Context: an optimization exercise on an open-source flow, tuned for small area and a short achievable clock period. The choices shown serve that exercise and are no tape-out recipe. RTL that was checked went through simulation tests only; none was proved equivalent to the original. Some runs may be left out. An edit can pass the tests and still lose a function that they never use. The RTL of runs 2 and 11 to 15 was laid out without a check of its function. No driver is modelled on the clock port, so clocking that relies on it looks cheaper here than on a real chip.

Figure 1. Ports around the boundary (run 1).
Scale: 2 px per µm. Pins as bars across the die edge, other pins in grey.
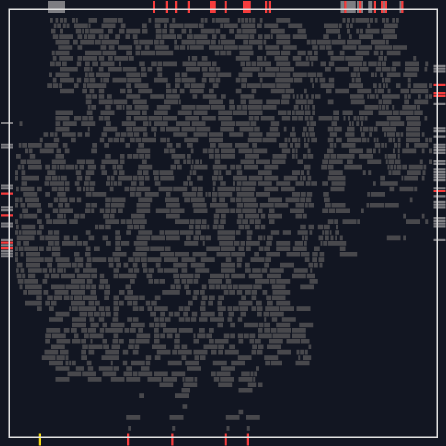
Figure 2. Port wiring (run 1).
Scale: 2 px per µm.
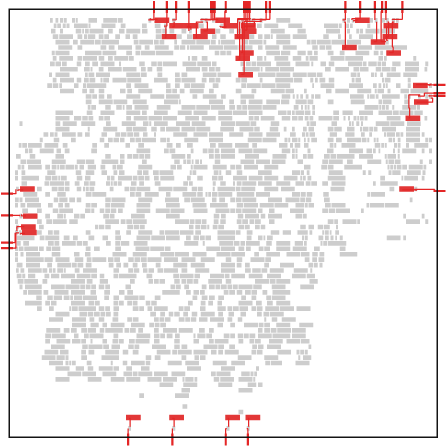
Figure 3. Routing congestion map (run 1).
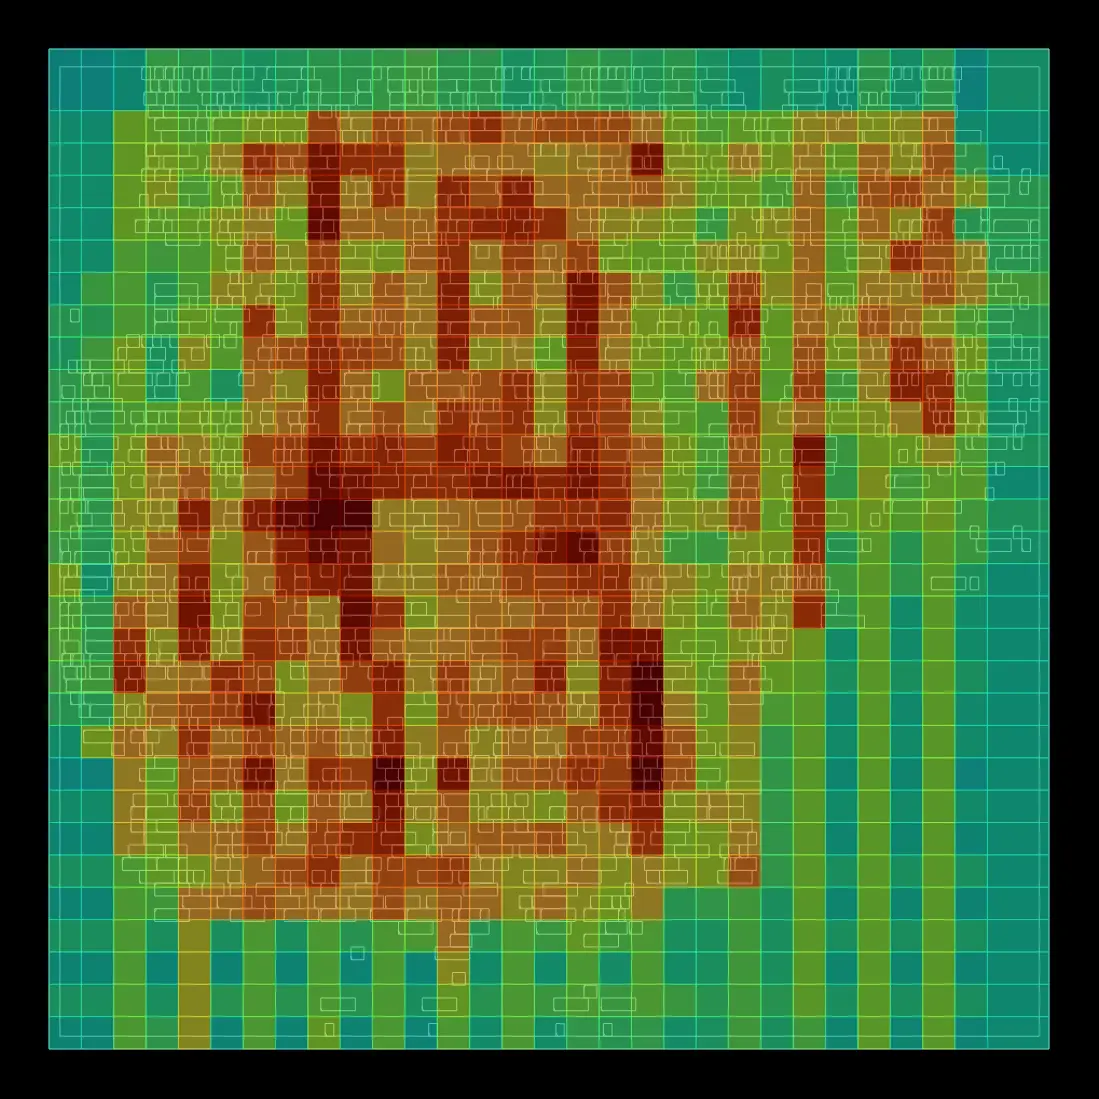
Figure 4. Routed metal, one colour a layer (run 1).
Scale: 2 px per µm.
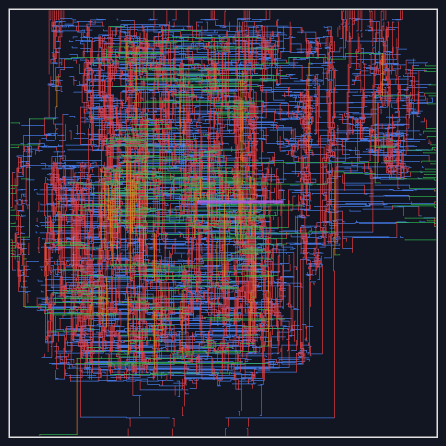
**flow/design.v**
```verilog
module fp_mult(
input logic [31:0]    dataA,
input logic [31:0]    dataB,
input logic clock,
output logic [31:0]   result
);
logic [22:0] ma;
logic [7:0]  ea1, eb1;
logic        sa1, sb1;
logic bo0;
logic bt0;
logic bn0;
logic bo1;
logic bt1;
logic bn1;
logic bo2;
logic bt2;
logic bn2;
logic bo3;
logic bt3;
logic bn3;
logic bo4;
logic bt4;
logic bn4;
logic bo5;
logic bt5;
logic bn5;
logic bo6;
logic bt6;
logic bn6;
logic bo7;
logic bt7;
logic bn7;
logic bo8;
logic bt8;
logic bn8;
logic bo9;
logic bt9;
logic bn9;
logic bo10;
logic bt10;
logic bn10;
logic bo11;
logic bt11;
always_ff @(posedge clock) begin
    ma  <= dataA[22:0];
    ea1 <= dataA[30:23];
    eb1 <= dataB[30:23];
    sa1 <= dataA[31];
    sb1 <= dataB[31];
    bo0 <= dataB[0];
    bt0 <= (dataB[1] & ~dataB[0]);
    bn0 <= dataB[1];
    bo1 <= (dataB[2] ^ dataB[1]);
    bt1 <= ((dataB[3] & ~dataB[2] & ~dataB[1]) | (~dataB[3] & dataB[2] & dataB[1]));
    bn1 <= dataB[3];
    bo2 <= (dataB[4] ^ dataB[3]);
    bt2 <= ((dataB[5] & ~dataB[4] & ~dataB[3]) | (~dataB[5] & dataB[4] & dataB[3]));
    bn2 <= dataB[5];
    bo3 <= (dataB[6] ^ dataB[5]);
    bt3 <= ((dataB[7] & ~dataB[6] & ~dataB[5]) | (~dataB[7] & dataB[6] & dataB[5]));
    bn3 <= dataB[7];
    bo4 <= (dataB[8] ^ dataB[7]);
    bt4 <= ((dataB[9] & ~dataB[8] & ~dataB[7]) | (~dataB[9] & dataB[8] & dataB[7]));
    bn4 <= dataB[9];
    bo5 <= (dataB[10] ^ dataB[9]);
    bt5 <= ((dataB[11] & ~dataB[10] & ~dataB[9]) | (~dataB[11] & dataB[10] & dataB[9]));
    bn5 <= dataB[11];
    bo6 <= (dataB[12] ^ dataB[11]);
    bt6 <= ((dataB[13] & ~dataB[12] & ~dataB[11]) | (~dataB[13] & dataB[12] & dataB[11]));
    bn6 <= dataB[13];
    bo7 <= (dataB[14] ^ dataB[13]);
    bt7 <= ((dataB[15] & ~dataB[14] & ~dataB[13]) | (~dataB[15] & dataB[14] & dataB[13]));
    bn7 <= dataB[15];
    bo8 <= (dataB[16] ^ dataB[15]);
    bt8 <= ((dataB[17] & ~dataB[16] & ~dataB[15]) | (~dataB[17] & dataB[16] & dataB[15]));
    bn8 <= dataB[17];
    bo9 <= (dataB[18] ^ dataB[17]);
    bt9 <= ((dataB[19] & ~dataB[18] & ~dataB[17]) | (~dataB[19] & dataB[18] & dataB[17]));
    bn9 <= dataB[19];
    bo10 <= (dataB[20] ^ dataB[19]);
    bt10 <= ((dataB[21] & ~dataB[20] & ~dataB[19]) | (~dataB[21] & dataB[20] & dataB[19]));
    bn10 <= dataB[21];
    bo11 <= (dataB[22] ^ dataB[21]);
    bt11 <= (~dataB[22] & ~dataB[21]);
end
logic a_ff, b_ff, a_zero, b_zero, a_small, b_small, a_mz, b_mz;
assign a_ff = &ea1;
assign b_ff = &eb1;
assign a_mz = ~|ma;
assign b_mz = ~|{bo0, bo1, bo2, bo3, bo4, bo5, bo6, bo7, bo8, bo9, bo10, bo11, bn0, bn1, bn2, bn3, bn4, bn5, bn6, bn7, bn8, bn9, bn10};
assign a_zero = a_mz & ~|ea1 & ~sa1;
assign b_zero = b_mz & ~|eb1 & ~sb1;
assign a_small = ~&ea1[7:1] | (~ea1[0] & a_mz);
assign b_small = ~&eb1[7:1] | (~eb1[0] & b_mz);
logic sp_any, sp_inf;
assign sp_any = a_ff | b_ff;
assign sp_inf = (a_ff & a_mz & ~b_zero & b_small) | (b_ff & b_mz & ~a_zero & a_small);
logic [8:0] ex, er;
wire g1197;
wire g1198;
wire g1199;
wire g1200;
wire g1201;
wire g1202;
wire g1203;
wire g1204;
wire p1205;
wire p1206;
wire p1207;
wire p1208;
wire p1209;
wire p1210;
wire p1211;
wire p1212;
wire g1213;
wire gg1214;
wire gg1215;
wire pp1216;
wire gg1217;
wire pp1218;
wire gg1219;
wire pp1220;
wire gg1221;
wire gg1222;
wire gg1223;
wire pp1224;
wire gg1225;
wire pp1226;
wire gg1227;
wire gg1228;
wire gg1229;
wire gg1230;
wire sum1231;
wire sum1232;
wire sum1233;
wire sum1234;
wire sum1235;
wire sum1236;
wire sum1237;
wire sum1238;
wire sum1239;
assign g1197 = (ea1[0] & eb1[0]);
assign g1198 = (ea1[1] & eb1[1]);
assign g1199 = (ea1[2] & eb1[2]);
assign g1200 = (ea1[3] & eb1[3]);
assign g1201 = (ea1[4] & eb1[4]);
assign g1202 = (ea1[5] & eb1[5]);
assign g1203 = (ea1[6] & eb1[6]);
assign g1204 = (ea1[7] & eb1[7]);
assign p1205 = (ea1[0] ^ eb1[0]);
assign p1206 = (ea1[1] ^ eb1[1]);
assign p1207 = (ea1[2] ^ eb1[2]);
assign p1208 = (ea1[3] ^ eb1[3]);
assign p1209 = (ea1[4] ^ eb1[4]);
assign p1210 = (ea1[5] ^ eb1[5]);
assign p1211 = (ea1[6] ^ eb1[6]);
assign p1212 = (ea1[7] ^ eb1[7]);
assign g1213 = (g1197 | p1205);
assign gg1214 = (g1198 | (p1206 & g1213));
assign gg1215 = (g1200 | (p1208 & g1199));
assign pp1216 = (p1208 & p1207);
assign gg1217 = (g1202 | (p1210 & g1201));
assign pp1218 = (p1210 & p1209);
assign gg1219 = (g1204 | (p1212 & g1203));
assign pp1220 = (p1212 & p1211);
assign gg1221 = (g1199 | (p1207 & gg1214));
assign gg1222 = (gg1215 | (pp1216 & gg1214));
assign gg1223 = (g1203 | (p1211 & gg1217));
assign pp1224 = (p1211 & pp1218);
assign gg1225 = (gg1219 | (pp1220 & gg1217));
assign pp1226 = (pp1220 & pp1218);
assign gg1227 = (g1201 | (p1209 & gg1222));
assign gg1228 = (gg1217 | (pp1218 & gg1222));
assign gg1229 = (gg1223 | (pp1224 & gg1222));
assign gg1230 = (gg1225 | (pp1226 & gg1222));
assign sum1231 = ~p1205;
assign sum1232 = (p1206 ^ g1213);
assign sum1233 = (p1207 ^ gg1214);
assign sum1234 = (p1208 ^ gg1221);
assign sum1235 = (p1209 ^ gg1222);
assign sum1236 = (p1210 ^ gg1227);
assign sum1237 = (p1211 ^ gg1228);
assign sum1238 = (p1212 ^ gg1229);
assign sum1239 = gg1230;
assign ex = {sum1239, sum1238, sum1237, sum1236, sum1235, sum1234, sum1233, sum1232, sum1231};
assign er = {~(ex[8] ^ ex[7]), ~ex[7], ex[6:0]};
wire pp0_0_1;
wire pp0_1_2;
wire pp0_2_3;
wire pp0_3_4;
wire pp0_4_5;
wire pp0_5_6;
wire pp0_6_7;
wire pp0_7_8;
wire pp0_8_9;
wire pp0_9_10;
wire pp0_10_11;
wire pp0_11_12;
wire pp0_12_13;
wire pp0_13_14;
wire pp0_14_15;
wire pp0_15_16;
wire pp0_16_17;
wire pp0_17_18;
wire pp0_18_19;
wire pp0_19_20;
wire pp0_20_21;
wire pp0_21_22;
wire pp0_22_23;
wire pp0_23_24;
wire pp0_24_25;
wire nn26;
wire pp1_0_27;
wire pp1_1_28;
wire pp1_2_29;
wire pp1_3_30;
wire pp1_4_31;
wire pp1_5_32;
wire pp1_6_33;
wire pp1_7_34;
wire pp1_8_35;
wire pp1_9_36;
wire pp1_10_37;
wire pp1_11_38;
wire pp1_12_39;
wire pp1_13_40;
wire pp1_14_41;
wire pp1_15_42;
wire pp1_16_43;
wire pp1_17_44;
wire pp1_18_45;
wire pp1_19_46;
wire pp1_20_47;
wire pp1_21_48;
wire pp1_22_49;
wire pp1_23_50;
wire pp1_24_51;
wire nn52;
wire pp2_0_53;
wire pp2_1_54;
wire pp2_2_55;
wire pp2_3_56;
wire pp2_4_57;
wire pp2_5_58;
wire pp2_6_59;
wire pp2_7_60;
wire pp2_8_61;
wire pp2_9_62;
wire pp2_10_63;
wire pp2_11_64;
wire pp2_12_65;
wire pp2_13_66;
wire pp2_14_67;
wire pp2_15_68;
wire pp2_16_69;
wire pp2_17_70;
wire pp2_18_71;
wire pp2_19_72;
wire pp2_20_73;
wire pp2_21_74;
wire pp2_22_75;
wire pp2_23_76;
wire pp2_24_77;
wire nn78;
wire pp3_0_79;
wire pp3_1_80;
wire pp3_2_81;
wire pp3_3_82;
wire pp3_4_83;
wire pp3_5_84;
wire pp3_6_85;
wire pp3_7_86;
wire pp3_8_87;
wire pp3_9_88;
wire pp3_10_89;
wire pp3_11_90;
wire pp3_12_91;
wire pp3_13_92;
wire pp3_14_93;
wire pp3_15_94;
wire pp3_16_95;
wire pp3_17_96;
wire pp3_18_97;
wire pp3_19_98;
wire pp3_20_99;
wire pp3_21_100;
wire pp3_22_101;
wire pp3_23_102;
wire pp3_24_103;
wire nn104;
wire pp4_0_105;
wire pp4_1_106;
wire pp4_2_107;
wire pp4_3_108;
wire pp4_4_109;
wire pp4_5_110;
wire pp4_6_111;
wire pp4_7_112;
wire pp4_8_113;
wire pp4_9_114;
wire pp4_10_115;
wire pp4_11_116;
wire pp4_12_117;
wire pp4_13_118;
wire pp4_14_119;
wire pp4_15_120;
wire pp4_16_121;
wire pp4_17_122;
wire pp4_18_123;
wire pp4_19_124;
wire pp4_20_125;
wire pp4_21_126;
wire pp4_22_127;
wire pp4_23_128;
wire pp4_24_129;
wire nn130;
wire pp5_0_131;
wire pp5_1_132;
wire pp5_2_133;
wire pp5_3_134;
wire pp5_4_135;
wire pp5_5_136;
wire pp5_6_137;
wire pp5_7_138;
wire pp5_8_139;
wire pp5_9_140;
wire pp5_10_141;
wire pp5_11_142;
wire pp5_12_143;
wire pp5_13_144;
wire pp5_14_145;
wire pp5_15_146;
wire pp5_16_147;
wire pp5_17_148;
wire pp5_18_149;
wire pp5_19_150;
wire pp5_20_151;
wire pp5_21_152;
wire pp5_22_153;
wire pp5_23_154;
wire pp5_24_155;
wire nn156;
wire pp6_0_157;
wire pp6_1_158;
wire pp6_2_159;
wire pp6_3_160;
wire pp6_4_161;
wire pp6_5_162;
wire pp6_6_163;
wire pp6_7_164;
wire pp6_8_165;
wire pp6_9_166;
wire pp6_10_167;
wire pp6_11_168;
wire pp6_12_169;
wire pp6_13_170;
wire pp6_14_171;
wire pp6_15_172;
wire pp6_16_173;
wire pp6_17_174;
wire pp6_18_175;
wire pp6_19_176;
wire pp6_20_177;
wire pp6_21_178;
wire pp6_22_179;
wire pp6_23_180;
wire pp6_24_181;
wire nn182;
wire pp7_0_183;
wire pp7_1_184;
wire pp7_2_185;
wire pp7_3_186;
wire pp7_4_187;
wire pp7_5_188;
wire pp7_6_189;
wire pp7_7_190;
wire pp7_8_191;
wire pp7_9_192;
wire pp7_10_193;
wire pp7_11_194;
wire pp7_12_195;
wire pp7_13_196;
wire pp7_14_197;
wire pp7_15_198;
wire pp7_16_199;
wire pp7_17_200;
wire pp7_18_201;
wire pp7_19_202;
wire pp7_20_203;
wire pp7_21_204;
wire pp7_22_205;
wire pp7_23_206;
wire pp7_24_207;
wire nn208;
wire pp8_0_209;
wire pp8_1_210;
wire pp8_2_211;
wire pp8_3_212;
wire pp8_4_213;
wire pp8_5_214;
wire pp8_6_215;
wire pp8_7_216;
wire pp8_8_217;
wire pp8_9_218;
wire pp8_10_219;
wire pp8_11_220;
wire pp8_12_221;
wire pp8_13_222;
wire pp8_14_223;
wire pp8_15_224;
wire pp8_16_225;
wire pp8_17_226;
wire pp8_18_227;
wire pp8_19_228;
wire pp8_20_229;
wire pp8_21_230;
wire pp8_22_231;
wire pp8_23_232;
wire pp8_24_233;
wire nn234;
wire pp9_0_235;
wire pp9_1_236;
wire pp9_2_237;
wire pp9_3_238;
wire pp9_4_239;
wire pp9_5_240;
wire pp9_6_241;
wire pp9_7_242;
wire pp9_8_243;
wire pp9_9_244;
wire pp9_10_245;
wire pp9_11_246;
wire pp9_12_247;
wire pp9_13_248;
wire pp9_14_249;
wire pp9_15_250;
wire pp9_16_251;
wire pp9_17_252;
wire pp9_18_253;
wire pp9_19_254;
wire pp9_20_255;
wire pp9_21_256;
wire pp9_22_257;
wire pp9_23_258;
wire pp9_24_259;
wire nn260;
wire pp10_0_261;
wire pp10_1_262;
wire pp10_2_263;
wire pp10_3_264;
wire pp10_4_265;
wire pp10_5_266;
wire pp10_6_267;
wire pp10_7_268;
wire pp10_8_269;
wire pp10_9_270;
wire pp10_10_271;
wire pp10_11_272;
wire pp10_12_273;
wire pp10_13_274;
wire pp10_14_275;
wire pp10_15_276;
wire pp10_16_277;
wire pp10_17_278;
wire pp10_18_279;
wire pp10_19_280;
wire pp10_20_281;
wire pp10_21_282;
wire pp10_22_283;
wire pp10_23_284;
wire pp10_24_285;
wire nn286;
wire pp11_0_287;
wire pp11_1_288;
wire pp11_2_289;
wire pp11_3_290;
wire pp11_4_291;
wire pp11_5_292;
wire pp11_6_293;
wire pp11_7_294;
wire pp11_8_295;
wire pp11_9_296;
wire pp11_10_297;
wire pp11_11_298;
wire pp11_12_299;
wire pp11_13_300;
wire pp11_14_301;
wire pp11_15_302;
wire pp11_16_303;
wire pp11_17_304;
wire pp11_18_305;
wire pp11_19_306;
wire pp11_20_307;
wire pp11_21_308;
wire pp11_22_309;
wire pp11_23_310;
wire pp11_24_311;
wire pp12_0_312;
wire pp12_1_313;
wire pp12_2_314;
wire pp12_3_315;
wire pp12_4_316;
wire pp12_5_317;
wire pp12_6_318;
wire pp12_7_319;
wire pp12_8_320;
wire pp12_9_321;
wire pp12_10_322;
wire pp12_11_323;
wire pp12_12_324;
wire pp12_13_325;
wire pp12_14_326;
wire pp12_15_327;
wire pp12_16_328;
wire pp12_17_329;
wire pp12_18_330;
wire pp12_19_331;
wire pp12_20_332;
wire pp12_21_333;
wire pp12_22_334;
wire k335;
wire k336;
wire k337;
wire k338;
wire k339;
wire k340;
wire k341;
wire k342;
wire k343;
wire k344;
wire k345;
wire k346;
wire k347;
wire k348;
wire s349;
wire c350;
wire s351;
wire c352;
wire s353;
wire c354;
wire s355;
wire c356;
wire s357;
wire c358;
wire s359;
wire c360;
wire s361;
wire c362;
wire s363;
wire c364;
wire s365;
wire c366;
wire s367;
wire c368;
wire s369;
wire c370;
wire s371;
wire c372;
wire s373;
wire c374;
wire s375;
wire c376;
wire s377;
wire c378;
wire s379;
wire c380;
wire s381;
wire c382;
wire s383;
wire c384;
wire s385;
wire c386;
wire s387;
wire c388;
wire s389;
wire c390;
wire s391;
wire c392;
wire s393;
wire c394;
wire s395;
wire c396;
wire s397;
wire c398;
wire s399;
wire c400;
wire s401;
wire c402;
wire s403;
wire c404;
wire s405;
wire c406;
wire s407;
wire c408;
wire s409;
wire c410;
wire s411;
wire c412;
wire s413;
wire c414;
wire s415;
wire c416;
wire s417;
wire c418;
wire s419;
wire c420;
wire s421;
wire c422;
wire s423;
wire c424;
wire s425;
wire c426;
wire s427;
wire c428;
wire s429;
wire c430;
wire s431;
wire c432;
wire s433;
wire c434;
wire s435;
wire c436;
wire s437;
wire c438;
wire s439;
wire c440;
wire s441;
wire c442;
wire s443;
wire c444;
wire s445;
wire c446;
wire s447;
wire c448;
wire s449;
wire c450;
wire s451;
wire c452;
wire s453;
wire c454;
wire s455;
wire c456;
wire s457;
wire c458;
wire s459;
wire c460;
wire s461;
wire c462;
wire s463;
wire c464;
wire s465;
wire c466;
wire s467;
wire c468;
wire s469;
wire c470;
wire s471;
wire c472;
wire s473;
wire c474;
wire s475;
wire c476;
wire s477;
wire c478;
wire s479;
wire c480;
wire s481;
wire c482;
wire s483;
wire c484;
wire s485;
wire c486;
wire s487;
wire c488;
wire s489;
wire c490;
wire s491;
wire c492;
wire s493;
wire c494;
wire s495;
wire c496;
wire s497;
wire c498;
wire s499;
wire c500;
wire s501;
wire c502;
wire s503;
wire c504;
wire s505;
wire c506;
wire s507;
wire c508;
wire s509;
wire c510;
wire s511;
wire c512;
wire s513;
wire c514;
wire s515;
wire c516;
wire s517;
wire c518;
wire s519;
wire c520;
wire s521;
wire c522;
wire s523;
wire c524;
wire s525;
wire c526;
wire s527;
wire c528;
wire s529;
wire c530;
wire s531;
wire c532;
wire s533;
wire c534;
wire s535;
wire c536;
wire s537;
wire c538;
wire s539;
wire c540;
wire s541;
wire c542;
wire s543;
wire c544;
wire s545;
wire c546;
wire s547;
wire c548;
wire s549;
wire c550;
wire s551;
wire c552;
wire s553;
wire c554;
wire s555;
wire c556;
wire s557;
wire c558;
wire s559;
wire c560;
wire s561;
wire c562;
wire s563;
wire c564;
wire s565;
wire c566;
wire s567;
wire c568;
wire s569;
wire c570;
wire s571;
wire c572;
wire s573;
wire c574;
wire s575;
wire c576;
wire s577;
wire c578;
wire s579;
wire c580;
wire s581;
wire c582;
wire s583;
wire c584;
wire s585;
wire c586;
wire s587;
wire c588;
wire s589;
wire c590;
wire s591;
wire c592;
wire s593;
wire c594;
wire s595;
wire c596;
wire s597;
wire c598;
wire s599;
wire c600;
wire s601;
wire c602;
wire s603;
wire c604;
wire s605;
wire c606;
wire s607;
wire c608;
wire s609;
wire c610;
wire s611;
wire c612;
wire s613;
wire c614;
wire s615;
wire c616;
wire s617;
wire c618;
wire s619;
wire c620;
wire s621;
wire c622;
wire s623;
wire c624;
wire s625;
wire c626;
wire s627;
wire c628;
wire s629;
wire c630;
wire s631;
wire c632;
wire s633;
wire c634;
wire s635;
wire c636;
wire s637;
wire c638;
wire s639;
wire c640;
wire s641;
wire c642;
wire s643;
wire c644;
wire s645;
wire c646;
wire s647;
wire c648;
wire s649;
wire c650;
wire s651;
wire c652;
wire s653;
wire c654;
wire s655;
wire c656;
wire s657;
wire c658;
wire s659;
wire c660;
wire s661;
wire c662;
wire s663;
wire c664;
wire s665;
wire c666;
wire s667;
wire c668;
wire s669;
wire c670;
wire s671;
wire c672;
wire s673;
wire c674;
wire s675;
wire c676;
wire s677;
wire c678;
wire s679;
wire c680;
wire s681;
wire c682;
wire s683;
wire c684;
wire s685;
wire c686;
wire s687;
wire c688;
wire s689;
wire c690;
wire s691;
wire c692;
wire s693;
wire c694;
wire s695;
wire c696;
wire s697;
wire c698;
wire s699;
wire c700;
wire s701;
wire c702;
wire s703;
wire c704;
wire s705;
wire c706;
wire s707;
wire c708;
wire s709;
wire c710;
wire s711;
wire c712;
wire s713;
wire c714;
wire s715;
wire c716;
wire s717;
wire c718;
wire s719;
wire c720;
wire s721;
wire c722;
wire s723;
wire c724;
wire s725;
wire c726;
wire s727;
wire c728;
wire s729;
wire c730;
wire s731;
wire c732;
wire s733;
wire c734;
wire s735;
wire c736;
wire s737;
wire c738;
wire s739;
wire c740;
wire s741;
wire c742;
wire s743;
wire c744;
wire s745;
wire c746;
wire s747;
wire c748;
wire s749;
wire c750;
wire s751;
wire c752;
wire s753;
wire c754;
wire s755;
wire c756;
wire s757;
wire c758;
wire s759;
wire c760;
wire s761;
wire c762;
wire s763;
wire c764;
wire s765;
wire c766;
wire s767;
wire c768;
wire s769;
wire c770;
wire s771;
wire c772;
wire s773;
wire c774;
wire s775;
wire c776;
wire s777;
wire c778;
wire s779;
wire c780;
wire s781;
wire c782;
wire s783;
wire c784;
wire s785;
wire c786;
wire s787;
wire c788;
wire s789;
wire c790;
wire s791;
wire c792;
wire s793;
wire c794;
wire s795;
wire c796;
wire s797;
wire c798;
wire s799;
wire c800;
wire s801;
wire c802;
wire s803;
wire c804;
wire s805;
wire c806;
wire s807;
wire c808;
wire s809;
wire c810;
wire s811;
wire c812;
wire s813;
wire c814;
wire s815;
wire c816;
wire s817;
wire c818;
wire s819;
wire c820;
wire s821;
wire c822;
wire s823;
wire c824;
wire s825;
wire c826;
wire s827;
wire c828;
wire s829;
wire c830;
wire s831;
wire c832;
wire s833;
wire c834;
wire s835;
wire c836;
wire s837;
wire c838;
wire s839;
wire c840;
wire s841;
wire c842;
wire s843;
wire c844;
wire s845;
wire c846;
wire s847;
wire c848;
wire s849;
wire c850;
wire s851;
wire c852;
wire s853;
wire c854;
wire s855;
wire c856;
wire s857;
wire c858;
wire s859;
wire c860;
wire s861;
wire c862;
wire s863;
wire c864;
wire s865;
wire c866;
wire s867;
wire c868;
wire s869;
wire c870;
wire s871;
wire c872;
wire s873;
wire c874;
wire s875;
wire c876;
wire s877;
wire c878;
wire s879;
wire c880;
wire s881;
wire c882;
wire s883;
wire c884;
wire s885;
wire c886;
wire s887;
wire c888;
wire s889;
wire c890;
wire s891;
wire c892;
wire s893;
wire c894;
wire s895;
wire c896;
wire s897;
wire c898;
wire s899;
wire c900;
wire s901;
wire c902;
wire s903;
wire c904;
wire s905;
wire c906;
wire s907;
wire c908;
wire s909;
wire c910;
wire s911;
wire c912;
wire s913;
wire c914;
wire s915;
wire c916;
wire lg917;
wire lg918;
wire lp919;
wire lp920;
wire lg921;
wire lp922;
wire lg923;
wire lp924;
wire lg925;
wire lp926;
wire lg927;
wire lp928;
wire lg929;
wire lp930;
wire lg931;
wire lp932;
wire lg933;
wire lp934;
wire lg935;
wire lp936;
wire lg937;
wire lp938;
wire lg939;
wire lg940;
wire lg941;
wire lg942;
wire lg943;
wire lp944;
wire lg945;
wire lg946;
wire lp947;
wire lg948;
wire lp949;
wire lg950;
wire lg951;
wire g952;
wire g953;
wire g954;
wire g955;
wire g956;
wire g957;
wire g958;
wire g959;
wire g960;
wire g961;
wire g962;
wire g963;
wire g964;
wire g965;
wire g966;
wire g967;
wire g968;
wire g969;
wire g970;
wire g971;
wire g972;
wire g973;
wire g974;
wire g975;
wire g976;
wire g977;
wire g978;
wire g979;
wire g980;
wire g981;
wire g982;
wire g983;
wire g984;
wire g985;
wire g986;
wire g987;
wire g988;
wire p989;
wire p990;
wire p991;
wire p992;
wire p993;
wire p994;
wire p995;
wire p996;
wire p997;
wire p998;
wire p999;
wire p1000;
wire p1001;
wire p1002;
wire p1003;
wire p1004;
wire p1005;
wire p1006;
wire p1007;
wire p1008;
wire p1009;
wire p1010;
wire p1011;
wire p1012;
wire p1013;
wire p1014;
wire p1015;
wire p1016;
wire p1017;
wire p1018;
wire p1019;
wire p1020;
wire p1021;
wire p1022;
wire p1023;
wire p1024;
wire p1025;
wire g1026;
wire gg1027;
wire gg1028;
wire pp1029;
wire gg1030;
wire pp1031;
wire gg1032;
wire pp1033;
wire gg1034;
wire pp1035;
wire gg1036;
wire pp1037;
wire gg1038;
wire pp1039;
wire gg1040;
wire pp1041;
wire gg1042;
wire pp1043;
wire gg1044;
wire pp1045;
wire gg1046;
wire pp1047;
wire gg1048;
wire pp1049;
wire gg1050;
wire pp1051;
wire gg1052;
wire pp1053;
wire gg1054;
wire pp1055;
wire gg1056;
wire pp1057;
wire gg1058;
wire pp1059;
wire gg1060;
wire pp1061;
wire gg1062;
wire gg1063;
wire gg1064;
wire pp1065;
wire gg1066;
wire pp1067;
wire gg1068;
wire pp1069;
wire gg1070;
wire pp1071;
wire gg1072;
wire pp1073;
wire gg1074;
wire pp1075;
wire gg1076;
wire pp1077;
wire gg1078;
wire pp1079;
wire gg1080;
wire pp1081;
wire gg1082;
wire pp1083;
wire gg1084;
wire pp1085;
wire gg1086;
wire pp1087;
wire gg1088;
wire pp1089;
wire gg1090;
wire pp1091;
wire gg1092;
wire pp1093;
wire gg1094;
wire pp1095;
wire gg1096;
wire gg1097;
wire gg1098;
wire gg1099;
wire gg1100;
wire pp1101;
wire gg1102;
wire pp1103;
wire gg1104;
wire pp1105;
wire gg1106;
wire pp1107;
wire gg1108;
wire pp1109;
wire gg1110;
wire pp1111;
wire gg1112;
wire pp1113;
wire gg1114;
wire pp1115;
wire gg1116;
wire pp1117;
wire gg1118;
wire pp1119;
wire gg1120;
wire pp1121;
wire gg1122;
wire pp1123;
wire gg1124;
wire pp1125;
wire gg1126;
wire gg1127;
wire gg1128;
wire gg1129;
wire gg1130;
wire gg1131;
wire gg1132;
wire gg1133;
wire gg1134;
wire pp1135;
wire gg1136;
wire pp1137;
wire gg1138;
wire pp1139;
wire gg1140;
wire pp1141;
wire gg1142;
wire pp1143;
wire gg1144;
wire pp1145;
wire gg1146;
wire pp1147;
wire gg1148;
wire pp1149;
wire gg1150;
wire gg1151;
wire gg1152;
wire gg1153;
wire gg1154;
wire gg1155;
wire gg1156;
wire gg1157;
wire gg1158;
wire gg1159;
wire gg1160;
wire gg1161;
wire gg1162;
wire gg1163;
wire gg1164;
wire gg1165;
wire gg1166;
wire gg1167;
wire gg1168;
wire gg1169;
wire gg1170;
wire sum1171;
wire sum1172;
wire sum1173;
wire sum1174;
wire sum1175;
wire sum1176;
wire sum1177;
wire sum1178;
wire sum1179;
wire sum1180;
wire sum1181;
wire sum1182;
wire sum1183;
wire sum1184;
wire sum1185;
wire sum1186;
wire sum1187;
wire sum1188;
wire sum1189;
wire sum1190;
wire sum1191;
wire sum1192;
wire sum1193;
wire sum1194;
wire sum1195;
wire sum1196;
logic cl;
logic r2_11_0;
logic r2_11_1;
logic r2_12_0;
logic r2_12_1;
logic r2_13_0;
logic r2_13_1;
logic r2_14_0;
logic r2_14_1;
logic r2_15_0;
logic r2_15_1;
logic r2_16_0;
logic r2_16_1;
logic r2_17_0;
logic r2_17_1;
logic r2_18_0;
logic r2_18_1;
logic r2_19_0;
logic r2_19_1;
logic r2_20_0;
logic r2_20_1;
logic r2_21_0;
logic r2_21_1;
logic r2_22_0;
logic r2_22_1;
logic r2_23_0;
logic r2_23_1;
logic r2_24_0;
logic r2_24_1;
logic r2_25_0;
logic r2_25_1;
logic r2_26_0;
logic r2_26_1;
logic r2_27_0;
logic r2_27_1;
logic r2_28_0;
logic r2_28_1;
logic r2_29_0;
logic r2_29_1;
logic r2_30_0;
logic r2_30_1;
logic r2_31_0;
logic r2_31_1;
logic r2_32_0;
logic r2_32_1;
logic r2_33_0;
logic r2_33_1;
logic r2_34_0;
logic r2_34_1;
logic r2_35_0;
logic r2_35_1;
logic r2_36_0;
logic r2_36_1;
logic r2_37_0;
logic r2_37_1;
logic r2_38_0;
logic r2_38_1;
logic r2_39_0;
logic r2_39_1;
logic r2_40_0;
logic r2_40_1;
logic r2_41_0;
logic r2_41_1;
logic r2_42_0;
logic r2_42_1;
logic r2_43_0;
logic r2_43_1;
logic r2_44_0;
logic r2_44_1;
logic r2_45_0;
logic r2_45_1;
logic r2_46_0;
logic r2_46_1;
logic r2_47_0;
logic r2_47_1;
assign pp0_0_1 = ((bo0 & ma[0]) ^ bn0);
assign pp0_1_2 = (((bo0 & ma[1]) | (bt0 & ma[0])) ^ bn0);
assign pp0_2_3 = (((bo0 & ma[2]) | (bt0 & ma[1])) ^ bn0);
assign pp0_3_4 = (((bo0 & ma[3]) | (bt0 & ma[2])) ^ bn0);
assign pp0_4_5 = (((bo0 & ma[4]) | (bt0 & ma[3])) ^ bn0);
assign pp0_5_6 = (((bo0 & ma[5]) | (bt0 & ma[4])) ^ bn0);
assign pp0_6_7 = (((bo0 & ma[6]) | (bt0 & ma[5])) ^ bn0);
assign pp0_7_8 = (((bo0 & ma[7]) | (bt0 & ma[6])) ^ bn0);
assign pp0_8_9 = (((bo0 & ma[8]) | (bt0 & ma[7])) ^ bn0);
assign pp0_9_10 = (((bo0 & ma[9]) | (bt0 & ma[8])) ^ bn0);
assign pp0_10_11 = (((bo0 & ma[10]) | (bt0 & ma[9])) ^ bn0);
assign pp0_11_12 = (((bo0 & ma[11]) | (bt0 & ma[10])) ^ bn0);
assign pp0_12_13 = (((bo0 & ma[12]) | (bt0 & ma[11])) ^ bn0);
assign pp0_13_14 = (((bo0 & ma[13]) | (bt0 & ma[12])) ^ bn0);
assign pp0_14_15 = (((bo0 & ma[14]) | (bt0 & ma[13])) ^ bn0);
assign pp0_15_16 = (((bo0 & ma[15]) | (bt0 & ma[14])) ^ bn0);
assign pp0_16_17 = (((bo0 & ma[16]) | (bt0 & ma[15])) ^ bn0);
assign pp0_17_18 = (((bo0 & ma[17]) | (bt0 & ma[16])) ^ bn0);
assign pp0_18_19 = (((bo0 & ma[18]) | (bt0 & ma[17])) ^ bn0);
assign pp0_19_20 = (((bo0 & ma[19]) | (bt0 & ma[18])) ^ bn0);
assign pp0_20_21 = (((bo0 & ma[20]) | (bt0 & ma[19])) ^ bn0);
assign pp0_21_22 = (((bo0 & ma[21]) | (bt0 & ma[20])) ^ bn0);
assign pp0_22_23 = (((bo0 & ma[22]) | (bt0 & ma[21])) ^ bn0);
assign pp0_23_24 = ((bo0 | (bt0 & ma[22])) ^ bn0);
assign pp0_24_25 = (bt0 ^ bn0);
assign nn26 = ~bn0;
assign pp1_0_27 = ((bo1 & ma[0]) ^ bn1);
assign pp1_1_28 = (((bo1 & ma[1]) | (bt1 & ma[0])) ^ bn1);
assign pp1_2_29 = (((bo1 & ma[2]) | (bt1 & ma[1])) ^ bn1);
assign pp1_3_30 = (((bo1 & ma[3]) | (bt1 & ma[2])) ^ bn1);
assign pp1_4_31 = (((bo1 & ma[4]) | (bt1 & ma[3])) ^ bn1);
assign pp1_5_32 = (((bo1 & ma[5]) | (bt1 & ma[4])) ^ bn1);
assign pp1_6_33 = (((bo1 & ma[6]) | (bt1 & ma[5])) ^ bn1);
assign pp1_7_34 = (((bo1 & ma[7]) | (bt1 & ma[6])) ^ bn1);
assign pp1_8_35 = (((bo1 & ma[8]) | (bt1 & ma[7])) ^ bn1);
assign pp1_9_36 = (((bo1 & ma[9]) | (bt1 & ma[8])) ^ bn1);
assign pp1_10_37 = (((bo1 & ma[10]) | (bt1 & ma[9])) ^ bn1);
assign pp1_11_38 = (((bo1 & ma[11]) | (bt1 & ma[10])) ^ bn1);
assign pp1_12_39 = (((bo1 & ma[12]) | (bt1 & ma[11])) ^ bn1);
assign pp1_13_40 = (((bo1 & ma[13]) | (bt1 & ma[12])) ^ bn1);
assign pp1_14_41 = (((bo1 & ma[14]) | (bt1 & ma[13])) ^ bn1);
assign pp1_15_42 = (((bo1 & ma[15]) | (bt1 & ma[14])) ^ bn1);
assign pp1_16_43 = (((bo1 & ma[16]) | (bt1 & ma[15])) ^ bn1);
assign pp1_17_44 = (((bo1 & ma[17]) | (bt1 & ma[16])) ^ bn1);
assign pp1_18_45 = (((bo1 & ma[18]) | (bt1 & ma[17])) ^ bn1);
assign pp1_19_46 = (((bo1 & ma[19]) | (bt1 & ma[18])) ^ bn1);
assign pp1_20_47 = (((bo1 & ma[20]) | (bt1 & ma[19])) ^ bn1);
assign pp1_21_48 = (((bo1 & ma[21]) | (bt1 & ma[20])) ^ bn1);
assign pp1_22_49 = (((bo1 & ma[22]) | (bt1 & ma[21])) ^ bn1);
assign pp1_23_50 = ((bo1 | (bt1 & ma[22])) ^ bn1);
assign pp1_24_51 = (bt1 ^ bn1);
assign nn52 = ~bn1;
assign pp2_0_53 = ((bo2 & ma[0]) ^ bn2);
assign pp2_1_54 = (((bo2 & ma[1]) | (bt2 & ma[0])) ^ bn2);
assign pp2_2_55 = (((bo2 & ma[2]) | (bt2 & ma[1])) ^ bn2);
assign pp2_3_56 = (((bo2 & ma[3]) | (bt2 & ma[2])) ^ bn2);
assign pp2_4_57 = (((bo2 & ma[4]) | (bt2 & ma[3])) ^ bn2);
assign pp2_5_58 = (((bo2 & ma[5]) | (bt2 & ma[4])) ^ bn2);
assign pp2_6_59 = (((bo2 & ma[6]) | (bt2 & ma[5])) ^ bn2);
assign pp2_7_60 = (((bo2 & ma[7]) | (bt2 & ma[6])) ^ bn2);
assign pp2_8_61 = (((bo2 & ma[8]) | (bt2 & ma[7])) ^ bn2);
assign pp2_9_62 = (((bo2 & ma[9]) | (bt2 & ma[8])) ^ bn2);
assign pp2_10_63 = (((bo2 & ma[10]) | (bt2 & ma[9])) ^ bn2);
assign pp2_11_64 = (((bo2 & ma[11]) | (bt2 & ma[10])) ^ bn2);
assign pp2_12_65 = (((bo2 & ma[12]) | (bt2 & ma[11])) ^ bn2);
assign pp2_13_66 = (((bo2 & ma[13]) | (bt2 & ma[12])) ^ bn2);
assign pp2_14_67 = (((bo2 & ma[14]) | (bt2 & ma[13])) ^ bn2);
assign pp2_15_68 = (((bo2 & ma[15]) | (bt2 & ma[14])) ^ bn2);
assign pp2_16_69 = (((bo2 & ma[16]) | (bt2 & ma[15])) ^ bn2);
assign pp2_17_70 = (((bo2 & ma[17]) | (bt2 & ma[16])) ^ bn2);
assign pp2_18_71 = (((bo2 & ma[18]) | (bt2 & ma[17])) ^ bn2);
assign pp2_19_72 = (((bo2 & ma[19]) | (bt2 & ma[18])) ^ bn2);
assign pp2_20_73 = (((bo2 & ma[20]) | (bt2 & ma[19])) ^ bn2);
assign pp2_21_74 = (((bo2 & ma[21]) | (bt2 & ma[20])) ^ bn2);
assign pp2_22_75 = (((bo2 & ma[22]) | (bt2 & ma[21])) ^ bn2);
assign pp2_23_76 = ((bo2 | (bt2 & ma[22])) ^ bn2);
assign pp2_24_77 = (bt2 ^ bn2);
assign nn78 = ~bn2;
assign pp3_0_79 = ((bo3 & ma[0]) ^ bn3);
assign pp3_1_80 = (((bo3 & ma[1]) | (bt3 & ma[0])) ^ bn3);
assign pp3_2_81 = (((bo3 & ma[2]) | (bt3 & ma[1])) ^ bn3);
assign pp3_3_82 = (((bo3 & ma[3]) | (bt3 & ma[2])) ^ bn3);
assign pp3_4_83 = (((bo3 & ma[4]) | (bt3 & ma[3])) ^ bn3);
assign pp3_5_84 = (((bo3 & ma[5]) | (bt3 & ma[4])) ^ bn3);
assign pp3_6_85 = (((bo3 & ma[6]) | (bt3 & ma[5])) ^ bn3);
assign pp3_7_86 = (((bo3 & ma[7]) | (bt3 & ma[6])) ^ bn3);
assign pp3_8_87 = (((bo3 & ma[8]) | (bt3 & ma[7])) ^ bn3);
assign pp3_9_88 = (((bo3 & ma[9]) | (bt3 & ma[8])) ^ bn3);
assign pp3_10_89 = (((bo3 & ma[10]) | (bt3 & ma[9])) ^ bn3);
assign pp3_11_90 = (((bo3 & ma[11]) | (bt3 & ma[10])) ^ bn3);
assign pp3_12_91 = (((bo3 & ma[12]) | (bt3 & ma[11])) ^ bn3);
assign pp3_13_92 = (((bo3 & ma[13]) | (bt3 & ma[12])) ^ bn3);
assign pp3_14_93 = (((bo3 & ma[14]) | (bt3 & ma[13])) ^ bn3);
assign pp3_15_94 = (((bo3 & ma[15]) | (bt3 & ma[14])) ^ bn3);
assign pp3_16_95 = (((bo3 & ma[16]) | (bt3 & ma[15])) ^ bn3);
assign pp3_17_96 = (((bo3 & ma[17]) | (bt3 & ma[16])) ^ bn3);
assign pp3_18_97 = (((bo3 & ma[18]) | (bt3 & ma[17])) ^ bn3);
assign pp3_19_98 = (((bo3 & ma[19]) | (bt3 & ma[18])) ^ bn3);
assign pp3_20_99 = (((bo3 & ma[20]) | (bt3 & ma[19])) ^ bn3);
assign pp3_21_100 = (((bo3 & ma[21]) | (bt3 & ma[20])) ^ bn3);
assign pp3_22_101 = (((bo3 & ma[22]) | (bt3 & ma[21])) ^ bn3);
assign pp3_23_102 = ((bo3 | (bt3 & ma[22])) ^ bn3);
assign pp3_24_103 = (bt3 ^ bn3);
assign nn104 = ~bn3;
assign pp4_0_105 = ((bo4 & ma[0]) ^ bn4);
assign pp4_1_106 = (((bo4 & ma[1]) | (bt4 & ma[0])) ^ bn4);
assign pp4_2_107 = (((bo4 & ma[2]) | (bt4 & ma[1])) ^ bn4);
assign pp4_3_108 = (((bo4 & ma[3]) | (bt4 & ma[2])) ^ bn4);
assign pp4_4_109 = (((bo4 & ma[4]) | (bt4 & ma[3])) ^ bn4);
assign pp4_5_110 = (((bo4 & ma[5]) | (bt4 & ma[4])) ^ bn4);
assign pp4_6_111 = (((bo4 & ma[6]) | (bt4 & ma[5])) ^ bn4);
assign pp4_7_112 = (((bo4 & ma[7]) | (bt4 & ma[6])) ^ bn4);
assign pp4_8_113 = (((bo4 & ma[8]) | (bt4 & ma[7])) ^ bn4);
assign pp4_9_114 = (((bo4 & ma[9]) | (bt4 & ma[8])) ^ bn4);
assign pp4_10_115 = (((bo4 & ma[10]) | (bt4 & ma[9])) ^ bn4);
assign pp4_11_116 = (((bo4 & ma[11]) | (bt4 & ma[10])) ^ bn4);
assign pp4_12_117 = (((bo4 & ma[12]) | (bt4 & ma[11])) ^ bn4);
assign pp4_13_118 = (((bo4 & ma[13]) | (bt4 & ma[12])) ^ bn4);
assign pp4_14_119 = (((bo4 & ma[14]) | (bt4 & ma[13])) ^ bn4);
assign pp4_15_120 = (((bo4 & ma[15]) | (bt4 & ma[14])) ^ bn4);
assign pp4_16_121 = (((bo4 & ma[16]) | (bt4 & ma[15])) ^ bn4);
assign pp4_17_122 = (((bo4 & ma[17]) | (bt4 & ma[16])) ^ bn4);
assign pp4_18_123 = (((bo4 & ma[18]) | (bt4 & ma[17])) ^ bn4);
assign pp4_19_124 = (((bo4 & ma[19]) | (bt4 & ma[18])) ^ bn4);
assign pp4_20_125 = (((bo4 & ma[20]) | (bt4 & ma[19])) ^ bn4);
assign pp4_21_126 = (((bo4 & ma[21]) | (bt4 & ma[20])) ^ bn4);
assign pp4_22_127 = (((bo4 & ma[22]) | (bt4 & ma[21])) ^ bn4);
assign pp4_23_128 = ((bo4 | (bt4 & ma[22])) ^ bn4);
assign pp4_24_129 = (bt4 ^ bn4);
assign nn130 = ~bn4;
assign pp5_0_131 = ((bo5 & ma[0]) ^ bn5);
assign pp5_1_132 = (((bo5 & ma[1]) | (bt5 & ma[0])) ^ bn5);
assign pp5_2_133 = (((bo5 & ma[2]) | (bt5 & ma[1])) ^ bn5);
assign pp5_3_134 = (((bo5 & ma[3]) | (bt5 & ma[2])) ^ bn5);
assign pp5_4_135 = (((bo5 & ma[4]) | (bt5 & ma[3])) ^ bn5);
assign pp5_5_136 = (((bo5 & ma[5]) | (bt5 & ma[4])) ^ bn5);
assign pp5_6_137 = (((bo5 & ma[6]) | (bt5 & ma[5])) ^ bn5);
assign pp5_7_138 = (((bo5 & ma[7]) | (bt5 & ma[6])) ^ bn5);
assign pp5_8_139 = (((bo5 & ma[8]) | (bt5 & ma[7])) ^ bn5);
assign pp5_9_140 = (((bo5 & ma[9]) | (bt5 & ma[8])) ^ bn5);
assign pp5_10_141 = (((bo5 & ma[10]) | (bt5 & ma[9])) ^ bn5);
assign pp5_11_142 = (((bo5 & ma[11]) | (bt5 & ma[10])) ^ bn5);
assign pp5_12_143 = (((bo5 & ma[12]) | (bt5 & ma[11])) ^ bn5);
assign pp5_13_144 = (((bo5 & ma[13]) | (bt5 & ma[12])) ^ bn5);
assign pp5_14_145 = (((bo5 & ma[14]) | (bt5 & ma[13])) ^ bn5);
assign pp5_15_146 = (((bo5 & ma[15]) | (bt5 & ma[14])) ^ bn5);
assign pp5_16_147 = (((bo5 & ma[16]) | (bt5 & ma[15])) ^ bn5);
assign pp5_17_148 = (((bo5 & ma[17]) | (bt5 & ma[16])) ^ bn5);
assign pp5_18_149 = (((bo5 & ma[18]) | (bt5 & ma[17])) ^ bn5);
assign pp5_19_150 = (((bo5 & ma[19]) | (bt5 & ma[18])) ^ bn5);
assign pp5_20_151 = (((bo5 & ma[20]) | (bt5 & ma[19])) ^ bn5);
assign pp5_21_152 = (((bo5 & ma[21]) | (bt5 & ma[20])) ^ bn5);
assign pp5_22_153 = (((bo5 & ma[22]) | (bt5 & ma[21])) ^ bn5);
assign pp5_23_154 = ((bo5 | (bt5 & ma[22])) ^ bn5);
assign pp5_24_155 = (bt5 ^ bn5);
assign nn156 = ~bn5;
assign pp6_0_157 = ((bo6 & ma[0]) ^ bn6);
assign pp6_1_158 = (((bo6 & ma[1]) | (bt6 & ma[0])) ^ bn6);
assign pp6_2_159 = (((bo6 & ma[2]) | (bt6 & ma[1])) ^ bn6);
assign pp6_3_160 = (((bo6 & ma[3]) | (bt6 & ma[2])) ^ bn6);
assign pp6_4_161 = (((bo6 & ma[4]) | (bt6 & ma[3])) ^ bn6);
assign pp6_5_162 = (((bo6 & ma[5]) | (bt6 & ma[4])) ^ bn6);
assign pp6_6_163 = (((bo6 & ma[6]) | (bt6 & ma[5])) ^ bn6);
assign pp6_7_164 = (((bo6 & ma[7]) | (bt6 & ma[6])) ^ bn6);
assign pp6_8_165 = (((bo6 & ma[8]) | (bt6 & ma[7])) ^ bn6);
assign pp6_9_166 = (((bo6 & ma[9]) | (bt6 & ma[8])) ^ bn6);
assign pp6_10_167 = (((bo6 & ma[10]) | (bt6 & ma[9])) ^ bn6);
assign pp6_11_168 = (((bo6 & ma[11]) | (bt6 & ma[10])) ^ bn6);
assign pp6_12_169 = (((bo6 & ma[12]) | (bt6 & ma[11])) ^ bn6);
assign pp6_13_170 = (((bo6 & ma[13]) | (bt6 & ma[12])) ^ bn6);
assign pp6_14_171 = (((bo6 & ma[14]) | (bt6 & ma[13])) ^ bn6);
assign pp6_15_172 = (((bo6 & ma[15]) | (bt6 & ma[14])) ^ bn6);
assign pp6_16_173 = (((bo6 & ma[16]) | (bt6 & ma[15])) ^ bn6);
assign pp6_17_174 = (((bo6 & ma[17]) | (bt6 & ma[16])) ^ bn6);
assign pp6_18_175 = (((bo6 & ma[18]) | (bt6 & ma[17])) ^ bn6);
assign pp6_19_176 = (((bo6 & ma[19]) | (bt6 & ma[18])) ^ bn6);
assign pp6_20_177 = (((bo6 & ma[20]) | (bt6 & ma[19])) ^ bn6);
assign pp6_21_178 = (((bo6 & ma[21]) | (bt6 & ma[20])) ^ bn6);
assign pp6_22_179 = (((bo6 & ma[22]) | (bt6 & ma[21])) ^ bn6);
assign pp6_23_180 = ((bo6 | (bt6 & ma[22])) ^ bn6);
assign pp6_24_181 = (bt6 ^ bn6);
assign nn182 = ~bn6;
assign pp7_0_183 = ((bo7 & ma[0]) ^ bn7);
assign pp7_1_184 = (((bo7 & ma[1]) | (bt7 & ma[0])) ^ bn7);
assign pp7_2_185 = (((bo7 & ma[2]) | (bt7 & ma[1])) ^ bn7);
assign pp7_3_186 = (((bo7 & ma[3]) | (bt7 & ma[2])) ^ bn7);
assign pp7_4_187 = (((bo7 & ma[4]) | (bt7 & ma[3])) ^ bn7);
assign pp7_5_188 = (((bo7 & ma[5]) | (bt7 & ma[4])) ^ bn7);
assign pp7_6_189 = (((bo7 & ma[6]) | (bt7 & ma[5])) ^ bn7);
assign pp7_7_190 = (((bo7 & ma[7]) | (bt7 & ma[6])) ^ bn7);
assign pp7_8_191 = (((bo7 & ma[8]) | (bt7 & ma[7])) ^ bn7);
assign pp7_9_192 = (((bo7 & ma[9]) | (bt7 & ma[8])) ^ bn7);
assign pp7_10_193 = (((bo7 & ma[10]) | (bt7 & ma[9])) ^ bn7);
assign pp7_11_194 = (((bo7 & ma[11]) | (bt7 & ma[10])) ^ bn7);
assign pp7_12_195 = (((bo7 & ma[12]) | (bt7 & ma[11])) ^ bn7);
assign pp7_13_196 = (((bo7 & ma[13]) | (bt7 & ma[12])) ^ bn7);
assign pp7_14_197 = (((bo7 & ma[14]) | (bt7 & ma[13])) ^ bn7);
assign pp7_15_198 = (((bo7 & ma[15]) | (bt7 & ma[14])) ^ bn7);
assign pp7_16_199 = (((bo7 & ma[16]) | (bt7 & ma[15])) ^ bn7);
assign pp7_17_200 = (((bo7 & ma[17]) | (bt7 & ma[16])) ^ bn7);
assign pp7_18_201 = (((bo7 & ma[18]) | (bt7 & ma[17])) ^ bn7);
assign pp7_19_202 = (((bo7 & ma[19]) | (bt7 & ma[18])) ^ bn7);
assign pp7_20_203 = (((bo7 & ma[20]) | (bt7 & ma[19])) ^ bn7);
assign pp7_21_204 = (((bo7 & ma[21]) | (bt7 & ma[20])) ^ bn7);
assign pp7_22_205 = (((bo7 & ma[22]) | (bt7 & ma[21])) ^ bn7);
assign pp7_23_206 = ((bo7 | (bt7 & ma[22])) ^ bn7);
assign pp7_24_207 = (bt7 ^ bn7);
assign nn208 = ~bn7;
assign pp8_0_209 = ((bo8 & ma[0]) ^ bn8);
assign pp8_1_210 = (((bo8 & ma[1]) | (bt8 & ma[0])) ^ bn8);
assign pp8_2_211 = (((bo8 & ma[2]) | (bt8 & ma[1])) ^ bn8);
assign pp8_3_212 = (((bo8 & ma[3]) | (bt8 & ma[2])) ^ bn8);
assign pp8_4_213 = (((bo8 & ma[4]) | (bt8 & ma[3])) ^ bn8);
assign pp8_5_214 = (((bo8 & ma[5]) | (bt8 & ma[4])) ^ bn8);
assign pp8_6_215 = (((bo8 & ma[6]) | (bt8 & ma[5])) ^ bn8);
assign pp8_7_216 = (((bo8 & ma[7]) | (bt8 & ma[6])) ^ bn8);
assign pp8_8_217 = (((bo8 & ma[8]) | (bt8 & ma[7])) ^ bn8);
assign pp8_9_218 = (((bo8 & ma[9]) | (bt8 & ma[8])) ^ bn8);
assign pp8_10_219 = (((bo8 & ma[10]) | (bt8 & ma[9])) ^ bn8);
assign pp8_11_220 = (((bo8 & ma[11]) | (bt8 & ma[10])) ^ bn8);
assign pp8_12_221 = (((bo8 & ma[12]) | (bt8 & ma[11])) ^ bn8);
assign pp8_13_222 = (((bo8 & ma[13]) | (bt8 & ma[12])) ^ bn8);
assign pp8_14_223 = (((bo8 & ma[14]) | (bt8 & ma[13])) ^ bn8);
assign pp8_15_224 = (((bo8 & ma[15]) | (bt8 & ma[14])) ^ bn8);
assign pp8_16_225 = (((bo8 & ma[16]) | (bt8 & ma[15])) ^ bn8);
assign pp8_17_226 = (((bo8 & ma[17]) | (bt8 & ma[16])) ^ bn8);
assign pp8_18_227 = (((bo8 & ma[18]) | (bt8 & ma[17])) ^ bn8);
assign pp8_19_228 = (((bo8 & ma[19]) | (bt8 & ma[18])) ^ bn8);
assign pp8_20_229 = (((bo8 & ma[20]) | (bt8 & ma[19])) ^ bn8);
assign pp8_21_230 = (((bo8 & ma[21]) | (bt8 & ma[20])) ^ bn8);
assign pp8_22_231 = (((bo8 & ma[22]) | (bt8 & ma[21])) ^ bn8);
assign pp8_23_232 = ((bo8 | (bt8 & ma[22])) ^ bn8);
assign pp8_24_233 = (bt8 ^ bn8);
assign nn234 = ~bn8;
assign pp9_0_235 = ((bo9 & ma[0]) ^ bn9);
assign pp9_1_236 = (((bo9 & ma[1]) | (bt9 & ma[0])) ^ bn9);
assign pp9_2_237 = (((bo9 & ma[2]) | (bt9 & ma[1])) ^ bn9);
assign pp9_3_238 = (((bo9 & ma[3]) | (bt9 & ma[2])) ^ bn9);
assign pp9_4_239 = (((bo9 & ma[4]) | (bt9 & ma[3])) ^ bn9);
assign pp9_5_240 = (((bo9 & ma[5]) | (bt9 & ma[4])) ^ bn9);
assign pp9_6_241 = (((bo9 & ma[6]) | (bt9 & ma[5])) ^ bn9);
assign pp9_7_242 = (((bo9 & ma[7]) | (bt9 & ma[6])) ^ bn9);
assign pp9_8_243 = (((bo9 & ma[8]) | (bt9 & ma[7])) ^ bn9);
assign pp9_9_244 = (((bo9 & ma[9]) | (bt9 & ma[8])) ^ bn9);
assign pp9_10_245 = (((bo9 & ma[10]) | (bt9 & ma[9])) ^ bn9);
assign pp9_11_246 = (((bo9 & ma[11]) | (bt9 & ma[10])) ^ bn9);
assign pp9_12_247 = (((bo9 & ma[12]) | (bt9 & ma[11])) ^ bn9);
assign pp9_13_248 = (((bo9 & ma[13]) | (bt9 & ma[12])) ^ bn9);
assign pp9_14_249 = (((bo9 & ma[14]) | (bt9 & ma[13])) ^ bn9);
assign pp9_15_250 = (((bo9 & ma[15]) | (bt9 & ma[14])) ^ bn9);
assign pp9_16_251 = (((bo9 & ma[16]) | (bt9 & ma[15])) ^ bn9);
assign pp9_17_252 = (((bo9 & ma[17]) | (bt9 & ma[16])) ^ bn9);
assign pp9_18_253 = (((bo9 & ma[18]) | (bt9 & ma[17])) ^ bn9);
assign pp9_19_254 = (((bo9 & ma[19]) | (bt9 & ma[18])) ^ bn9);
assign pp9_20_255 = (((bo9 & ma[20]) | (bt9 & ma[19])) ^ bn9);
assign pp9_21_256 = (((bo9 & ma[21]) | (bt9 & ma[20])) ^ bn9);
assign pp9_22_257 = (((bo9 & ma[22]) | (bt9 & ma[21])) ^ bn9);
assign pp9_23_258 = ((bo9 | (bt9 & ma[22])) ^ bn9);
assign pp9_24_259 = (bt9 ^ bn9);
assign nn260 = ~bn9;
assign pp10_0_261 = ((bo10 & ma[0]) ^ bn10);
assign pp10_1_262 = (((bo10 & ma[1]) | (bt10 & ma[0])) ^ bn10);
assign pp10_2_263 = (((bo10 & ma[2]) | (bt10 & ma[1])) ^ bn10);
assign pp10_3_264 = (((bo10 & ma[3]) | (bt10 & ma[2])) ^ bn10);
assign pp10_4_265 = (((bo10 & ma[4]) | (bt10 & ma[3])) ^ bn10);
assign pp10_5_266 = (((bo10 & ma[5]) | (bt10 & ma[4])) ^ bn10);
assign pp10_6_267 = (((bo10 & ma[6]) | (bt10 & ma[5])) ^ bn10);
assign pp10_7_268 = (((bo10 & ma[7]) | (bt10 & ma[6])) ^ bn10);
assign pp10_8_269 = (((bo10 & ma[8]) | (bt10 & ma[7])) ^ bn10);
assign pp10_9_270 = (((bo10 & ma[9]) | (bt10 & ma[8])) ^ bn10);
assign pp10_10_271 = (((bo10 & ma[10]) | (bt10 & ma[9])) ^ bn10);
assign pp10_11_272 = (((bo10 & ma[11]) | (bt10 & ma[10])) ^ bn10);
assign pp10_12_273 = (((bo10 & ma[12]) | (bt10 & ma[11])) ^ bn10);
assign pp10_13_274 = (((bo10 & ma[13]) | (bt10 & ma[12])) ^ bn10);
assign pp10_14_275 = (((bo10 & ma[14]) | (bt10 & ma[13])) ^ bn10);
assign pp10_15_276 = (((bo10 & ma[15]) | (bt10 & ma[14])) ^ bn10);
assign pp10_16_277 = (((bo10 & ma[16]) | (bt10 & ma[15])) ^ bn10);
assign pp10_17_278 = (((bo10 & ma[17]) | (bt10 & ma[16])) ^ bn10);
assign pp10_18_279 = (((bo10 & ma[18]) | (bt10 & ma[17])) ^ bn10);
assign pp10_19_280 = (((bo10 & ma[19]) | (bt10 & ma[18])) ^ bn10);
assign pp10_20_281 = (((bo10 & ma[20]) | (bt10 & ma[19])) ^ bn10);
assign pp10_21_282 = (((bo10 & ma[21]) | (bt10 & ma[20])) ^ bn10);
assign pp10_22_283 = (((bo10 & ma[22]) | (bt10 & ma[21])) ^ bn10);
assign pp10_23_284 = ((bo10 | (bt10 & ma[22])) ^ bn10);
assign pp10_24_285 = (bt10 ^ bn10);
assign nn286 = ~bn10;
assign pp11_0_287 = ~(bo11 & ma[0]);
assign pp11_1_288 = ~((bo11 & ma[1]) | (bt11 & ma[0]));
assign pp11_2_289 = ~((bo11 & ma[2]) | (bt11 & ma[1]));
assign pp11_3_290 = ~((bo11 & ma[3]) | (bt11 & ma[2]));
assign pp11_4_291 = ~((bo11 & ma[4]) | (bt11 & ma[3]));
assign pp11_5_292 = ~((bo11 & ma[5]) | (bt11 & ma[4]));
assign pp11_6_293 = ~((bo11 & ma[6]) | (bt11 & ma[5]));
assign pp11_7_294 = ~((bo11 & ma[7]) | (bt11 & ma[6]));
assign pp11_8_295 = ~((bo11 & ma[8]) | (bt11 & ma[7]));
assign pp11_9_296 = ~((bo11 & ma[9]) | (bt11 & ma[8]));
assign pp11_10_297 = ~((bo11 & ma[10]) | (bt11 & ma[9]));
assign pp11_11_298 = ~((bo11 & ma[11]) | (bt11 & ma[10]));
assign pp11_12_299 = ~((bo11 & ma[12]) | (bt11 & ma[11]));
assign pp11_13_300 = ~((bo11 & ma[13]) | (bt11 & ma[12]));
assign pp11_14_301 = ~((bo11 & ma[14]) | (bt11 & ma[13]));
assign pp11_15_302 = ~((bo11 & ma[15]) | (bt11 & ma[14]));
assign pp11_16_303 = ~((bo11 & ma[16]) | (bt11 & ma[15]));
assign pp11_17_304 = ~((bo11 & ma[17]) | (bt11 & ma[16]));
assign pp11_18_305 = ~((bo11 & ma[18]) | (bt11 & ma[17]));
assign pp11_19_306 = ~((bo11 & ma[19]) | (bt11 & ma[18]));
assign pp11_20_307 = ~((bo11 & ma[20]) | (bt11 & ma[19]));
assign pp11_21_308 = ~((bo11 & ma[21]) | (bt11 & ma[20]));
assign pp11_22_309 = ~((bo11 & ma[22]) | (bt11 & ma[21]));
assign pp11_23_310 = ~(bo11 | (bt11 & ma[22]));
assign pp11_24_311 = ~bt11;
assign pp12_0_312 = ma[0];
assign pp12_1_313 = ma[1];
assign pp12_2_314 = ma[2];
assign pp12_3_315 = ma[3];
assign pp12_4_316 = ma[4];
assign pp12_5_317 = ma[5];
assign pp12_6_318 = ma[6];
assign pp12_7_319 = ma[7];
assign pp12_8_320 = ma[8];
assign pp12_9_321 = ma[9];
assign pp12_10_322 = ma[10];
assign pp12_11_323 = ma[11];
assign pp12_12_324 = ma[12];
assign pp12_13_325 = ma[13];
assign pp12_14_326 = ma[14];
assign pp12_15_327 = ma[15];
assign pp12_16_328 = ma[16];
assign pp12_17_329 = ma[17];
assign pp12_18_330 = ma[18];
assign pp12_19_331 = ma[19];
assign pp12_20_332 = ma[20];
assign pp12_21_333 = ma[21];
assign pp12_22_334 = ma[22];
assign k335 = ~pp0_22_23;
assign k336 = ~nn26;
assign k337 = ~nn26;
assign k338 = ~pp2_24_77;
assign k339 = ~pp3_24_103;
assign k340 = ~pp4_24_129;
assign k341 = ~pp5_24_155;
assign k342 = ~pp6_24_181;
assign k343 = ~pp7_24_207;
assign k344 = ~pp8_24_233;
assign k345 = ~pp9_24_259;
assign k346 = ~pp10_24_285;
assign k347 = ~pp11_24_311;
assign k348 = ~pp11_24_311;
fp_mult_ha u_s349 (.a(bn8), .b(pp0_16_17), .s(s349), .co(c350));
fp_mult_ha u_s351 (.a(pp0_17_18), .b(pp1_15_42), .s(s351), .co(c352));
fp_mult_fa u_s353 (.a(bn9), .b(pp0_18_19), .c(pp1_16_43), .s(s353), .co(c354));
fp_mult_ha u_s355 (.a(pp2_14_67), .b(pp3_12_91), .s(s355), .co(c356));
fp_mult_fa u_s357 (.a(pp0_19_20), .b(pp1_17_44), .c(pp2_15_68), .s(s357), .co(c358));
fp_mult_ha u_s359 (.a(pp3_13_92), .b(pp4_11_116), .s(s359), .co(c360));
fp_mult_fa u_s361 (.a(bn10), .b(pp0_20_21), .c(pp1_18_45), .s(s361), .co(c362));
fp_mult_fa u_s363 (.a(pp2_16_69), .b(pp3_14_93), .c(pp4_12_117), .s(s363), .co(c364));
fp_mult_ha u_s365 (.a(pp5_10_141), .b(pp6_8_165), .s(s365), .co(c366));
fp_mult_fa u_s367 (.a(pp0_21_22), .b(pp1_19_46), .c(pp2_17_70), .s(s367), .co(c368));
fp_mult_fa u_s369 (.a(pp3_15_94), .b(pp4_13_118), .c(pp5_11_142), .s(s369), .co(c370));
fp_mult_ha u_s371 (.a(pp6_9_166), .b(pp7_7_190), .s(s371), .co(c372));
fp_mult_fa u_s373 (.a(pp1_20_47), .b(pp2_18_71), .c(pp3_16_95), .s(s373), .co(c374));
fp_mult_fa u_s375 (.a(pp4_14_119), .b(pp5_12_143), .c(pp6_10_167), .s(s375), .co(c376));
fp_mult_fa u_s377 (.a(pp7_8_191), .b(pp8_6_215), .c(pp9_4_239), .s(s377), .co(c378));
fp_mult_fa u_s379 (.a(pp0_23_24), .b(pp1_21_48), .c(pp2_19_72), .s(s379), .co(c380));
fp_mult_fa u_s381 (.a(pp3_17_96), .b(pp4_15_120), .c(pp5_13_144), .s(s381), .co(c382));
fp_mult_fa u_s383 (.a(pp6_11_168), .b(pp7_9_192), .c(pp8_7_216), .s(s383), .co(c384));
fp_mult_ha u_s385 (.a(pp9_5_240), .b(pp10_3_264), .s(s385), .co(c386));
fp_mult_fa u_s387 (.a(pp0_24_25), .b(pp1_22_49), .c(pp2_20_73), .s(s387), .co(c388));
fp_mult_fa u_s389 (.a(pp3_18_97), .b(pp4_16_121), .c(pp5_14_145), .s(s389), .co(c390));
fp_mult_fa u_s391 (.a(pp6_12_169), .b(pp7_10_193), .c(pp8_8_217), .s(s391), .co(c392));
fp_mult_fa u_s393 (.a(pp9_6_241), .b(pp10_4_265), .c(pp11_2_289), .s(s393), .co(c394));
fp_mult_fa u_s395 (.a(k336), .b(pp1_23_50), .c(pp2_21_74), .s(s395), .co(c396));
fp_mult_fa u_s397 (.a(pp3_19_98), .b(pp4_17_122), .c(pp5_15_146), .s(s397), .co(c398));
fp_mult_fa u_s399 (.a(pp6_13_170), .b(pp7_11_194), .c(pp8_9_218), .s(s399), .co(c400));
fp_mult_fa u_s401 (.a(pp9_7_242), .b(pp10_5_266), .c(pp11_3_290), .s(s401), .co(c402));
fp_mult_fa u_s403 (.a(k337), .b(pp1_24_51), .c(pp2_22_75), .s(s403), .co(c404));
fp_mult_fa u_s405 (.a(pp3_20_99), .b(pp4_18_123), .c(pp5_16_147), .s(s405), .co(c406));
fp_mult_fa u_s407 (.a(pp6_14_171), .b(pp7_12_195), .c(pp8_10_219), .s(s407), .co(c408));
fp_mult_fa u_s409 (.a(pp9_8_243), .b(pp10_6_267), .c(pp11_4_291), .s(s409), .co(c410));
fp_mult_fa u_s411 (.a(nn52), .b(nn26), .c(pp2_23_76), .s(s411), .co(c412));
fp_mult_fa u_s413 (.a(pp3_21_100), .b(pp4_19_124), .c(pp5_17_148), .s(s413), .co(c414));
fp_mult_fa u_s415 (.a(pp6_15_172), .b(pp7_13_196), .c(pp8_11_220), .s(s415), .co(c416));
fp_mult_fa u_s417 (.a(pp9_9_244), .b(pp10_7_268), .c(pp11_5_292), .s(s417), .co(c418));
fp_mult_fa u_s419 (.a(pp3_22_101), .b(pp4_20_125), .c(pp5_18_149), .s(s419), .co(c420));
fp_mult_fa u_s421 (.a(pp6_16_173), .b(pp7_14_197), .c(pp8_12_221), .s(s421), .co(c422));
fp_mult_fa u_s423 (.a(pp9_10_245), .b(pp10_8_269), .c(pp11_6_293), .s(s423), .co(c424));
fp_mult_fa u_s425 (.a(nn78), .b(pp3_23_102), .c(pp4_21_126), .s(s425), .co(c426));
fp_mult_fa u_s427 (.a(pp5_19_150), .b(pp6_17_174), .c(pp7_15_198), .s(s427), .co(c428));
fp_mult_fa u_s429 (.a(pp8_13_222), .b(pp9_11_246), .c(pp10_9_270), .s(s429), .co(c430));
fp_mult_fa u_s431 (.a(pp4_22_127), .b(pp5_20_151), .c(pp6_18_175), .s(s431), .co(c432));
fp_mult_fa u_s433 (.a(pp7_16_199), .b(pp8_14_223), .c(pp9_12_247), .s(s433), .co(c434));
fp_mult_fa u_s435 (.a(nn104), .b(pp4_23_128), .c(pp5_21_152), .s(s435), .co(c436));
fp_mult_fa u_s437 (.a(pp6_19_176), .b(pp7_17_200), .c(pp8_15_224), .s(s437), .co(c438));
fp_mult_fa u_s439 (.a(pp5_22_153), .b(pp6_20_177), .c(pp7_18_201), .s(s439), .co(c440));
fp_mult_fa u_s441 (.a(nn130), .b(pp5_23_154), .c(pp6_21_178), .s(s441), .co(c442));
fp_mult_ha u_s443 (.a(bn5), .b(pp0_10_11), .s(s443), .co(c444));
fp_mult_ha u_s445 (.a(pp0_11_12), .b(pp1_9_36), .s(s445), .co(c446));
fp_mult_fa u_s447 (.a(bn6), .b(pp0_12_13), .c(pp1_10_37), .s(s447), .co(c448));
fp_mult_ha u_s449 (.a(pp2_8_61), .b(pp3_6_85), .s(s449), .co(c450));
fp_mult_fa u_s451 (.a(pp0_13_14), .b(pp1_11_38), .c(pp2_9_62), .s(s451), .co(c452));
fp_mult_ha u_s453 (.a(pp3_7_86), .b(pp4_5_110), .s(s453), .co(c454));
fp_mult_fa u_s455 (.a(bn7), .b(pp0_14_15), .c(pp1_12_39), .s(s455), .co(c456));
fp_mult_fa u_s457 (.a(pp2_10_63), .b(pp3_8_87), .c(pp4_6_111), .s(s457), .co(c458));
fp_mult_ha u_s459 (.a(pp5_4_135), .b(pp6_2_159), .s(s459), .co(c460));
fp_mult_fa u_s461 (.a(pp0_15_16), .b(pp1_13_40), .c(pp2_11_64), .s(s461), .co(c462));
fp_mult_fa u_s463 (.a(pp3_9_88), .b(pp4_7_112), .c(pp5_5_136), .s(s463), .co(c464));
fp_mult_ha u_s465 (.a(pp6_3_160), .b(pp7_1_184), .s(s465), .co(c466));
fp_mult_fa u_s467 (.a(pp1_14_41), .b(pp2_12_65), .c(pp3_10_89), .s(s467), .co(c468));
fp_mult_fa u_s469 (.a(pp4_8_113), .b(pp5_6_137), .c(pp6_4_161), .s(s469), .co(c470));
fp_mult_fa u_s471 (.a(pp7_2_185), .b(pp8_0_209), .c(s349), .s(s471), .co(c472));
fp_mult_fa u_s473 (.a(pp2_13_66), .b(pp3_11_90), .c(pp4_9_114), .s(s473), .co(c474));
fp_mult_fa u_s475 (.a(pp5_7_138), .b(pp6_5_162), .c(pp7_3_186), .s(s475), .co(c476));
fp_mult_fa u_s477 (.a(pp8_1_210), .b(c350), .c(s351), .s(s477), .co(c478));
fp_mult_fa u_s479 (.a(pp4_10_115), .b(pp5_8_139), .c(pp6_6_163), .s(s479), .co(c480));
fp_mult_fa u_s481 (.a(pp7_4_187), .b(pp8_2_211), .c(pp9_0_235), .s(s481), .co(c482));
fp_mult_fa u_s483 (.a(c352), .b(s355), .c(s353), .s(s483), .co(c484));
fp_mult_fa u_s485 (.a(pp5_9_140), .b(pp6_7_164), .c(pp7_5_188), .s(s485), .co(c486));
fp_mult_fa u_s487 (.a(pp8_3_212), .b(pp9_1_236), .c(c356), .s(s487), .co(c488));
fp_mult_fa u_s489 (.a(s359), .b(c354), .c(s357), .s(s489), .co(c490));
fp_mult_fa u_s491 (.a(pp7_6_189), .b(pp8_4_213), .c(pp9_2_237), .s(s491), .co(c492));
fp_mult_fa u_s493 (.a(pp10_0_261), .b(c360), .c(s365), .s(s493), .co(c494));
fp_mult_fa u_s495 (.a(c358), .b(s361), .c(s363), .s(s495), .co(c496));
fp_mult_fa u_s497 (.a(pp8_5_214), .b(pp9_3_238), .c(pp10_1_262), .s(s497), .co(c498));
fp_mult_fa u_s499 (.a(c366), .b(s371), .c(c362), .s(s499), .co(c500));
fp_mult_fa u_s501 (.a(c364), .b(s367), .c(s369), .s(s501), .co(c502));
fp_mult_fa u_s503 (.a(pp10_2_263), .b(pp11_0_287), .c(k335), .s(s503), .co(c504));
fp_mult_fa u_s505 (.a(c372), .b(c368), .c(c370), .s(s505), .co(c506));
fp_mult_fa u_s507 (.a(s373), .b(s375), .c(s377), .s(s507), .co(c508));
fp_mult_fa u_s509 (.a(pp11_1_288), .b(pp0_22_23), .c(s385), .s(s509), .co(c510));
fp_mult_fa u_s511 (.a(c374), .b(c376), .c(c378), .s(s511), .co(c512));
fp_mult_fa u_s513 (.a(s379), .b(s381), .c(s383), .s(s513), .co(c514));
fp_mult_fa u_s515 (.a(pp12_0_312), .b(c386), .c(c380), .s(s515), .co(c516));
fp_mult_fa u_s517 (.a(c382), .b(c384), .c(s387), .s(s517), .co(c518));
fp_mult_fa u_s519 (.a(s389), .b(s391), .c(s393), .s(s519), .co(c520));
fp_mult_fa u_s521 (.a(pp12_1_313), .b(c388), .c(c390), .s(s521), .co(c522));
fp_mult_fa u_s523 (.a(c392), .b(c394), .c(s395), .s(s523), .co(c524));
fp_mult_fa u_s525 (.a(s397), .b(s399), .c(s401), .s(s525), .co(c526));
fp_mult_fa u_s527 (.a(pp12_2_314), .b(c396), .c(c398), .s(s527), .co(c528));
fp_mult_fa u_s529 (.a(c400), .b(c402), .c(s403), .s(s529), .co(c530));
fp_mult_fa u_s531 (.a(s405), .b(s407), .c(s409), .s(s531), .co(c532));
fp_mult_fa u_s533 (.a(pp12_3_315), .b(c404), .c(c406), .s(s533), .co(c534));
fp_mult_fa u_s535 (.a(c408), .b(c410), .c(s411), .s(s535), .co(c536));
fp_mult_fa u_s537 (.a(s413), .b(s415), .c(s417), .s(s537), .co(c538));
fp_mult_fa u_s539 (.a(pp12_4_316), .b(k338), .c(c412), .s(s539), .co(c540));
fp_mult_fa u_s541 (.a(c414), .b(c416), .c(c418), .s(s541), .co(c542));
fp_mult_fa u_s543 (.a(s419), .b(s421), .c(s423), .s(s543), .co(c544));
fp_mult_fa u_s545 (.a(pp11_7_294), .b(pp12_5_317), .c(pp2_24_77), .s(s545), .co(c546));
fp_mult_fa u_s547 (.a(c420), .b(c422), .c(c424), .s(s547), .co(c548));
fp_mult_fa u_s549 (.a(s425), .b(s427), .c(s429), .s(s549), .co(c550));
fp_mult_fa u_s551 (.a(pp10_10_271), .b(pp11_8_295), .c(pp12_6_318), .s(s551), .co(c552));
fp_mult_fa u_s553 (.a(k339), .b(c426), .c(c428), .s(s553), .co(c554));
fp_mult_fa u_s555 (.a(c430), .b(s431), .c(s433), .s(s555), .co(c556));
fp_mult_fa u_s557 (.a(pp9_13_248), .b(pp10_11_272), .c(pp11_9_296), .s(s557), .co(c558));
fp_mult_fa u_s559 (.a(pp12_7_319), .b(pp3_24_103), .c(c432), .s(s559), .co(c560));
fp_mult_fa u_s561 (.a(c434), .b(s435), .c(s437), .s(s561), .co(c562));
fp_mult_fa u_s563 (.a(pp8_16_225), .b(pp9_14_249), .c(pp10_12_273), .s(s563), .co(c564));
fp_mult_fa u_s565 (.a(pp11_10_297), .b(pp12_8_320), .c(k340), .s(s565), .co(c566));
fp_mult_fa u_s567 (.a(c436), .b(c438), .c(s439), .s(s567), .co(c568));
fp_mult_fa u_s569 (.a(pp7_19_202), .b(pp8_17_226), .c(pp9_15_250), .s(s569), .co(c570));
fp_mult_fa u_s571 (.a(pp10_13_274), .b(pp11_11_298), .c(pp12_9_321), .s(s571), .co(c572));
fp_mult_fa u_s573 (.a(pp4_24_129), .b(c440), .c(s441), .s(s573), .co(c574));
fp_mult_fa u_s575 (.a(pp6_22_179), .b(pp7_20_203), .c(pp8_18_227), .s(s575), .co(c576));
fp_mult_fa u_s577 (.a(pp9_16_251), .b(pp10_14_275), .c(pp11_12_299), .s(s577), .co(c578));
fp_mult_fa u_s579 (.a(pp12_10_322), .b(k341), .c(c442), .s(s579), .co(c580));
fp_mult_fa u_s581 (.a(nn156), .b(pp6_23_180), .c(pp7_21_204), .s(s581), .co(c582));
fp_mult_fa u_s583 (.a(pp8_19_228), .b(pp9_17_252), .c(pp10_15_276), .s(s583), .co(c584));
fp_mult_fa u_s585 (.a(pp11_13_300), .b(pp12_11_323), .c(pp5_24_155), .s(s585), .co(c586));
fp_mult_fa u_s587 (.a(pp7_22_205), .b(pp8_20_229), .c(pp9_18_253), .s(s587), .co(c588));
fp_mult_fa u_s589 (.a(pp10_16_277), .b(pp11_14_301), .c(pp12_12_324), .s(s589), .co(c590));
fp_mult_fa u_s591 (.a(nn182), .b(pp7_23_206), .c(pp8_21_230), .s(s591), .co(c592));
fp_mult_fa u_s593 (.a(pp9_19_254), .b(pp10_17_278), .c(pp11_15_302), .s(s593), .co(c594));
fp_mult_fa u_s595 (.a(pp8_22_231), .b(pp9_20_255), .c(pp10_18_279), .s(s595), .co(c596));
fp_mult_fa u_s597 (.a(nn208), .b(pp8_23_232), .c(pp9_21_256), .s(s597), .co(c598));
fp_mult_ha u_s599 (.a(bn3), .b(pp0_6_7), .s(s599), .co(c600));
fp_mult_ha u_s601 (.a(pp0_7_8), .b(pp1_5_32), .s(s601), .co(c602));
fp_mult_fa u_s603 (.a(bn4), .b(pp0_8_9), .c(pp1_6_33), .s(s603), .co(c604));
fp_mult_ha u_s605 (.a(pp2_4_57), .b(pp3_2_81), .s(s605), .co(c606));
fp_mult_fa u_s607 (.a(pp0_9_10), .b(pp1_7_34), .c(pp2_5_58), .s(s607), .co(c608));
fp_mult_ha u_s609 (.a(pp3_3_82), .b(pp4_1_106), .s(s609), .co(c610));
fp_mult_fa u_s611 (.a(pp1_8_35), .b(pp2_6_59), .c(pp3_4_83), .s(s611), .co(c612));
fp_mult_fa u_s613 (.a(pp4_2_107), .b(pp5_0_131), .c(s443), .s(s613), .co(c614));
fp_mult_fa u_s615 (.a(pp2_7_60), .b(pp3_5_84), .c(pp4_3_108), .s(s615), .co(c616));
fp_mult_fa u_s617 (.a(pp5_1_132), .b(c444), .c(s445), .s(s617), .co(c618));
fp_mult_fa u_s619 (.a(pp4_4_109), .b(pp5_2_133), .c(pp6_0_157), .s(s619), .co(c620));
fp_mult_fa u_s621 (.a(c446), .b(s449), .c(s447), .s(s621), .co(c622));
fp_mult_fa u_s623 (.a(pp5_3_134), .b(pp6_1_158), .c(c450), .s(s623), .co(c624));
fp_mult_fa u_s625 (.a(s453), .b(c448), .c(s451), .s(s625), .co(c626));
fp_mult_fa u_s627 (.a(pp7_0_183), .b(c454), .c(s459), .s(s627), .co(c628));
fp_mult_fa u_s629 (.a(c452), .b(s455), .c(s457), .s(s629), .co(c630));
fp_mult_fa u_s631 (.a(c460), .b(s465), .c(c456), .s(s631), .co(c632));
fp_mult_fa u_s633 (.a(c458), .b(s461), .c(s463), .s(s633), .co(c634));
fp_mult_fa u_s635 (.a(c466), .b(c462), .c(c464), .s(s635), .co(c636));
fp_mult_fa u_s637 (.a(s467), .b(s469), .c(s471), .s(s637), .co(c638));
fp_mult_fa u_s639 (.a(c468), .b(c470), .c(s473), .s(s639), .co(c640));
fp_mult_fa u_s641 (.a(s475), .b(c472), .c(s477), .s(s641), .co(c642));
fp_mult_fa u_s643 (.a(c474), .b(c476), .c(s479), .s(s643), .co(c644));
fp_mult_fa u_s645 (.a(s481), .b(c478), .c(s483), .s(s645), .co(c646));
fp_mult_fa u_s647 (.a(c480), .b(c482), .c(s485), .s(s647), .co(c648));
fp_mult_fa u_s649 (.a(s487), .b(c484), .c(s489), .s(s649), .co(c650));
fp_mult_fa u_s651 (.a(c486), .b(s491), .c(c488), .s(s651), .co(c652));
fp_mult_fa u_s653 (.a(s493), .b(c490), .c(s495), .s(s653), .co(c654));
fp_mult_fa u_s655 (.a(c492), .b(s497), .c(c494), .s(s655), .co(c656));
fp_mult_fa u_s657 (.a(c496), .b(s499), .c(s501), .s(s657), .co(c658));
fp_mult_fa u_s659 (.a(c498), .b(s503), .c(c500), .s(s659), .co(c660));
fp_mult_fa u_s661 (.a(c502), .b(s505), .c(s507), .s(s661), .co(c662));
fp_mult_fa u_s663 (.a(c504), .b(c506), .c(s509), .s(s663), .co(c664));
fp_mult_fa u_s665 (.a(c508), .b(s511), .c(s513), .s(s665), .co(c666));
fp_mult_fa u_s667 (.a(c510), .b(c512), .c(c514), .s(s667), .co(c668));
fp_mult_fa u_s669 (.a(s515), .b(s517), .c(s519), .s(s669), .co(c670));
fp_mult_fa u_s671 (.a(c516), .b(c518), .c(c520), .s(s671), .co(c672));
fp_mult_fa u_s673 (.a(s521), .b(s523), .c(s525), .s(s673), .co(c674));
fp_mult_fa u_s675 (.a(c522), .b(c524), .c(c526), .s(s675), .co(c676));
fp_mult_fa u_s677 (.a(s527), .b(s529), .c(s531), .s(s677), .co(c678));
fp_mult_fa u_s679 (.a(c528), .b(c530), .c(c532), .s(s679), .co(c680));
fp_mult_fa u_s681 (.a(s533), .b(s535), .c(s537), .s(s681), .co(c682));
fp_mult_fa u_s683 (.a(c534), .b(c536), .c(c538), .s(s683), .co(c684));
fp_mult_fa u_s685 (.a(s539), .b(s541), .c(s543), .s(s685), .co(c686));
fp_mult_fa u_s687 (.a(s545), .b(c540), .c(c542), .s(s687), .co(c688));
fp_mult_fa u_s689 (.a(c544), .b(s547), .c(s549), .s(s689), .co(c690));
fp_mult_fa u_s691 (.a(c546), .b(s551), .c(c548), .s(s691), .co(c692));
fp_mult_fa u_s693 (.a(c550), .b(s553), .c(s555), .s(s693), .co(c694));
fp_mult_fa u_s695 (.a(c552), .b(s557), .c(c554), .s(s695), .co(c696));
fp_mult_fa u_s697 (.a(c556), .b(s559), .c(s561), .s(s697), .co(c698));
fp_mult_fa u_s699 (.a(c558), .b(s563), .c(s565), .s(s699), .co(c700));
fp_mult_fa u_s701 (.a(c560), .b(c562), .c(s567), .s(s701), .co(c702));
fp_mult_fa u_s703 (.a(c564), .b(c566), .c(s569), .s(s703), .co(c704));
fp_mult_fa u_s705 (.a(s571), .b(c568), .c(s573), .s(s705), .co(c706));
fp_mult_fa u_s707 (.a(c570), .b(c572), .c(s575), .s(s707), .co(c708));
fp_mult_fa u_s709 (.a(s577), .b(c574), .c(s579), .s(s709), .co(c710));
fp_mult_fa u_s711 (.a(c576), .b(c578), .c(s581), .s(s711), .co(c712));
fp_mult_fa u_s713 (.a(s583), .b(s585), .c(c580), .s(s713), .co(c714));
fp_mult_fa u_s715 (.a(k342), .b(c582), .c(c584), .s(s715), .co(c716));
fp_mult_fa u_s717 (.a(c586), .b(s587), .c(s589), .s(s717), .co(c718));
fp_mult_fa u_s719 (.a(pp12_13_325), .b(pp6_24_181), .c(c588), .s(s719), .co(c720));
fp_mult_fa u_s721 (.a(c590), .b(s591), .c(s593), .s(s721), .co(c722));
fp_mult_fa u_s723 (.a(pp11_16_303), .b(pp12_14_326), .c(k343), .s(s723), .co(c724));
fp_mult_fa u_s725 (.a(c592), .b(c594), .c(s595), .s(s725), .co(c726));
fp_mult_fa u_s727 (.a(pp10_19_280), .b(pp11_17_304), .c(pp12_15_327), .s(s727), .co(c728));
fp_mult_fa u_s729 (.a(pp7_24_207), .b(c596), .c(s597), .s(s729), .co(c730));
fp_mult_fa u_s731 (.a(pp9_22_257), .b(pp10_20_281), .c(pp11_18_305), .s(s731), .co(c732));
fp_mult_fa u_s733 (.a(pp12_16_328), .b(k344), .c(c598), .s(s733), .co(c734));
fp_mult_fa u_s735 (.a(nn234), .b(pp9_23_258), .c(pp10_21_282), .s(s735), .co(c736));
fp_mult_fa u_s737 (.a(pp11_19_306), .b(pp12_17_329), .c(pp8_24_233), .s(s737), .co(c738));
fp_mult_fa u_s739 (.a(pp10_22_283), .b(pp11_20_307), .c(pp12_18_330), .s(s739), .co(c740));
fp_mult_fa u_s741 (.a(nn260), .b(pp10_23_284), .c(pp11_21_308), .s(s741), .co(c742));
fp_mult_ha u_s743 (.a(bn2), .b(pp0_4_5), .s(s743), .co(c744));
fp_mult_ha u_s745 (.a(pp0_5_6), .b(pp1_3_30), .s(s745), .co(c746));
fp_mult_fa u_s747 (.a(pp1_4_31), .b(pp2_2_55), .c(pp3_0_79), .s(s747), .co(c748));
fp_mult_fa u_s749 (.a(pp2_3_56), .b(pp3_1_80), .c(c600), .s(s749), .co(c750));
fp_mult_fa u_s751 (.a(pp4_0_105), .b(c602), .c(s605), .s(s751), .co(c752));
fp_mult_fa u_s753 (.a(c606), .b(s609), .c(c604), .s(s753), .co(c754));
fp_mult_fa u_s755 (.a(c610), .b(c608), .c(s611), .s(s755), .co(c756));
fp_mult_fa u_s757 (.a(c612), .b(s615), .c(c614), .s(s757), .co(c758));
fp_mult_fa u_s759 (.a(c616), .b(s619), .c(c618), .s(s759), .co(c760));
fp_mult_fa u_s761 (.a(c620), .b(s623), .c(c622), .s(s761), .co(c762));
fp_mult_fa u_s763 (.a(c624), .b(s627), .c(c626), .s(s763), .co(c764));
fp_mult_fa u_s765 (.a(c628), .b(c630), .c(s631), .s(s765), .co(c766));
fp_mult_fa u_s767 (.a(c632), .b(c634), .c(s635), .s(s767), .co(c768));
fp_mult_fa u_s769 (.a(c636), .b(s639), .c(c638), .s(s769), .co(c770));
fp_mult_fa u_s771 (.a(c640), .b(s643), .c(c642), .s(s771), .co(c772));
fp_mult_fa u_s773 (.a(c644), .b(s647), .c(c646), .s(s773), .co(c774));
fp_mult_fa u_s775 (.a(c648), .b(s651), .c(c650), .s(s775), .co(c776));
fp_mult_fa u_s777 (.a(c652), .b(s655), .c(c654), .s(s777), .co(c778));
fp_mult_fa u_s779 (.a(c656), .b(s659), .c(c658), .s(s779), .co(c780));
fp_mult_fa u_s781 (.a(c660), .b(s663), .c(c662), .s(s781), .co(c782));
fp_mult_fa u_s783 (.a(c664), .b(c666), .c(s667), .s(s783), .co(c784));
fp_mult_fa u_s785 (.a(c668), .b(c670), .c(s671), .s(s785), .co(c786));
fp_mult_fa u_s787 (.a(c672), .b(c674), .c(s675), .s(s787), .co(c788));
fp_mult_fa u_s789 (.a(c676), .b(c678), .c(s679), .s(s789), .co(c790));
fp_mult_fa u_s791 (.a(c680), .b(c682), .c(s683), .s(s791), .co(c792));
fp_mult_fa u_s793 (.a(c684), .b(s687), .c(c686), .s(s793), .co(c794));
fp_mult_fa u_s795 (.a(c688), .b(s691), .c(c690), .s(s795), .co(c796));
fp_mult_fa u_s797 (.a(c692), .b(s695), .c(c694), .s(s797), .co(c798));
fp_mult_fa u_s799 (.a(s699), .b(c696), .c(c698), .s(s799), .co(c800));
fp_mult_fa u_s801 (.a(c700), .b(s703), .c(c702), .s(s801), .co(c802));
fp_mult_fa u_s803 (.a(c704), .b(s707), .c(c706), .s(s803), .co(c804));
fp_mult_fa u_s805 (.a(c708), .b(s711), .c(c710), .s(s805), .co(c806));
fp_mult_fa u_s807 (.a(c712), .b(s715), .c(s717), .s(s807), .co(c808));
fp_mult_fa u_s809 (.a(c716), .b(c718), .c(s719), .s(s809), .co(c810));
fp_mult_fa u_s811 (.a(s723), .b(c720), .c(c722), .s(s811), .co(c812));
fp_mult_fa u_s813 (.a(c724), .b(s727), .c(c726), .s(s813), .co(c814));
fp_mult_fa u_s815 (.a(c728), .b(s731), .c(c730), .s(s815), .co(c816));
fp_mult_fa u_s817 (.a(c732), .b(s735), .c(s737), .s(s817), .co(c818));
fp_mult_fa u_s819 (.a(k345), .b(c736), .c(c738), .s(s819), .co(c820));
fp_mult_fa u_s821 (.a(pp12_19_331), .b(pp9_24_259), .c(c740), .s(s821), .co(c822));
fp_mult_fa u_s823 (.a(pp11_22_309), .b(pp12_20_332), .c(k346), .s(s823), .co(c824));
fp_mult_fa u_s825 (.a(nn286), .b(pp11_23_310), .c(pp12_21_333), .s(s825), .co(c826));
fp_mult_ha u_s827 (.a(bn1), .b(pp0_2_3), .s(s827), .co(c828));
fp_mult_ha u_s829 (.a(pp0_3_4), .b(pp1_1_28), .s(s829), .co(c830));
fp_mult_fa u_s831 (.a(pp1_2_29), .b(pp2_0_53), .c(s743), .s(s831), .co(c832));
fp_mult_fa u_s833 (.a(pp2_1_54), .b(c744), .c(s745), .s(s833), .co(c834));
fp_mult_fa u_s835 (.a(c746), .b(s599), .c(s747), .s(s835), .co(c836));
fp_mult_fa u_s837 (.a(s601), .b(c748), .c(s749), .s(s837), .co(c838));
fp_mult_fa u_s839 (.a(s603), .b(c750), .c(s751), .s(s839), .co(c840));
fp_mult_fa u_s841 (.a(s607), .b(c752), .c(s753), .s(s841), .co(c842));
fp_mult_fa u_s843 (.a(c754), .b(s613), .c(s755), .s(s843), .co(c844));
fp_mult_fa u_s845 (.a(s617), .b(c756), .c(s757), .s(s845), .co(c846));
fp_mult_fa u_s847 (.a(s621), .b(c758), .c(s759), .s(s847), .co(c848));
fp_mult_fa u_s849 (.a(s625), .b(c760), .c(s761), .s(s849), .co(c850));
fp_mult_fa u_s851 (.a(s629), .b(c762), .c(s763), .s(s851), .co(c852));
fp_mult_fa u_s853 (.a(s633), .b(c764), .c(s765), .s(s853), .co(c854));
fp_mult_fa u_s855 (.a(c766), .b(s637), .c(s767), .s(s855), .co(c856));
fp_mult_fa u_s857 (.a(c768), .b(s641), .c(s769), .s(s857), .co(c858));
fp_mult_fa u_s859 (.a(s645), .b(c770), .c(s771), .s(s859), .co(c860));
fp_mult_fa u_s861 (.a(s649), .b(c772), .c(s773), .s(s861), .co(c862));
fp_mult_fa u_s863 (.a(s653), .b(c774), .c(s775), .s(s863), .co(c864));
fp_mult_fa u_s865 (.a(s657), .b(c776), .c(s777), .s(s865), .co(c866));
fp_mult_fa u_s867 (.a(s661), .b(c778), .c(s779), .s(s867), .co(c868));
fp_mult_fa u_s869 (.a(s665), .b(c780), .c(s781), .s(s869), .co(c870));
fp_mult_fa u_s871 (.a(s669), .b(c782), .c(s783), .s(s871), .co(c872));
fp_mult_fa u_s873 (.a(s673), .b(c784), .c(s785), .s(s873), .co(c874));
fp_mult_fa u_s875 (.a(s677), .b(c786), .c(s787), .s(s875), .co(c876));
fp_mult_fa u_s877 (.a(s681), .b(c788), .c(s789), .s(s877), .co(c878));
fp_mult_fa u_s879 (.a(s685), .b(c790), .c(s791), .s(s879), .co(c880));
fp_mult_fa u_s881 (.a(s689), .b(c792), .c(s793), .s(s881), .co(c882));
fp_mult_fa u_s883 (.a(s693), .b(c794), .c(s795), .s(s883), .co(c884));
fp_mult_fa u_s885 (.a(s697), .b(c796), .c(s797), .s(s885), .co(c886));
fp_mult_fa u_s887 (.a(s701), .b(c798), .c(s799), .s(s887), .co(c888));
fp_mult_fa u_s889 (.a(s705), .b(c800), .c(s801), .s(s889), .co(c890));
fp_mult_fa u_s891 (.a(s709), .b(c802), .c(s803), .s(s891), .co(c892));
fp_mult_fa u_s893 (.a(s713), .b(c804), .c(s805), .s(s893), .co(c894));
fp_mult_fa u_s895 (.a(c714), .b(s807), .c(c806), .s(s895), .co(c896));
fp_mult_fa u_s897 (.a(s721), .b(c808), .c(s809), .s(s897), .co(c898));
fp_mult_fa u_s899 (.a(s725), .b(c810), .c(s811), .s(s899), .co(c900));
fp_mult_fa u_s901 (.a(s729), .b(c812), .c(s813), .s(s901), .co(c902));
fp_mult_fa u_s903 (.a(s733), .b(c814), .c(s815), .s(s903), .co(c904));
fp_mult_fa u_s905 (.a(c734), .b(s817), .c(c816), .s(s905), .co(c906));
fp_mult_fa u_s907 (.a(s739), .b(c818), .c(s819), .s(s907), .co(c908));
fp_mult_fa u_s909 (.a(s741), .b(c820), .c(s821), .s(s909), .co(c910));
fp_mult_fa u_s911 (.a(c742), .b(s823), .c(c822), .s(s911), .co(c912));
fp_mult_fa u_s913 (.a(pp10_24_285), .b(c824), .c(s825), .s(s913), .co(c914));
fp_mult_fa u_s915 (.a(pp12_22_334), .b(k347), .c(c826), .s(s915), .co(c916));
assign lg917 = (bn0 & pp0_0_1);
assign lg918 = (bn0 & pp0_0_1);
assign lp919 = (bn0 ^ pp0_0_1);
assign lp920 = pp0_1_2;
assign lg921 = (s827 & pp1_0_27);
assign lp922 = (s827 ^ pp1_0_27);
assign lg923 = (c828 & s829);
assign lp924 = (c828 ^ s829);
assign lg925 = (c830 & s831);
assign lp926 = (c830 ^ s831);
assign lg927 = (c832 & s833);
assign lp928 = (c832 ^ s833);
assign lg929 = (c834 & s835);
assign lp930 = (c834 ^ s835);
assign lg931 = (c836 & s837);
assign lp932 = (c836 ^ s837);
assign lg933 = (c838 & s839);
assign lp934 = (c838 ^ s839);
assign lg935 = (c840 & s841);
assign lp936 = (c840 ^ s841);
assign lg937 = (c842 & s843);
assign lp938 = (c842 ^ s843);
assign lg939 = (lp920 & lg918);
assign lg940 = (lg921 | (lp922 & lg939));
assign lg941 = (lg923 | (lp924 & lg940));
assign lg942 = (lg925 | (lp926 & lg941));
assign lg943 = (lg929 | (lp930 & lg927));
assign lp944 = (lp930 & lp928);
assign lg945 = (lg943 | (lp944 & lg942));
assign lg946 = (lg933 | (lp934 & lg931));
assign lp947 = (lp934 & lp932);
assign lg948 = (lg937 | (lp938 & lg935));
assign lp949 = (lp938 & lp936);
assign lg950 = (lg946 | (lp947 & lg945));
assign lg951 = (lg948 | (lp949 & lg950));
assign g952 = (r2_11_0 & r2_11_1);
assign g953 = (r2_12_0 & r2_12_1);
assign g954 = (r2_13_0 & r2_13_1);
assign g955 = (r2_14_0 & r2_14_1);
assign g956 = (r2_15_0 & r2_15_1);
assign g957 = (r2_16_0 & r2_16_1);
assign g958 = (r2_17_0 & r2_17_1);
assign g959 = (r2_18_0 & r2_18_1);
assign g960 = (r2_19_0 & r2_19_1);
assign g961 = (r2_20_0 & r2_20_1);
assign g962 = (r2_21_0 & r2_21_1);
assign g963 = (r2_22_0 & r2_22_1);
assign g964 = (r2_23_0 & r2_23_1);
assign g965 = (r2_24_0 & r2_24_1);
assign g966 = (r2_25_0 & r2_25_1);
assign g967 = (r2_26_0 & r2_26_1);
assign g968 = (r2_27_0 & r2_27_1);
assign g969 = (r2_28_0 & r2_28_1);
assign g970 = (r2_29_0 & r2_29_1);
assign g971 = (r2_30_0 & r2_30_1);
assign g972 = (r2_31_0 & r2_31_1);
assign g973 = (r2_32_0 & r2_32_1);
assign g974 = (r2_33_0 & r2_33_1);
assign g975 = (r2_34_0 & r2_34_1);
assign g976 = (r2_35_0 & r2_35_1);
assign g977 = (r2_36_0 & r2_36_1);
assign g978 = (r2_37_0 & r2_37_1);
assign g979 = (r2_38_0 & r2_38_1);
assign g980 = (r2_39_0 & r2_39_1);
assign g981 = (r2_40_0 & r2_40_1);
assign g982 = (r2_41_0 & r2_41_1);
assign g983 = (r2_42_0 & r2_42_1);
assign g984 = (r2_43_0 & r2_43_1);
assign g985 = (r2_44_0 & r2_44_1);
assign g986 = (r2_45_0 & r2_45_1);
assign g987 = (r2_46_0 & r2_46_1);
assign g988 = (r2_47_0 & r2_47_1);
assign p989 = (r2_11_0 ^ r2_11_1);
assign p990 = (r2_12_0 ^ r2_12_1);
assign p991 = (r2_13_0 ^ r2_13_1);
assign p992 = (r2_14_0 ^ r2_14_1);
assign p993 = (r2_15_0 ^ r2_15_1);
assign p994 = (r2_16_0 ^ r2_16_1);
assign p995 = (r2_17_0 ^ r2_17_1);
assign p996 = (r2_18_0 ^ r2_18_1);
assign p997 = (r2_19_0 ^ r2_19_1);
assign p998 = (r2_20_0 ^ r2_20_1);
assign p999 = (r2_21_0 ^ r2_21_1);
assign p1000 = (r2_22_0 ^ r2_22_1);
assign p1001 = (r2_23_0 ^ r2_23_1);
assign p1002 = (r2_24_0 ^ r2_24_1);
assign p1003 = (r2_25_0 ^ r2_25_1);
assign p1004 = (r2_26_0 ^ r2_26_1);
assign p1005 = (r2_27_0 ^ r2_27_1);
assign p1006 = (r2_28_0 ^ r2_28_1);
assign p1007 = (r2_29_0 ^ r2_29_1);
assign p1008 = (r2_30_0 ^ r2_30_1);
assign p1009 = (r2_31_0 ^ r2_31_1);
assign p1010 = (r2_32_0 ^ r2_32_1);
assign p1011 = (r2_33_0 ^ r2_33_1);
assign p1012 = (r2_34_0 ^ r2_34_1);
assign p1013 = (r2_35_0 ^ r2_35_1);
assign p1014 = (r2_36_0 ^ r2_36_1);
assign p1015 = (r2_37_0 ^ r2_37_1);
assign p1016 = (r2_38_0 ^ r2_38_1);
assign p1017 = (r2_39_0 ^ r2_39_1);
assign p1018 = (r2_40_0 ^ r2_40_1);
assign p1019 = (r2_41_0 ^ r2_41_1);
assign p1020 = (r2_42_0 ^ r2_42_1);
assign p1021 = (r2_43_0 ^ r2_43_1);
assign p1022 = (r2_44_0 ^ r2_44_1);
assign p1023 = (r2_45_0 ^ r2_45_1);
assign p1024 = (r2_46_0 ^ r2_46_1);
assign p1025 = (r2_47_0 ^ r2_47_1);
assign g1026 = (g952 | (p989 & cl));
assign gg1027 = (g953 | (p990 & g1026));
assign gg1028 = (g955 | (p992 & g954));
assign pp1029 = (p992 & p991);
assign gg1030 = (g957 | (p994 & g956));
assign pp1031 = (p994 & p993);
assign gg1032 = (g959 | (p996 & g958));
assign pp1033 = (p996 & p995);
assign gg1034 = (g961 | (p998 & g960));
assign pp1035 = (p998 & p997);
assign gg1036 = (g963 | (p1000 & g962));
assign pp1037 = (p1000 & p999);
assign gg1038 = (g965 | (p1002 & g964));
assign pp1039 = (p1002 & p1001);
assign gg1040 = (g967 | (p1004 & g966));
assign pp1041 = (p1004 & p1003);
assign gg1042 = (g969 | (p1006 & g968));
assign pp1043 = (p1006 & p1005);
assign gg1044 = (g971 | (p1008 & g970));
assign pp1045 = (p1008 & p1007);
assign gg1046 = (g973 | (p1010 & g972));
assign pp1047 = (p1010 & p1009);
assign gg1048 = (g975 | (p1012 & g974));
assign pp1049 = (p1012 & p1011);
assign gg1050 = (g977 | (p1014 & g976));
assign pp1051 = (p1014 & p1013);
assign gg1052 = (g979 | (p1016 & g978));
assign pp1053 = (p1016 & p1015);
assign gg1054 = (g981 | (p1018 & g980));
assign pp1055 = (p1018 & p1017);
assign gg1056 = (g983 | (p1020 & g982));
assign pp1057 = (p1020 & p1019);
assign gg1058 = (g985 | (p1022 & g984));
assign pp1059 = (p1022 & p1021);
assign gg1060 = (g987 | (p1024 & g986));
assign pp1061 = (p1024 & p1023);
assign gg1062 = (g954 | (p991 & gg1027));
assign gg1063 = (gg1028 | (pp1029 & gg1027));
assign gg1064 = (g958 | (p995 & gg1030));
assign pp1065 = (p995 & pp1031);
assign gg1066 = (gg1032 | (pp1033 & gg1030));
assign pp1067 = (pp1033 & pp1031);
assign gg1068 = (g962 | (p999 & gg1034));
assign pp1069 = (p999 & pp1035);
assign gg1070 = (gg1036 | (pp1037 & gg1034));
assign pp1071 = (pp1037 & pp1035);
assign gg1072 = (g966 | (p1003 & gg1038));
assign pp1073 = (p1003 & pp1039);
assign gg1074 = (gg1040 | (pp1041 & gg1038));
assign pp1075 = (pp1041 & pp1039);
assign gg1076 = (g970 | (p1007 & gg1042));
assign pp1077 = (p1007 & pp1043);
assign gg1078 = (gg1044 | (pp1045 & gg1042));
assign pp1079 = (pp1045 & pp1043);
assign gg1080 = (g974 | (p1011 & gg1046));
assign pp1081 = (p1011 & pp1047);
assign gg1082 = (gg1048 | (pp1049 & gg1046));
assign pp1083 = (pp1049 & pp1047);
assign gg1084 = (g978 | (p1015 & gg1050));
assign pp1085 = (p1015 & pp1051);
assign gg1086 = (gg1052 | (pp1053 & gg1050));
assign pp1087 = (pp1053 & pp1051);
assign gg1088 = (g982 | (p1019 & gg1054));
assign pp1089 = (p1019 & pp1055);
assign gg1090 = (gg1056 | (pp1057 & gg1054));
assign pp1091 = (pp1057 & pp1055);
assign gg1092 = (g986 | (p1023 & gg1058));
assign pp1093 = (p1023 & pp1059);
assign gg1094 = (gg1060 | (pp1061 & gg1058));
assign pp1095 = (pp1061 & pp1059);
assign gg1096 = (g956 | (p993 & gg1063));
assign gg1097 = (gg1030 | (pp1031 & gg1063));
assign gg1098 = (gg1064 | (pp1065 & gg1063));
assign gg1099 = (gg1066 | (pp1067 & gg1063));
assign gg1100 = (g964 | (p1001 & gg1070));
assign pp1101 = (p1001 & pp1071);
assign gg1102 = (gg1038 | (pp1039 & gg1070));
assign pp1103 = (pp1039 & pp1071);
assign gg1104 = (gg1072 | (pp1073 & gg1070));
assign pp1105 = (pp1073 & pp1071);
assign gg1106 = (gg1074 | (pp1075 & gg1070));
assign pp1107 = (pp1075 & pp1071);
assign gg1108 = (g972 | (p1009 & gg1078));
assign pp1109 = (p1009 & pp1079);
assign gg1110 = (gg1046 | (pp1047 & gg1078));
assign pp1111 = (pp1047 & pp1079);
assign gg1112 = (gg1080 | (pp1081 & gg1078));
assign pp1113 = (pp1081 & pp1079);
assign gg1114 = (gg1082 | (pp1083 & gg1078));
assign pp1115 = (pp1083 & pp1079);
assign gg1116 = (g980 | (p1017 & gg1086));
assign pp1117 = (p1017 & pp1087);
assign gg1118 = (gg1054 | (pp1055 & gg1086));
assign pp1119 = (pp1055 & pp1087);
assign gg1120 = (gg1088 | (pp1089 & gg1086));
assign pp1121 = (pp1089 & pp1087);
assign gg1122 = (gg1090 | (pp1091 & gg1086));
assign pp1123 = (pp1091 & pp1087);
assign gg1124 = (g988 | (p1025 & gg1094));
assign pp1125 = (p1025 & pp1095);
assign gg1126 = (g960 | (p997 & gg1099));
assign gg1127 = (gg1034 | (pp1035 & gg1099));
assign gg1128 = (gg1068 | (pp1069 & gg1099));
assign gg1129 = (gg1070 | (pp1071 & gg1099));
assign gg1130 = (gg1100 | (pp1101 & gg1099));
assign gg1131 = (gg1102 | (pp1103 & gg1099));
assign gg1132 = (gg1104 | (pp1105 & gg1099));
assign gg1133 = (gg1106 | (pp1107 & gg1099));
assign gg1134 = (g976 | (p1013 & gg1114));
assign pp1135 = (p1013 & pp1115);
assign gg1136 = (gg1050 | (pp1051 & gg1114));
assign pp1137 = (pp1051 & pp1115);
assign gg1138 = (gg1084 | (pp1085 & gg1114));
assign pp1139 = (pp1085 & pp1115);
assign gg1140 = (gg1086 | (pp1087 & gg1114));
assign pp1141 = (pp1087 & pp1115);
assign gg1142 = (gg1116 | (pp1117 & gg1114));
assign pp1143 = (pp1117 & pp1115);
assign gg1144 = (gg1118 | (pp1119 & gg1114));
assign pp1145 = (pp1119 & pp1115);
assign gg1146 = (gg1120 | (pp1121 & gg1114));
assign pp1147 = (pp1121 & pp1115);
assign gg1148 = (gg1122 | (pp1123 & gg1114));
assign pp1149 = (pp1123 & pp1115);
assign gg1150 = (g968 | (p1005 & gg1133));
assign gg1151 = (gg1042 | (pp1043 & gg1133));
assign gg1152 = (gg1076 | (pp1077 & gg1133));
assign gg1153 = (gg1078 | (pp1079 & gg1133));
assign gg1154 = (gg1108 | (pp1109 & gg1133));
assign gg1155 = (gg1110 | (pp1111 & gg1133));
assign gg1156 = (gg1112 | (pp1113 & gg1133));
assign gg1157 = (gg1114 | (pp1115 & gg1133));
assign gg1158 = (gg1134 | (pp1135 & gg1133));
assign gg1159 = (gg1136 | (pp1137 & gg1133));
assign gg1160 = (gg1138 | (pp1139 & gg1133));
assign gg1161 = (gg1140 | (pp1141 & gg1133));
assign gg1162 = (gg1142 | (pp1143 & gg1133));
assign gg1163 = (gg1144 | (pp1145 & gg1133));
assign gg1164 = (gg1146 | (pp1147 & gg1133));
assign gg1165 = (gg1148 | (pp1149 & gg1133));
assign gg1166 = (g984 | (p1021 & gg1165));
assign gg1167 = (gg1058 | (pp1059 & gg1165));
assign gg1168 = (gg1092 | (pp1093 & gg1165));
assign gg1169 = (gg1094 | (pp1095 & gg1165));
assign gg1170 = (gg1124 | (pp1125 & gg1165));
assign sum1171 = (p1000 ^ gg1128);
assign sum1172 = (p1001 ^ gg1129);
assign sum1173 = (p1002 ^ gg1130);
assign sum1174 = (p1003 ^ gg1131);
assign sum1175 = (p1004 ^ gg1132);
assign sum1176 = (p1005 ^ gg1133);
assign sum1177 = (p1006 ^ gg1150);
assign sum1178 = (p1007 ^ gg1151);
assign sum1179 = (p1008 ^ gg1152);
assign sum1180 = (p1009 ^ gg1153);
assign sum1181 = (p1010 ^ gg1154);
assign sum1182 = (p1011 ^ gg1155);
assign sum1183 = (p1012 ^ gg1156);
assign sum1184 = (p1013 ^ gg1157);
assign sum1185 = (p1014 ^ gg1158);
assign sum1186 = (p1015 ^ gg1159);
assign sum1187 = (p1016 ^ gg1160);
assign sum1188 = (p1017 ^ gg1161);
assign sum1189 = (p1018 ^ gg1162);
assign sum1190 = (p1019 ^ gg1163);
assign sum1191 = (p1020 ^ gg1164);
assign sum1192 = (p1021 ^ gg1165);
assign sum1193 = (p1022 ^ gg1166);
assign sum1194 = (p1023 ^ gg1167);
assign sum1195 = (p1024 ^ gg1168);
assign sum1196 = (p1025 ^ gg1169);
logic s2, nan2, inf2, zero2;
logic [8:0] er2;
always_ff @(posedge clock) begin
    s2    <= sa1 ^ sb1;
    nan2  <= sp_any & ~sp_inf;
    inf2  <= sp_any & sp_inf;
    zero2 <= ~sp_any & (a_zero | b_zero);    
    er2   <= er;
    cl <= lg951;
    r2_11_0 <= c844;
    r2_11_1 <= s845;
    r2_12_0 <= c846;
    r2_12_1 <= s847;
    r2_13_0 <= c848;
    r2_13_1 <= s849;
    r2_14_0 <= c850;
    r2_14_1 <= s851;
    r2_15_0 <= c852;
    r2_15_1 <= s853;
    r2_16_0 <= c854;
    r2_16_1 <= s855;
    r2_17_0 <= c856;
    r2_17_1 <= s857;
    r2_18_0 <= c858;
    r2_18_1 <= s859;
    r2_19_0 <= c860;
    r2_19_1 <= s861;
    r2_20_0 <= c862;
    r2_20_1 <= s863;
    r2_21_0 <= c864;
    r2_21_1 <= s865;
    r2_22_0 <= c866;
    r2_22_1 <= s867;
    r2_23_0 <= c868;
    r2_23_1 <= s869;
    r2_24_0 <= c870;
    r2_24_1 <= s871;
    r2_25_0 <= c872;
    r2_25_1 <= s873;
    r2_26_0 <= c874;
    r2_26_1 <= s875;
    r2_27_0 <= c876;
    r2_27_1 <= s877;
    r2_28_0 <= c878;
    r2_28_1 <= s879;
    r2_29_0 <= c880;
    r2_29_1 <= s881;
    r2_30_0 <= c882;
    r2_30_1 <= s883;
    r2_31_0 <= c884;
    r2_31_1 <= s885;
    r2_32_0 <= c886;
    r2_32_1 <= s887;
    r2_33_0 <= c888;
    r2_33_1 <= s889;
    r2_34_0 <= c890;
    r2_34_1 <= s891;
    r2_35_0 <= c892;
    r2_35_1 <= s893;
    r2_36_0 <= c894;
    r2_36_1 <= s895;
    r2_37_0 <= c896;
    r2_37_1 <= s897;
    r2_38_0 <= c898;
    r2_38_1 <= s899;
    r2_39_0 <= c900;
    r2_39_1 <= s901;
    r2_40_0 <= c902;
    r2_40_1 <= s903;
    r2_41_0 <= c904;
    r2_41_1 <= s905;
    r2_42_0 <= c906;
    r2_42_1 <= s907;
    r2_43_0 <= c908;
    r2_43_1 <= s909;
    r2_44_0 <= c910;
    r2_44_1 <= s911;
    r2_45_0 <= c912;
    r2_45_1 <= s913;
    r2_46_0 <= c914;
    r2_46_1 <= s915;
    r2_47_0 <= c916;
    r2_47_1 <= k348;
end
logic [47:22] p;
assign p = {sum1196, sum1195, sum1194, sum1193, sum1192, sum1191, sum1190, sum1189, sum1188, sum1187, sum1186, sum1185, sum1184, sum1183, sum1182, sum1181, sum1180, sum1179, sum1178, sum1177, sum1176, sum1175, sum1174, sum1173, sum1172, sum1171};
logic [8:0] er2i;
assign er2i[0] = ~er2[0];
genvar k;
generate for (k = 1; k < 9; k = k + 1) begin : inc
    assign er2i[k] = er2[k] ^ (&er2[k-1:0]);
end endgenerate
logic ok0, ok1, ff0, ff1;
assign ok0 = ~nan2 & ~inf2 & ~zero2 & ~er2[8];       
assign ok1 = ~nan2 & ~inf2 & ~zero2 & ~er2i[8];      
assign ff0 = nan2 | inf2 | (~zero2 & er2[8]);        
assign ff1 = nan2 | inf2 | (~zero2 & er2i[8]);
logic [7:0]  e0, e1;
logic [22:0] m0, m1;
assign e0 = ok0 ? er2[7:0]  : {8{ff0}};
assign e1 = ok1 ? er2i[7:0] : {8{ff1}};
assign m0 = p[44:22] & {23{ok0}};
assign m1 = p[45:23] & {23{ok1}};
always_ff @(posedge clock)
    result <= {s2 & ~zero2, p[47] ? e1 : e0, (p[47] ? m1 : m0) | {22'h0, nan2}};
endmodule
module fp_mult_fa(input logic a, input logic b, input logic c, output logic s, output logic co);
assign s = a ^ b ^ c;
assign co = (a & b) | (a & c) | (b & c);
endmodule
module fp_mult_ha(input logic a, input logic b, output logic s, output logic co);
assign s = a ^ b;
assign co = a & b;
endmodule
```
**flow/standard.sh**
```bash
#!/bin/bash
# synth_recipe.tcl (not shown) runs the flow's synth.tcl, then flattens the netlist and writes it again
# the make line also repeats each setting of config.mk as NAME=value (left out here)
make -C /OpenROAD-flow-scripts/flow DESIGN_CONFIG=/design/flow/config.mk WORK_HOME=/design/flow/orfs CLKGATE_MAP_FILE= SYNTH_SCRIPT=/design/flow/synth_recipe.tcl "${@:-finish}"
```
**flow/config.mk**
```make
export PLATFORM = sky130hd
export DESIGN_NAME = fp_mult
export DESIGN_NICKNAME = fp_mult
export VERILOG_FILES = /design/flow/design.v
export SDC_FILE = /design/flow/constraint.sdc
export NUM_CORES = 4
export LEC_CHECK = 0
export CAP_MARGIN = 50
export CORE_MARGIN = 2
export CORE_UTILIZATION = 40
export SETUP_SLACK_MARGIN = 5
export SLEW_MARGIN = 60
export SYNTH_HIERARCHICAL = 1
```
**flow/flow/skew.tcl**
```tcl
set block [ord::get_db_block]
set db [ord::get_db]
set clk_net [$block findNet clock]
set dly_master [$db findMaster $::env(SKEW_CELL)]
set late_net [odb::dbNet_create $block clk_late]
$late_net setSigType CLOCK
set dly [odb::dbInst_create $block $dly_master clk_late_dly]
[$dly findITerm A] connect $clk_net
[$dly findITerm X] connect $late_net
set n 0
set sx 0
set sy 0
foreach inst [$block getInsts] {
  set nm [$inst getName]
  if {![regexp {^(r2_|cl\$|s2\$|nan2\$|inf2\$|zero2\$|er2\[|result\[)} $nm]} continue
  set it [$inst findITerm CLK]
  if {$it eq "NULL" || $it eq ""} continue
  $it disconnect
  $it connect $late_net
  set loc [$inst getLocation]
  incr sx [lindex $loc 0]
  incr sy [lindex $loc 1]
  incr n
}
puts "skew: $n registers moved to clk_late"
$dly setLocation [expr {$sx / $n}] [expr {$sy / $n}]
$dly setPlacementStatus PLACED
```
**flow/flow/run.sh**
```bash
#!/bin/bash
set -o pipefail
export BUFFER_PORTS_ARGS="-buffer_cell sky130_fd_sc_hd__buf_2"
export PRE_CTS_TCL="$PWD/flow/skew.tcl"
export SKEW_CELL="sky130_fd_sc_hd__clkdlybuf4s25_1"
bash standard.sh > standard.log 2>&1
```
**flow/constraint.sdc**
```tcl
create_clock -name core_clock -period 9.0 [get_ports {clock}]
set_input_delay 1.8000 -clock core_clock [delete_from_list [all_inputs] [get_ports {clock}]]
set_output_delay 1.8000 -clock core_clock [all_outputs]
set_load 0.01 [all_outputs]
```
==> flow_metrics.py, run 1 <==
metrics = {
    "grt": {
        "grt_start_max_net_pins": 29,
        "overflow": 0,
        "grt_pass1_wl_um": 80210,
        "grt.met3_usage": 0.07207,
        "grt_pass1_vias": 13720,
        "antenna_found_initial": 0,
    },
    "finish": {
        "diodes": 0,
        "final_common_cell": "xnor2_1",
        "finalNetCount": 2040,
        "design_area_um2": 19540,
        "largest_register_ffs": 32,
        "regMostFlops": "result",
        "seq_share": 0.2016,
        "multiInputGateArea_um2": 12840,
        "nFillCells": 4078,
        "inv_count": 33,
        "syn2layout_area_growth_pct": 11.57,
        "n_sequential_cell": 196,
        "nMultiInputCombCells": 1214,
        "largest_cell_class": "multi-input combinational cells",
        "regArea_um2": 3939,
        "multi_input_area_share": 0.6571,
    },
    "yosys": {
        "synthSimpleGateAreaFrac": 0.04423,
        "synth_ff_type": "dfxtp_1",
        "yosysMostFrequentCell": "xnor2_1",
        "synth_top_family_by_area": "adder cells",
        "avgSynthCellArea_um2": 10.88,
        "syn_inst": 1609,
        "synth_edf_count": 0,
        "synth_common_cells": "xnor2_1 (282), fa_1 (268), a22oi_1 (263)",
        "synth_nets": 2019,
        "yosys_warnings": 7,
        "synth_top_area_share": 0.3064,
        "muxShareOfSynthArea": 0.003787,
        "async_flop_share": 0,
    },
    "clock_tree": {
        "cts_tree": "yes",
        "clkTransAtPathRegs_ns": 0.07,
        "clk_latency_ns": 0.93,
    },
    "floorplanning": {
        "die_h_um": 213.2,
        "ios": 97,
        "taps": 585,
        "rows": 76,
    },
    "critical_path": {
        "reg2reg_to": "r2_28_1$_DFF_P_",
        "cp-endpoint": "r2_28_1$_DFF_P_",
        "crit_type": "flop to flop",
        "crit_path_frequent_cell": "fa_1",
        "r2r_start": "bo6$_DFF_P_",
        "startpoint": "bo6$_DFF_P_",
        "critPathTopFamily": "adder cells",
        "critical_path.slowest_cell": "fa_1",
        "cpPeakStageDelay_ns": 0.62,
        "path_cells": "buf_4, a22oi_1, xnor2_1, fa_1, fa_1, fa_1, fa_1, fa_1",
        "critPathMaxFanout": 25,
        "critPathLaunchType": "flop",
        "rrSetupSlack_ns": 5.44,
        "worstSetupEndpointType": "flop",
        "crit_buf_inv": 1,
        "r2r_cells": 8,
        "cp.arrival_ns": 4.36,
    },
    "route": {
        "highest_layer": "met5",
        "routed-wl-met3_um": 5871,
        "drt_iter0_markers": 1448,
        "wl_met2_um": 23720,
        "wl_met1_um": 21620,
        "drt_wl_total_um": 53170,
        "drt_first_pass_iters": 6,
        "drc": 0,
        "vias_per_cell": 5.853,
    },
    "sta": {
        "min_period_over_period": 0.3952,
        "fin_setup_tns_ns": 0,
        "final.setup.worst_slack_ns": 5.443,
        "finalSetupViolations": 0,
        "worstMarginPinSlew_ns": 0.6077,
        "max-slew-margin-rel": 0.5949,
        "hold_viol": 0,
        "rsz0062_at_grt": "no",
        "clock_skew_ns": 0.1279,
        "min_period_ns": 3.557,
    },
    "job": {
        "cap_violations": 0,
    },
    "worst_hold_path": {
        "holdPathEnd": "s2$_DFF_P_",
        "hold_path_startpoint": "sa1$_DFF_P_",
        "hp-class": "flop to flop",
    },
    "outcome": {
        "status": "complete, no violations",
    },
    "placement": {
        "port_buffers": 96,
        "place_ws_ns": 5.390,
    },
}
## Picture notes: Figure 1
legend:
  yellow:
    port: `clock`
    pins: 1
    direction: input
    edge: south
  red:
    port: `dataA`
    pins: 32
    direction: input
    edge: 20 north, 4 south, 4 east, 4 west
all pins by edge: 42 north, 32 east, 18 west, 5 south

## Picture notes: Figure 2
legend:
  red:
    port: `dataA`
    bits: 32
    direction: input
    edge: 20 north, 4 south, 4 east, 4 west
    end_cells: 32
    buffers: 32
    wire: 520 µm

## Picture notes: Figure 3
drt wl/cell: 23.79 µm
met1 Use GR: 0.3128
busiest layer in global routing: met2
gr usage total: 0.2396
GRT met2 Usage: 0.3650

## Picture notes: Figure 4
legend:
  red:
    layer: met2
    wire_length: 23.7 mm
  purple:
    layer: met5
    wire_length: 41.4 µm
  blue:
    layer: met1
    wire_length: 21.6 mm
  orange:
    layer: met4
    wire_length: 1910 µm
  green:
    layer: met3
    wire_length: 5870 µm

Figure 5. Cell sizes after repair (run 1).
Scale: 3 px per µm.
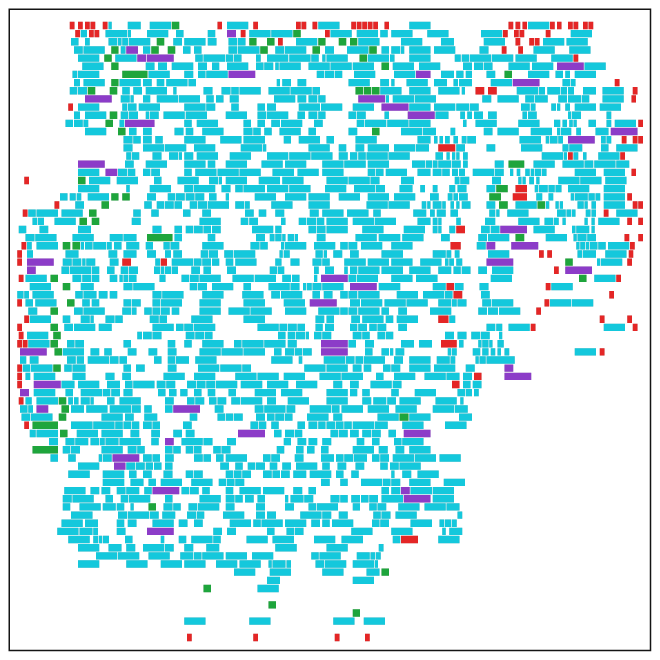

--- run 2 (diff from run 1) ---
--- a/flow/design.v
+++ b/flow/design.v
@@ -97,93 +97,93 @@
 assign sp_any = a_ff | b_ff;
 assign sp_inf = (a_ff & a_mz & ~b_zero & b_small) | (b_ff & b_mz & ~a_zero & a_small);
 logic [8:0] ex, er;
-wire g1197;
-wire g1198;
-wire g1199;
-wire g1200;
-wire g1201;
-wire g1202;
-wire g1203;
-wire g1204;
-wire p1205;
-wire p1206;
-wire p1207;
-wire p1208;
-wire p1209;
-wire p1210;
-wire p1211;
-wire p1212;
+wire g1207;
+wire g1208;
+wire g1209;
+wire g1210;
+wire g1211;
+wire g1212;
 wire g1213;
-wire gg1214;
-wire gg1215;
-wire pp1216;
-wire gg1217;
-wire pp1218;
-wire gg1219;
-wire pp1220;
-wire gg1221;
-wire gg1222;
-wire gg1223;
-wire pp1224;
+wire g1214;
+wire p1215;
+wire p1216;
+wire p1217;
+wire p1218;
+wire p1219;
+wire p1220;
+wire p1221;
+wire p1222;
+wire g1223;
+wire gg1224;
 wire gg1225;
 wire pp1226;
 wire gg1227;
-wire gg1228;
+wire pp1228;
 wire gg1229;
-wire gg1230;
-wire sum1231;
-wire sum1232;
-wire sum1233;
-wire sum1234;
-wire sum1235;
-wire sum1236;
-wire sum1237;
-wire sum1238;
-wire sum1239;
-assign g1197 = (ea1[0] & eb1[0]);
-assign g1198 = (ea1[1] & eb1[1]);
-assign g1199 = (ea1[2] & eb1[2]);
-assign g1200 = (ea1[3] & eb1[3]);
-assign g1201 = (ea1[4] & eb1[4]);
-assign g1202 = (ea1[5] & eb1[5]);
-assign g1203 = (ea1[6] & eb1[6]);
-assign g1204 = (ea1[7] & eb1[7]);
-assign p1205 = (ea1[0] ^ eb1[0]);
-assign p1206 = (ea1[1] ^ eb1[1]);
-assign p1207 = (ea1[2] ^ eb1[2]);
-assign p1208 = (ea1[3] ^ eb1[3]);
-assign p1209 = (ea1[4] ^ eb1[4]);
-assign p1210 = (ea1[5] ^ eb1[5]);
-assign p1211 = (ea1[6] ^ eb1[6]);
-assign p1212 = (ea1[7] ^ eb1[7]);
-assign g1213 = (g1197 | p1205);
-assign gg1214 = (g1198 | (p1206 & g1213));
-assign gg1215 = (g1200 | (p1208 & g1199));
-assign pp1216 = (p1208 & p1207);
-assign gg1217 = (g1202 | (p1210 & g1201));
-assign pp1218 = (p1210 & p1209);
-assign gg1219 = (g1204 | (p1212 & g1203));
-assign pp1220 = (p1212 & p1211);
-assign gg1221 = (g1199 | (p1207 & gg1214));
-assign gg1222 = (gg1215 | (pp1216 & gg1214));
-assign gg1223 = (g1203 | (p1211 & gg1217));
-assign pp1224 = (p1211 & pp1218);
-assign gg1225 = (gg1219 | (pp1220 & gg1217));
-assign pp1226 = (pp1220 & pp1218);
-assign gg1227 = (g1201 | (p1209 & gg1222));
-assign gg1228 = (gg1217 | (pp1218 & gg1222));
-assign gg1229 = (gg1223 | (pp1224 & gg1222));
-assign gg1230 = (gg1225 | (pp1226 & gg1222));
-assign sum1231 = ~p1205;
-assign sum1232 = (p1206 ^ g1213);
-assign sum1233 = (p1207 ^ gg1214);
-assign sum1234 = (p1208 ^ gg1221);
-assign sum1235 = (p1209 ^ gg1222);
-assign sum1236 = (p1210 ^ gg1227);
-assign sum1237 = (p1211 ^ gg1228);
-assign sum1238 = (p1212 ^ gg1229);
-assign sum1239 = gg1230;
-assign ex = {sum1239, sum1238, sum1237, sum1236, sum1235, sum1234, sum1233, sum1232, sum1231};
+wire pp1230;
+wire gg1231;
+wire gg1232;
+wire pp1233;
+wire gg1234;
+wire pp1235;
+wire gg1236;
+wire gg1237;
+wire gg1238;
+wire gg1239;
+wire gg1240;
+wire sum1241;
+wire sum1242;
+wire sum1243;
+wire sum1244;
+wire sum1245;
+wire sum1246;
+wire sum1247;
+wire sum1248;
+wire sum1249;
+assign g1207 = (ea1[0] & eb1[0]);
+assign g1208 = (ea1[1] & eb1[1]);
+assign g1209 = (ea1[2] & eb1[2]);
+assign g1210 = (ea1[3] & eb1[3]);
+assign g1211 = (ea1[4] & eb1[4]);
+assign g1212 = (ea1[5] & eb1[5]);
+assign g1213 = (ea1[6] & eb1[6]);
+assign g1214 = (ea1[7] & eb1[7]);
+assign p1215 = (ea1[0] ^ eb1[0]);
+assign p1216 = (ea1[1] ^ eb1[1]);
+assign p1217 = (ea1[2] ^ eb1[2]);
+assign p1218 = (ea1[3] ^ eb1[3]);
+assign p1219 = (ea1[4] ^ eb1[4]);
+assign p1220 = (ea1[5] ^ eb1[5]);
+assign p1221 = (ea1[6] ^ eb1[6]);
+assign p1222 = (ea1[7] ^ eb1[7]);
+assign g1223 = (g1207 | p1215);
+assign gg1224 = (g1208 | (p1216 & g1223));
+assign gg1225 = (g1210 | (p1218 & g1209));
+assign pp1226 = (p1218 & p1217);
+assign gg1227 = (g1212 | (p1220 & g1211));
+assign pp1228 = (p1220 & p1219);
+assign gg1229 = (g1214 | (p1222 & g1213));
+assign pp1230 = (p1222 & p1221);
+assign gg1231 = (gg1225 | (pp1226 & gg1224));
+assign gg1232 = (gg1227 | (pp1228 & gg1225));
+assign pp1233 = (pp1228 & pp1226);
+assign gg1234 = (gg1229 | (pp1230 & gg1227));
+assign pp1235 = (pp1230 & pp1228);
+assign gg1236 = (gg1232 | (pp1233 & gg1224));
+assign gg1237 = (gg1234 | (pp1235 & gg1231));
+assign gg1238 = (g1209 | (p1217 & gg1224));
+assign gg1239 = (g1211 | (p1219 & gg1231));
+assign gg1240 = (g1213 | (p1221 & gg1236));
+assign sum1241 = ~p1215;
+assign sum1242 = (p1216 ^ g1223);
+assign sum1243 = (p1217 ^ gg1224);
+assign sum1244 = (p1218 ^ gg1238);
+assign sum1245 = (p1219 ^ gg1231);
+assign sum1246 = (p1220 ^ gg1239);
+assign sum1247 = (p1221 ^ gg1236);
+assign sum1248 = (p1222 ^ gg1240);
+assign sum1249 = gg1237;
+assign ex = {sum1249, sum1248, sum1247, sum1246, sum1245, sum1244, sum1243, sum1242, sum1241};
 assign er = {~(ex[8] ^ ex[7]), ~ex[7], ex[6:0]};
 wire pp0_0_1;
 wire pp0_1_2;
@@ -1248,92 +1248,92 @@
 wire pp1061;
 wire gg1062;
 wire gg1063;
-wire gg1064;
-wire pp1065;
-wire gg1066;
-wire pp1067;
-wire gg1068;
-wire pp1069;
-wire gg1070;
-wire pp1071;
-wire gg1072;
-wire pp1073;
-wire gg1074;
-wire pp1075;
-wire gg1076;
-wire pp1077;
-wire gg1078;
-wire pp1079;
-wire gg1080;
-wire pp1081;
-wire gg1082;
-wire pp1083;
-wire gg1084;
-wire pp1085;
-wire gg1086;
-wire pp1087;
-wire gg1088;
-wire pp1089;
-wire gg1090;
-wire pp1091;
-wire gg1092;
-wire pp1093;
-wire gg1094;
-wire pp1095;
+wire pp1064;
+wire gg1065;
+wire pp1066;
+wire gg1067;
+wire pp1068;
+wire gg1069;
+wire pp1070;
+wire gg1071;
+wire pp1072;
+wire gg1073;
+wire pp1074;
+wire gg1075;
+wire pp1076;
+wire gg1077;
+wire pp1078;
+wire gg1079;
+wire pp1080;
+wire gg1081;
+wire pp1082;
+wire gg1083;
+wire pp1084;
+wire gg1085;
+wire pp1086;
+wire gg1087;
+wire pp1088;
+wire gg1089;
+wire pp1090;
+wire gg1091;
+wire pp1092;
+wire gg1093;
+wire pp1094;
+wire gg1095;
 wire gg1096;
 wire gg1097;
-wire gg1098;
+wire pp1098;
 wire gg1099;
-wire gg1100;
-wire pp1101;
-wire gg1102;
-wire pp1103;
-wire gg1104;
-wire pp1105;
-wire gg1106;
-wire pp1107;
-wire gg1108;
-wire pp1109;
-wire gg1110;
-wire pp1111;
-wire gg1112;
-wire pp1113;
-wire gg1114;
-wire pp1115;
-wire gg1116;
-wire pp1117;
-wire gg1118;
-wire pp1119;
-wire gg1120;
-wire pp1121;
-wire gg1122;
-wire pp1123;
-wire gg1124;
-wire pp1125;
+wire pp1100;
+wire gg1101;
+wire pp1102;
+wire gg1103;
+wire pp1104;
+wire gg1105;
+wire pp1106;
+wire gg1107;
+wire pp1108;
+wire gg1109;
+wire pp1110;
+wire gg1111;
+wire pp1112;
+wire gg1113;
+wire pp1114;
+wire gg1115;
+wire pp1116;
+wire gg1117;
+wire pp1118;
+wire gg1119;
+wire pp1120;
+wire gg1121;
+wire pp1122;
+wire gg1123;
+wire pp1124;
+wire gg1125;
 wire gg1126;
 wire gg1127;
 wire gg1128;
 wire gg1129;
-wire gg1130;
+wire pp1130;
 wire gg1131;
-wire gg1132;
+wire pp1132;
 wire gg1133;
-wire gg1134;
-wire pp1135;
-wire gg1136;
-wire pp1137;
-wire gg1138;
-wire pp1139;
-wire gg1140;
-wire pp1141;
-wire gg1142;
-wire pp1143;
-wire gg1144;
-wire pp1145;
-wire gg1146;
-wire pp1147;
-wire gg1148;
-wire pp1149;
+wire pp1134;
+wire gg1135;
+wire pp1136;
+wire gg1137;
+wire pp1138;
+wire gg1139;
+wire pp1140;
+wire gg1141;
+wire pp1142;
+wire gg1143;
+wire pp1144;
+wire gg1145;
+wire pp1146;
+wire gg1147;
+wire pp1148;
+wire gg1149;
 wire gg1150;
 wire gg1151;
 wire gg1152;
@@ -1342,9 +1342,9 @@
 wire gg1155;
 wire gg1156;
 wire gg1157;
-wire gg1158;
+wire pp1158;
 wire gg1159;
-wire gg1160;
+wire pp1160;
 wire gg1161;
 wire gg1162;
 wire gg1163;
@@ -1355,16 +1355,16 @@
 wire gg1168;
 wire gg1169;
 wire gg1170;
-wire sum1171;
-wire sum1172;
-wire sum1173;
-wire sum1174;
-wire sum1175;
-wire sum1176;
-wire sum1177;
-wire sum1178;
-wire sum1179;
-wire sum1180;
+wire gg1171;
+wire gg1172;
+wire gg1173;
+wire gg1174;
+wire gg1175;
+wire gg1176;
+wire gg1177;
+wire gg1178;
+wire gg1179;
+wire gg1180;
 wire sum1181;
 wire sum1182;
 wire sum1183;
@@ -1381,6 +1381,16 @@
 wire sum1194;
 wire sum1195;
 wire sum1196;
+wire sum1197;
+wire sum1198;
+wire sum1199;
+wire sum1200;
+wire sum1201;
+wire sum1202;
+wire sum1203;
+wire sum1204;
+wire sum1205;
+wire sum1206;
 logic cl;
 logic r2_11_0;
 logic r2_11_1;
@@ -2233,141 +2243,151 @@
 assign pp1059 = (p1022 & p1021);
 assign gg1060 = (g987 | (p1024 & g986));
 assign pp1061 = (p1024 & p1023);
-assign gg1062 = (g954 | (p991 & gg1027));
-assign gg1063 = (gg1028 | (pp1029 & gg1027));
-assign gg1064 = (g958 | (p995 & gg1030));
-assign pp1065 = (p995 & pp1031);
-assign gg1066 = (gg1032 | (pp1033 & gg1030));
-assign pp1067 = (pp1033 & pp1031);
-assign gg1068 = (g962 | (p999 & gg1034));
-assign pp1069 = (p999 & pp1035);
-assign gg1070 = (gg1036 | (pp1037 & gg1034));
-assign pp1071 = (pp1037 & pp1035);
-assign gg1072 = (g966 | (p1003 & gg1038));
-assign pp1073 = (p1003 & pp1039);
-assign gg1074 = (gg1040 | (pp1041 & gg1038));
-assign pp1075 = (pp1041 & pp1039);
-assign gg1076 = (g970 | (p1007 & gg1042));
-assign pp1077 = (p1007 & pp1043);
-assign gg1078 = (gg1044 | (pp1045 & gg1042));
-assign pp1079 = (pp1045 & pp1043);
-assign gg1080 = (g974 | (p1011 & gg1046));
-assign pp1081 = (p1011 & pp1047);
-assign gg1082 = (gg1048 | (pp1049 & gg1046));
-assign pp1083 = (pp1049 & pp1047);
-assign gg1084 = (g978 | (p1015 & gg1050));
-assign pp1085 = (p1015 & pp1051);
-assign gg1086 = (gg1052 | (pp1053 & gg1050));
-assign pp1087 = (pp1053 & pp1051);
-assign gg1088 = (g982 | (p1019 & gg1054));
-assign pp1089 = (p1019 & pp1055);
-assign gg1090 = (gg1056 | (pp1057 & gg1054));
-assign pp1091 = (pp1057 & pp1055);
-assign gg1092 = (g986 | (p1023 & gg1058));
-assign pp1093 = (p1023 & pp1059);
-assign gg1094 = (gg1060 | (pp1061 & gg1058));
-assign pp1095 = (pp1061 & pp1059);
-assign gg1096 = (g956 | (p993 & gg1063));
-assign gg1097 = (gg1030 | (pp1031 & gg1063));
-assign gg1098 = (gg1064 | (pp1065 & gg1063));
-assign gg1099 = (gg1066 | (pp1067 & gg1063));
-assign gg1100 = (g964 | (p1001 & gg1070));
-assign pp1101 = (p1001 & pp1071);
-assign gg1102 = (gg1038 | (pp1039 & gg1070));
-assign pp1103 = (pp1039 & pp1071);
-assign gg1104 = (gg1072 | (pp1073 & gg1070));
-assign pp1105 = (pp1073 & pp1071);
-assign gg1106 = (gg1074 | (pp1075 & gg1070));
-assign pp1107 = (pp1075 & pp1071);
-assign gg1108 = (g972 | (p1009 & gg1078));
-assign pp1109 = (p1009 & pp1079);
-assign gg1110 = (gg1046 | (pp1047 & gg1078));
-assign pp1111 = (pp1047 & pp1079);
-assign gg1112 = (gg1080 | (pp1081 & gg1078));
-assign pp1113 = (pp1081 & pp1079);
-assign gg1114 = (gg1082 | (pp1083 & gg1078));
-assign pp1115 = (pp1083 & pp1079);
-assign gg1116 = (g980 | (p1017 & gg1086));
-assign pp1117 = (p1017 & pp1087);
-assign gg1118 = (gg1054 | (pp1055 & gg1086));
-assign pp1119 = (pp1055 & pp1087);
-assign gg1120 = (gg1088 | (pp1089 & gg1086));
-assign pp1121 = (pp1089 & pp1087);
-assign gg1122 = (gg1090 | (pp1091 & gg1086));
-assign pp1123 = (pp1091 & pp1087);
-assign gg1124 = (g988 | (p1025 & gg1094));
-assign pp1125 = (p1025 & pp1095);
-assign gg1126 = (g960 | (p997 & gg1099));
-assign gg1127 = (gg1034 | (pp1035 & gg1099));
-assign gg1128 = (gg1068 | (pp1069 & gg1099));
-assign gg1129 = (gg1070 | (pp1071 & gg1099));
-assign gg1130 = (gg1100 | (pp1101 & gg1099));
-assign gg1131 = (gg1102 | (pp1103 & gg1099));
-assign gg1132 = (gg1104 | (pp1105 & gg1099));
-assign gg1133 = (gg1106 | (pp1107 & gg1099));
-assign gg1134 = (g976 | (p1013 & gg1114));
-assign pp1135 = (p1013 & pp1115);
-assign gg1136 = (gg1050 | (pp1051 & gg1114));
-assign pp1137 = (pp1051 & pp1115);
-assign gg1138 = (gg1084 | (pp1085 & gg1114));
-assign pp1139 = (pp1085 & pp1115);
-assign gg1140 = (gg1086 | (pp1087 & gg1114));
-assign pp1141 = (pp1087 & pp1115);
-assign gg1142 = (gg1116 | (pp1117 & gg1114));
-assign pp1143 = (pp1117 & pp1115);
-assign gg1144 = (gg1118 | (pp1119 & gg1114));
-assign pp1145 = (pp1119 & pp1115);
-assign gg1146 = (gg1120 | (pp1121 & gg1114));
-assign pp1147 = (pp1121 & pp1115);
-assign gg1148 = (gg1122 | (pp1123 & gg1114));
-assign pp1149 = (pp1123 & pp1115);
-assign gg1150 = (g968 | (p1005 & gg1133));
-assign gg1151 = (gg1042 | (pp1043 & gg1133));
-assign gg1152 = (gg1076 | (pp1077 & gg1133));
-assign gg1153 = (gg1078 | (pp1079 & gg1133));
-assign gg1154 = (gg1108 | (pp1109 & gg1133));
-assign gg1155 = (gg1110 | (pp1111 & gg1133));
-assign gg1156 = (gg1112 | (pp1113 & gg1133));
-assign gg1157 = (gg1114 | (pp1115 & gg1133));
-assign gg1158 = (gg1134 | (pp1135 & gg1133));
-assign gg1159 = (gg1136 | (pp1137 & gg1133));
-assign gg1160 = (gg1138 | (pp1139 & gg1133));
-assign gg1161 = (gg1140 | (pp1141 & gg1133));
-assign gg1162 = (gg1142 | (pp1143 & gg1133));
-assign gg1163 = (gg1144 | (pp1145 & gg1133));
-assign gg1164 = (gg1146 | (pp1147 & gg1133));
-assign gg1165 = (gg1148 | (pp1149 & gg1133));
-assign gg1166 = (g984 | (p1021 & gg1165));
-assign gg1167 = (gg1058 | (pp1059 & gg1165));
-assign gg1168 = (gg1092 | (pp1093 & gg1165));
-assign gg1169 = (gg1094 | (pp1095 & gg1165));
-assign gg1170 = (gg1124 | (pp1125 & gg1165));
-assign sum1171 = (p1000 ^ gg1128);
-assign sum1172 = (p1001 ^ gg1129);
-assign sum1173 = (p1002 ^ gg1130);
-assign sum1174 = (p1003 ^ gg1131);
-assign sum1175 = (p1004 ^ gg1132);
-assign sum1176 = (p1005 ^ gg1133);
-assign sum1177 = (p1006 ^ gg1150);
-assign sum1178 = (p1007 ^ gg1151);
-assign sum1179 = (p1008 ^ gg1152);
-assign sum1180 = (p1009 ^ gg1153);
-assign sum1181 = (p1010 ^ gg1154);
-assign sum1182 = (p1011 ^ gg1155);
-assign sum1183 = (p1012 ^ gg1156);
-assign sum1184 = (p1013 ^ gg1157);
-assign sum1185 = (p1014 ^ gg1158);
-assign sum1186 = (p1015 ^ gg1159);
-assign sum1187 = (p1016 ^ gg1160);
-assign sum1188 = (p1017 ^ gg1161);
-assign sum1189 = (p1018 ^ gg1162);
-assign sum1190 = (p1019 ^ gg1163);
-assign sum1191 = (p1020 ^ gg1164);
-assign sum1192 = (p1021 ^ gg1165);
-assign sum1193 = (p1022 ^ gg1166);
-assign sum1194 = (p1023 ^ gg1167);
-assign sum1195 = (p1024 ^ gg1168);
-assign sum1196 = (p1025 ^ gg1169);
+assign gg1062 = (gg1028 | (pp1029 & gg1027));
+assign gg1063 = (gg1030 | (pp1031 & gg1028));
+assign pp1064 = (pp1031 & pp1029);
+assign gg1065 = (gg1032 | (pp1033 & gg1030));
+assign pp1066 = (pp1033 & pp1031);
+assign gg1067 = (gg1034 | (pp1035 & gg1032));
+assign pp1068 = (pp1035 & pp1033);
+assign gg1069 = (gg1036 | (pp1037 & gg1034));
+assign pp1070 = (pp1037 & pp1035);
+assign gg1071 = (gg1038 | (pp1039 & gg1036));
+assign pp1072 = (pp1039 & pp1037);
+assign gg1073 = (gg1040 | (pp1041 & gg1038));
+assign pp1074 = (pp1041 & pp1039);
+assign gg1075 = (gg1042 | (pp1043 & gg1040));
+assign pp1076 = (pp1043 & pp1041);
+assign gg1077 = (gg1044 | (pp1045 & gg1042));
+assign pp1078 = (pp1045 & pp1043);
+assign gg1079 = (gg1046 | (pp1047 & gg1044));
+assign pp1080 = (pp1047 & pp1045);
+assign gg1081 = (gg1048 | (pp1049 & gg1046));
+assign pp1082 = (pp1049 & pp1047);
+assign gg1083 = (gg1050 | (pp1051 & gg1048));
+assign pp1084 = (pp1051 & pp1049);
+assign gg1085 = (gg1052 | (pp1053 & gg1050));
+assign pp1086 = (pp1053 & pp1051);
+assign gg1087 = (gg1054 | (pp1055 & gg1052));
+assign pp1088 = (pp1055 & pp1053);
+assign gg1089 = (gg1056 | (pp1057 & gg1054));
+assign pp1090 = (pp1057 & pp1055);
+assign gg1091 = (gg1058 | (pp1059 & gg1056));
+assign pp1092 = (pp1059 & pp1057);
+assign gg1093 = (gg1060 | (pp1061 & gg1058));
+assign pp1094 = (pp1061 & pp1059);
+assign gg1095 = (gg1063 | (pp1064 & gg1027));
+assign gg1096 = (gg1065 | (pp1066 & gg1062));
+assign gg1097 = (gg1067 | (pp1068 & gg1063));
+assign pp1098 = (pp1068 & pp1064);
+assign gg1099 = (gg1069 | (pp1070 & gg1065));
+assign pp1100 = (pp1070 & pp1066);
+assign gg1101 = (gg1071 | (pp1072 & gg1067));
+assign pp1102 = (pp1072 & pp1068);
+assign gg1103 = (gg1073 | (pp1074 & gg1069));
+assign pp1104 = (pp1074 & pp1070);
+assign gg1105 = (gg1075 | (pp1076 & gg1071));
+assign pp1106 = (pp1076 & pp1072);
+assign gg1107 = (gg1077 | (pp1078 & gg1073));
+assign pp1108 = (pp1078 & pp1074);
+assign gg1109 = (gg1079 | (pp1080 & gg1075));
+assign pp1110 = (pp1080 & pp1076);
+assign gg1111 = (gg1081 | (pp1082 & gg1077));
+assign pp1112 = (pp1082 & pp1078);
+assign gg1113 = (gg1083 | (pp1084 & gg1079));
+assign pp1114 = (pp1084 & pp1080);
+assign gg1115 = (gg1085 | (pp1086 & gg1081));
+assign pp1116 = (pp1086 & pp1082);
+assign gg1117 = (gg1087 | (pp1088 & gg1083));
+assign pp1118 = (pp1088 & pp1084);
+assign gg1119 = (gg1089 | (pp1090 & gg1085));
+assign pp1120 = (pp1090 & pp1086);
+assign gg1121 = (gg1091 | (pp1092 & gg1087));
+assign pp1122 = (pp1092 & pp1088);
+assign gg1123 = (gg1093 | (pp1094 & gg1089));
+assign pp1124 = (pp1094 & pp1090);
+assign gg1125 = (gg1097 | (pp1098 & gg1027));
+assign gg1126 = (gg1099 | (pp1100 & gg1062));
+assign gg1127 = (gg1101 | (pp1102 & gg1095));
+assign gg1128 = (gg1103 | (pp1104 & gg1096));
+assign gg1129 = (gg1105 | (pp1106 & gg1097));
+assign pp1130 = (pp1106 & pp1098);
+assign gg1131 = (gg1107 | (pp1108 & gg1099));
+assign pp1132 = (pp1108 & pp1100);
+assign gg1133 = (gg1109 | (pp1110 & gg1101));
+assign pp1134 = (pp1110 & pp1102);
+assign gg1135 = (gg1111 | (pp1112 & gg1103));
+assign pp1136 = (pp1112 & pp1104);
+assign gg1137 = (gg1113 | (pp1114 & gg1105));
+assign pp1138 = (pp1114 & pp1106);
+assign gg1139 = (gg1115 | (pp1116 & gg1107));
+assign pp1140 = (pp1116 & pp1108);
+assign gg1141 = (gg1117 | (pp1118 & gg1109));
+assign pp1142 = (pp1118 & pp1110);
+assign gg1143 = (gg1119 | (pp1120 & gg1111));
+assign pp1144 = (pp1120 & pp1112);
+assign gg1145 = (gg1121 | (pp1122 & gg1113));
+assign pp1146 = (pp1122 & pp1114);
+assign gg1147 = (gg1123 | (pp1124 & gg1115));
+assign pp1148 = (pp1124 & pp1116);
+assign gg1149 = (gg1129 | (pp1130 & gg1027));
+assign gg1150 = (gg1131 | (pp1132 & gg1062));
+assign gg1151 = (gg1133 | (pp1134 & gg1095));
+assign gg1152 = (gg1135 | (pp1136 & gg1096));
+assign gg1153 = (gg1137 | (pp1138 & gg1125));
+assign gg1154 = (gg1139 | (pp1140 & gg1126));
+assign gg1155 = (gg1141 | (pp1142 & gg1127));
+assign gg1156 = (gg1143 | (pp1144 & gg1128));
+assign gg1157 = (gg1145 | (pp1146 & gg1129));
+assign pp1158 = (pp1146 & pp1130);
+assign gg1159 = (gg1147 | (pp1148 & gg1131));
+assign pp1160 = (pp1148 & pp1132);
+assign gg1161 = (gg1157 | (pp1158 & gg1027));
+assign gg1162 = (gg1159 | (pp1160 & gg1062));
+assign gg1163 = (g954 | (p991 & gg1027));
+assign gg1164 = (g956 | (p993 & gg1062));
+assign gg1165 = (g958 | (p995 & gg1095));
+assign gg1166 = (g960 | (p997 & gg1096));
+assign gg1167 = (g962 | (p999 & gg1125));
+assign gg1168 = (g964 | (p1001 & gg1126));
+assign gg1169 = (g966 | (p1003 & gg1127));
+assign gg1170 = (g968 | (p1005 & gg1128));
+assign gg1171 = (g970 | (p1007 & gg1149));
+assign gg1172 = (g972 | (p1009 & gg1150));
+assign gg1173 = (g974 | (p1011 & gg1151));
+assign gg1174 = (g976 | (p1013 & gg1152));
+assign gg1175 = (g978 | (p1015 & gg1153));
+assign gg1176 = (g980 | (p1017 & gg1154));
+assign gg1177 = (g982 | (p1019 & gg1155));
+assign gg1178 = (g984 | (p1021 & gg1156));
+assign gg1179 = (g986 | (p1023 & gg1161));
+assign gg1180 = (g988 | (p1025 & gg1162));
+assign sum1181 = (p1000 ^ gg1167);
+assign sum1182 = (p1001 ^ gg1126);
+assign sum1183 = (p1002 ^ gg1168);
+assign sum1184 = (p1003 ^ gg1127);
+assign sum1185 = (p1004 ^ gg1169);
+assign sum1186 = (p1005 ^ gg1128);
+assign sum1187 = (p1006 ^ gg1170);
+assign sum1188 = (p1007 ^ gg1149);
+assign sum1189 = (p1008 ^ gg1171);
+assign sum1190 = (p1009 ^ gg1150);
+assign sum1191 = (p1010 ^ gg1172);
+assign sum1192 = (p1011 ^ gg1151);
+assign sum1193 = (p1012 ^ gg1173);
+assign sum1194 = (p1013 ^ gg1152);
+assign sum1195 = (p1014 ^ gg1174);
+assign sum1196 = (p1015 ^ gg1153);
+assign sum1197 = (p1016 ^ gg1175);
+assign sum1198 = (p1017 ^ gg1154);
+assign sum1199 = (p1018 ^ gg1176);
+assign sum1200 = (p1019 ^ gg1155);
+assign sum1201 = (p1020 ^ gg1177);
+assign sum1202 = (p1021 ^ gg1156);
+assign sum1203 = (p1022 ^ gg1178);
+assign sum1204 = (p1023 ^ gg1161);
+assign sum1205 = (p1024 ^ gg1179);
+assign sum1206 = (p1025 ^ gg1162);
 logic s2, nan2, inf2, zero2;
 logic [8:0] er2;
 always_ff @(posedge clock) begin
@@ -2453,7 +2473,7 @@
     r2_47_1 <= k348;
 end
 logic [47:22] p;
-assign p = {sum1196, sum1195, sum1194, sum1193, sum1192, sum1191, sum1190, sum1189, sum1188, sum1187, sum1186, sum1185, sum1184, sum1183, sum1182, sum1181, sum1180, sum1179, sum1178, sum1177, sum1176, sum1175, sum1174, sum1173, sum1172, sum1171};
+assign p = {sum1206, sum1205, sum1204, sum1203, sum1202, sum1201, sum1200, sum1199, sum1198, sum1197, sum1196, sum1195, sum1194, sum1193, sum1192, sum1191, sum1190, sum1189, sum1188, sum1187, sum1186, sum1185, sum1184, sum1183, sum1182, sum1181};
 logic [8:0] er2i;
 assign er2i[0] = ~er2[0];
 genvar k;
==> flow/flow/run.sh (replaced) <==
#!/bin/bash
set -o pipefail
export BUFFER_PORTS_ARGS="-buffer_cell sky130_fd_sc_hd__buf_2"
export POST_CTS_TCL="$PWD/flow/skew.tcl"
export SKEW_CELL="${SKEW_CELL:-sky130_fd_sc_hd__clkdlybuf4s25_1}"
export SKEW_BUF="${SKEW_BUF:-sky130_fd_sc_hd__clkbuf_8}"
bash standard.sh > standard.log 2>&1
==> flow/flow/skew.tcl (replaced) <==
set block [ord::get_db_block]
set db [ord::get_db]
set dly_master [$db findMaster $::env(SKEW_CELL)]
set buf_master [$db findMaster $::env(SKEW_BUF)]
set late {^(r2_|cl\$|s2\$|nan2\$|inf2\$|zero2\$|er2\\?\[|result\\?\[)}
set groups [dict create]
foreach inst [$block getInsts] {
  if {![regexp $late [$inst getName]]} continue
  set it [$inst findITerm CLK]
  if {$it eq "NULL" || $it eq ""} continue
  set net [$it getNet]
  dict lappend groups [$net getName] $it
}
set k 0
set moved 0
dict for {netname iterms} $groups {
  set net [$block findNet $netname]
  set mid_net [odb::dbNet_create $block "clk_late_mid_$k"]
  $mid_net setSigType CLOCK
  set late_net [odb::dbNet_create $block "clk_late_$k"]
  $late_net setSigType CLOCK
  set dly [odb::dbInst_create $block $dly_master "clk_late_dly_$k"]
  [$dly findITerm A] connect $net
  [$dly findITerm X] connect $mid_net
  set buf [odb::dbInst_create $block $buf_master "clk_late_buf_$k"]
  [$buf findITerm A] connect $mid_net
  [$buf findITerm X] connect $late_net
  set sx 0; set sy 0
  foreach it $iterms {
    $it disconnect
    $it connect $late_net
    set loc [[$it getInst] getLocation]
    set sx [expr {$sx + [lindex $loc 0]}]
    set sy [expr {$sy + [lindex $loc 1]}]
  }
  set n [llength $iterms]
  incr moved $n
  $dly setLocation [expr {$sx / $n}] [expr {$sy / $n}]
  $dly setPlacementStatus PLACED
  $buf setLocation [expr {$sx / $n}] [expr {$sy / $n}]
  $buf setPlacementStatus PLACED
  incr k
}
puts "skew: $moved registers on $k leaf nets moved behind $::env(SKEW_CELL) and $::env(SKEW_BUF)"
detailed_placement
check_placement -verbose
estimate_parasitics -placement
report_clock_skew
--- a/flow/config.mk
+++ b/flow/config.mk
@@ -8,6 +8,7 @@
 export CAP_MARGIN = 50
 export CORE_MARGIN = 2
 export CORE_UTILIZATION = 40
+export HOLD_SLACK_MARGIN = 0.1
 export SETUP_SLACK_MARGIN = 5
 export SLEW_MARGIN = 60
 export SYNTH_HIERARCHICAL = 1
Figure 6. Cell sizes after repair (run 2).
Scale: 3 px per µm.
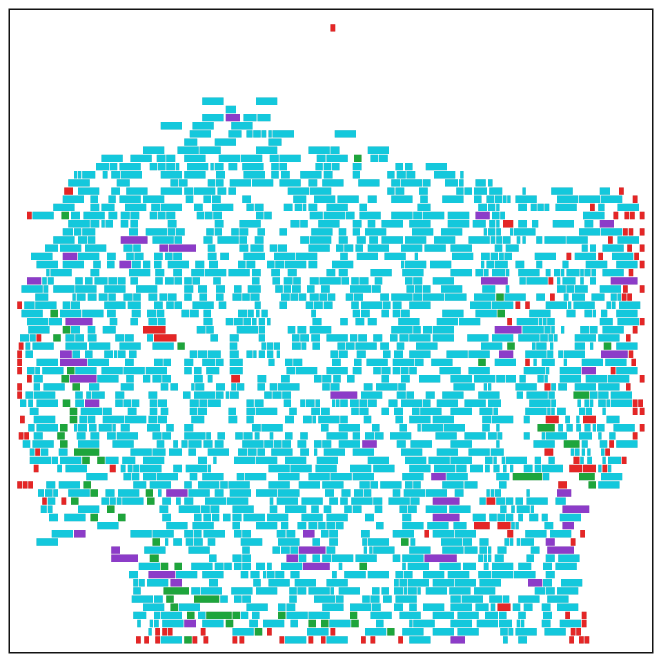
legend:
  cyan:
    size: drive 1 or less
    cells: 1443
    share: 87%
    most_used: fa_1
  green:
    size: drive 3 to 4
    cells: 59
    share: 3.5%
    most_used: buf_4
  purple:
    size: drive 6 and up
    cells: 44
    share: 2.6%
    most_used: clkbuf_16
  red:
    size: drive 2
    cells: 116
    share: 7.0%
    most_used: buf_2

Figure 7. Ports around the boundary (run 2).
Scale: 2 px per µm. Pins as bars across the die edge, other pins in grey.
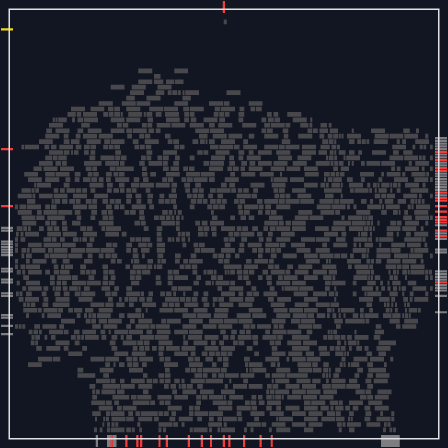
legend:
  red:
    port: `dataA`
    pins: 32
    direction: input
    edge: 15 east, 14 south, 2 west, 1 north
  yellow:
    port: `clock`
    pins: 1
    direction: input
    edge: west
all pins by edge: 46 east, 29 south, 21 west, 1 north

==> run 2 against run 1 <==
Against the previous run:
- still clean
- worst hold slack got worse by 0.24 ns
- core utilization rose by 0.065 points
- synthesized cell count is 0.68% higher
- area after synthesis is 0.76% higher
- first-iteration DRC count is 9.7% lower
- global-route usage shrank 0.77 points
- via count rose by 0.37%
- critical path type unchanged
- critical endpoint is now result[18]$_DFF_P_
==> flow_metrics.py, run 2 <==
metrics = {
    "finish": {
        "nFillCells": 4066,
        "syn2layout_area_growth_pct": 11.13,
        "final_common_cell": "fa_1",
        "finalNetCount": 2070,
        "diodes": 0,
        "nMultiInputCombCells": 1210,
        "multi_input_area_share": 0.6599,
        "regArea_um2": 3941,
        "regMostFlops": "result",
        "fin_util": 0.4532,
        "design_area_um2": 19610,
        "largest_cell_class": "multi-input combinational cells",
        "n_sequential_cell": 196,
        "seq_share": 0.2010,
        "multiInputGateArea_um2": 12940,
        "inv_count": 48,
        "largest_register_ffs": 32,
    },
    "grt": {
        "use_met2": 0.3563,
        "grt_most_used_layer": "met2",
        "grt_pass1_vias": 14200,
        "grt.met3_usage": 0.07277,
        "grt_pass1_wl_um": 81940,
        "antenna_found_initial": 1,
        "track_usage": 0.2319,
        "grt_start_max_net_pins": 29,
        "overflow": 0,
        "met1_usage": 0.3055,
    },
    "worst_hold_path": {
        "whs_path_depth": 1,
        "holdPathEnd": "s2$_DFF_P_",
        "hp-class": "flop to flop",
        "hold_path_startpoint": "sb1$_DFF_P_",
    },
    "critical_path": {
        "critical_path.slowest_cell": "o31ai_1",
        "cp.arrival_ns": 4.50,
        "reg2reg_to": "result[18]$_DFF_P_",
        "cpPeakStageDelay_ns": 0.45,
        "crit_buf_inv": 0,
        "cp-endpoint": "result[18]$_DFF_P_",
        "crit_type": "flop to flop",
        "rrSetupSlack_ns": 5.26,
        "worstSetupEndpointType": "flop",
        "critPathLaunchType": "flop",
        "critical_path_required_ns": 9.76,
        "startpoint": "r2_19_0$_DFF_P_",
        "r2r_cells": 12,
        "path_cells": "ha_1, nand4_1, o21bai_1, nor3_1, a21o_1, and3b_1, o31a_1, o31ai_1, a211oi_1, nor2_1, fa_1, a22o_1",
        "r2r_start": "r2_19_0$_DFF_P_",
    },
    "yosys": {
        "muxShareOfSynthArea": 0.002553,
        "syn_inst": 1620,
        "synth_edf_count": 0,
        "async_flop_share": 0,
        "synth_ff_type": "dfxtp_1",
        "synthSimpleGateAreaFrac": 0.04595,
        "synth_top_area_share": 0.3154,
        "synth_top_family_by_area": "adder cells",
        "yosysMostFrequentCell": "fa_1",
        "synth_nets": 2040,
        "synth_common_cells": "fa_1 (278), a22oi_1 (268), xnor2_1 (265)",
        "avgSynthCellArea_um2": 10.89,
    },
    "floorplanning": {
        "die_x_um": 214.0,
        "core_area_um2": 43270,
        "rows": 76,
        "die_h_um": 214.0,
        "ios": 97,
        "taps": 585,
    },
    "sta": {
        "worstMarginPinSlew_ns": 0.5862,
        "finalSetupViolations": 0,
        "rsz0062_at_grt": "no",
        "clock_skew_ns": 0.4516,
        "fin_setup_tns_ns": 0,
        "min_period_over_period": 0.4157,
        "min_period_ns": 3.741,
        "hold_viol": 0,
        "max-slew-margin-rel": 0.6092,
        "final.setup.worst_slack_ns": 5.259,
    },
    "job": {
        "cap_violations": 0,
    },
    "route": {
        "drt-wirelength-per-cell_um": 23.25,
        "highest_layer": "met5",
        "drt_first_pass_iters": 8,
        "drt_wl_total_um": 52240,
        "wl_met1_um": 21540,
        "drc": 0,
        "wl_met2_um": 23970,
        "vias_per_cell": 5.843,
        "drt_iter0_markers": 1307,
        "routed-wl-met3_um": 5263,
    },
    "clock_tree": {
        "clkTransAtPathRegs_ns": 0.07,
        "clk_latency_ns": 0.89,
        "cts_tree": "yes",
    },
    "placement": {
        "place_ws_ns": 5.331,
        "port_buffers": 96,
        "gp_congestion": 0.8544,
    },
    "outcome": {
        "status": "complete, no violations",
    },
}
Figure 8. Routed metal, one colour a layer (run 2).
Scale: 2 px per µm.
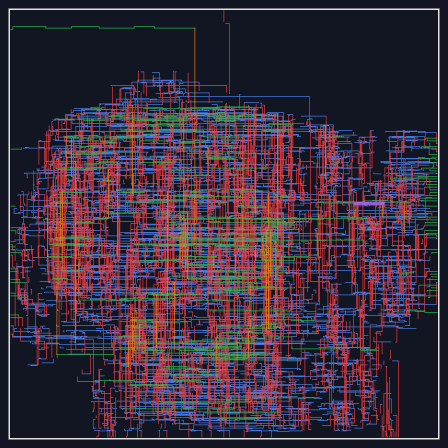

==> run 3: too many edits to list; what changed since run 2 <==
flow/design.v: 2504 -> 2780 lines; modules unchanged: 2
  fp_mult: edited, 2496 -> 2772 lines
Figure 9. Routed metal, one colour a layer (run 3).
Scale: 2 px per µm.
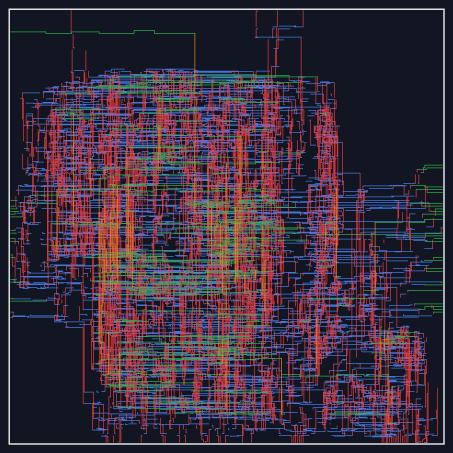
legend:
  orange:
    layer: met4
    wire_length: 1660 µm
  red:
    layer: met2
    wire_length: 24.9 mm
  blue:
    layer: met1
    wire_length: 23.2 mm
  green:
    layer: met3
    wire_length: 5420 µm

==> run 3 against run 2 <==
Against the previous run:
- still clean on timing, DRC and antenna
- maximum frequency up 16%
==> flow_metrics.py, run 3 <==
metrics = {
    "outcome": {
        "status": "complete, no violations",
    },
    "sta": {
        "clock_skew_ns": 0.4583,
        "rsz0062_at_grt": "no",
        "max-slew-margin-rel": 0.5835,
        "final.setup.worst_slack_ns": 5.778,
        "hold_viol": 0,
        "finalSetupViolations": 0,
        "min_period_over_period": 0.3580,
        "min_period_ns": 3.222,
        "fin_setup_tns_ns": 0,
        "worstMarginPinSlew_ns": 0.6248,
    },
    "grt": {
        "use_met2": 0.3717,
        "grt_most_used_layer": "met2",
        "grt_start_max_net_pins": 29,
        "grt.met3_usage": 0.06133,
        "met1_usage": 0.3154,
        "grt_pass1_wl_um": 85570,
        "track_usage": 0.2388,
        "overflow": 0,
        "grt_pass1_vias": 14830,
        "antenna_found_initial": 0,
    },
    "critical_path": {
        "critPathTopFamily": "adder cells",
        "crit_path_frequent_cell": "fa_1",
        "cp-endpoint": "r2_28_1$_DFF_P_",
        "crit_type": "flop to flop",
        "crit_cells": 8,
        "critPathLaunchType": "flop",
        "critical_path_required_ns": 9.81,
        "rrSetupSlack_ns": 5.78,
        "path_cells": "buf_4, a22oi_1, xnor2_1, fa_1, fa_1, fa_1, fa_1, fa_1",
        "cpPeakStageDelay_ns": 0.63,
        "r2r_start": "ma[8]$_DFF_P_",
        "startpoint": "ma[8]$_DFF_P_",
        "crit_buf_inv": 1,
        "r2r_cells": 8,
        "cp.arrival_ns": 4.03,
        "critPathMaxFanout": 26,
        "critical_path.slowest_cell": "fa_1",
        "worstSetupEndpointType": "flop",
        "reg2reg_to": "r2_28_1$_DFF_P_",
    },
    "route": {
        "routed-wl-met3_um": 5424,
        "drc": 0,
        "drt_first_pass_iters": 5,
        "wl_met2_um": 24880,
        "highest_layer": "met4",
        "wl_met1_um": 23190,
        "drt_iter0_markers": 1472,
        "vias_per_cell": 5.974,
        "drt_wl_total_um": 55150,
        "drt-wirelength-per-cell_um": 23.54,
    },
    "job": {
        "cap_violations": 0,
    },
    "finish": {
        "design_area_um2": 20090,
        "n_sequential_cell": 196,
        "syn2layout_area_growth_pct": 11.02,
        "nMultiInputCombCells": 1298,
        "multiInputGateArea_um2": 13330,
        "seq_share": 0.1963,
        "final_common_cell": "xnor2_1",
        "largest_register_ffs": 32,
        "finalNetCount": 2145,
        "multi_input_area_share": 0.6636,
        "nFillCells": 4083,
        "fin_util": 0.4523,
        "largest_cell_class": "multi-input combinational cells",
        "diodes": 0,
        "inv_count": 45,
        "regArea_um2": 3944,
        "regMostFlops": "result",
    },
    "yosys": {
        "synth_adder_area_share": 0.3461,
        "async_flop_share": 0,
        "synth_common_cells": "xnor2_1 (286), a22oi_1 (267), fa_1 (264)",
        "yosys_warnings": 7,
        "synth_compound_area_frac": 0.1815,
        "synth_top_family_by_area": "adder cells",
        "syn_inst": 1710,
        "synthSimpleGateAreaFrac": 0.05705,
        "avgSynthCellArea_um2": 10.58,
        "synth_edf_count": 0,
        "syn_area_um2": 18090,
        "synth_nets": 2117,
        "yosysMostFrequentCell": "xnor2_1",
        "synth_ff_type": "dfxtp_1",
        "synth_top_area_share": 0.2921,
        "muxShareOfSynthArea": 0,
    },
    "placement": {
        "gp_congestion": 0.9288,
        "place_hpwl_um": 35490,
        "place_ws_ns": 5.364,
    },
    "clock_tree": {
        "clk_latency_ns": 0.92,
        "clkTransAtPathRegs_ns": 0.09,
        "cts_tree": "yes",
    },
    "worst_hold_path": {
        "hp-class": "flop to flop",
        "holdPathEnd": "inf2$_DFF_P_",
        "whs_path_depth": 2,
        "hold_path_startpoint": "eb1[0]$_DFF_P_",
    },
    "floorplanning": {
        "core_area_um2": 44410,
        "initial_core_util": 0.4074,
        "taps": 592,
        "rows": 77,
        "ios": 97,
    },
}
Figure 10. Ports around the boundary (run 3).
Scale: 2 px per µm. Pins as bars across the die edge, other pins in grey.
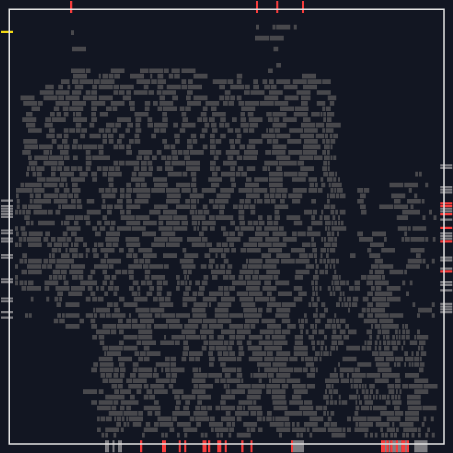
# port buffers: 96
Die X: 216.7 µm
die height: 216.7 µm

Figure 11. Routing congestion map (run 3).
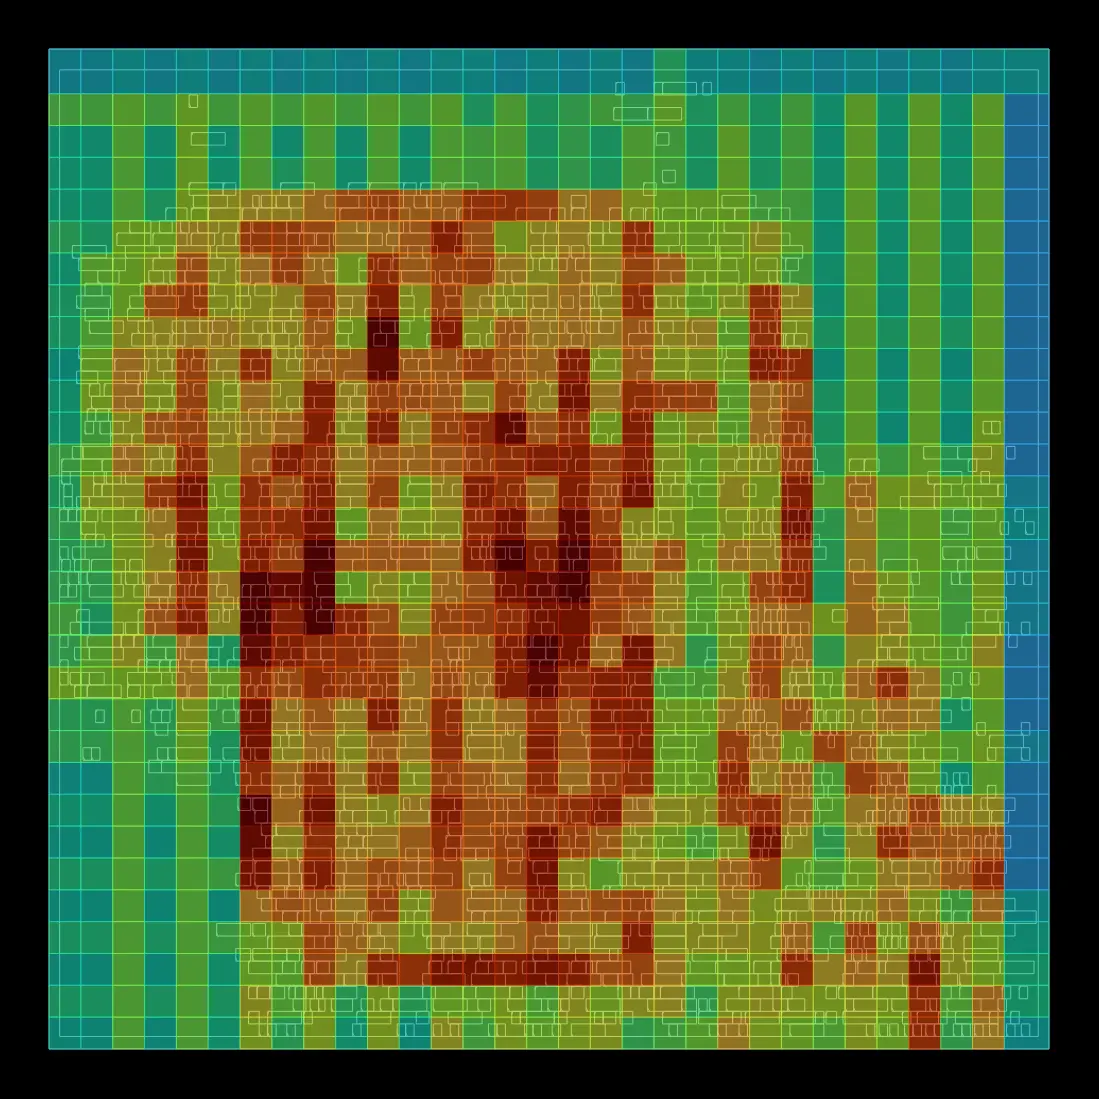

--- run 4 (diff from run 3) ---
--- a/flow/config.mk
+++ b/flow/config.mk
@@ -9,6 +9,7 @@
 export CORE_MARGIN = 2
 export CORE_UTILIZATION = 40
 export HOLD_SLACK_MARGIN = 0.1
+export PLACE_DENSITY = 0.75
 export SETUP_SLACK_MARGIN = 5
 export SLEW_MARGIN = 60
 export SYNTH_HIERARCHICAL = 1
Figure 12. Routing congestion map (run 4).
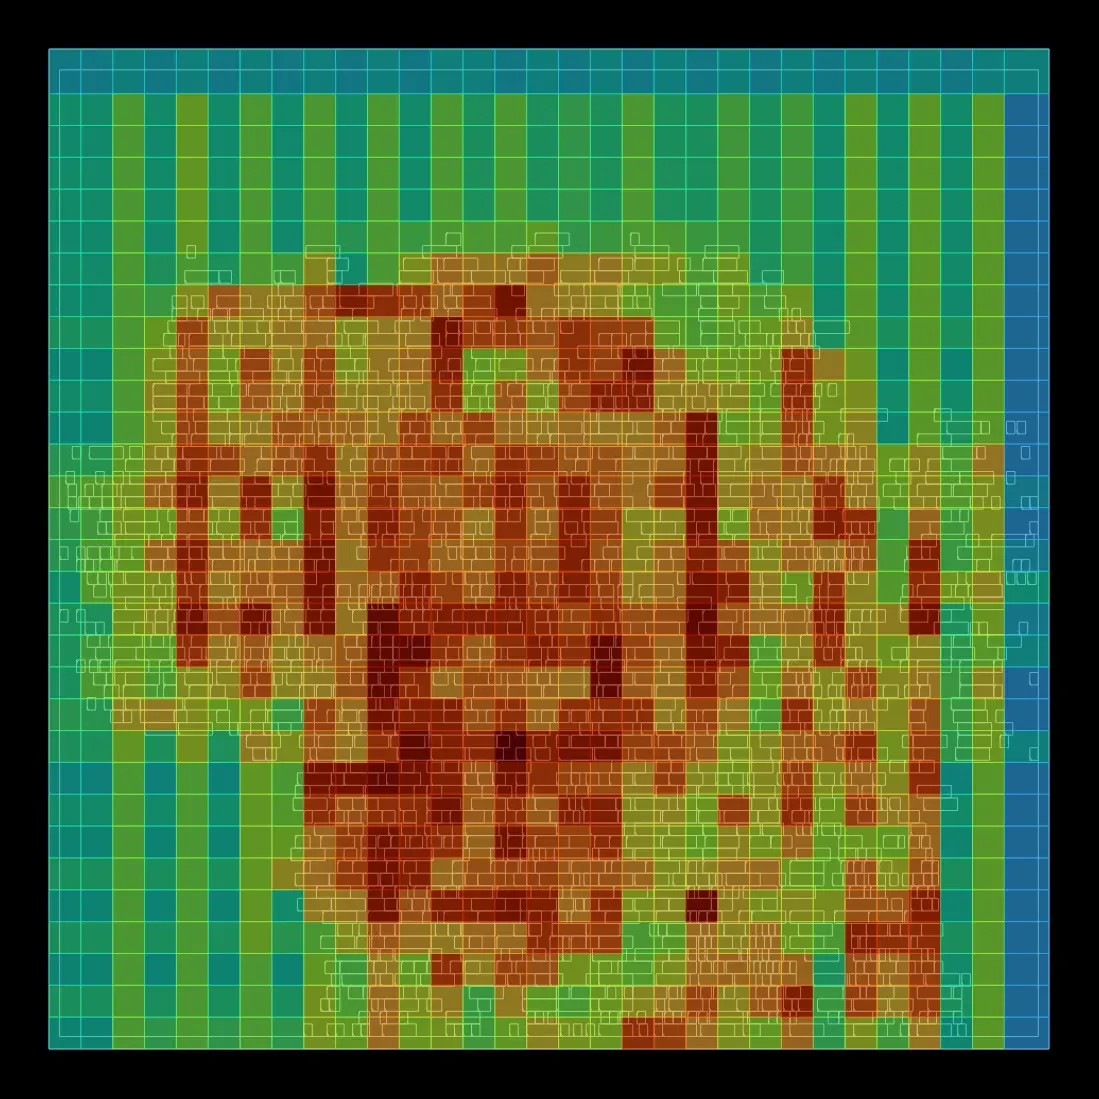
Finished Core Util: 0.4497
gr usage total: 0.2241
routing usage on met3: 0.07060

Figure 13. Ports around the boundary (run 4).
Scale: 2 px per µm. Pins as bars across the die edge, other pins in grey.
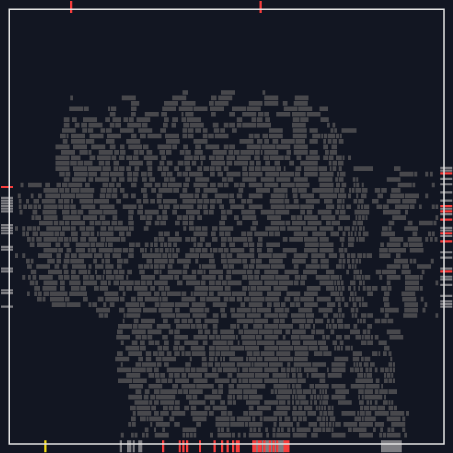
legend:
  red:
    port: `dataA`
    pins: 32
    direction: input
    edge: 22 south, 7 east, 2 north, 1 west
  yellow:
    port: `clock`
    pins: 1
    direction: input
    edge: south
all pins by edge: 49 south, 28 east, 18 west, 2 north

==> run 4 against run 3 <==
Against the previous run:
- clock skew shrank 0.012 ns
- synthesized cell count is the same
- sequential share of layout area grew 0.14 points
- worst setup slack lost 0.10 ns
- final cell count down 0.38%
- core utilization decreased by 0.26 points
- via count rose by 0.88%
- highest routed layer is now met5
==> flow_metrics.py, run 4 <==
metrics = {
    "critical_path": {
        "rrSetupSlack_ns": 5.67,
        "critical_path.slowest_cell": "dfxtp_2",
        "cp-endpoint": "r2_27_1$_DFF_P_",
        "reg2reg_to": "r2_27_1$_DFF_P_",
        "worstSetupEndpointType": "flop",
        "critPathTopFamily": "adder cells",
        "r2r_start": "ma[17]$_DFF_P_",
        "startpoint": "ma[17]$_DFF_P_",
        "critPathMaxFanout": 26,
        "crit_buf_inv": 0,
        "path_cells": "a22oi_1, xnor2_1, fa_1, fa_1, fa_1, fa_1, fa_1",
        "crit_cells": 7,
        "critical_path_required_ns": 9.75,
        "r2r_cells": 7,
        "critPathLaunchType": "flop",
        "crit_type": "flop to flop",
        "crit_path_frequent_cell": "fa_1",
        "cp.arrival_ns": 4.08,
    },
    "sta": {
        "clock_skew_ns": 0.4467,
        "finalSetupViolations": 0,
        "worstMarginPinSlew_ns": 0.6042,
        "final.setup.worst_slack_ns": 5.673,
        "hold_viol": 0,
        "fin_setup_tns_ns": 0,
        "max-slew-margin-rel": 0.5972,
        "min_period_over_period": 0.3696,
        "min_period_ns": 3.327,
        "rsz0062_at_grt": "no",
    },
    "finish": {
        "regArea_um2": 3950,
        "multiInputGateArea_um2": 13340,
        "n_sequential_cell": 196,
        "nMultiInputCombCells": 1298,
        "nFillCells": 4040,
        "multi_input_area_share": 0.6681,
        "largest_cell_class": "multi-input combinational cells",
        "final_common_cell": "xnor2_1",
        "syn2layout_area_growth_pct": 10.39,
        "inv_count": 45,
        "largest_register_ffs": 32,
        "diodes": 2,
        "design_area_um2": 19970,
        "regMostFlops": "result",
        "finalNetCount": 2135,
        "top_regs": "result: 32 flops, ma: 23 flops, er2: 9 flops",
    },
    "grt": {
        "overflow": 0,
        "grt_start_max_net_pins": 29,
        "antenna_found_initial": 3,
        "grt_most_used_layer": "met2",
        "grt_pass1_vias": 14650,
        "use_met2": 0.3513,
        "met1_usage": 0.2843,
        "grt_pass1_wl_um": 81690,
    },
    "yosys": {
        "synthSimpleGateAreaFrac": 0.05705,
        "synth_edf_count": 0,
        "synth_adder_area_share": 0.3461,
        "synth_top_area_share": 0.2921,
        "yosysMostFrequentCell": "xnor2_1",
        "synth_common_cells": "xnor2_1 (286), a22oi_1 (267), fa_1 (264)",
        "muxShareOfSynthArea": 0,
        "synth_nets": 2117,
        "yosys_warnings": 7,
        "avgSynthCellArea_um2": 10.58,
        "syn_inst": 1710,
        "syn_area_um2": 18090,
        "synth_compound_area_frac": 0.1815,
        "async_flop_share": 0,
        "synth_ff_type": "dfxtp_1",
        "synth-seq-area-share": 0.2169,
    },
    "floorplanning": {
        "die_h_um": 216.7,
        "ios": 97,
        "taps": 592,
        "rows": 77,
        "die_x_um": 216.7,
        "core_area_um2": 44410,
    },
    "job": {
        "cap_violations": 0,
    },
    "placement": {
        "place_ws_ns": 5.296,
        "dp.cells": 2275,
        "port_buffers": 96,
        "gp_congestion": 0.9036,
        "place_hpwl_um": 35260,
    },
    "clock_tree": {
        "clkTransAtPathRegs_ns": 0.09,
        "clk_latency_ns": 0.87,
    },
    "outcome": {
        "status": "complete, no violations",
    },
    "worst_hold_path": {
        "holdPathEnd": "inf2$_DFF_P_",
        "hp-class": "flop to flop",
        "whs_path_depth": 2,
        "hold_path_startpoint": "ea1[0]$_DFF_P_",
    },
    "route": {
        "routed-wl-met3_um": 6105,
        "drt_first_pass_iters": 9,
        "highest_layer": "met5",
        "drt_iter0_markers": 1579,
        "vias_per_cell": 6.049,
        "drt_wl_total_um": 52730,
        "drc": 0,
        "wl_met1_um": 20930,
    },
}
Figure 14. Port wiring (run 4).
Scale: 1.5 px per µm.
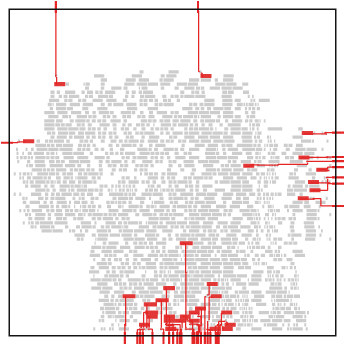

--- run 5 (diff from run 4) ---
--- a/flow/config.mk
+++ b/flow/config.mk
@@ -7,9 +7,8 @@
 export LEC_CHECK = 0
 export CAP_MARGIN = 50
 export CORE_MARGIN = 2
-export CORE_UTILIZATION = 40
+export CORE_UTILIZATION = 60
 export HOLD_SLACK_MARGIN = 0.1
-export PLACE_DENSITY = 0.75
 export SETUP_SLACK_MARGIN = 5
 export SLEW_MARGIN = 60
 export SYNTH_HIERARCHICAL = 1
Figure 15. Port wiring (run 5).
Scale: 2 px per µm.
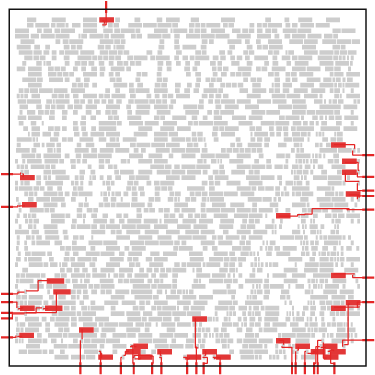
legend:
  red:
    port: `dataA`
    bits: 32
    direction: input
    edge: 16 south, 8 east, 7 west, 1 north
    end_cells: 32
    buffers: 32
    wire: 525 µm

==> run 5 against run 4 <==
Against the previous run:
- critical path depth is 1 higher
- die area is 33% lower
- flip-flop and latch count stayed put
- core utilization is 22 points higher
- global-route usage is 13 points higher
- register-to-register slack worse by 0.07 ns
- critical path type unchanged
- critical endpoint is now r2_28_1$_DFF_P_
- largest cell class unchanged
- highest routed layer is now met4
==> flow_metrics.py, run 5 <==
metrics = {
    "outcome": {
        "status": "complete, no violations",
    },
    "finish": {
        "top_regs": "result: 32 flops, ma: 23 flops, er2: 9 flops",
        "nMultiInputCombCells": 1298,
        "n_sequential_cell": 196,
        "regMostFlops": "result",
        "largest_cell_class": "multi-input combinational cells",
        "design_area_um2": 19800,
        "finalNetCount": 2144,
        "syn2layout_area_growth_pct": 9.426,
        "final_common_cell": "xnor2_1",
        "inv_count": 45,
        "fin_util": 0.6680,
        "diodes": 0,
        "regArea_um2": 3938,
        "seq_share": 0.1989,
        "multiInputGateArea_um2": 13350,
        "largest_register_ffs": 32,
        "multi_input_area_share": 0.6741,
        "nFillCells": 2370,
    },
    "placement": {
        "place_ws_ns": 5.251,
        "gp_congestion": 0.9023,
        "place_hpwl_um": 34640,
        "port_buffers": 96,
        "dp.cells": 2079,
        "place_area_um2": 18830,
    },
    "yosys": {
        "synth_top_area_share": 0.2921,
        "synth_top_family_by_area": "adder cells",
        "yosys_warnings": 7,
        "synth_compound_area_frac": 0.1815,
        "synth_nets": 2117,
        "synth_common_cells": "xnor2_1 (286), a22oi_1 (267), fa_1 (264)",
        "synth_largest_area_cell": "fa_1",
        "muxShareOfSynthArea": 0,
        "yosysMostFrequentCell": "xnor2_1",
        "syn_inst": 1710,
        "synth-xor-area-share": 0.1520,
        "synth-seq-area-share": 0.2169,
        "synthSimpleGateAreaFrac": 0.05705,
        "async_flop_share": 0,
        "synth_ff_type": "dfxtp_1",
        "avgSynthCellArea_um2": 10.58,
        "synth_edf_count": 0,
        "synth_adder_area_share": 0.3461,
        "syn_area_um2": 18090,
    },
    "route": {
        "drt_wl_total_um": 53720,
        "wl_met2_um": 23870,
        "vias": 14000,
        "drt_iter0_markers": 1510,
        "highest_layer": "met4",
        "ant_nets": 0,
        "vias_per_cell": 6.543,
        "wl_met1_um": 22230,
        "routed-wl-met3_um": 6140,
        "drt_first_pass_iters": 6,
        "drt-wirelength-per-cell_um": 25.10,
        "drc": 0,
    },
    "critical_path": {
        "critPathLaunchType": "flop",
        "crit_path_frequent_cell": "fa_1",
        "startpoint": "bt2$_DFF_P_",
        "critical_path_required_ns": 9.75,
        "crit_type": "flop to flop",
        "crit_cells": 8,
        "cpPeakStageDelay_ns": 0.62,
        "reg2reg_to": "r2_28_1$_DFF_P_",
        "critPathTopFamily": "adder cells",
        "path_cells": "buf_4, a22oi_1, xnor2_1, fa_1, fa_1, fa_1, fa_1, fa_1",
        "r2r_start": "bt2$_DFF_P_",
        "worstSetupEndpointType": "flop",
        "critical_path.slowest_cell": "dfxtp_1",
        "r2r_cells": 8,
        "crit_buf_inv": 1,
        "rrSetupSlack_ns": 5.60,
        "cp-endpoint": "r2_28_1$_DFF_P_",
        "cp.arrival_ns": 4.14,
        "critPathMaxFanout": 15,
    },
    "worst_hold_path": {
        "hold_path_startpoint": "ea1[0]$_DFF_P_",
        "hp-class": "flop to flop",
        "whs_path_depth": 2,
        "holdPathEnd": "inf2$_DFF_P_",
    },
    "grt": {
        "grt_pass1_vias": 14670,
        "antenna_found_initial": 0,
        "grt_pass1_wl_um": 83470,
        "grt_most_used_layer": "met2",
        "use_met2": 0.5268,
        "grt_start_max_net_pins": 29,
        "overflow": 0,
        "grt.met3_usage": 0.1052,
        "met1_usage": 0.4810,
        "track_usage": 0.3519,
    },
    "sta": {
        "clock.fmax_mhz": 294.5,
        "final.setup.worst_slack_ns": 5.605,
        "max-slew-margin-rel": 0.5580,
        "finalSetupViolations": 0,
        "rsz0062_at_grt": "no",
        "fin_setup_tns_ns": 0,
        "min_period_over_period": 0.3773,
        "worstMarginPinSlew_ns": 0.6606,
        "slew_viol_final": 0,
        "min_period_ns": 3.395,
        "clock_skew_ns": 0.4471,
        "hold_viol": 0,
    },
    "floorplanning": {
        "taps": 390,
        "die_h_um": 177.7,
        "ios": 97,
        "rows": 63,
        "die_x_um": 177.7,
        "initial_core_util": 0.6104,
        "core_area_um2": 29640,
    },
    "clock_tree": {
        "clkTransAtPathRegs_ns": 0.09,
        "clk_latency_ns": 0.87,
        "cts_tree": "yes",
    },
    "job": {
        "cap_violations": 0,
    },
}
Figure 16. Cell sizes after repair (run 5).
Scale: 4 px per µm.
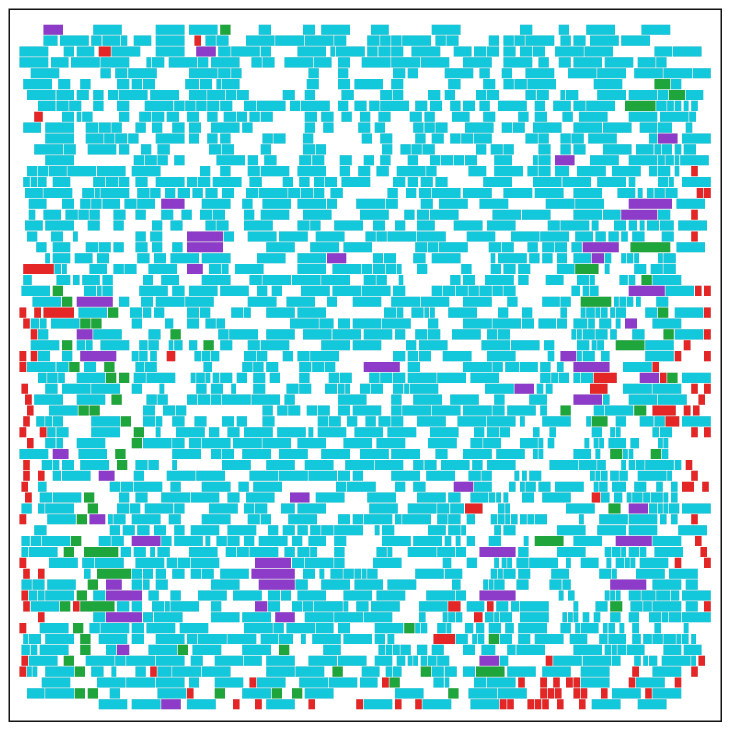
legend:
  purple:
    size: drive 6 and up
    cells: 46
    share: 2.6%
    most_used: clkbuf_16
  cyan:
    size: drive 1 or less
    cells: 1522
    share: 87%
    most_used: xnor2_1
  red:
    size: drive 2
    cells: 112
    share: 6.4%
    most_used: buf_2
  green:
    size: drive 3 to 4
    cells: 70
    share: 4.0%
    most_used: buf_4

--- run 6 (diff from run 5) ---
--- a/flow/config.mk
+++ b/flow/config.mk
@@ -7,7 +7,9 @@
 export LEC_CHECK = 0
 export CAP_MARGIN = 50
 export CORE_MARGIN = 2
-export CORE_UTILIZATION = 60
+export CORE_UTILIZATION = 40
+export CTS_CLUSTER_DIAMETER = 60
+export CTS_CLUSTER_SIZE = 30
 export HOLD_SLACK_MARGIN = 0.1
 export SETUP_SLACK_MARGIN = 5
 export SLEW_MARGIN = 60
Figure 17. Port wiring (run 6).
Scale: 1.5 px per µm.
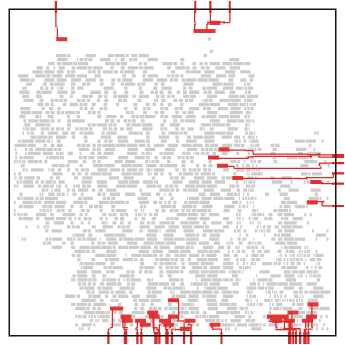
legend:
  red:
    port: `dataA`
    bits: 32
    direction: input
    edge: 22 south, 6 east, 4 north
    end_cells: 32
    buffers: 32
    wire: 767 µm

Figure 18. Cell sizes after repair (run 6).
Scale: 3 px per µm.
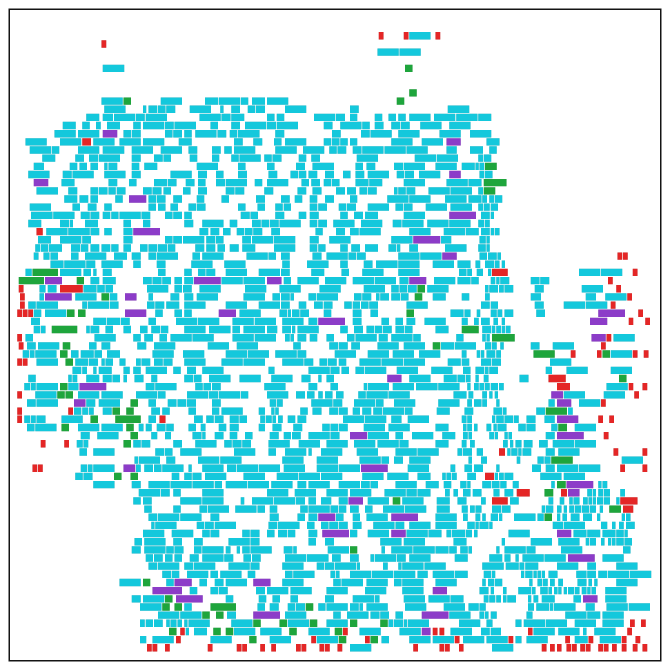
PnR worst setup slack: 5.778 ns
P&R area growth vs syn: 11.02%

==> run 6 against run 5 <==
Against the previous run:
- core utilization is 22 points lower
- worst setup slack better by 0.17 ns
- critical path depth did not move
- critical endpoint unchanged
- cell area up 1.5%
==> flow_metrics.py, run 6 <==
metrics = {
    "yosys": {
        "avgSynthCellArea_um2": 10.58,
        "synth_top_area_share": 0.2921,
        "syn_inst": 1710,
        "synth-xor-area-share": 0.1520,
        "syn_area_um2": 18090,
        "async_flop_share": 0,
        "muxShareOfSynthArea": 0,
        "yosys_warnings": 7,
        "synth_top_family_by_area": "adder cells",
    },
    "grt": {
        "grt_pass1_vias": 14830,
        "met1_usage": 0.3154,
        "grt_most_used_layer": "met2",
        "use_met2": 0.3717,
        "antenna_found_initial": 0,
    },
    "route": {
        "drt_wl_total_um": 55150,
        "drt-wirelength-per-cell_um": 23.54,
        "wl_met2_um": 24880,
        "vias": 14000,
        "wl_met1_um": 23190,
        "drt_iter0_markers": 1472,
        "routed-wl-met3_um": 5424,
        "vias_per_cell": 5.974,
    },
    "finish": {
        "diodes": 0,
        "seq_share": 0.1963,
        "largest_register_ffs": 32,
        "regMostFlops": "result",
        "final_common_cell": "xnor2_1",
        "nFillCells": 4083,
        "multiInputGateArea_um2": 13330,
        "fin_util": 0.4523,
    },
    "floorplanning": {
        "die_h_um": 216.7,
        "initial_core_util": 0.4074,
        "ios": 97,
        "die_x_um": 216.7,
    },
    "clock_tree": {
        "clkTransAtPathRegs_ns": 0.09,
        "cts_tree": "yes",
    },
    "sta": {
        "hold_viol": 0,
        "finalSetupViolations": 0,
        "min_period_ns": 3.222,
        "clock.fmax_mhz": 310.3,
    },
    "critical_path": {
        "cp-endpoint": "r2_28_1$_DFF_P_",
        "reg2reg_to": "r2_28_1$_DFF_P_",
        "path_cells": "buf_4, a22oi_1, xnor2_1, fa_1, fa_1, fa_1, fa_1, fa_1",
        "crit_path_frequent_cell": "fa_1",
        "crit_cells": 8,
        "critPathTopFamily": "adder cells",
        "startpoint": "ma[8]$_DFF_P_",
        "critical_path_required_ns": 9.81,
        "worstSetupEndpointType": "flop",
        "cpPeakStageDelay_ns": 0.63,
        "cp.arrival_ns": 4.03,
        "crit_buf_inv": 1,
    },
    "placement": {
        "place_hpwl_um": 35490,
        "dp.cells": 2280,
        "gp_congestion": 0.9288,
    },
    "outcome": {
        "status": "complete, no violations",
    },
    "worst_hold_path": {
        "holdPathEnd": "inf2$_DFF_P_",
        "hold_path_startpoint": "eb1[0]$_DFF_P_",
    },
}
--- run 7 (diff from run 6) ---
==> flow/flow/run.sh (replaced) <==
#!/bin/bash
set -o pipefail
export BUFFER_PORTS_ARGS="-buffer_cell sky130_fd_sc_hd__buf_2"
export POST_CTS_TCL="$PWD/flow/skew.tcl"
export SKEW_CELL="${SKEW_CELL:-sky130_fd_sc_hd__clkdlybuf4s50_1}"
export SKEW_BUF="${SKEW_BUF:-sky130_fd_sc_hd__clkbuf_8}"
bash standard.sh > standard.log 2>&1
--- a/flow/config.mk
+++ b/flow/config.mk
@@ -8,8 +8,6 @@
 export CAP_MARGIN = 50
 export CORE_MARGIN = 2
 export CORE_UTILIZATION = 40
-export CTS_CLUSTER_DIAMETER = 60
-export CTS_CLUSTER_SIZE = 30
 export HOLD_SLACK_MARGIN = 0.1
 export SETUP_SLACK_MARGIN = 5
 export SLEW_MARGIN = 60
Figure 19. Routing congestion map (run 7).
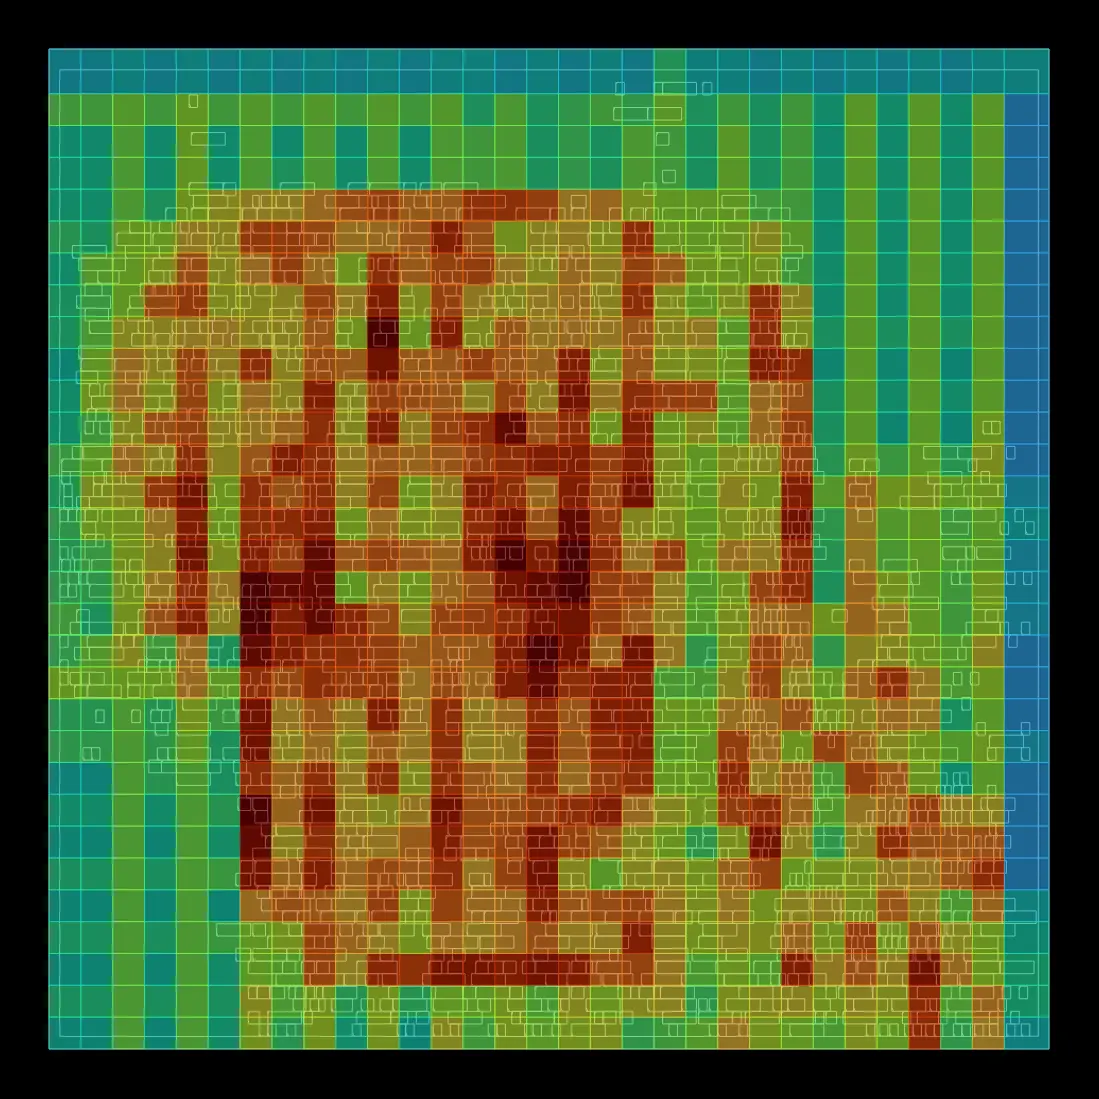
GRT met2 Usage: 0.3723
drt wl/cell: 23.46 µm
routing usage on met3: 0.06007

==> run 7 against run 6 <==
Against the previous run:
- final cell count up 0.55%
- register-to-register slack worse by 0.03 ns
- worst hold slack worse by 0.025 ns
- cell area up 0.65%
- synthesized cell count unchanged
- global-route usage about the same
- clock skew up 0.23 ns
- sequential share of layout area down 0.13 points
- critical path type is now flop to primary output
- highest routed layer unchanged
==> flow_metrics.py, run 7 <==
metrics = {
    "yosys": {
        "async_flop_share": 0,
        "synth-seq-area-share": 0.2169,
        "synth_ff_type": "dfxtp_1",
        "muxShareOfSynthArea": 0,
        "synthSimpleGateAreaFrac": 0.05705,
        "avgSynthCellArea_um2": 10.58,
        "synth_top_family_by_area": "adder cells",
        "syn_inst": 1710,
        "synth_adder_area_share": 0.3461,
        "synth_largest_area_cell": "fa_1",
        "synth_top_area_share": 0.2921,
        "syn_area_um2": 18090,
        "synth_compound_area_frac": 0.1815,
        "synth-xor-area-share": 0.1520,
        "synth_nets": 2117,
        "yosys_warnings": 7,
        "synth_common_cells": "xnor2_1 (286), a22oi_1 (267), fa_1 (264)",
    },
    "sta": {
        "min_period_ns": 3.437,
        "slew_viol_final": 0,
        "final.setup.worst_slack_ns": 5.563,
        "fin_setup_tns_ns": 0,
        "clock.fmax_mhz": 290.9,
        "finalSetupViolations": 0,
        "worstMarginPinSlew_ns": 0.6122,
        "clock_skew_ns": 0.6857,
        "max-slew-margin-rel": 0.5919,
        "min_period_over_period": 0.3819,
        "hold_viol": 0,
        "rsz0062_at_grt": "no",
    },
    "finish": {
        "fin_util": 0.4552,
        "seq_share": 0.1951,
        "n_sequential_cell": 196,
        "largest_register_ffs": 32,
        "finalNetCount": 2158,
        "final_common_cell": "xnor2_1",
        "regArea_um2": 3944,
        "multi_input_area_share": 0.6594,
        "largest_cell_class": "multi-input combinational cells",
        "syn2layout_area_growth_pct": 11.74,
        "top_regs": "result: 32 flops, ma: 23 flops, er2: 9 flops",
        "diodes": 0,
    },
    "critical_path": {
        "cp-endpoint": "result[22]",
        "reg2reg_to": "r2_28_1$_DFF_P_",
        "critical_path_required_ns": 7.20,
        "cp.arrival_ns": 1.64,
        "worstSetupEndpointType": "primary output",
        "r2r_cells": 8,
        "rrSetupSlack_ns": 5.75,
        "path_cells": "buf_2",
        "critPathMaxFanout": 1,
        "critical_path.slowest_cell": "dfxtp_1",
        "critPathTopFamily": "flip-flops",
        "r2r_start": "bt11$_DFF_P_",
        "critPathLaunchType": "flop",
        "crit_cells": 1,
        "crit_type": "flop to primary output",
        "startpoint": "result[22]$_DFF_P_",
    },
    "placement": {
        "gp_congestion": 0.9288,
        "place_hpwl_um": 35490,
        "dp.cells": 2280,
        "place_ws_ns": 5.364,
        "port_buffers": 96,
        "place_area_um2": 19050,
    },
    "floorplanning": {
        "die_h_um": 216.7,
        "taps": 592,
        "initial_core_util": 0.4074,
        "ios": 97,
        "die_x_um": 216.7,
    },
    "route": {
        "highest_layer": "met4",
        "wl_met1_um": 22890,
        "routed-wl-met3_um": 5708,
        "drc": 0,
        "drt_iter0_markers": 1382,
        "vias_per_cell": 5.960,
    },
    "worst_hold_path": {
        "holdPathEnd": "er2[5]$_DFF_P_",
        "hold_path_startpoint": "ea1[5]$_DFF_P_",
        "whs_path_depth": 3,
        "hp-class": "flop to flop",
    },
    "outcome": {
        "status": "complete, no violations",
    },
    "clock_tree": {
        "clkTransAtPathRegs_ns": 0.09,
    },
    "grt": {
        "overflow": 0,
        "grt_pass1_vias": 14840,
        "grt_start_max_net_pins": 29,
        "grt_most_used_layer": "met2",
        "track_usage": 0.2389,
        "met1_usage": 0.3160,
    },
    "job": {
        "cap_violations": 0,
    },
}
Figure 20. Routed metal, one colour a layer (run 7).
Scale: 2 px per µm.
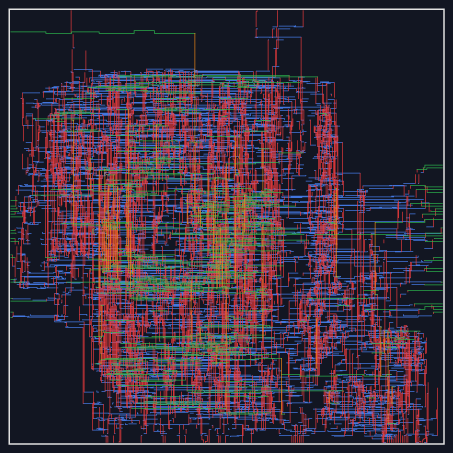
legend:
  green:
    layer: met3
    wire_length: 5710 µm
  blue:
    layer: met1
    wire_length: 22.9 mm
  orange:
    layer: met4
    wire_length: 1540 µm
  red:
    layer: met2
    wire_length: 25.1 mm

Figure 21. Port wiring (run 7).
Scale: 1.5 px per µm.
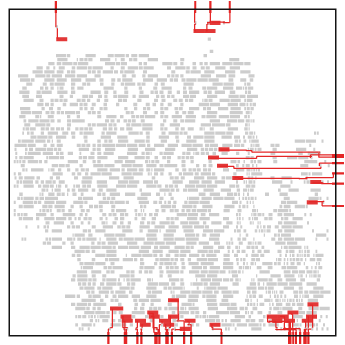

--- run 8 (diff from run 7) ---
==> flow/flow/run.sh (replaced) <==
#!/bin/bash
set -o pipefail
export BUFFER_PORTS_ARGS="-buffer_cell sky130_fd_sc_hd__buf_2"
export POST_CTS_TCL="$PWD/flow/skew.tcl"
export SKEW_R2="${SKEW_R2:-sky130_fd_sc_hd__clkdlybuf4s18_1 sky130_fd_sc_hd__clkdlybuf4s15_1 sky130_fd_sc_hd__clkbuf_8}"
export SKEW_R3="${SKEW_R3:-sky130_fd_sc_hd__clkdlybuf4s15_1 sky130_fd_sc_hd__clkbuf_8}"
bash standard.sh > standard.log 2>&1
==> flow/flow/skew.tcl (replaced) <==
set block [ord::get_db_block]
set db [ord::get_db]
set rank2 {^(r2_|cl\$|s2\$|nan2\$|inf2\$|zero2\$|er2\\?\[)}
set rank3 {^result\\?\[}
set groups [dict create]
foreach inst [$block getInsts] {
  set nm [$inst getName]
  if {[regexp $rank2 $nm]} {
    set r 2
  } elseif {[regexp $rank3 $nm]} {
    set r 3
  } else {
    continue
  }
  set it [$inst findITerm CLK]
  if {$it eq "NULL" || $it eq ""} continue
  dict lappend groups "$r [[$it getNet] getName]" $it
}
set k 0
set moved 0
dict for {key iterms} $groups {
  lassign $key r netname
  set net [$block findNet $netname]
  set sx 0; set sy 0
  foreach it $iterms {
    set loc [[$it getInst] getLocation]
    set sx [expr {$sx + [lindex $loc 0]}]
    set sy [expr {$sy + [lindex $loc 1]}]
  }
  set n [llength $iterms]
  set x [expr {$sx / $n}]
  set y [expr {$sy / $n}]
  set j 0
  foreach cell $::env(SKEW_R$r) {
    set out [odb::dbNet_create $block "clk_skew_net_${k}_$j"]
    $out setSigType CLOCK
    set c [odb::dbInst_create $block [$db findMaster $cell] "clk_skew_${k}_$j"]
    [$c findITerm A] connect $net
    [$c findITerm X] connect $out
    $c setLocation $x $y
    $c setPlacementStatus PLACED
    set net $out
    incr j
  }
  foreach it $iterms {
    $it disconnect
    $it connect $net
  }
  incr moved $n
  incr k
}
puts "skew: $moved registers in $k groups; rank 2 behind $::env(SKEW_R2); rank 3 behind $::env(SKEW_R3)"
detailed_placement
check_placement -verbose
estimate_parasitics -placement
report_clock_skew
Figure 22. Port wiring (run 8).
Scale: 1.5 px per µm.
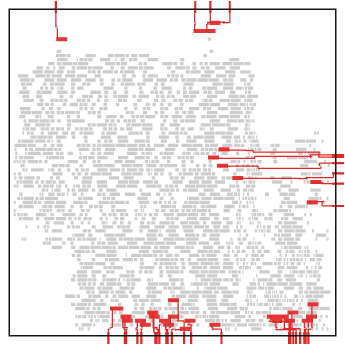
legend:
  red:
    port: `dataA`
    bits: 32
    direction: input
    edge: 22 south, 6 east, 4 north
    end_cells: 32
    buffers: 32
    wire: 765 µm

==> run 8 against run 7 <==
Against the previous run:
- worst hold slack better by 0.027 ns
- final cell count rose by 0.38%
- synthesized cell count unchanged
- still clean
- core utilization up 0.23 points
==> flow_metrics.py, run 8 <==
metrics = {
    "yosys": {
        "syn_area_um2": 18090,
        "synth_ff_type": "dfxtp_1",
        "synth_compound_area_frac": 0.1815,
        "yosys_warnings": 7,
        "syn_inst": 1710,
        "synth_top_family_by_area": "adder cells",
        "synthSimpleGateAreaFrac": 0.05705,
        "synth-xor-area-share": 0.1520,
        "synth-seq-area-share": 0.2169,
        "async_flop_share": 0,
        "avgSynthCellArea_um2": 10.58,
        "synth_edf_count": 0,
        "synth_nets": 2117,
        "synth_largest_area_cell": "fa_1",
        "synth_common_cells": "xnor2_1 (286), a22oi_1 (267), fa_1 (264)",
        "yosysMostFrequentCell": "xnor2_1",
        "muxShareOfSynthArea": 0,
    },
    "critical_path": {
        "path_cells": "dlygate4sd3_1, buf_4, a22oi_1, fa_1, fa_1, fa_1, fa_1, fa_1",
        "critPathMaxFanout": 25,
        "crit_buf_inv": 2,
        "crit_path_frequent_cell": "fa_1",
        "startpoint": "bt11$_DFF_P_",
        "crit_cells": 8,
        "cpPeakStageDelay_ns": 0.59,
        "worstSetupEndpointType": "flop",
        "crit_type": "flop to flop",
        "r2r_cells": 8,
        "critPathTopFamily": "adder cells",
        "r2r_start": "bt11$_DFF_P_",
        "cp.arrival_ns": 4.28,
        "critPathLaunchType": "flop",
        "reg2reg_to": "r2_28_1$_DFF_P_",
        "rrSetupSlack_ns": 5.64,
        "critical_path_required_ns": 9.92,
    },
    "grt": {
        "grt_pass1_vias": 15010,
        "grt_start_max_net_pins": 29,
        "grt_most_used_layer": "met2",
        "grt.met3_usage": 0.06133,
        "antenna_found_initial": 0,
        "met1_usage": 0.3162,
        "use_met2": 0.3732,
    },
    "route": {
        "drc": 0,
        "wl_met2_um": 25000,
        "vias": 14050,
        "wl_met1_um": 23080,
        "drt_wl_total_um": 55340,
        "routed-wl-met3_um": 5660,
        "drt_first_pass_iters": 7,
        "vias_per_cell": 5.942,
        "highest_layer": "met4",
        "drt_iter0_markers": 1454,
    },
    "worst_hold_path": {
        "whs_path_depth": 3,
        "holdPathEnd": "nan2$_DFF_P_",
    },
    "outcome": {
        "status": "complete, no violations",
    },
    "placement": {
        "place_area_um2": 19050,
        "port_buffers": 96,
        "dp.cells": 2280,
        "place_hpwl_um": 35490,
        "gp_congestion": 0.9288,
    },
    "sta": {
        "finalSetupViolations": 0,
        "clock.fmax_mhz": 297.8,
        "clock_skew_ns": 0.5660,
        "final.setup.worst_slack_ns": 5.642,
        "min_period_ns": 3.358,
        "worstMarginPinSlew_ns": 0.6121,
        "hold_viol": 0,
        "fin_setup_tns_ns": 0,
        "min_period_over_period": 0.3731,
        "max-slew-margin-rel": 0.5919,
    },
    "clock_tree": {
        "clkTransAtPathRegs_ns": 0.09,
        "clk_latency_ns": 1.03,
    },
    "floorplanning": {
        "die_h_um": 216.7,
        "die_x_um": 216.7,
        "rows": 77,
        "initial_core_util": 0.4074,
        "core_area_um2": 44410,
        "taps": 592,
    },
    "finish": {
        "n_sequential_cell": 196,
        "design_area_um2": 20320,
        "fin_util": 0.4575,
        "regArea_um2": 3944,
        "largest_cell_class": "multi-input combinational cells",
        "inv_count": 45,
        "seq_share": 0.1941,
        "multiInputGateArea_um2": 13330,
        "multi_input_area_share": 0.6561,
        "top_regs": "result: 32 flops, ma: 23 flops, er2: 9 flops",
        "syn2layout_area_growth_pct": 12.30,
    },
    "job": {
        "cap_violations": 0,
    },
}
Figure 23. Routed metal, one colour a layer (run 8).
Scale: 2 px per µm.
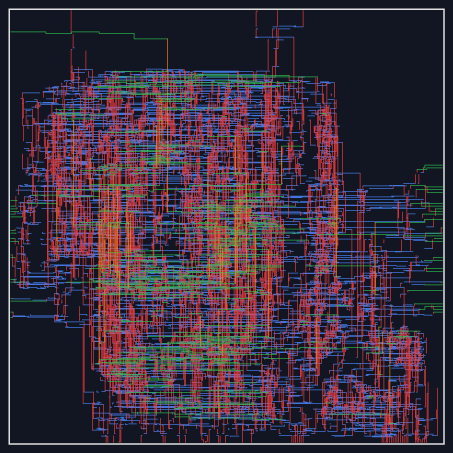
legend:
  orange:
    layer: met4
    wire_length: 1600 µm
  blue:
    layer: met1
    wire_length: 23.1 mm
  green:
    layer: met3
    wire_length: 5660 µm
  red:
    layer: met2
    wire_length: 25.0 mm

Figure 24. Routing congestion map (run 8).
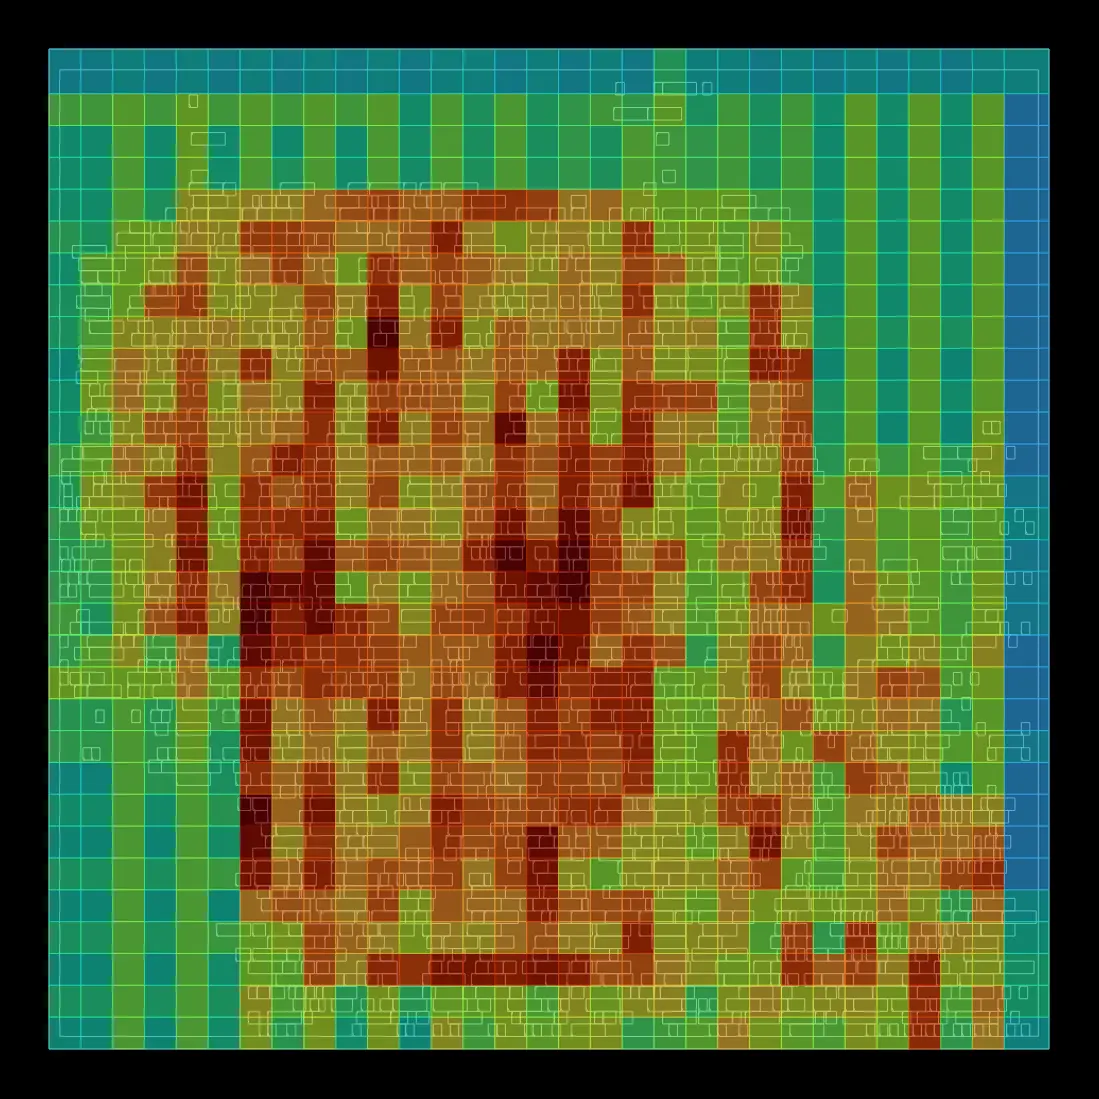

--- run 9 (diff from run 8) ---
--- a/flow/flow/skew.tcl
+++ b/flow/flow/skew.tcl
@@ -1,7 +1,7 @@
 set block [ord::get_db_block]
 set db [ord::get_db]
-set rank2 {^(r2_|cl\$|s2\$|nan2\$|inf2\$|zero2\$|er2\\?\[)}
-set rank3 {^result\\?\[}
+set rank2 {^r2_(1[7-9]|2[0-9]|3[0-7])_}
+set rank3 {^(r2_|cl\$|s2\$|nan2\$|inf2\$|zero2\$|er2\\?\[|result\\?\[)}
 set groups [dict create]
 foreach inst [$block getInsts] {
   set nm [$inst getName]
Figure 25. Routing congestion map (run 9).
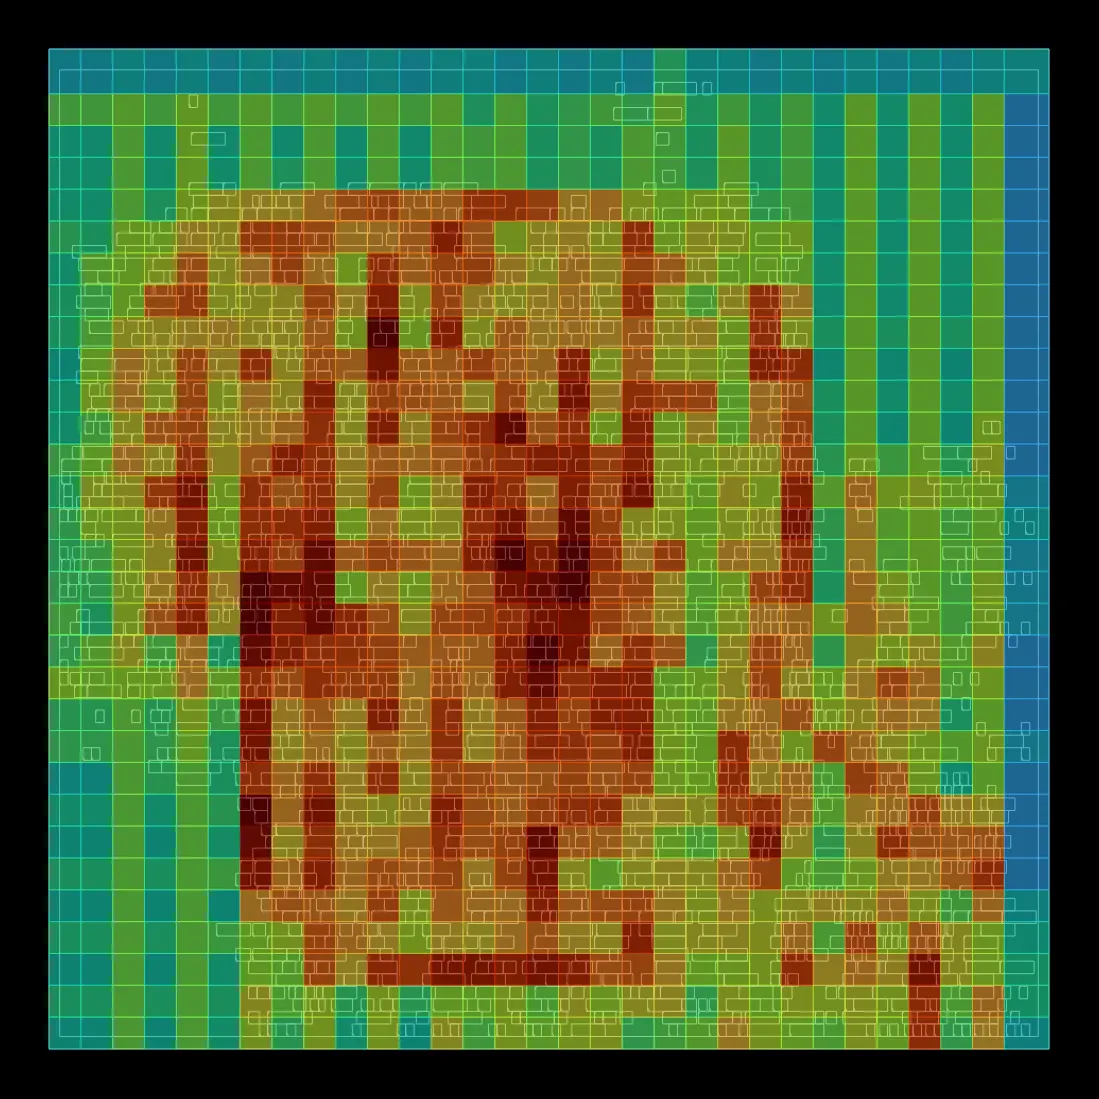
met1 Use GR: 0.3168
Finished Core Util: 0.4550

Figure 26. Port wiring (run 9).
Scale: 1.5 px per µm.
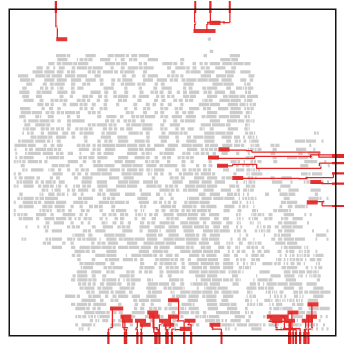
legend:
  red:
    port: `dataA`
    bits: 32
    direction: input
    edge: 22 south, 6 east, 4 north
    end_cells: 32
    buffers: 32
    wire: 767 µm

==> run 9 against run 8 <==
Against the previous run:
- highest routed layer unchanged
- critical path depth decreased by 7
- register-to-register slack better by 0.24 ns
- synthesized cell count unchanged
- die area did not move
- critical endpoint is now result[22]
- worst setup slack better by 0.22 ns
- maximum frequency grew 7.0%
- final cell count fell by 0.47%
- wire length is 0.15% higher
- clock skew up 0.0046 ns
- worst hold slack got worse by 0.028 ns
- first-iteration DRC count is 5.1% higher
- sequential share of layout area increased by 0.11 points
==> flow_metrics.py, run 9 <==
metrics = {
    "outcome": {
        "status": "complete, no violations",
    },
    "yosys": {
        "synth_adder_area_share": 0.3461,
        "muxShareOfSynthArea": 0,
        "synthTopCellsByArea": "fa_1 (29%), dfxtp_1 (22%), xnor2_1 (14%)",
        "async_flop_share": 0,
        "yosysMostFrequentCell": "xnor2_1",
        "synthSimpleGateAreaFrac": 0.05705,
        "synth_common_cells": "xnor2_1 (286), a22oi_1 (267), fa_1 (264)",
        "avgSynthCellArea_um2": 10.58,
        "synth-xor-area-share": 0.1520,
        "synth-seq-area-share": 0.2169,
        "yosys_warnings": 7,
        "synth_ff_type": "dfxtp_1",
        "synth_compound_area_frac": 0.1815,
        "synth_nets": 2117,
        "synth_top_area_share": 0.2921,
        "synth_largest_area_cell": "fa_1",
        "synth_top_family_by_area": "adder cells",
        "synth_edf_count": 0,
        "syn_area_um2": 18090,
        "syn_inst": 1710,
    },
    "finish": {
        "final_common_cell": "xnor2_1",
        "top_regs": "result: 32 flops, ma: 23 flops, er2: 9 flops",
        "design_area_um2": 20210,
        "largest_cell_class": "multi-input combinational cells",
        "seq_share": 0.1952,
        "largest_register_ffs": 32,
        "inv_count": 45,
        "nMultiInputCombCells": 1298,
        "regArea_um2": 3944,
        "syn2layout_area_growth_pct": 11.69,
        "n_sequential_cell": 196,
        "finalNetCount": 2156,
        "nFillCells": 4076,
        "regMostFlops": "result",
        "diodes": 0,
        "multiInputGateArea_um2": 13330,
        "multi_input_area_share": 0.6597,
    },
    "critical_path": {
        "worstSetupEndpointType": "primary output",
        "r2r_cells": 8,
        "critical_path.slowest_cell": "dfxtp_1",
        "crit_type": "flop to primary output",
        "critPathLaunchType": "flop",
        "startpoint": "result[22]$_DFF_P_",
        "cpPeakStageDelay_ns": 0.36,
        "critPathMaxFanout": 1,
        "cp.arrival_ns": 1.34,
        "rrSetupSlack_ns": 5.88,
        "crit_buf_inv": 1,
        "path_cells": "buf_2",
        "r2r_start": "ma[8]$_DFF_P_",
        "critical_path_required_ns": 7.20,
        "cp-endpoint": "result[22]",
        "crit_cells": 1,
        "critPathTopFamily": "flip-flops",
    },
    "grt": {
        "grt_start_max_net_pins": 29,
        "track_usage": 0.2396,
        "overflow": 0,
        "grt_pass1_vias": 14940,
        "grt_pass1_wl_um": 85890,
        "grt_most_used_layer": "met2",
        "use_met2": 0.3730,
        "antenna_found_initial": 0,
        "grt.met3_usage": 0.05979,
    },
    "route": {
        "wl_met1_um": 23030,
        "highest_layer": "met4",
        "vias_per_cell": 5.986,
        "vias": 14090,
        "routed-wl-met3_um": 5667,
        "drt_iter0_markers": 1528,
        "drt_first_pass_iters": 6,
        "drt-wirelength-per-cell_um": 23.54,
        "wl_met2_um": 25140,
    },
    "placement": {
        "place_area_um2": 19050,
        "place_ws_ns": 5.364,
        "port_buffers": 96,
        "gp_congestion": 0.9288,
        "place_hpwl_um": 35490,
        "dp.cells": 2280,
    },
    "worst_hold_path": {
        "hp-class": "flop to flop",
        "hold_path_startpoint": "sb1$_DFF_P_",
        "whs_path_depth": 1,
        "holdPathEnd": "s2$_DFF_P_",
    },
    "sta": {
        "finalSetupViolations": 0,
        "worstMarginPinSlew_ns": 0.6100,
        "holdWs_ns": 0.08474,
        "hold_viol": 0,
        "max-slew-margin-rel": 0.5933,
        "clock.fmax_mhz": 318.6,
        "final.setup.worst_slack_ns": 5.862,
        "min_period_over_period": 0.3487,
        "rsz0062_at_grt": "no",
        "slew_viol_final": 0,
        "fin_setup_tns_ns": 0,
        "min_period_ns": 3.138,
    },
    "floorplanning": {
        "die_x_um": 216.7,
        "initial_core_util": 0.4074,
        "ios": 97,
        "rows": 77,
        "core_area_um2": 44410,
        "die_h_um": 216.7,
    },
    "clock_tree": {
        "cts_tree": "yes",
        "clk_latency_ns": 1.04,
        "clkTransAtPathRegs_ns": 0.09,
    },
    "job": {
        "cap_violations": 0,
    },
}
Figure 27. Routed metal, one colour a layer (run 9).
Scale: 2 px per µm.
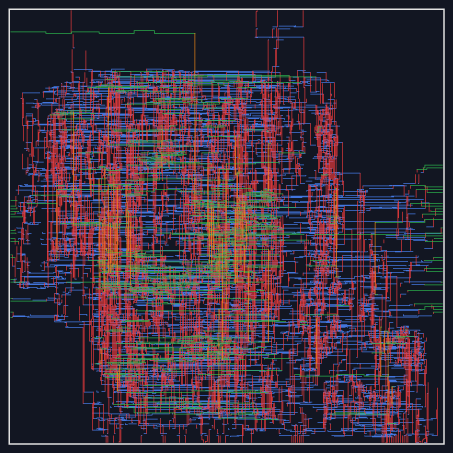

--- run 10 (diff from run 9) ---
==> flow/flow/run.sh (replaced) <==
#!/bin/bash
set -o pipefail
export BUFFER_PORTS_ARGS="-buffer_cell sky130_fd_sc_hd__buf_2"
export PRE_CTS_TCL="$PWD/flow/skew.tcl"
export SKEW_CELL="sky130_fd_sc_hd__clkdlybuf4s25_1"
bash standard.sh > standard.log 2>&1
==> flow/flow/skew.tcl (replaced) <==
set block [ord::get_db_block]
set db [ord::get_db]
set clk_net [$block findNet clock]
set dly_master [$db findMaster $::env(SKEW_CELL)]
set late_net [odb::dbNet_create $block clk_late]
$late_net setSigType CLOCK
set dly [odb::dbInst_create $block $dly_master clk_late_dly]
[$dly findITerm A] connect $clk_net
[$dly findITerm X] connect $late_net
set n 0
set sx 0
set sy 0
foreach inst [$block getInsts] {
  set nm [$inst getName]
  if {![regexp {^(r2_|cl\$|s2\$|nan2\$|inf2\$|zero2\$|er2\[|result\[)} $nm]} continue
  set it [$inst findITerm CLK]
  if {$it eq "NULL" || $it eq ""} continue
  $it disconnect
  $it connect $late_net
  set loc [$inst getLocation]
  incr sx [lindex $loc 0]
  incr sy [lindex $loc 1]
  incr n
}
puts "skew: $n registers moved to clk_late"
$dly setLocation [expr {$sx / $n}] [expr {$sy / $n}]
$dly setPlacementStatus PLACED
--- a/flow/config.mk
+++ b/flow/config.mk
@@ -8,7 +8,6 @@
 export CAP_MARGIN = 50
 export CORE_MARGIN = 2
 export CORE_UTILIZATION = 40
-export HOLD_SLACK_MARGIN = 0.1
 export SETUP_SLACK_MARGIN = 5
 export SLEW_MARGIN = 60
 export SYNTH_HIERARCHICAL = 1
Figure 28. Routed metal, one colour a layer (run 10).
Scale: 2 px per µm.
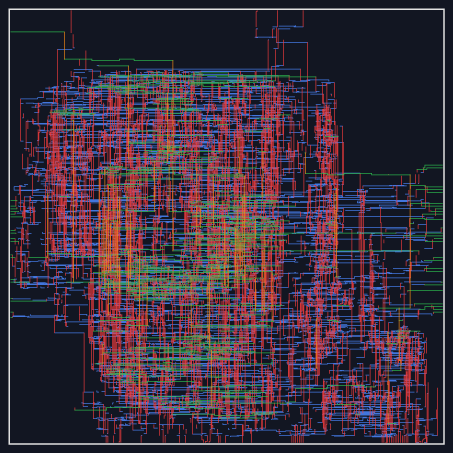
drt wl/cell: 23.80 µm
gr usage total: 0.2435
final wirelength: 55580 µm
via count: 13970

Figure 29. Cell sizes after repair (run 10).
Scale: 3 px per µm.
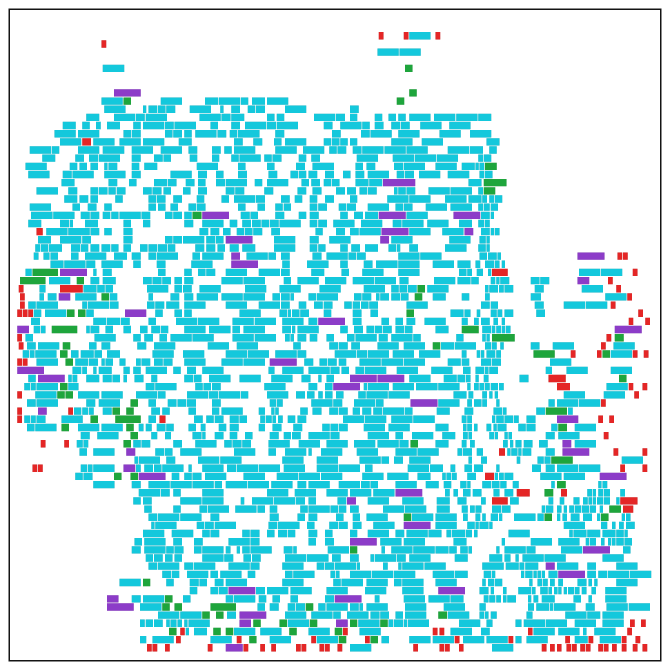
legend:
  purple:
    size: drive 6 and up
    cells: 50
    share: 2.9%
    most_used: clkbuf_16
  cyan:
    size: drive 1 or less
    cells: 1508
    share: 87%
    most_used: xnor2_1
  red:
    size: drive 2
    cells: 110
    share: 6.3%
    most_used: buf_2
  green:
    size: drive 3 to 4
    cells: 75
    share: 4.3%
    most_used: buf_4

==> run 10 against run 9 <==
Against the previous run:
- synthesized cell count stayed put
- sequential share of layout area grew 0.10 points
- critical path depth grew 7
- global-route usage grew 0.39 points
- first-iteration DRC count is 7.5% higher
- worst hold slack gained 0.26 ns
- critical path type is now flop to flop
- largest cell class unchanged
==> flow_metrics.py, run 10 <==
metrics = {
    "outcome": {
        "status": "complete, no violations",
    },
    "yosys": {
        "syn_inst": 1710,
        "synthTopCellsByArea": "fa_1 (29%), dfxtp_1 (22%), xnor2_1 (14%)",
        "synth_top_area_share": 0.2921,
        "synth_ff_type": "dfxtp_1",
        "synth_edf_count": 0,
        "muxShareOfSynthArea": 0,
        "synth-xor-area-share": 0.1520,
        "synth_adder_area_share": 0.3461,
        "yosysMostFrequentCell": "xnor2_1",
        "async_flop_share": 0,
        "yosys_warnings": 7,
        "synth-seq-area-share": 0.2169,
        "synth_largest_area_cell": "fa_1",
        "syn_area_um2": 18090,
    },
    "critical_path": {
        "critPathMaxFanout": 26,
        "critPathLaunchType": "flop",
        "rrSetupSlack_ns": 5.39,
        "critical_path.slowest_cell": "fa_1",
        "r2r_start": "ma[8]$_DFF_P_",
        "critPathTopFamily": "adder cells",
        "r2r_cells": 8,
        "cp.arrival_ns": 4.43,
        "crit_path_frequent_cell": "fa_1",
        "cpPeakStageDelay_ns": 0.65,
        "cp-endpoint": "r2_28_1$_DFF_P_",
        "crit_cells": 8,
    },
    "finish": {
        "inv_count": 45,
        "diodes": 0,
        "fin_util": 0.4527,
        "largest_cell_class": "multi-input combinational cells",
        "design_area_um2": 20100,
        "multi_input_area_share": 0.6631,
        "top_regs": "result: 32 flops, ma: 23 flops, er2: 9 flops",
        "multiInputGateArea_um2": 13330,
        "regArea_um2": 3944,
        "largest_register_ffs": 32,
        "seq_share": 0.1962,
    },
    "sta": {
        "slew_viol_final": 0,
        "min_period_ns": 3.611,
        "final.setup.worst_slack_ns": 5.389,
        "finalSetupViolations": 0,
        "hold_viol": 0,
        "holdWs_ns": 0.3493,
        "max-slew-margin-rel": 0.5913,
        "fin_setup_tns_ns": 0,
        "clock_skew_ns": 0.1278,
        "min_period_over_period": 0.4012,
        "clock.fmax_mhz": 276.9,
    },
    "floorplanning": {
        "taps": 592,
        "ios": 97,
        "initial_core_util": 0.4074,
        "die_x_um": 216.7,
        "rows": 77,
        "die_h_um": 216.7,
        "core_area_um2": 44410,
    },
    "worst_hold_path": {
        "holdPathEnd": "s2$_DFF_P_",
    },
    "placement": {
        "port_buffers": 96,
        "place_ws_ns": 5.364,
        "place_hpwl_um": 35490,
        "gp_congestion": 0.9288,
        "place_area_um2": 19050,
    },
    "clock_tree": {
        "clk_latency_ns": 0.95,
    },
    "route": {
        "drc": 0,
        "drt_first_pass_iters": 7,
        "routed-wl-met3_um": 5802,
        "highest_layer": "met4",
        "drt_iter0_markers": 1643,
        "wl_met2_um": 24890,
    },
    "grt": {
        "grt_most_used_layer": "met2",
        "grt_pass1_vias": 14800,
        "met1_usage": 0.3182,
        "grt_pass1_wl_um": 86350,
        "use_met2": 0.3747,
    },
}
Figure 30. Port wiring (run 10).
Scale: 1.5 px per µm.
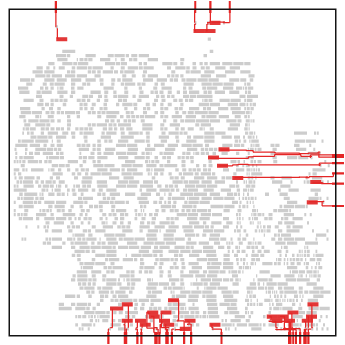

==> run 11: too many edits to list; what changed since run 10 <==
flow/design.v: 2780 -> 2518 lines; modules unchanged: 2
  fp_mult: edited, 2772 -> 2498 lines
  fp_mult_fx: new, 6 lines
  fp_mult_x2: new, 3 lines
  fp_mult_mj: new, 3 lines
==> module fp_mult_fx as of run 11 <==
module fp_mult_fx(input logic a, input logic b, input logic c, output logic s, output logic co);
logic ab;
fp_mult_x2 u_x0 (.a(a), .b(b), .y(ab));
fp_mult_x2 u_x1 (.a(ab), .b(c), .y(s));
fp_mult_mj u_mj (.a(a), .b(b), .c(c), .y(co));
endmodule
==> module fp_mult_mj as of run 11 <==
module fp_mult_mj(input logic a, input logic b, input logic c, output logic y);
assign y = (a & b) | (a & c) | (b & c);
endmodule
==> module fp_mult_x2 as of run 11 <==
module fp_mult_x2(input logic a, input logic b, output logic y);
assign y = a ^ b;
endmodule
==> flow/flow/run.sh (replaced) <==
#!/bin/bash
set -o pipefail
export BUFFER_PORTS_ARGS="-buffer_cell sky130_fd_sc_hd__buf_2"
echo "export BUFFER_PORTS_ARGS = -buffer_cell sky130_fd_sc_hd__buf_2" >> config.mk
bash standard.sh > standard.log 2>&1
--- a/flow/config.mk
+++ b/flow/config.mk
@@ -12,2 +12,3 @@
 export SLEW_MARGIN = 60
 export SYNTH_HIERARCHICAL = 1
+export BUFFER_PORTS_ARGS = -buffer_cell sky130_fd_sc_hd__buf_2
removed: flow/flow/skew.tcl
Figure 31. Port wiring (run 11).
Scale: 1.5 px per µm.
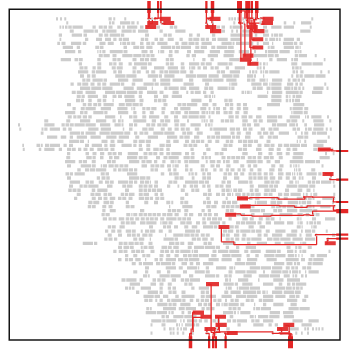
legend:
  red:
    port: `dataA`
    bits: 32
    direction: input
    edge: 16 north, 9 south, 7 east
    end_cells: 32
    buffers: 32
    wire: 875 µm

Figure 32. Cell sizes after repair (run 11).
Scale: 3 px per µm.
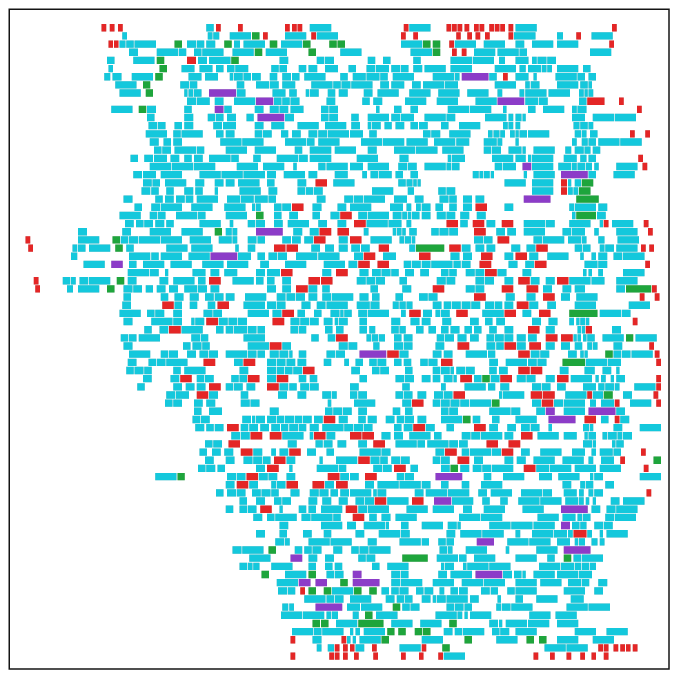
PnR worst setup slack: 5.353 ns
post-route cell area: 20190 µm²
P&R area growth vs syn: 8.761%
bufs w/o clock: 154

==> run 11 against run 10 <==
Against the previous run:
- critical path type unchanged
- final cell count rose by 5.0%
- critical endpoint is now result[22]$_DFF_P_
- core utilization decreased by 0.96 points
- highest routed layer unchanged
==> flow_metrics.py, run 11 <==
metrics = {
    "finish": {
        "fin_util": 0.4431,
        "largest_cell_class": "multi-input combinational cells",
        "regMostFlops": "result",
        "finalNetCount": 2131,
        "nFillCells": 4320,
        "top_regs": "result: 32 flops, ma: 23 flops, er2: 9 flops",
        "regArea_um2": 4015,
        "nMultiInputCombCells": 1430,
        "clock_tree_area_fraction": 0.02801,
        "nonClkBufAreaFrac": 0.04567,
        "seq_share": 0.1988,
        "n_sequential_cell": 200,
        "diodes": 0,
        "largest_register_ffs": 32,
        "final_cell_mix": "xnor2_1 (278), xor2_1 (266), a22oi_1 (263)",
        "instances_no_fill": 2451,
        "drive_above_1_share": 0.1734,
        "clockBufferCount": 18,
        "multi_input_area_share": 0.6838,
        "final_common_cell": "xnor2_1",
        "multiInputGateArea_um2": 13810,
        "inv_count": 35,
    },
    "route": {
        "ant_nets": 0,
        "drt_iter0_markers": 1305,
        "wl_met2_um": 27650,
        "drc": 0,
        "drt_wl_total_um": 56800,
        "wl_met1_um": 22780,
        "drt-wirelength-per-cell_um": 23.17,
        "highest_layer": "met4",
        "vias": 14370,
        "drt_first_pass_iters": 6,
        "routed-wl-met3_um": 4107,
        "vias_per_cell": 5.861,
    },
    "sta": {
        "finalSetupViolations": 0,
        "hold_viol": 0,
        "clock_skew_ns": 0.01401,
        "holdWs_ns": 0.4398,
        "max-slew-margin-rel": 0.5871,
        "clock.fmax_mhz": 274.2,
        "fin_setup_tns_ns": 0,
        "slew_viol_final": 0,
        "worstMarginPinSlew_ns": 0.6194,
        "rsz0062_at_grt": "no",
        "min_period_over_period": 0.4052,
        "min_period_ns": 3.647,
    },
    "clock_tree": {
        "clockBufferDepth": 2,
        "cts_root_buffer": "clkbuf_16",
        "clkSinkCount": 200,
        "cts_setup_buffers": 0,
        "cts_max_level": 4,
        "cts_buffers": 17,
        "ctsHoldBuffers": 0,
        "clkTransAtPathRegs_ns": 0.08,
        "ctsResizeCount": 0,
        "clk_latency_ns": 0.48,
        "cts_tree": "yes",
    },
    "critical_path": {
        "worstSetupEndpointType": "flop",
        "r2r_start": "r2_19_0$_DFF_P_",
        "r2r_cells": 10,
        "startpoint": "r2_19_0$_DFF_P_",
        "cpPeakStageDelay_ns": 0.59,
        "path_cells": "ha_1, nand4_1, o21bai_1, o21ai_0, a311oi_4, o31ai_4, o221ai_4, nor2_4, or4_4, o31ai_2",
        "crit_type": "flop to flop",
        "critPathMaxFanout": 12,
        "critical_path.slowest_cell": "or4_4",
        "critical_path_required_ns": 9.37,
        "critPathTopFamily": "compound AO/OA/AOI/OAI gates",
        "crit_buf_inv": 0,
        "rrSetupSlack_ns": 5.35,
        "cp.arrival_ns": 4.02,
        "cp-endpoint": "result[22]$_DFF_P_",
        "crit_cells": 10,
        "critPathLaunchType": "flop",
        "reg2reg_to": "result[22]$_DFF_P_",
    },
    "yosys": {
        "synth_ff_type": "dfxtp_1",
        "synthSimpleGateAreaFrac": 0.04434,
        "synth-xor-area-share": 0.2571,
        "avgSynthCellArea_um2": 10.13,
        "yosysMostFrequentCell": "xnor2_1",
        "synth_adder_area_share": 0.2857,
        "syn_inst": 1832,
        "yosys_warnings": 7,
        "synth_nets": 2125,
        "async_flop_share": 0,
        "synthTopCellsByArea": "dfxtp_1 (22%), fa_1 (16%), xnor2_1 (13%)",
        "synth_largest_area_cell": "dfxtp_1",
        "muxShareOfSynthArea": 0,
        "yosys.cell_types.count": 61,
        "synth_edf_count": 0,
        "synth-seq-area-share": 0.2156,
        "syn_area_um2": 18570,
        "synth_top_area_share": 0.2156,
        "synth_common_cells": "xnor2_1 (279), xor2_1 (266), a22oi_1 (263)",
        "synth_compound_area_frac": 0.1554,
        "synth-seq-cells": 200,
        "synth_top_family_by_area": "adder cells",
    },
    "worst_hold_path": {
        "hp-class": "flop to flop",
        "whs_path_depth": 1,
        "holdPathEnd": "result[31]$_DFF_P_",
        "hold_path_startpoint": "s2$_DFF_P_",
    },
    "floorplanning": {
        "dieArea_um2": 48160,
        "rows": 78,
        "die_h_um": 219.4,
        "taps": 600,
        "initial_core_util": 0.4074,
        "die_x_um": 219.4,
        "core_area_um2": 45580,
        "ios": 97,
    },
    "grt": {
        "antenna_found_initial": 0,
        "grt_pass1_vias": 14860,
        "track_usage": 0.2386,
        "grt_start_max_net_pins": 31,
        "overflow": 0,
        "grt.met3_usage": 0.03853,
        "grt_most_used_layer": "met2",
        "met1_usage": 0.2884,
        "use_met2": 0.4098,
        "grt_pass1_wl_um": 86590,
    },
    "placement": {
        "gp_congestion": 0.8865,
        "dp.cells": 2419,
        "place_hpwl_um": 36680,
        "place_ws_ns": 5.420,
        "place_area_um2": 19620,
        "port_buffers": 96,
    },
    "job": {
        "cap_violations": 0,
    },
    "outcome": {
        "status": "complete, no violations",
    },
}
Figure 33. Ports around the boundary (run 11).
Scale: 2 px per µm. Pins as bars across the die edge, other pins in grey.
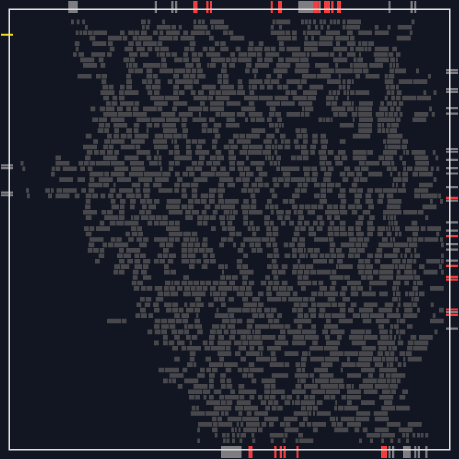

--- run 12: outline of the changes from run 11 ---
flow/design.v: 2518 -> 2518 lines; modules unchanged: 5
  fp_mult: edited, 2498 -> 2498 lines
Figure 34. Ports around the boundary (run 12).
Scale: 2 px per µm. Pins as bars across the die edge, other pins in grey.
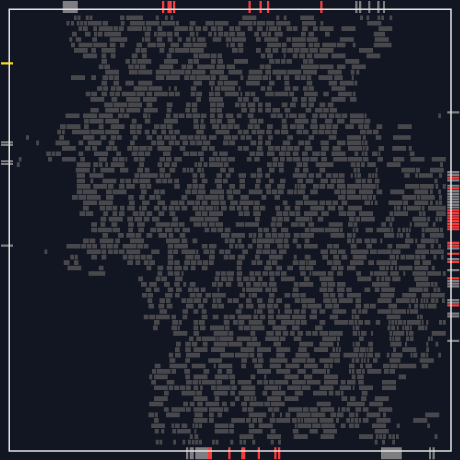
legend:
  red:
    port: `dataA`
    pins: 32
    direction: input
    edge: 16 east, 8 north, 8 south
  yellow:
    port: `clock`
    pins: 1
    direction: input
    edge: west
all pins by edge: 39 east, 31 south, 21 north, 6 west

==> run 12 against run 11 <==
Against the previous run:
- still clean on timing, DRC and antenna
- maximum frequency shrank 4.0%
- clock skew is 0.0020 ns lower
- flip-flop and latch count is 1 lower
- wire length decreased by 1.3%
- worst setup slack got worse by 0.15 ns
- die area increased by 0.63%
- critical path depth increased by 1
- cell area increased by 0.82%
- highest routed layer unchanged
==> flow_metrics.py, run 12 <==
metrics = {
    "critical_path": {
        "critical_path_required_ns": 9.40,
        "reg2reg_to": "r2_26_p$_DFF_P_",
        "cp-endpoint": "r2_26_p$_DFF_P_",
        "cpPeakStageDelay_ns": 0.55,
        "critPathLaunchType": "flop",
        "crit_type": "flop to flop",
        "critPathTopFamily": "XOR/XNOR gates",
        "critical_path.slowest_cell": "dfxtp_1",
        "critPathMaxFanout": 22,
        "crit_buf_inv": 1,
        "crit_path_frequent_cell": "xor2_1",
        "crit_cells": 11,
        "startpoint": "bn6$_DFF_P_",
        "cp.arrival_ns": 4.20,
        "r2r_cells": 11,
        "rrSetupSlack_ns": 5.20,
    },
    "sta": {
        "max-slew-margin-rel": 0.5857,
        "clock_skew_ns": 0.01196,
        "fin_setup_tns_ns": 0,
        "final.setup.worst_slack_ns": 5.200,
        "slew_viol_final": 0,
        "min_period_over_period": 0.4222,
        "clock.fmax_mhz": 263.2,
        "worstMarginPinSlew_ns": 0.6215,
        "rsz0062_at_grt": "no",
        "finalSetupViolations": 0,
        "holdWs_ns": 0.4467,
        "min_period_ns": 3.800,
    },
    "clock_tree": {
        "clk_latency_ns": 0.51,
        "ctsHoldBuffers": 0,
        "cts_max_level": 4,
        "ctsResizeCount": 0,
        "cts_tree": "yes",
        "cts_buffers": 17,
        "cts_setup_buffers": 0,
        "clkSinkCount": 199,
        "cts_root_buffer": "clkbuf_16",
        "clkTransAtPathRegs_ns": 0.09,
    },
    "finish": {
        "syn2layout_area_growth_pct": 8.959,
        "top_regs": "result: 32 flops, ma: 23 flops, er2: 9 flops",
        "instances_no_fill": 2486,
        "inv_count": 37,
        "buffers_excl_clock": 152,
        "diodes": 0,
        "nFillCells": 4355,
        "clockBufferCount": 18,
        "clock_tree_area_fraction": 0.03024,
        "multi_input_area_share": 0.6841,
        "regArea_um2": 4005,
        "largest_cell_class": "multi-input combinational cells",
        "final_common_cell": "xnor2_1",
        "final_cell_mix": "xnor2_1 (276), a22oi_1 (268), xor2_1 (265)",
        "nonClkBufAreaFrac": 0.04486,
        "fin_util": 0.4392,
        "nMultiInputCombCells": 1459,
        "finalNetCount": 2159,
        "drive_above_1_share": 0.1730,
        "seq_share": 0.1967,
        "regMostFlops": "result",
        "multiInputGateArea_um2": 13930,
        "n_sequential_cell": 199,
    },
    "yosys": {
        "synth_largest_area_cell": "dfxtp_1",
        "yosys.cell_types.count": 66,
        "syn_inst": 1863,
        "synth_top_family_by_area": "adder cells",
        "muxShareOfSynthArea": 0,
        "synth_compound_area_frac": 0.1609,
        "synth_nets": 2156,
        "synth-seq-cells": 199,
        "async_flop_share": 0,
        "syn_area_um2": 18690,
        "synthTopCellsByArea": "dfxtp_1 (21%), fa_1 (16%), xnor2_1 (13%)",
        "synth-seq-area-share": 0.2132,
        "synth_ff_type": "dfxtp_1",
        "yosys_warnings": 7,
        "synth_edf_count": 0,
        "avgSynthCellArea_um2": 10.03,
        "synth_common_cells": "xnor2_1 (276), a22oi_1 (268), xor2_1 (265)",
        "synth_top_area_share": 0.2132,
        "synth_adder_area_share": 0.2830,
        "synth-xor-area-share": 0.2536,
    },
    "grt": {
        "track_usage": 0.2341,
        "overflow": 0,
        "use_met2": 0.3846,
        "antenna_found_initial": 1,
        "grt.met3_usage": 0.05979,
        "met1_usage": 0.2916,
        "grt_most_used_layer": "met2",
        "grt_start_max_net_pins": 31,
    },
    "floorplanning": {
        "taps": 607,
        "core_area_um2": 46360,
        "die_h_um": 220.1,
        "rows": 79,
        "die_x_um": 220.1,
        "initial_core_util": 0.4031,
        "dieArea_um2": 48460,
    },
    "route": {
        "drt_first_pass_iters": 5,
        "wl_met1_um": 23030,
        "vias": 14360,
        "vias_per_cell": 5.778,
        "drt_iter0_markers": 1152,
        "highest_layer": "met4",
        "drc": 0,
        "wl_met2_um": 26730,
        "drt_wl_total_um": 56080,
        "drt-wirelength-per-cell_um": 22.56,
    },
    "worst_hold_path": {
        "holdPathEnd": "result[31]$_DFF_P_",
        "whs_path_depth": 1,
        "hold_path_startpoint": "s2$_DFF_P_",
        "hp-class": "flop to flop",
    },
    "placement": {
        "gp_congestion": 0.9064,
        "place_hpwl_um": 36660,
        "port_buffers": 96,
        "place_ws_ns": 5.338,
        "place_area_um2": 19740,
        "dp.cells": 2454,
    },
    "job": {
        "cap_violations": 0,
    },
    "outcome": {
        "status": "complete, no violations",
    },
}
Figure 35. Routed metal, one colour a layer (run 12).
Scale: 2 px per µm.
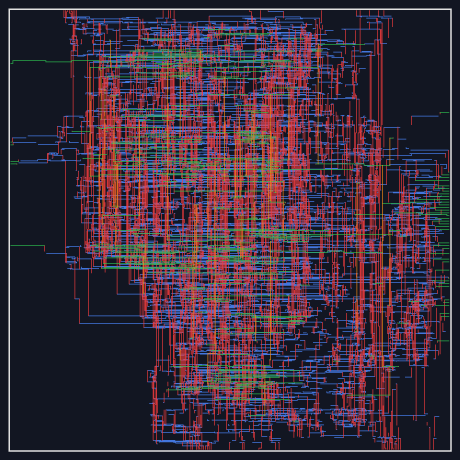
legend:
  orange:
    layer: met4
    wire_length: 1670 µm
  blue:
    layer: met1
    wire_length: 23.0 mm
  green:
    layer: met3
    wire_length: 4650 µm
  red:
    layer: met2
    wire_length: 26.7 mm

Figure 36. Port wiring (run 12).
Scale: 1.5 px per µm.
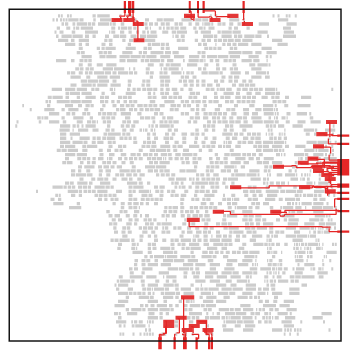

==> run 13: a larger rewrite; changed files in full <==
removed: flow/flow/run.sh
removed: flow/standard.sh
==> flow/design.v <==
module fp_mult( 
input logic [31:0]    dataA,
input logic [31:0]    dataB,
input logic clock,
output logic [31:0]   result
);
logic          sign_a; 
logic          sign_b;
logic          sign_result;
logic [7:0]    exp_a;
logic [7:0]    exp_b;
logic [8:0]    exp_result;
logic [8:0]    exp_result_final;
logic [23:0]   mantissa_a; 
logic [23:0]   mantissa_b;
logic [47:0]   mantissa_result; 
logic [22:0]   normalized_mantissa;
logic          overflow;
assign sign_a = dataA[31];
assign sign_b = dataB[31];
assign exp_a = dataA[30:23];
assign exp_b = dataB[30:23];
assign mantissa_a = {1'b1, dataA[22:0]};
assign mantissa_b = {1'b1, dataB[22:0]};
assign mantissa_result = mantissa_a * mantissa_b;
assign exp_result = exp_a + exp_b - 8'd127;
assign sign_result = sign_a ^ sign_b;
logic          sign_result_1;
logic [7:0]    exp_a_1;
logic [7:0]    exp_b_1;
logic [31:0]   dataA_1;
logic [31:0]   dataB_1;
always_ff @(posedge clock) begin
    sign_result_1 <= sign_result;
    exp_a_1 <= exp_a;
    exp_b_1 <= exp_b;
    dataA_1 <= dataA;
    dataB_1 <= dataB;
end
always_ff @(posedge clock) begin
    if (mantissa_result[47]) begin
        exp_result_final <= exp_result + 1'b1;
        normalized_mantissa <= mantissa_result[46:23];
    end
    else begin
        normalized_mantissa <= mantissa_result[45:22];
        exp_result_final <= exp_result;
    end
end
assign overflow = exp_result_final[8];
logic          sign_result_2;
logic [7:0]    exp_a_2;
logic [7:0]    exp_b_2;
logic [31:0]   dataA_2;
logic [31:0]   dataB_2;
logic          overflow_2;
logic [8:0]    exp_result_final_2;
logic [22:0]   normalized_mantissa_2;
always_ff @(posedge clock) begin
    sign_result_2 <= sign_result_1;
    exp_a_2 <= exp_a_1;
    exp_b_2 <= exp_b_1;
    dataA_2 <= dataA_1;
    dataB_2 <= dataB_1;
    overflow_2 <= overflow;
    exp_result_final_2 <= exp_result_final;
    normalized_mantissa_2 <= normalized_mantissa;
end
always@(posedge clock) begin
    if (exp_a_2==8'hff || exp_b_2==8'hff) begin
        if ((exp_a_2==8'hff && dataA_2[22:0]==0 && dataB_2>0 && dataB_2[30:0]<=31'h7f000000)
           ||(exp_b_2==8'hff && dataB_2[22:0]==0 && dataA_2>0 && dataA_2[30:0]<=31'h7f000000)) begin
            result <= {sign_result_2, 8'hff, 23'b0};
           end
        else begin
            result <= {sign_result_2, 8'hff, 23'b1};
        end
    end
    else if (dataA_2==32'b0 || dataB_2==32'b0) begin
        result <= 32'b0;
    end
    else if (overflow_2) begin
        result <= {sign_result_2, 8'hff, 23'b0};
    end
    else begin
        result <= {sign_result_2, exp_result_final_2[7:0], normalized_mantissa_2};
    end
end
endmodule
==> flow/run.sh <==
#!/bin/bash
# synth_recipe.tcl (not shown) runs the flow's synth.tcl, then flattens the netlist and writes it again
# the make line also repeats each setting of config.mk as NAME=value (left out here)
make -C /OpenROAD-flow-scripts/flow DESIGN_CONFIG=/design/flow/config.mk WORK_HOME=/design/flow/orfs CLKGATE_MAP_FILE= SYNTH_SCRIPT=/design/flow/synth_recipe.tcl finish
==> flow/config.mk <==
export PLATFORM = sky130hd
export DESIGN_NAME = fp_mult
export DESIGN_NICKNAME = fp_mult
export VERILOG_FILES = /design/flow/design.v
export SDC_FILE = /design/flow/constraint.sdc
export NUM_CORES = 4
export LEC_CHECK = 0
export CAP_MARGIN = 20
export CORE_MARGIN = 2
export CORE_UTILIZATION = 40
export SLEW_MARGIN = 20
Figure 37. Port wiring (run 13).
Scale: 1.5 px per µm.
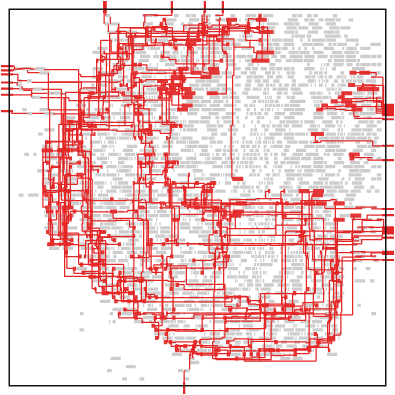
I/O pins: 97

Figure 38. Ports around the boundary (run 13).
Scale: 2 px per µm. Pins as bars across the die edge, other pins in grey.
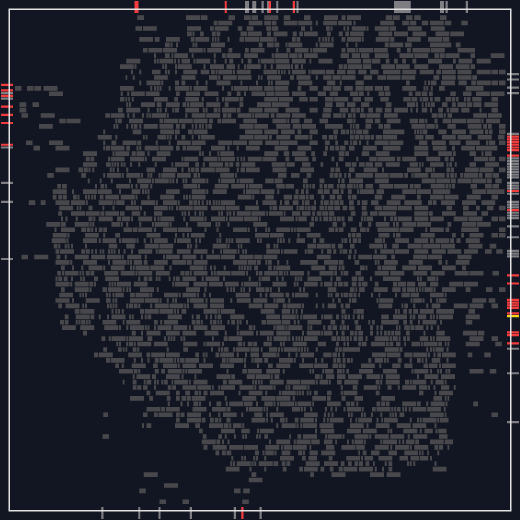
Die X: 250.0 µm
die height: 250.0 µm

==> run 13 against run 12 <==
Against the previous run:
- clock skew is 0.0098 ns higher
- first-iteration DRC count down 13%
- global-route usage down 2.5 points
- clock-buffer cell count rose by 9
- area after synthesis up 30%
- cell area rose by 38%
- die area up 29%
- critical path depth grew 13
- worst setup slack worse by 4.8 ns
- register-to-register slack better by 1.1 ns
- critical endpoint is now normalized_mantissa[19]$_DFF_P_
==> flow_metrics.py, run 13 <==
metrics = {
    "finish": {
        "regArea_um2": 4524,
        "finalNetCount": 3413,
        "design_area_um2": 28060,
        "nFillCells": 5656,
        "inv_count": 609,
        "n_sequential_cell": 226,
        "multiInputGateArea_um2": 17010,
        "nMultiInputCombCells": 1584,
        "final_cell_mix": "inv_1 (607), fa_1 (482), nand2_1 (298)",
        "instances_no_fill": 3479,
    },
    "outcome": {
        "status": "complete, no violations",
    },
    "grt": {
        "met1_usage": 0.2964,
        "track_usage": 0.2090,
        "grt_most_used_layer": "met2",
        "grt_pass1_vias": 18550,
    },
    "yosys": {
        "synthSimpleGateAreaFrac": 0.1434,
        "synth_adder_area_share": 0.4944,
        "synth-seq-cells": 226,
        "syn_area_um2": 24200,
        "synth_top_family_by_area": "adder cells",
        "yosys.cell_types.count": 56,
        "yosys_warnings": 1,
        "synthTopCellsByArea": "fa_1 (40%), dfxtp_1 (19%), ha_1 (9.6%)",
        "synth_top_area_share": 0.3987,
        "synth_compound_area_frac": 0.03960,
    },
    "clock_tree": {
        "clkTransAtPathRegs_ns": 0.06,
        "cts_root_buffer": "clkbuf_16",
        "cts_tree": "yes",
        "clk_latency_ns": 0.51,
    },
    "worst_hold_path": {
        "hp-class": "flop to flop",
        "whs_path_depth": 0,
    },
    "critical_path": {
        "cpPeakStageDelay_ns": 0.76,
        "startpoint": "dataA[8]",
        "path_cells": "clkdlybuf4s50_1, buf_4, nand2_1, fa_1, inv_1, fa_1, fa_1, fa_1, fa_1, fa_1, inv_1, fa_1, inv_1, ha_1, a21oi_1, nand2_1, a211oi_1, nand3_1, o21ai_0, o21ai_0, buf_4, a31oi_1, xor2_1, mux2i_1",
        "reg2reg_to": "result[31]$_DFF_P_",
        "crit_buf_inv": 6,
        "crit_cells": 24,
        "crit_type": "input pin to flop",
        "cp-endpoint": "normalized_mantissa[19]$_DFF_P_",
        "r2r_start": "dataA_2[0]$_DFF_P_",
        "crit_path_frequent_cell": "fa_1",
    },
    "sta": {
        "fin_setup_tns_ns": 0,
        "slew_viol_final": 0,
        "rsz0062_at_grt": "no",
        "worstMarginPinSlew_ns": 0.7512,
    },
    "route": {
        "routed-wl-met3_um": 4937,
        "highest_layer": "met4",
        "vias": 16910,
        "wl_met2_um": 28680,
    },
    "floorplanning": {
        "core_area_um2": 60130,
        "dieArea_um2": 62480,
        "initial_core_util": 0.4024,
    },
    "job": {
        "cap_violations": 0,
    },
}
Figure 39. Cell sizes after repair (run 13).
Scale: 3 px per µm.
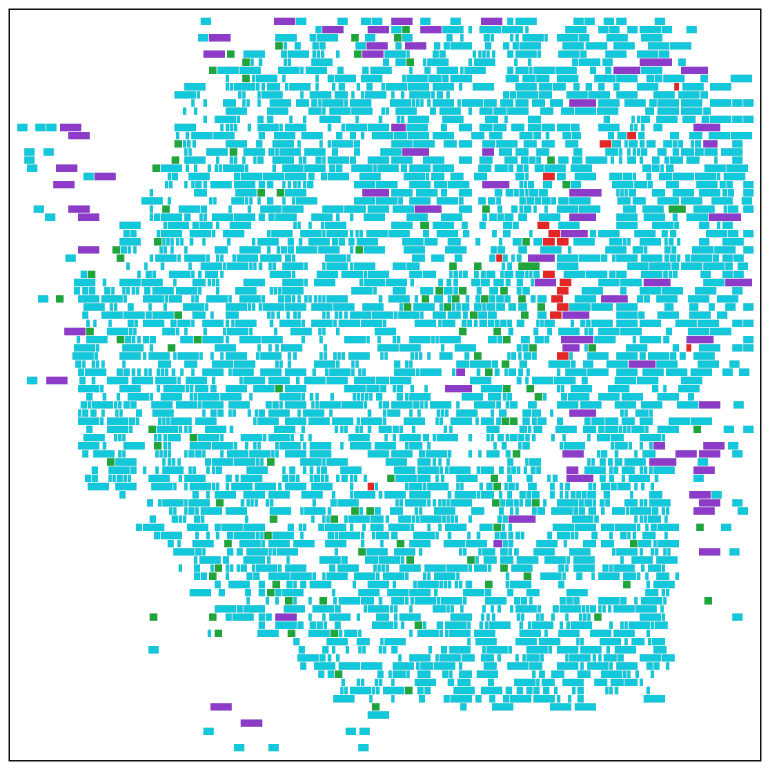

==> run 14: too many edits to list; what changed since run 13 <==
flow/design.v: 89 -> 2217 lines; modules unchanged: 0
  fp_mult: edited, 89 -> 2217 lines
Figure 40. Cell sizes after repair (run 14).
Scale: 3 px per µm.
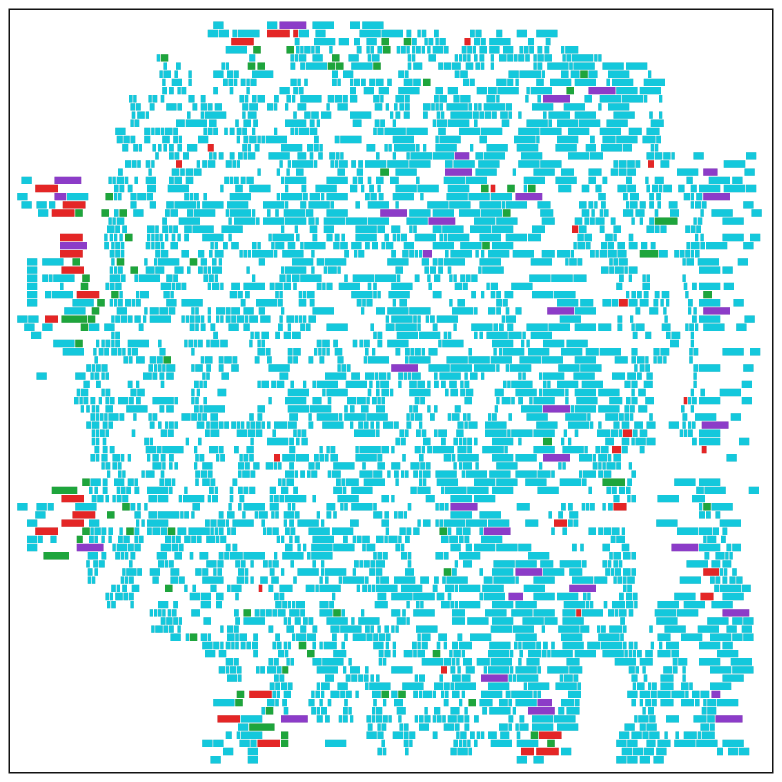
bufs w/o clock: 160
post-route cell area: 27040 µm²

==> run 14 against run 13 <==
Against the previous run:
- wire length increased by 31%
- critical path depth fell by 1
- die area up 3.2%
- area after synthesis up 3.3%
- still clean
- register-to-register slack worse by 3.1 ns
- critical endpoint is now result[19]$_SDFF_PP0_
==> flow_metrics.py, run 14 <==
metrics = {
    "outcome": {
        "status": "complete, no violations",
    },
    "critical_path": {
        "rrSetupSlack_ns": 3.13,
        "worstSetupEndpointType": "flop",
        "reg2reg_to": "result[19]$_SDFF_PP0_",
        "startpoint": "r2_4_0$_DFF_P_",
        "cp-endpoint": "result[19]$_SDFF_PP0_",
        "crit_cells": 23,
        "critPathTopFamily": "compound AO/OA/AOI/OAI gates",
        "crit_type": "flop to flop",
        "cpPeakStageDelay_ns": 0.62,
        "crit_buf_inv": 4,
        "critPathMaxFanout": 26,
        "critical_path.slowest_cell": "nor4b_2",
        "critPathLaunchType": "flop",
        "r2r_cells": 23,
    },
    "finish": {
        "seq_share": 0.1798,
        "n_sequential_cell": 241,
        "final_cell_mix": "a21oi_1 (357), nor2_1 (342), nand2_1 (334)",
        "diodes": 0,
        "instances_no_fill": 3964,
        "clockBufferCount": 37,
        "final_common_cell": "a21oi_1",
        "syn2layout_area_growth_pct": 8.179,
        "multi_input_area_share": 0.6574,
        "regMostFlops": "result",
        "nFillCells": 6223,
        "top_regs": "result: 32 flops, ma: 23 flops, mb: 23 flops",
        "clock_tree_area_fraction": 0.03109,
        "nonClkBufAreaFrac": 0.05330,
    },
    "yosys": {
        "muxShareOfSynthArea": 0.0008009,
        "synth-xor-area-share": 0.02663,
        "synthTopCellsByArea": "fa_1 (21%), dfxtp_1 (19%), a21oi_1 (7.1%)",
        "synth-seq-cells": 241,
        "synthSimpleGateAreaFrac": 0.1384,
        "synth_nets": 3683,
        "async_flop_share": 0,
        "synth_ff_type": "dfxtp_1",
        "yosys_warnings": 1,
        "syn_area_um2": 25000,
        "synth-seq-area-share": 0.1930,
        "yosysMostFrequentCell": "a21oi_1",
    },
    "sta": {
        "finalSetupViolations": 0,
        "hold_viol": 0,
        "min_period_over_period": 0.6519,
        "holdWs_ns": 0.3237,
        "fin_setup_tns_ns": 0,
        "min_period_ns": 5.867,
    },
    "grt": {
        "grt_start_max_net_pins": 92,
        "use_met2": 0.3867,
        "grt_pass1_vias": 21960,
    },
    "placement": {
        "dp.cells": 3915,
        "gp_congestion": 0.9061,
        "place_hpwl_um": 58550,
        "place_area_um2": 26190,
    },
    "route": {
        "vias_per_cell": 5.903,
        "drt_first_pass_iters": 8,
        "highest_layer": "met4",
        "routed-wl-met3_um": 7810,
        "wl_met2_um": 36110,
        "wl_met1_um": 37260,
    },
    "worst_hold_path": {
        "whs_path_depth": 0,
    },
    "floorplanning": {
        "dieArea_um2": 64510,
        "ios": 97,
        "die_x_um": 254.0,
        "initial_core_util": 0.4051,
    },
    "job": {
        "cap_violations": 0,
    },
    "clock_tree": {
        "clockBufferDepth": 3,
        "clkTransAtPathRegs_ns": 0.06,
        "cts_root_buffer": "clkbuf_16",
        "clkSinkCount": 241,
        "ctsResizeCount": 0,
        "clk_latency_ns": 0.59,
    },
}
Figure 41. Routed metal, one colour a layer (run 14).
Scale: 2 px per µm.
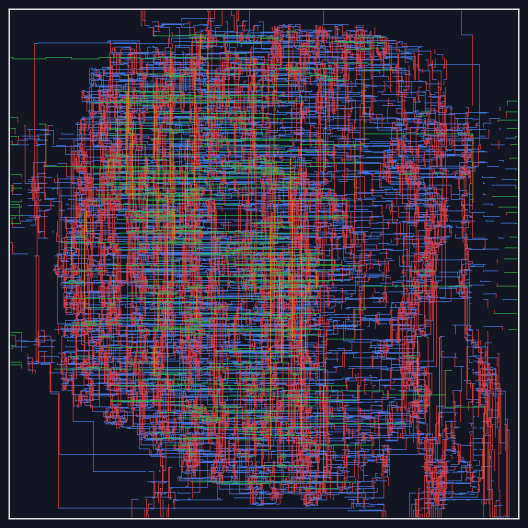
drt wl/cell: 21.03 µm
final wirelength: 83380 µm
via count: 23400

Figure 42. Routing congestion map (run 14).
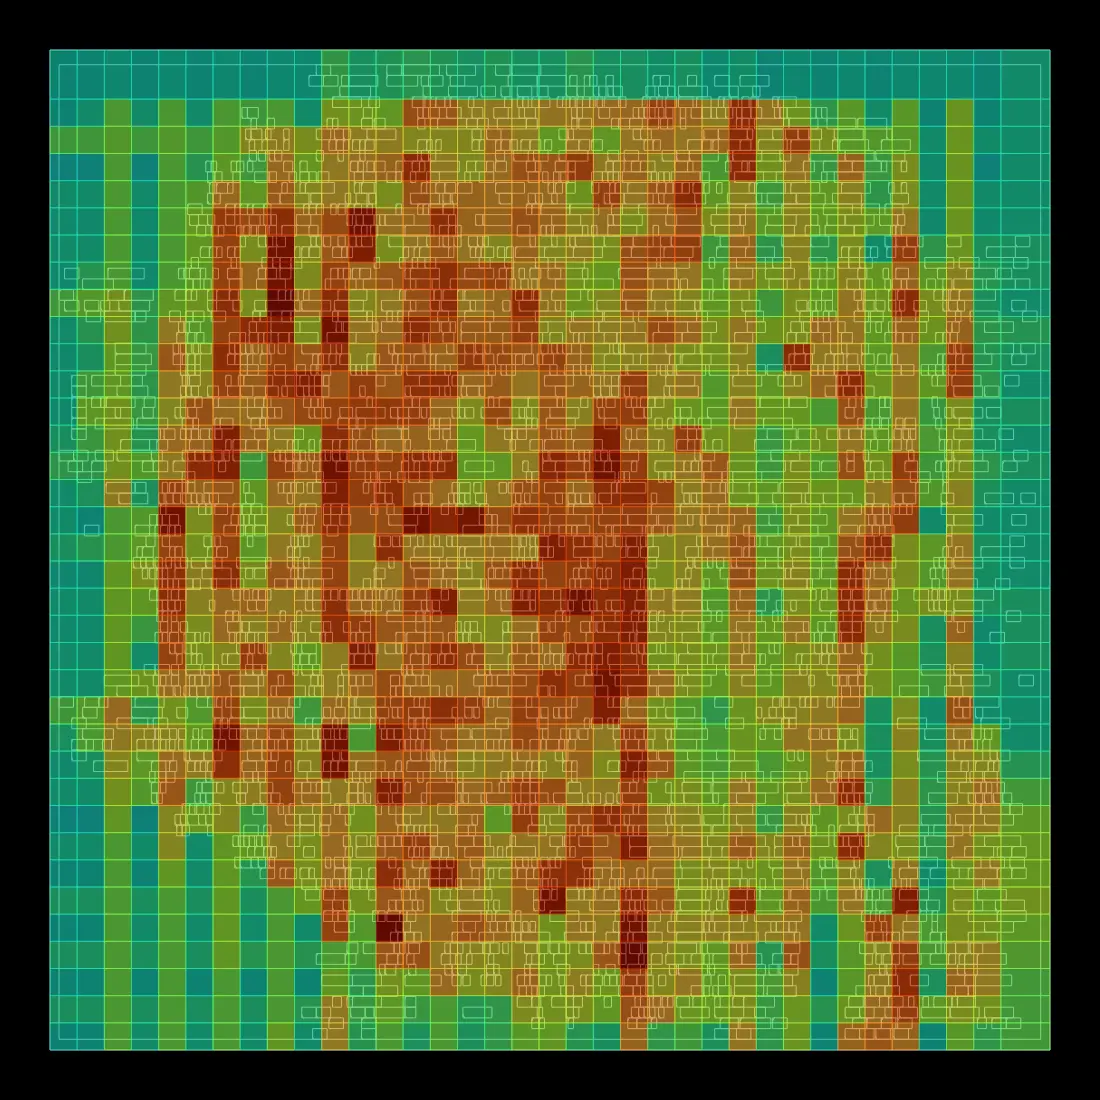

--- run 15: outline of the changes from run 14 ---
flow/design.v: 2217 -> 2131 lines; modules unchanged: 0
  fp_mult: edited, 2217 -> 2131 lines
Figure 43. Routing congestion map (run 15).
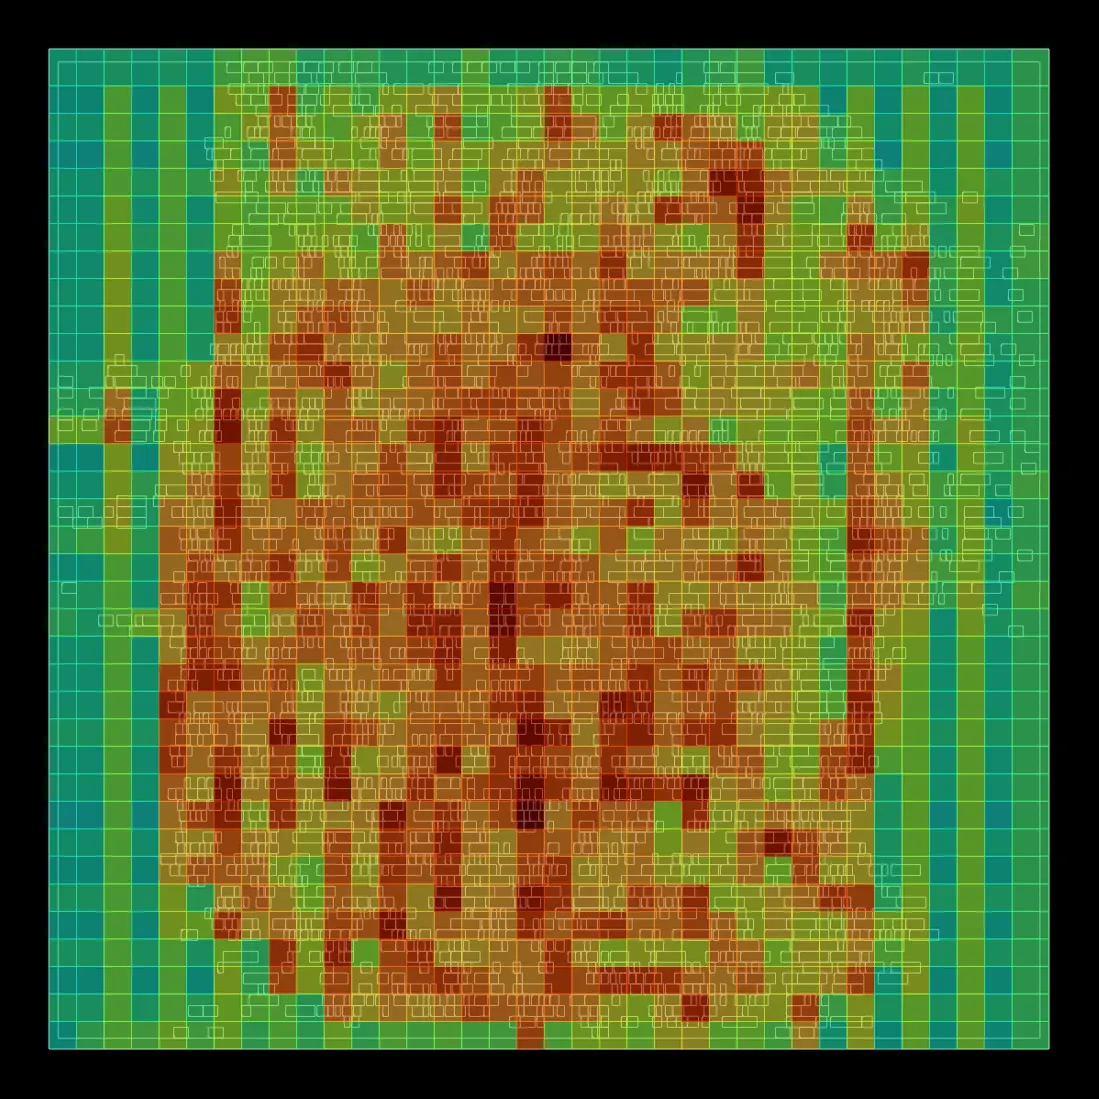
GRT met2 Usage: 0.4013
Finished Core Util: 0.4348
drt wl/cell: 22.12 µm

==> run 15 against run 14 <==
Against the previous run:
- non-clock buffer count is 1 higher
- area after synthesis is 2.6% lower
- die area is 2.5% lower
- core utilization is 0.34 points lower
==> flow_metrics.py, run 15 <==
metrics = {
    "outcome": {
        "status": "complete, no violations",
    },
    "sta": {
        "clock_skew_ns": 0.02754,
        "rsz0062_at_grt": "no",
        "final.setup.worst_slack_ns": 3.509,
    },
    "finish": {
        "clockBufferCount": 17,
        "n_sequential_cell": 199,
        "design_area_um2": 26190,
        "multiInputGateArea_um2": 17890,
    },
    "yosys": {
        "synthSimpleGateAreaFrac": 0.1353,
        "synth_compound_area_frac": 0.2778,
        "async_flop_share": 0,
        "syn_inst": 3199,
        "synth_largest_area_cell": "fa_1",
        "avgSynthCellArea_um2": 7.613,
        "syn_area_um2": 24350,
        "synth_adder_area_share": 0.2829,
    },
    "critical_path": {
        "reg2reg_to": "result[18]$_SDFF_PP0_",
        "startpoint": "r2_10_1$_DFF_P_",
        "critPathMaxFanout": 23,
    },
    "route": {
        "drt_first_pass_iters": 9,
        "highest_layer": "met5",
        "routed-wl-met3_um": 9274,
        "wl_met2_um": 36750,
        "vias": 23320,
    },
    "grt": {
        "grt.met3_usage": 0.07082,
        "grt_pass1_vias": 22110,
        "antenna_found_initial": 4,
    },
    "placement": {
        "place_ws_ns": 3.530,
        "port_buffers": 96,
        "dp.cells": 3801,
    },
    "clock_tree": {
        "ctsResizeCount": 0,
    },
    "floorplanning": {
        "initial_core_util": 0.4042,
    },
    "job": {
        "cap_violations": 0,
    },
}
Figure 44. Port wiring (run 15).
Scale: 1.5 px per µm.
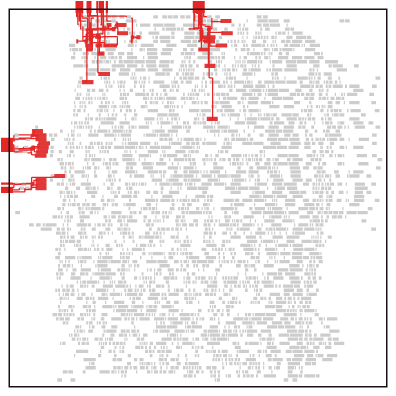
legend:
  red:
    port: `dataA`
    bits: 32
    direction: input
    edge: 21 north, 11 west
    end_cells: 44
    buffers: 32
    wire: 1070 µm

-- what the ideal ports hide --
No port has a modelled driver above. Below, the same layouts with a new extraction and two added sets of constraints. Step 1, drivers: a clkbuf_16 drives clock and a buf_2 each remaining input, both assumed. Step 2, shift: input delay + t, output delay - t, t = (earliest + latest rising clock arrival at the registers) / 2. This alone moves slack from input paths to output paths. Slacks: ideal / step 1 / step 2; pairs: ideal / step 1.
run | t, ns | slack for setup (ns) | latest minus earliest clock arrival (ns) | slew at the worst register clock pin (ns)
run 1 | 0.932 | 5.443 / 5.443 / 5.443 | 0.128 / 0.128 | 0.07 / 0.07
run 2 | 0.725 | 5.259 / 5.259 / 5.259 | 0.452 / 0.452 | 0.11 / 0.11
run 3 | 0.746 | 5.778 / 5.732 / 5.778 | 0.460 / 0.460 | 0.10 / 0.10
run 4 | 0.704 | 5.673 / 5.673 / 5.673 | 0.454 / 0.454 | 0.11 / 0.11
run 5 | 0.705 | 5.605 / 5.605 / 5.605 | 0.450 / 0.450 | 0.09 / 0.09
run 6 | 0.746 | 5.778 / 5.732 / 5.778 | 0.460 / 0.460 | 0.10 / 0.10
run 7 | 0.858 | 5.563 / 5.510 / 5.746 | 0.686 / 0.687 | 0.10 / 0.10
run 8 | 0.799 | 5.642 / 5.642 / 5.642 | 0.567 / 0.567 | 0.10 / 0.10
run 9 | 0.804 | 5.862 / 5.808 / 5.877 | 0.571 / 0.572 | 0.10 / 0.10
run 10 | 0.952 | 5.389 / 5.389 / 5.389 | 0.128 / 0.128 | 0.07 / 0.07
run 11 | 0.530 | 5.353 / 5.353 / 5.353 | 0.014 / 0.014 | 0.08 / 0.08
run 12 | 0.565 | 5.200 / 5.200 / 5.200 | 0.012 / 0.013 | 0.09 / 0.09
run 13 | 0.546 | 0.361 / 0.379 / -0.167 | 0.023 / 0.023 | 0.07 / 0.07
run 14 | 0.644 | 3.133 / 3.133 / 3.133 | 0.027 / 0.028 | 0.08 / 0.08
run 15 | 0.541 | 3.509 / 3.509 / 3.509 | 0.027 / 0.028 | 0.10 / 0.10
In 8 of these runs the clock reaches the registers at very different times; t lies between them, and the last value is a rough guide only. With both steps, setup timing fails in run 13, where it was met with ideal ports. The setup slack of run 13, which loses most, moves by +0.018 ns with the drivers and by -0.528 ns with both steps.
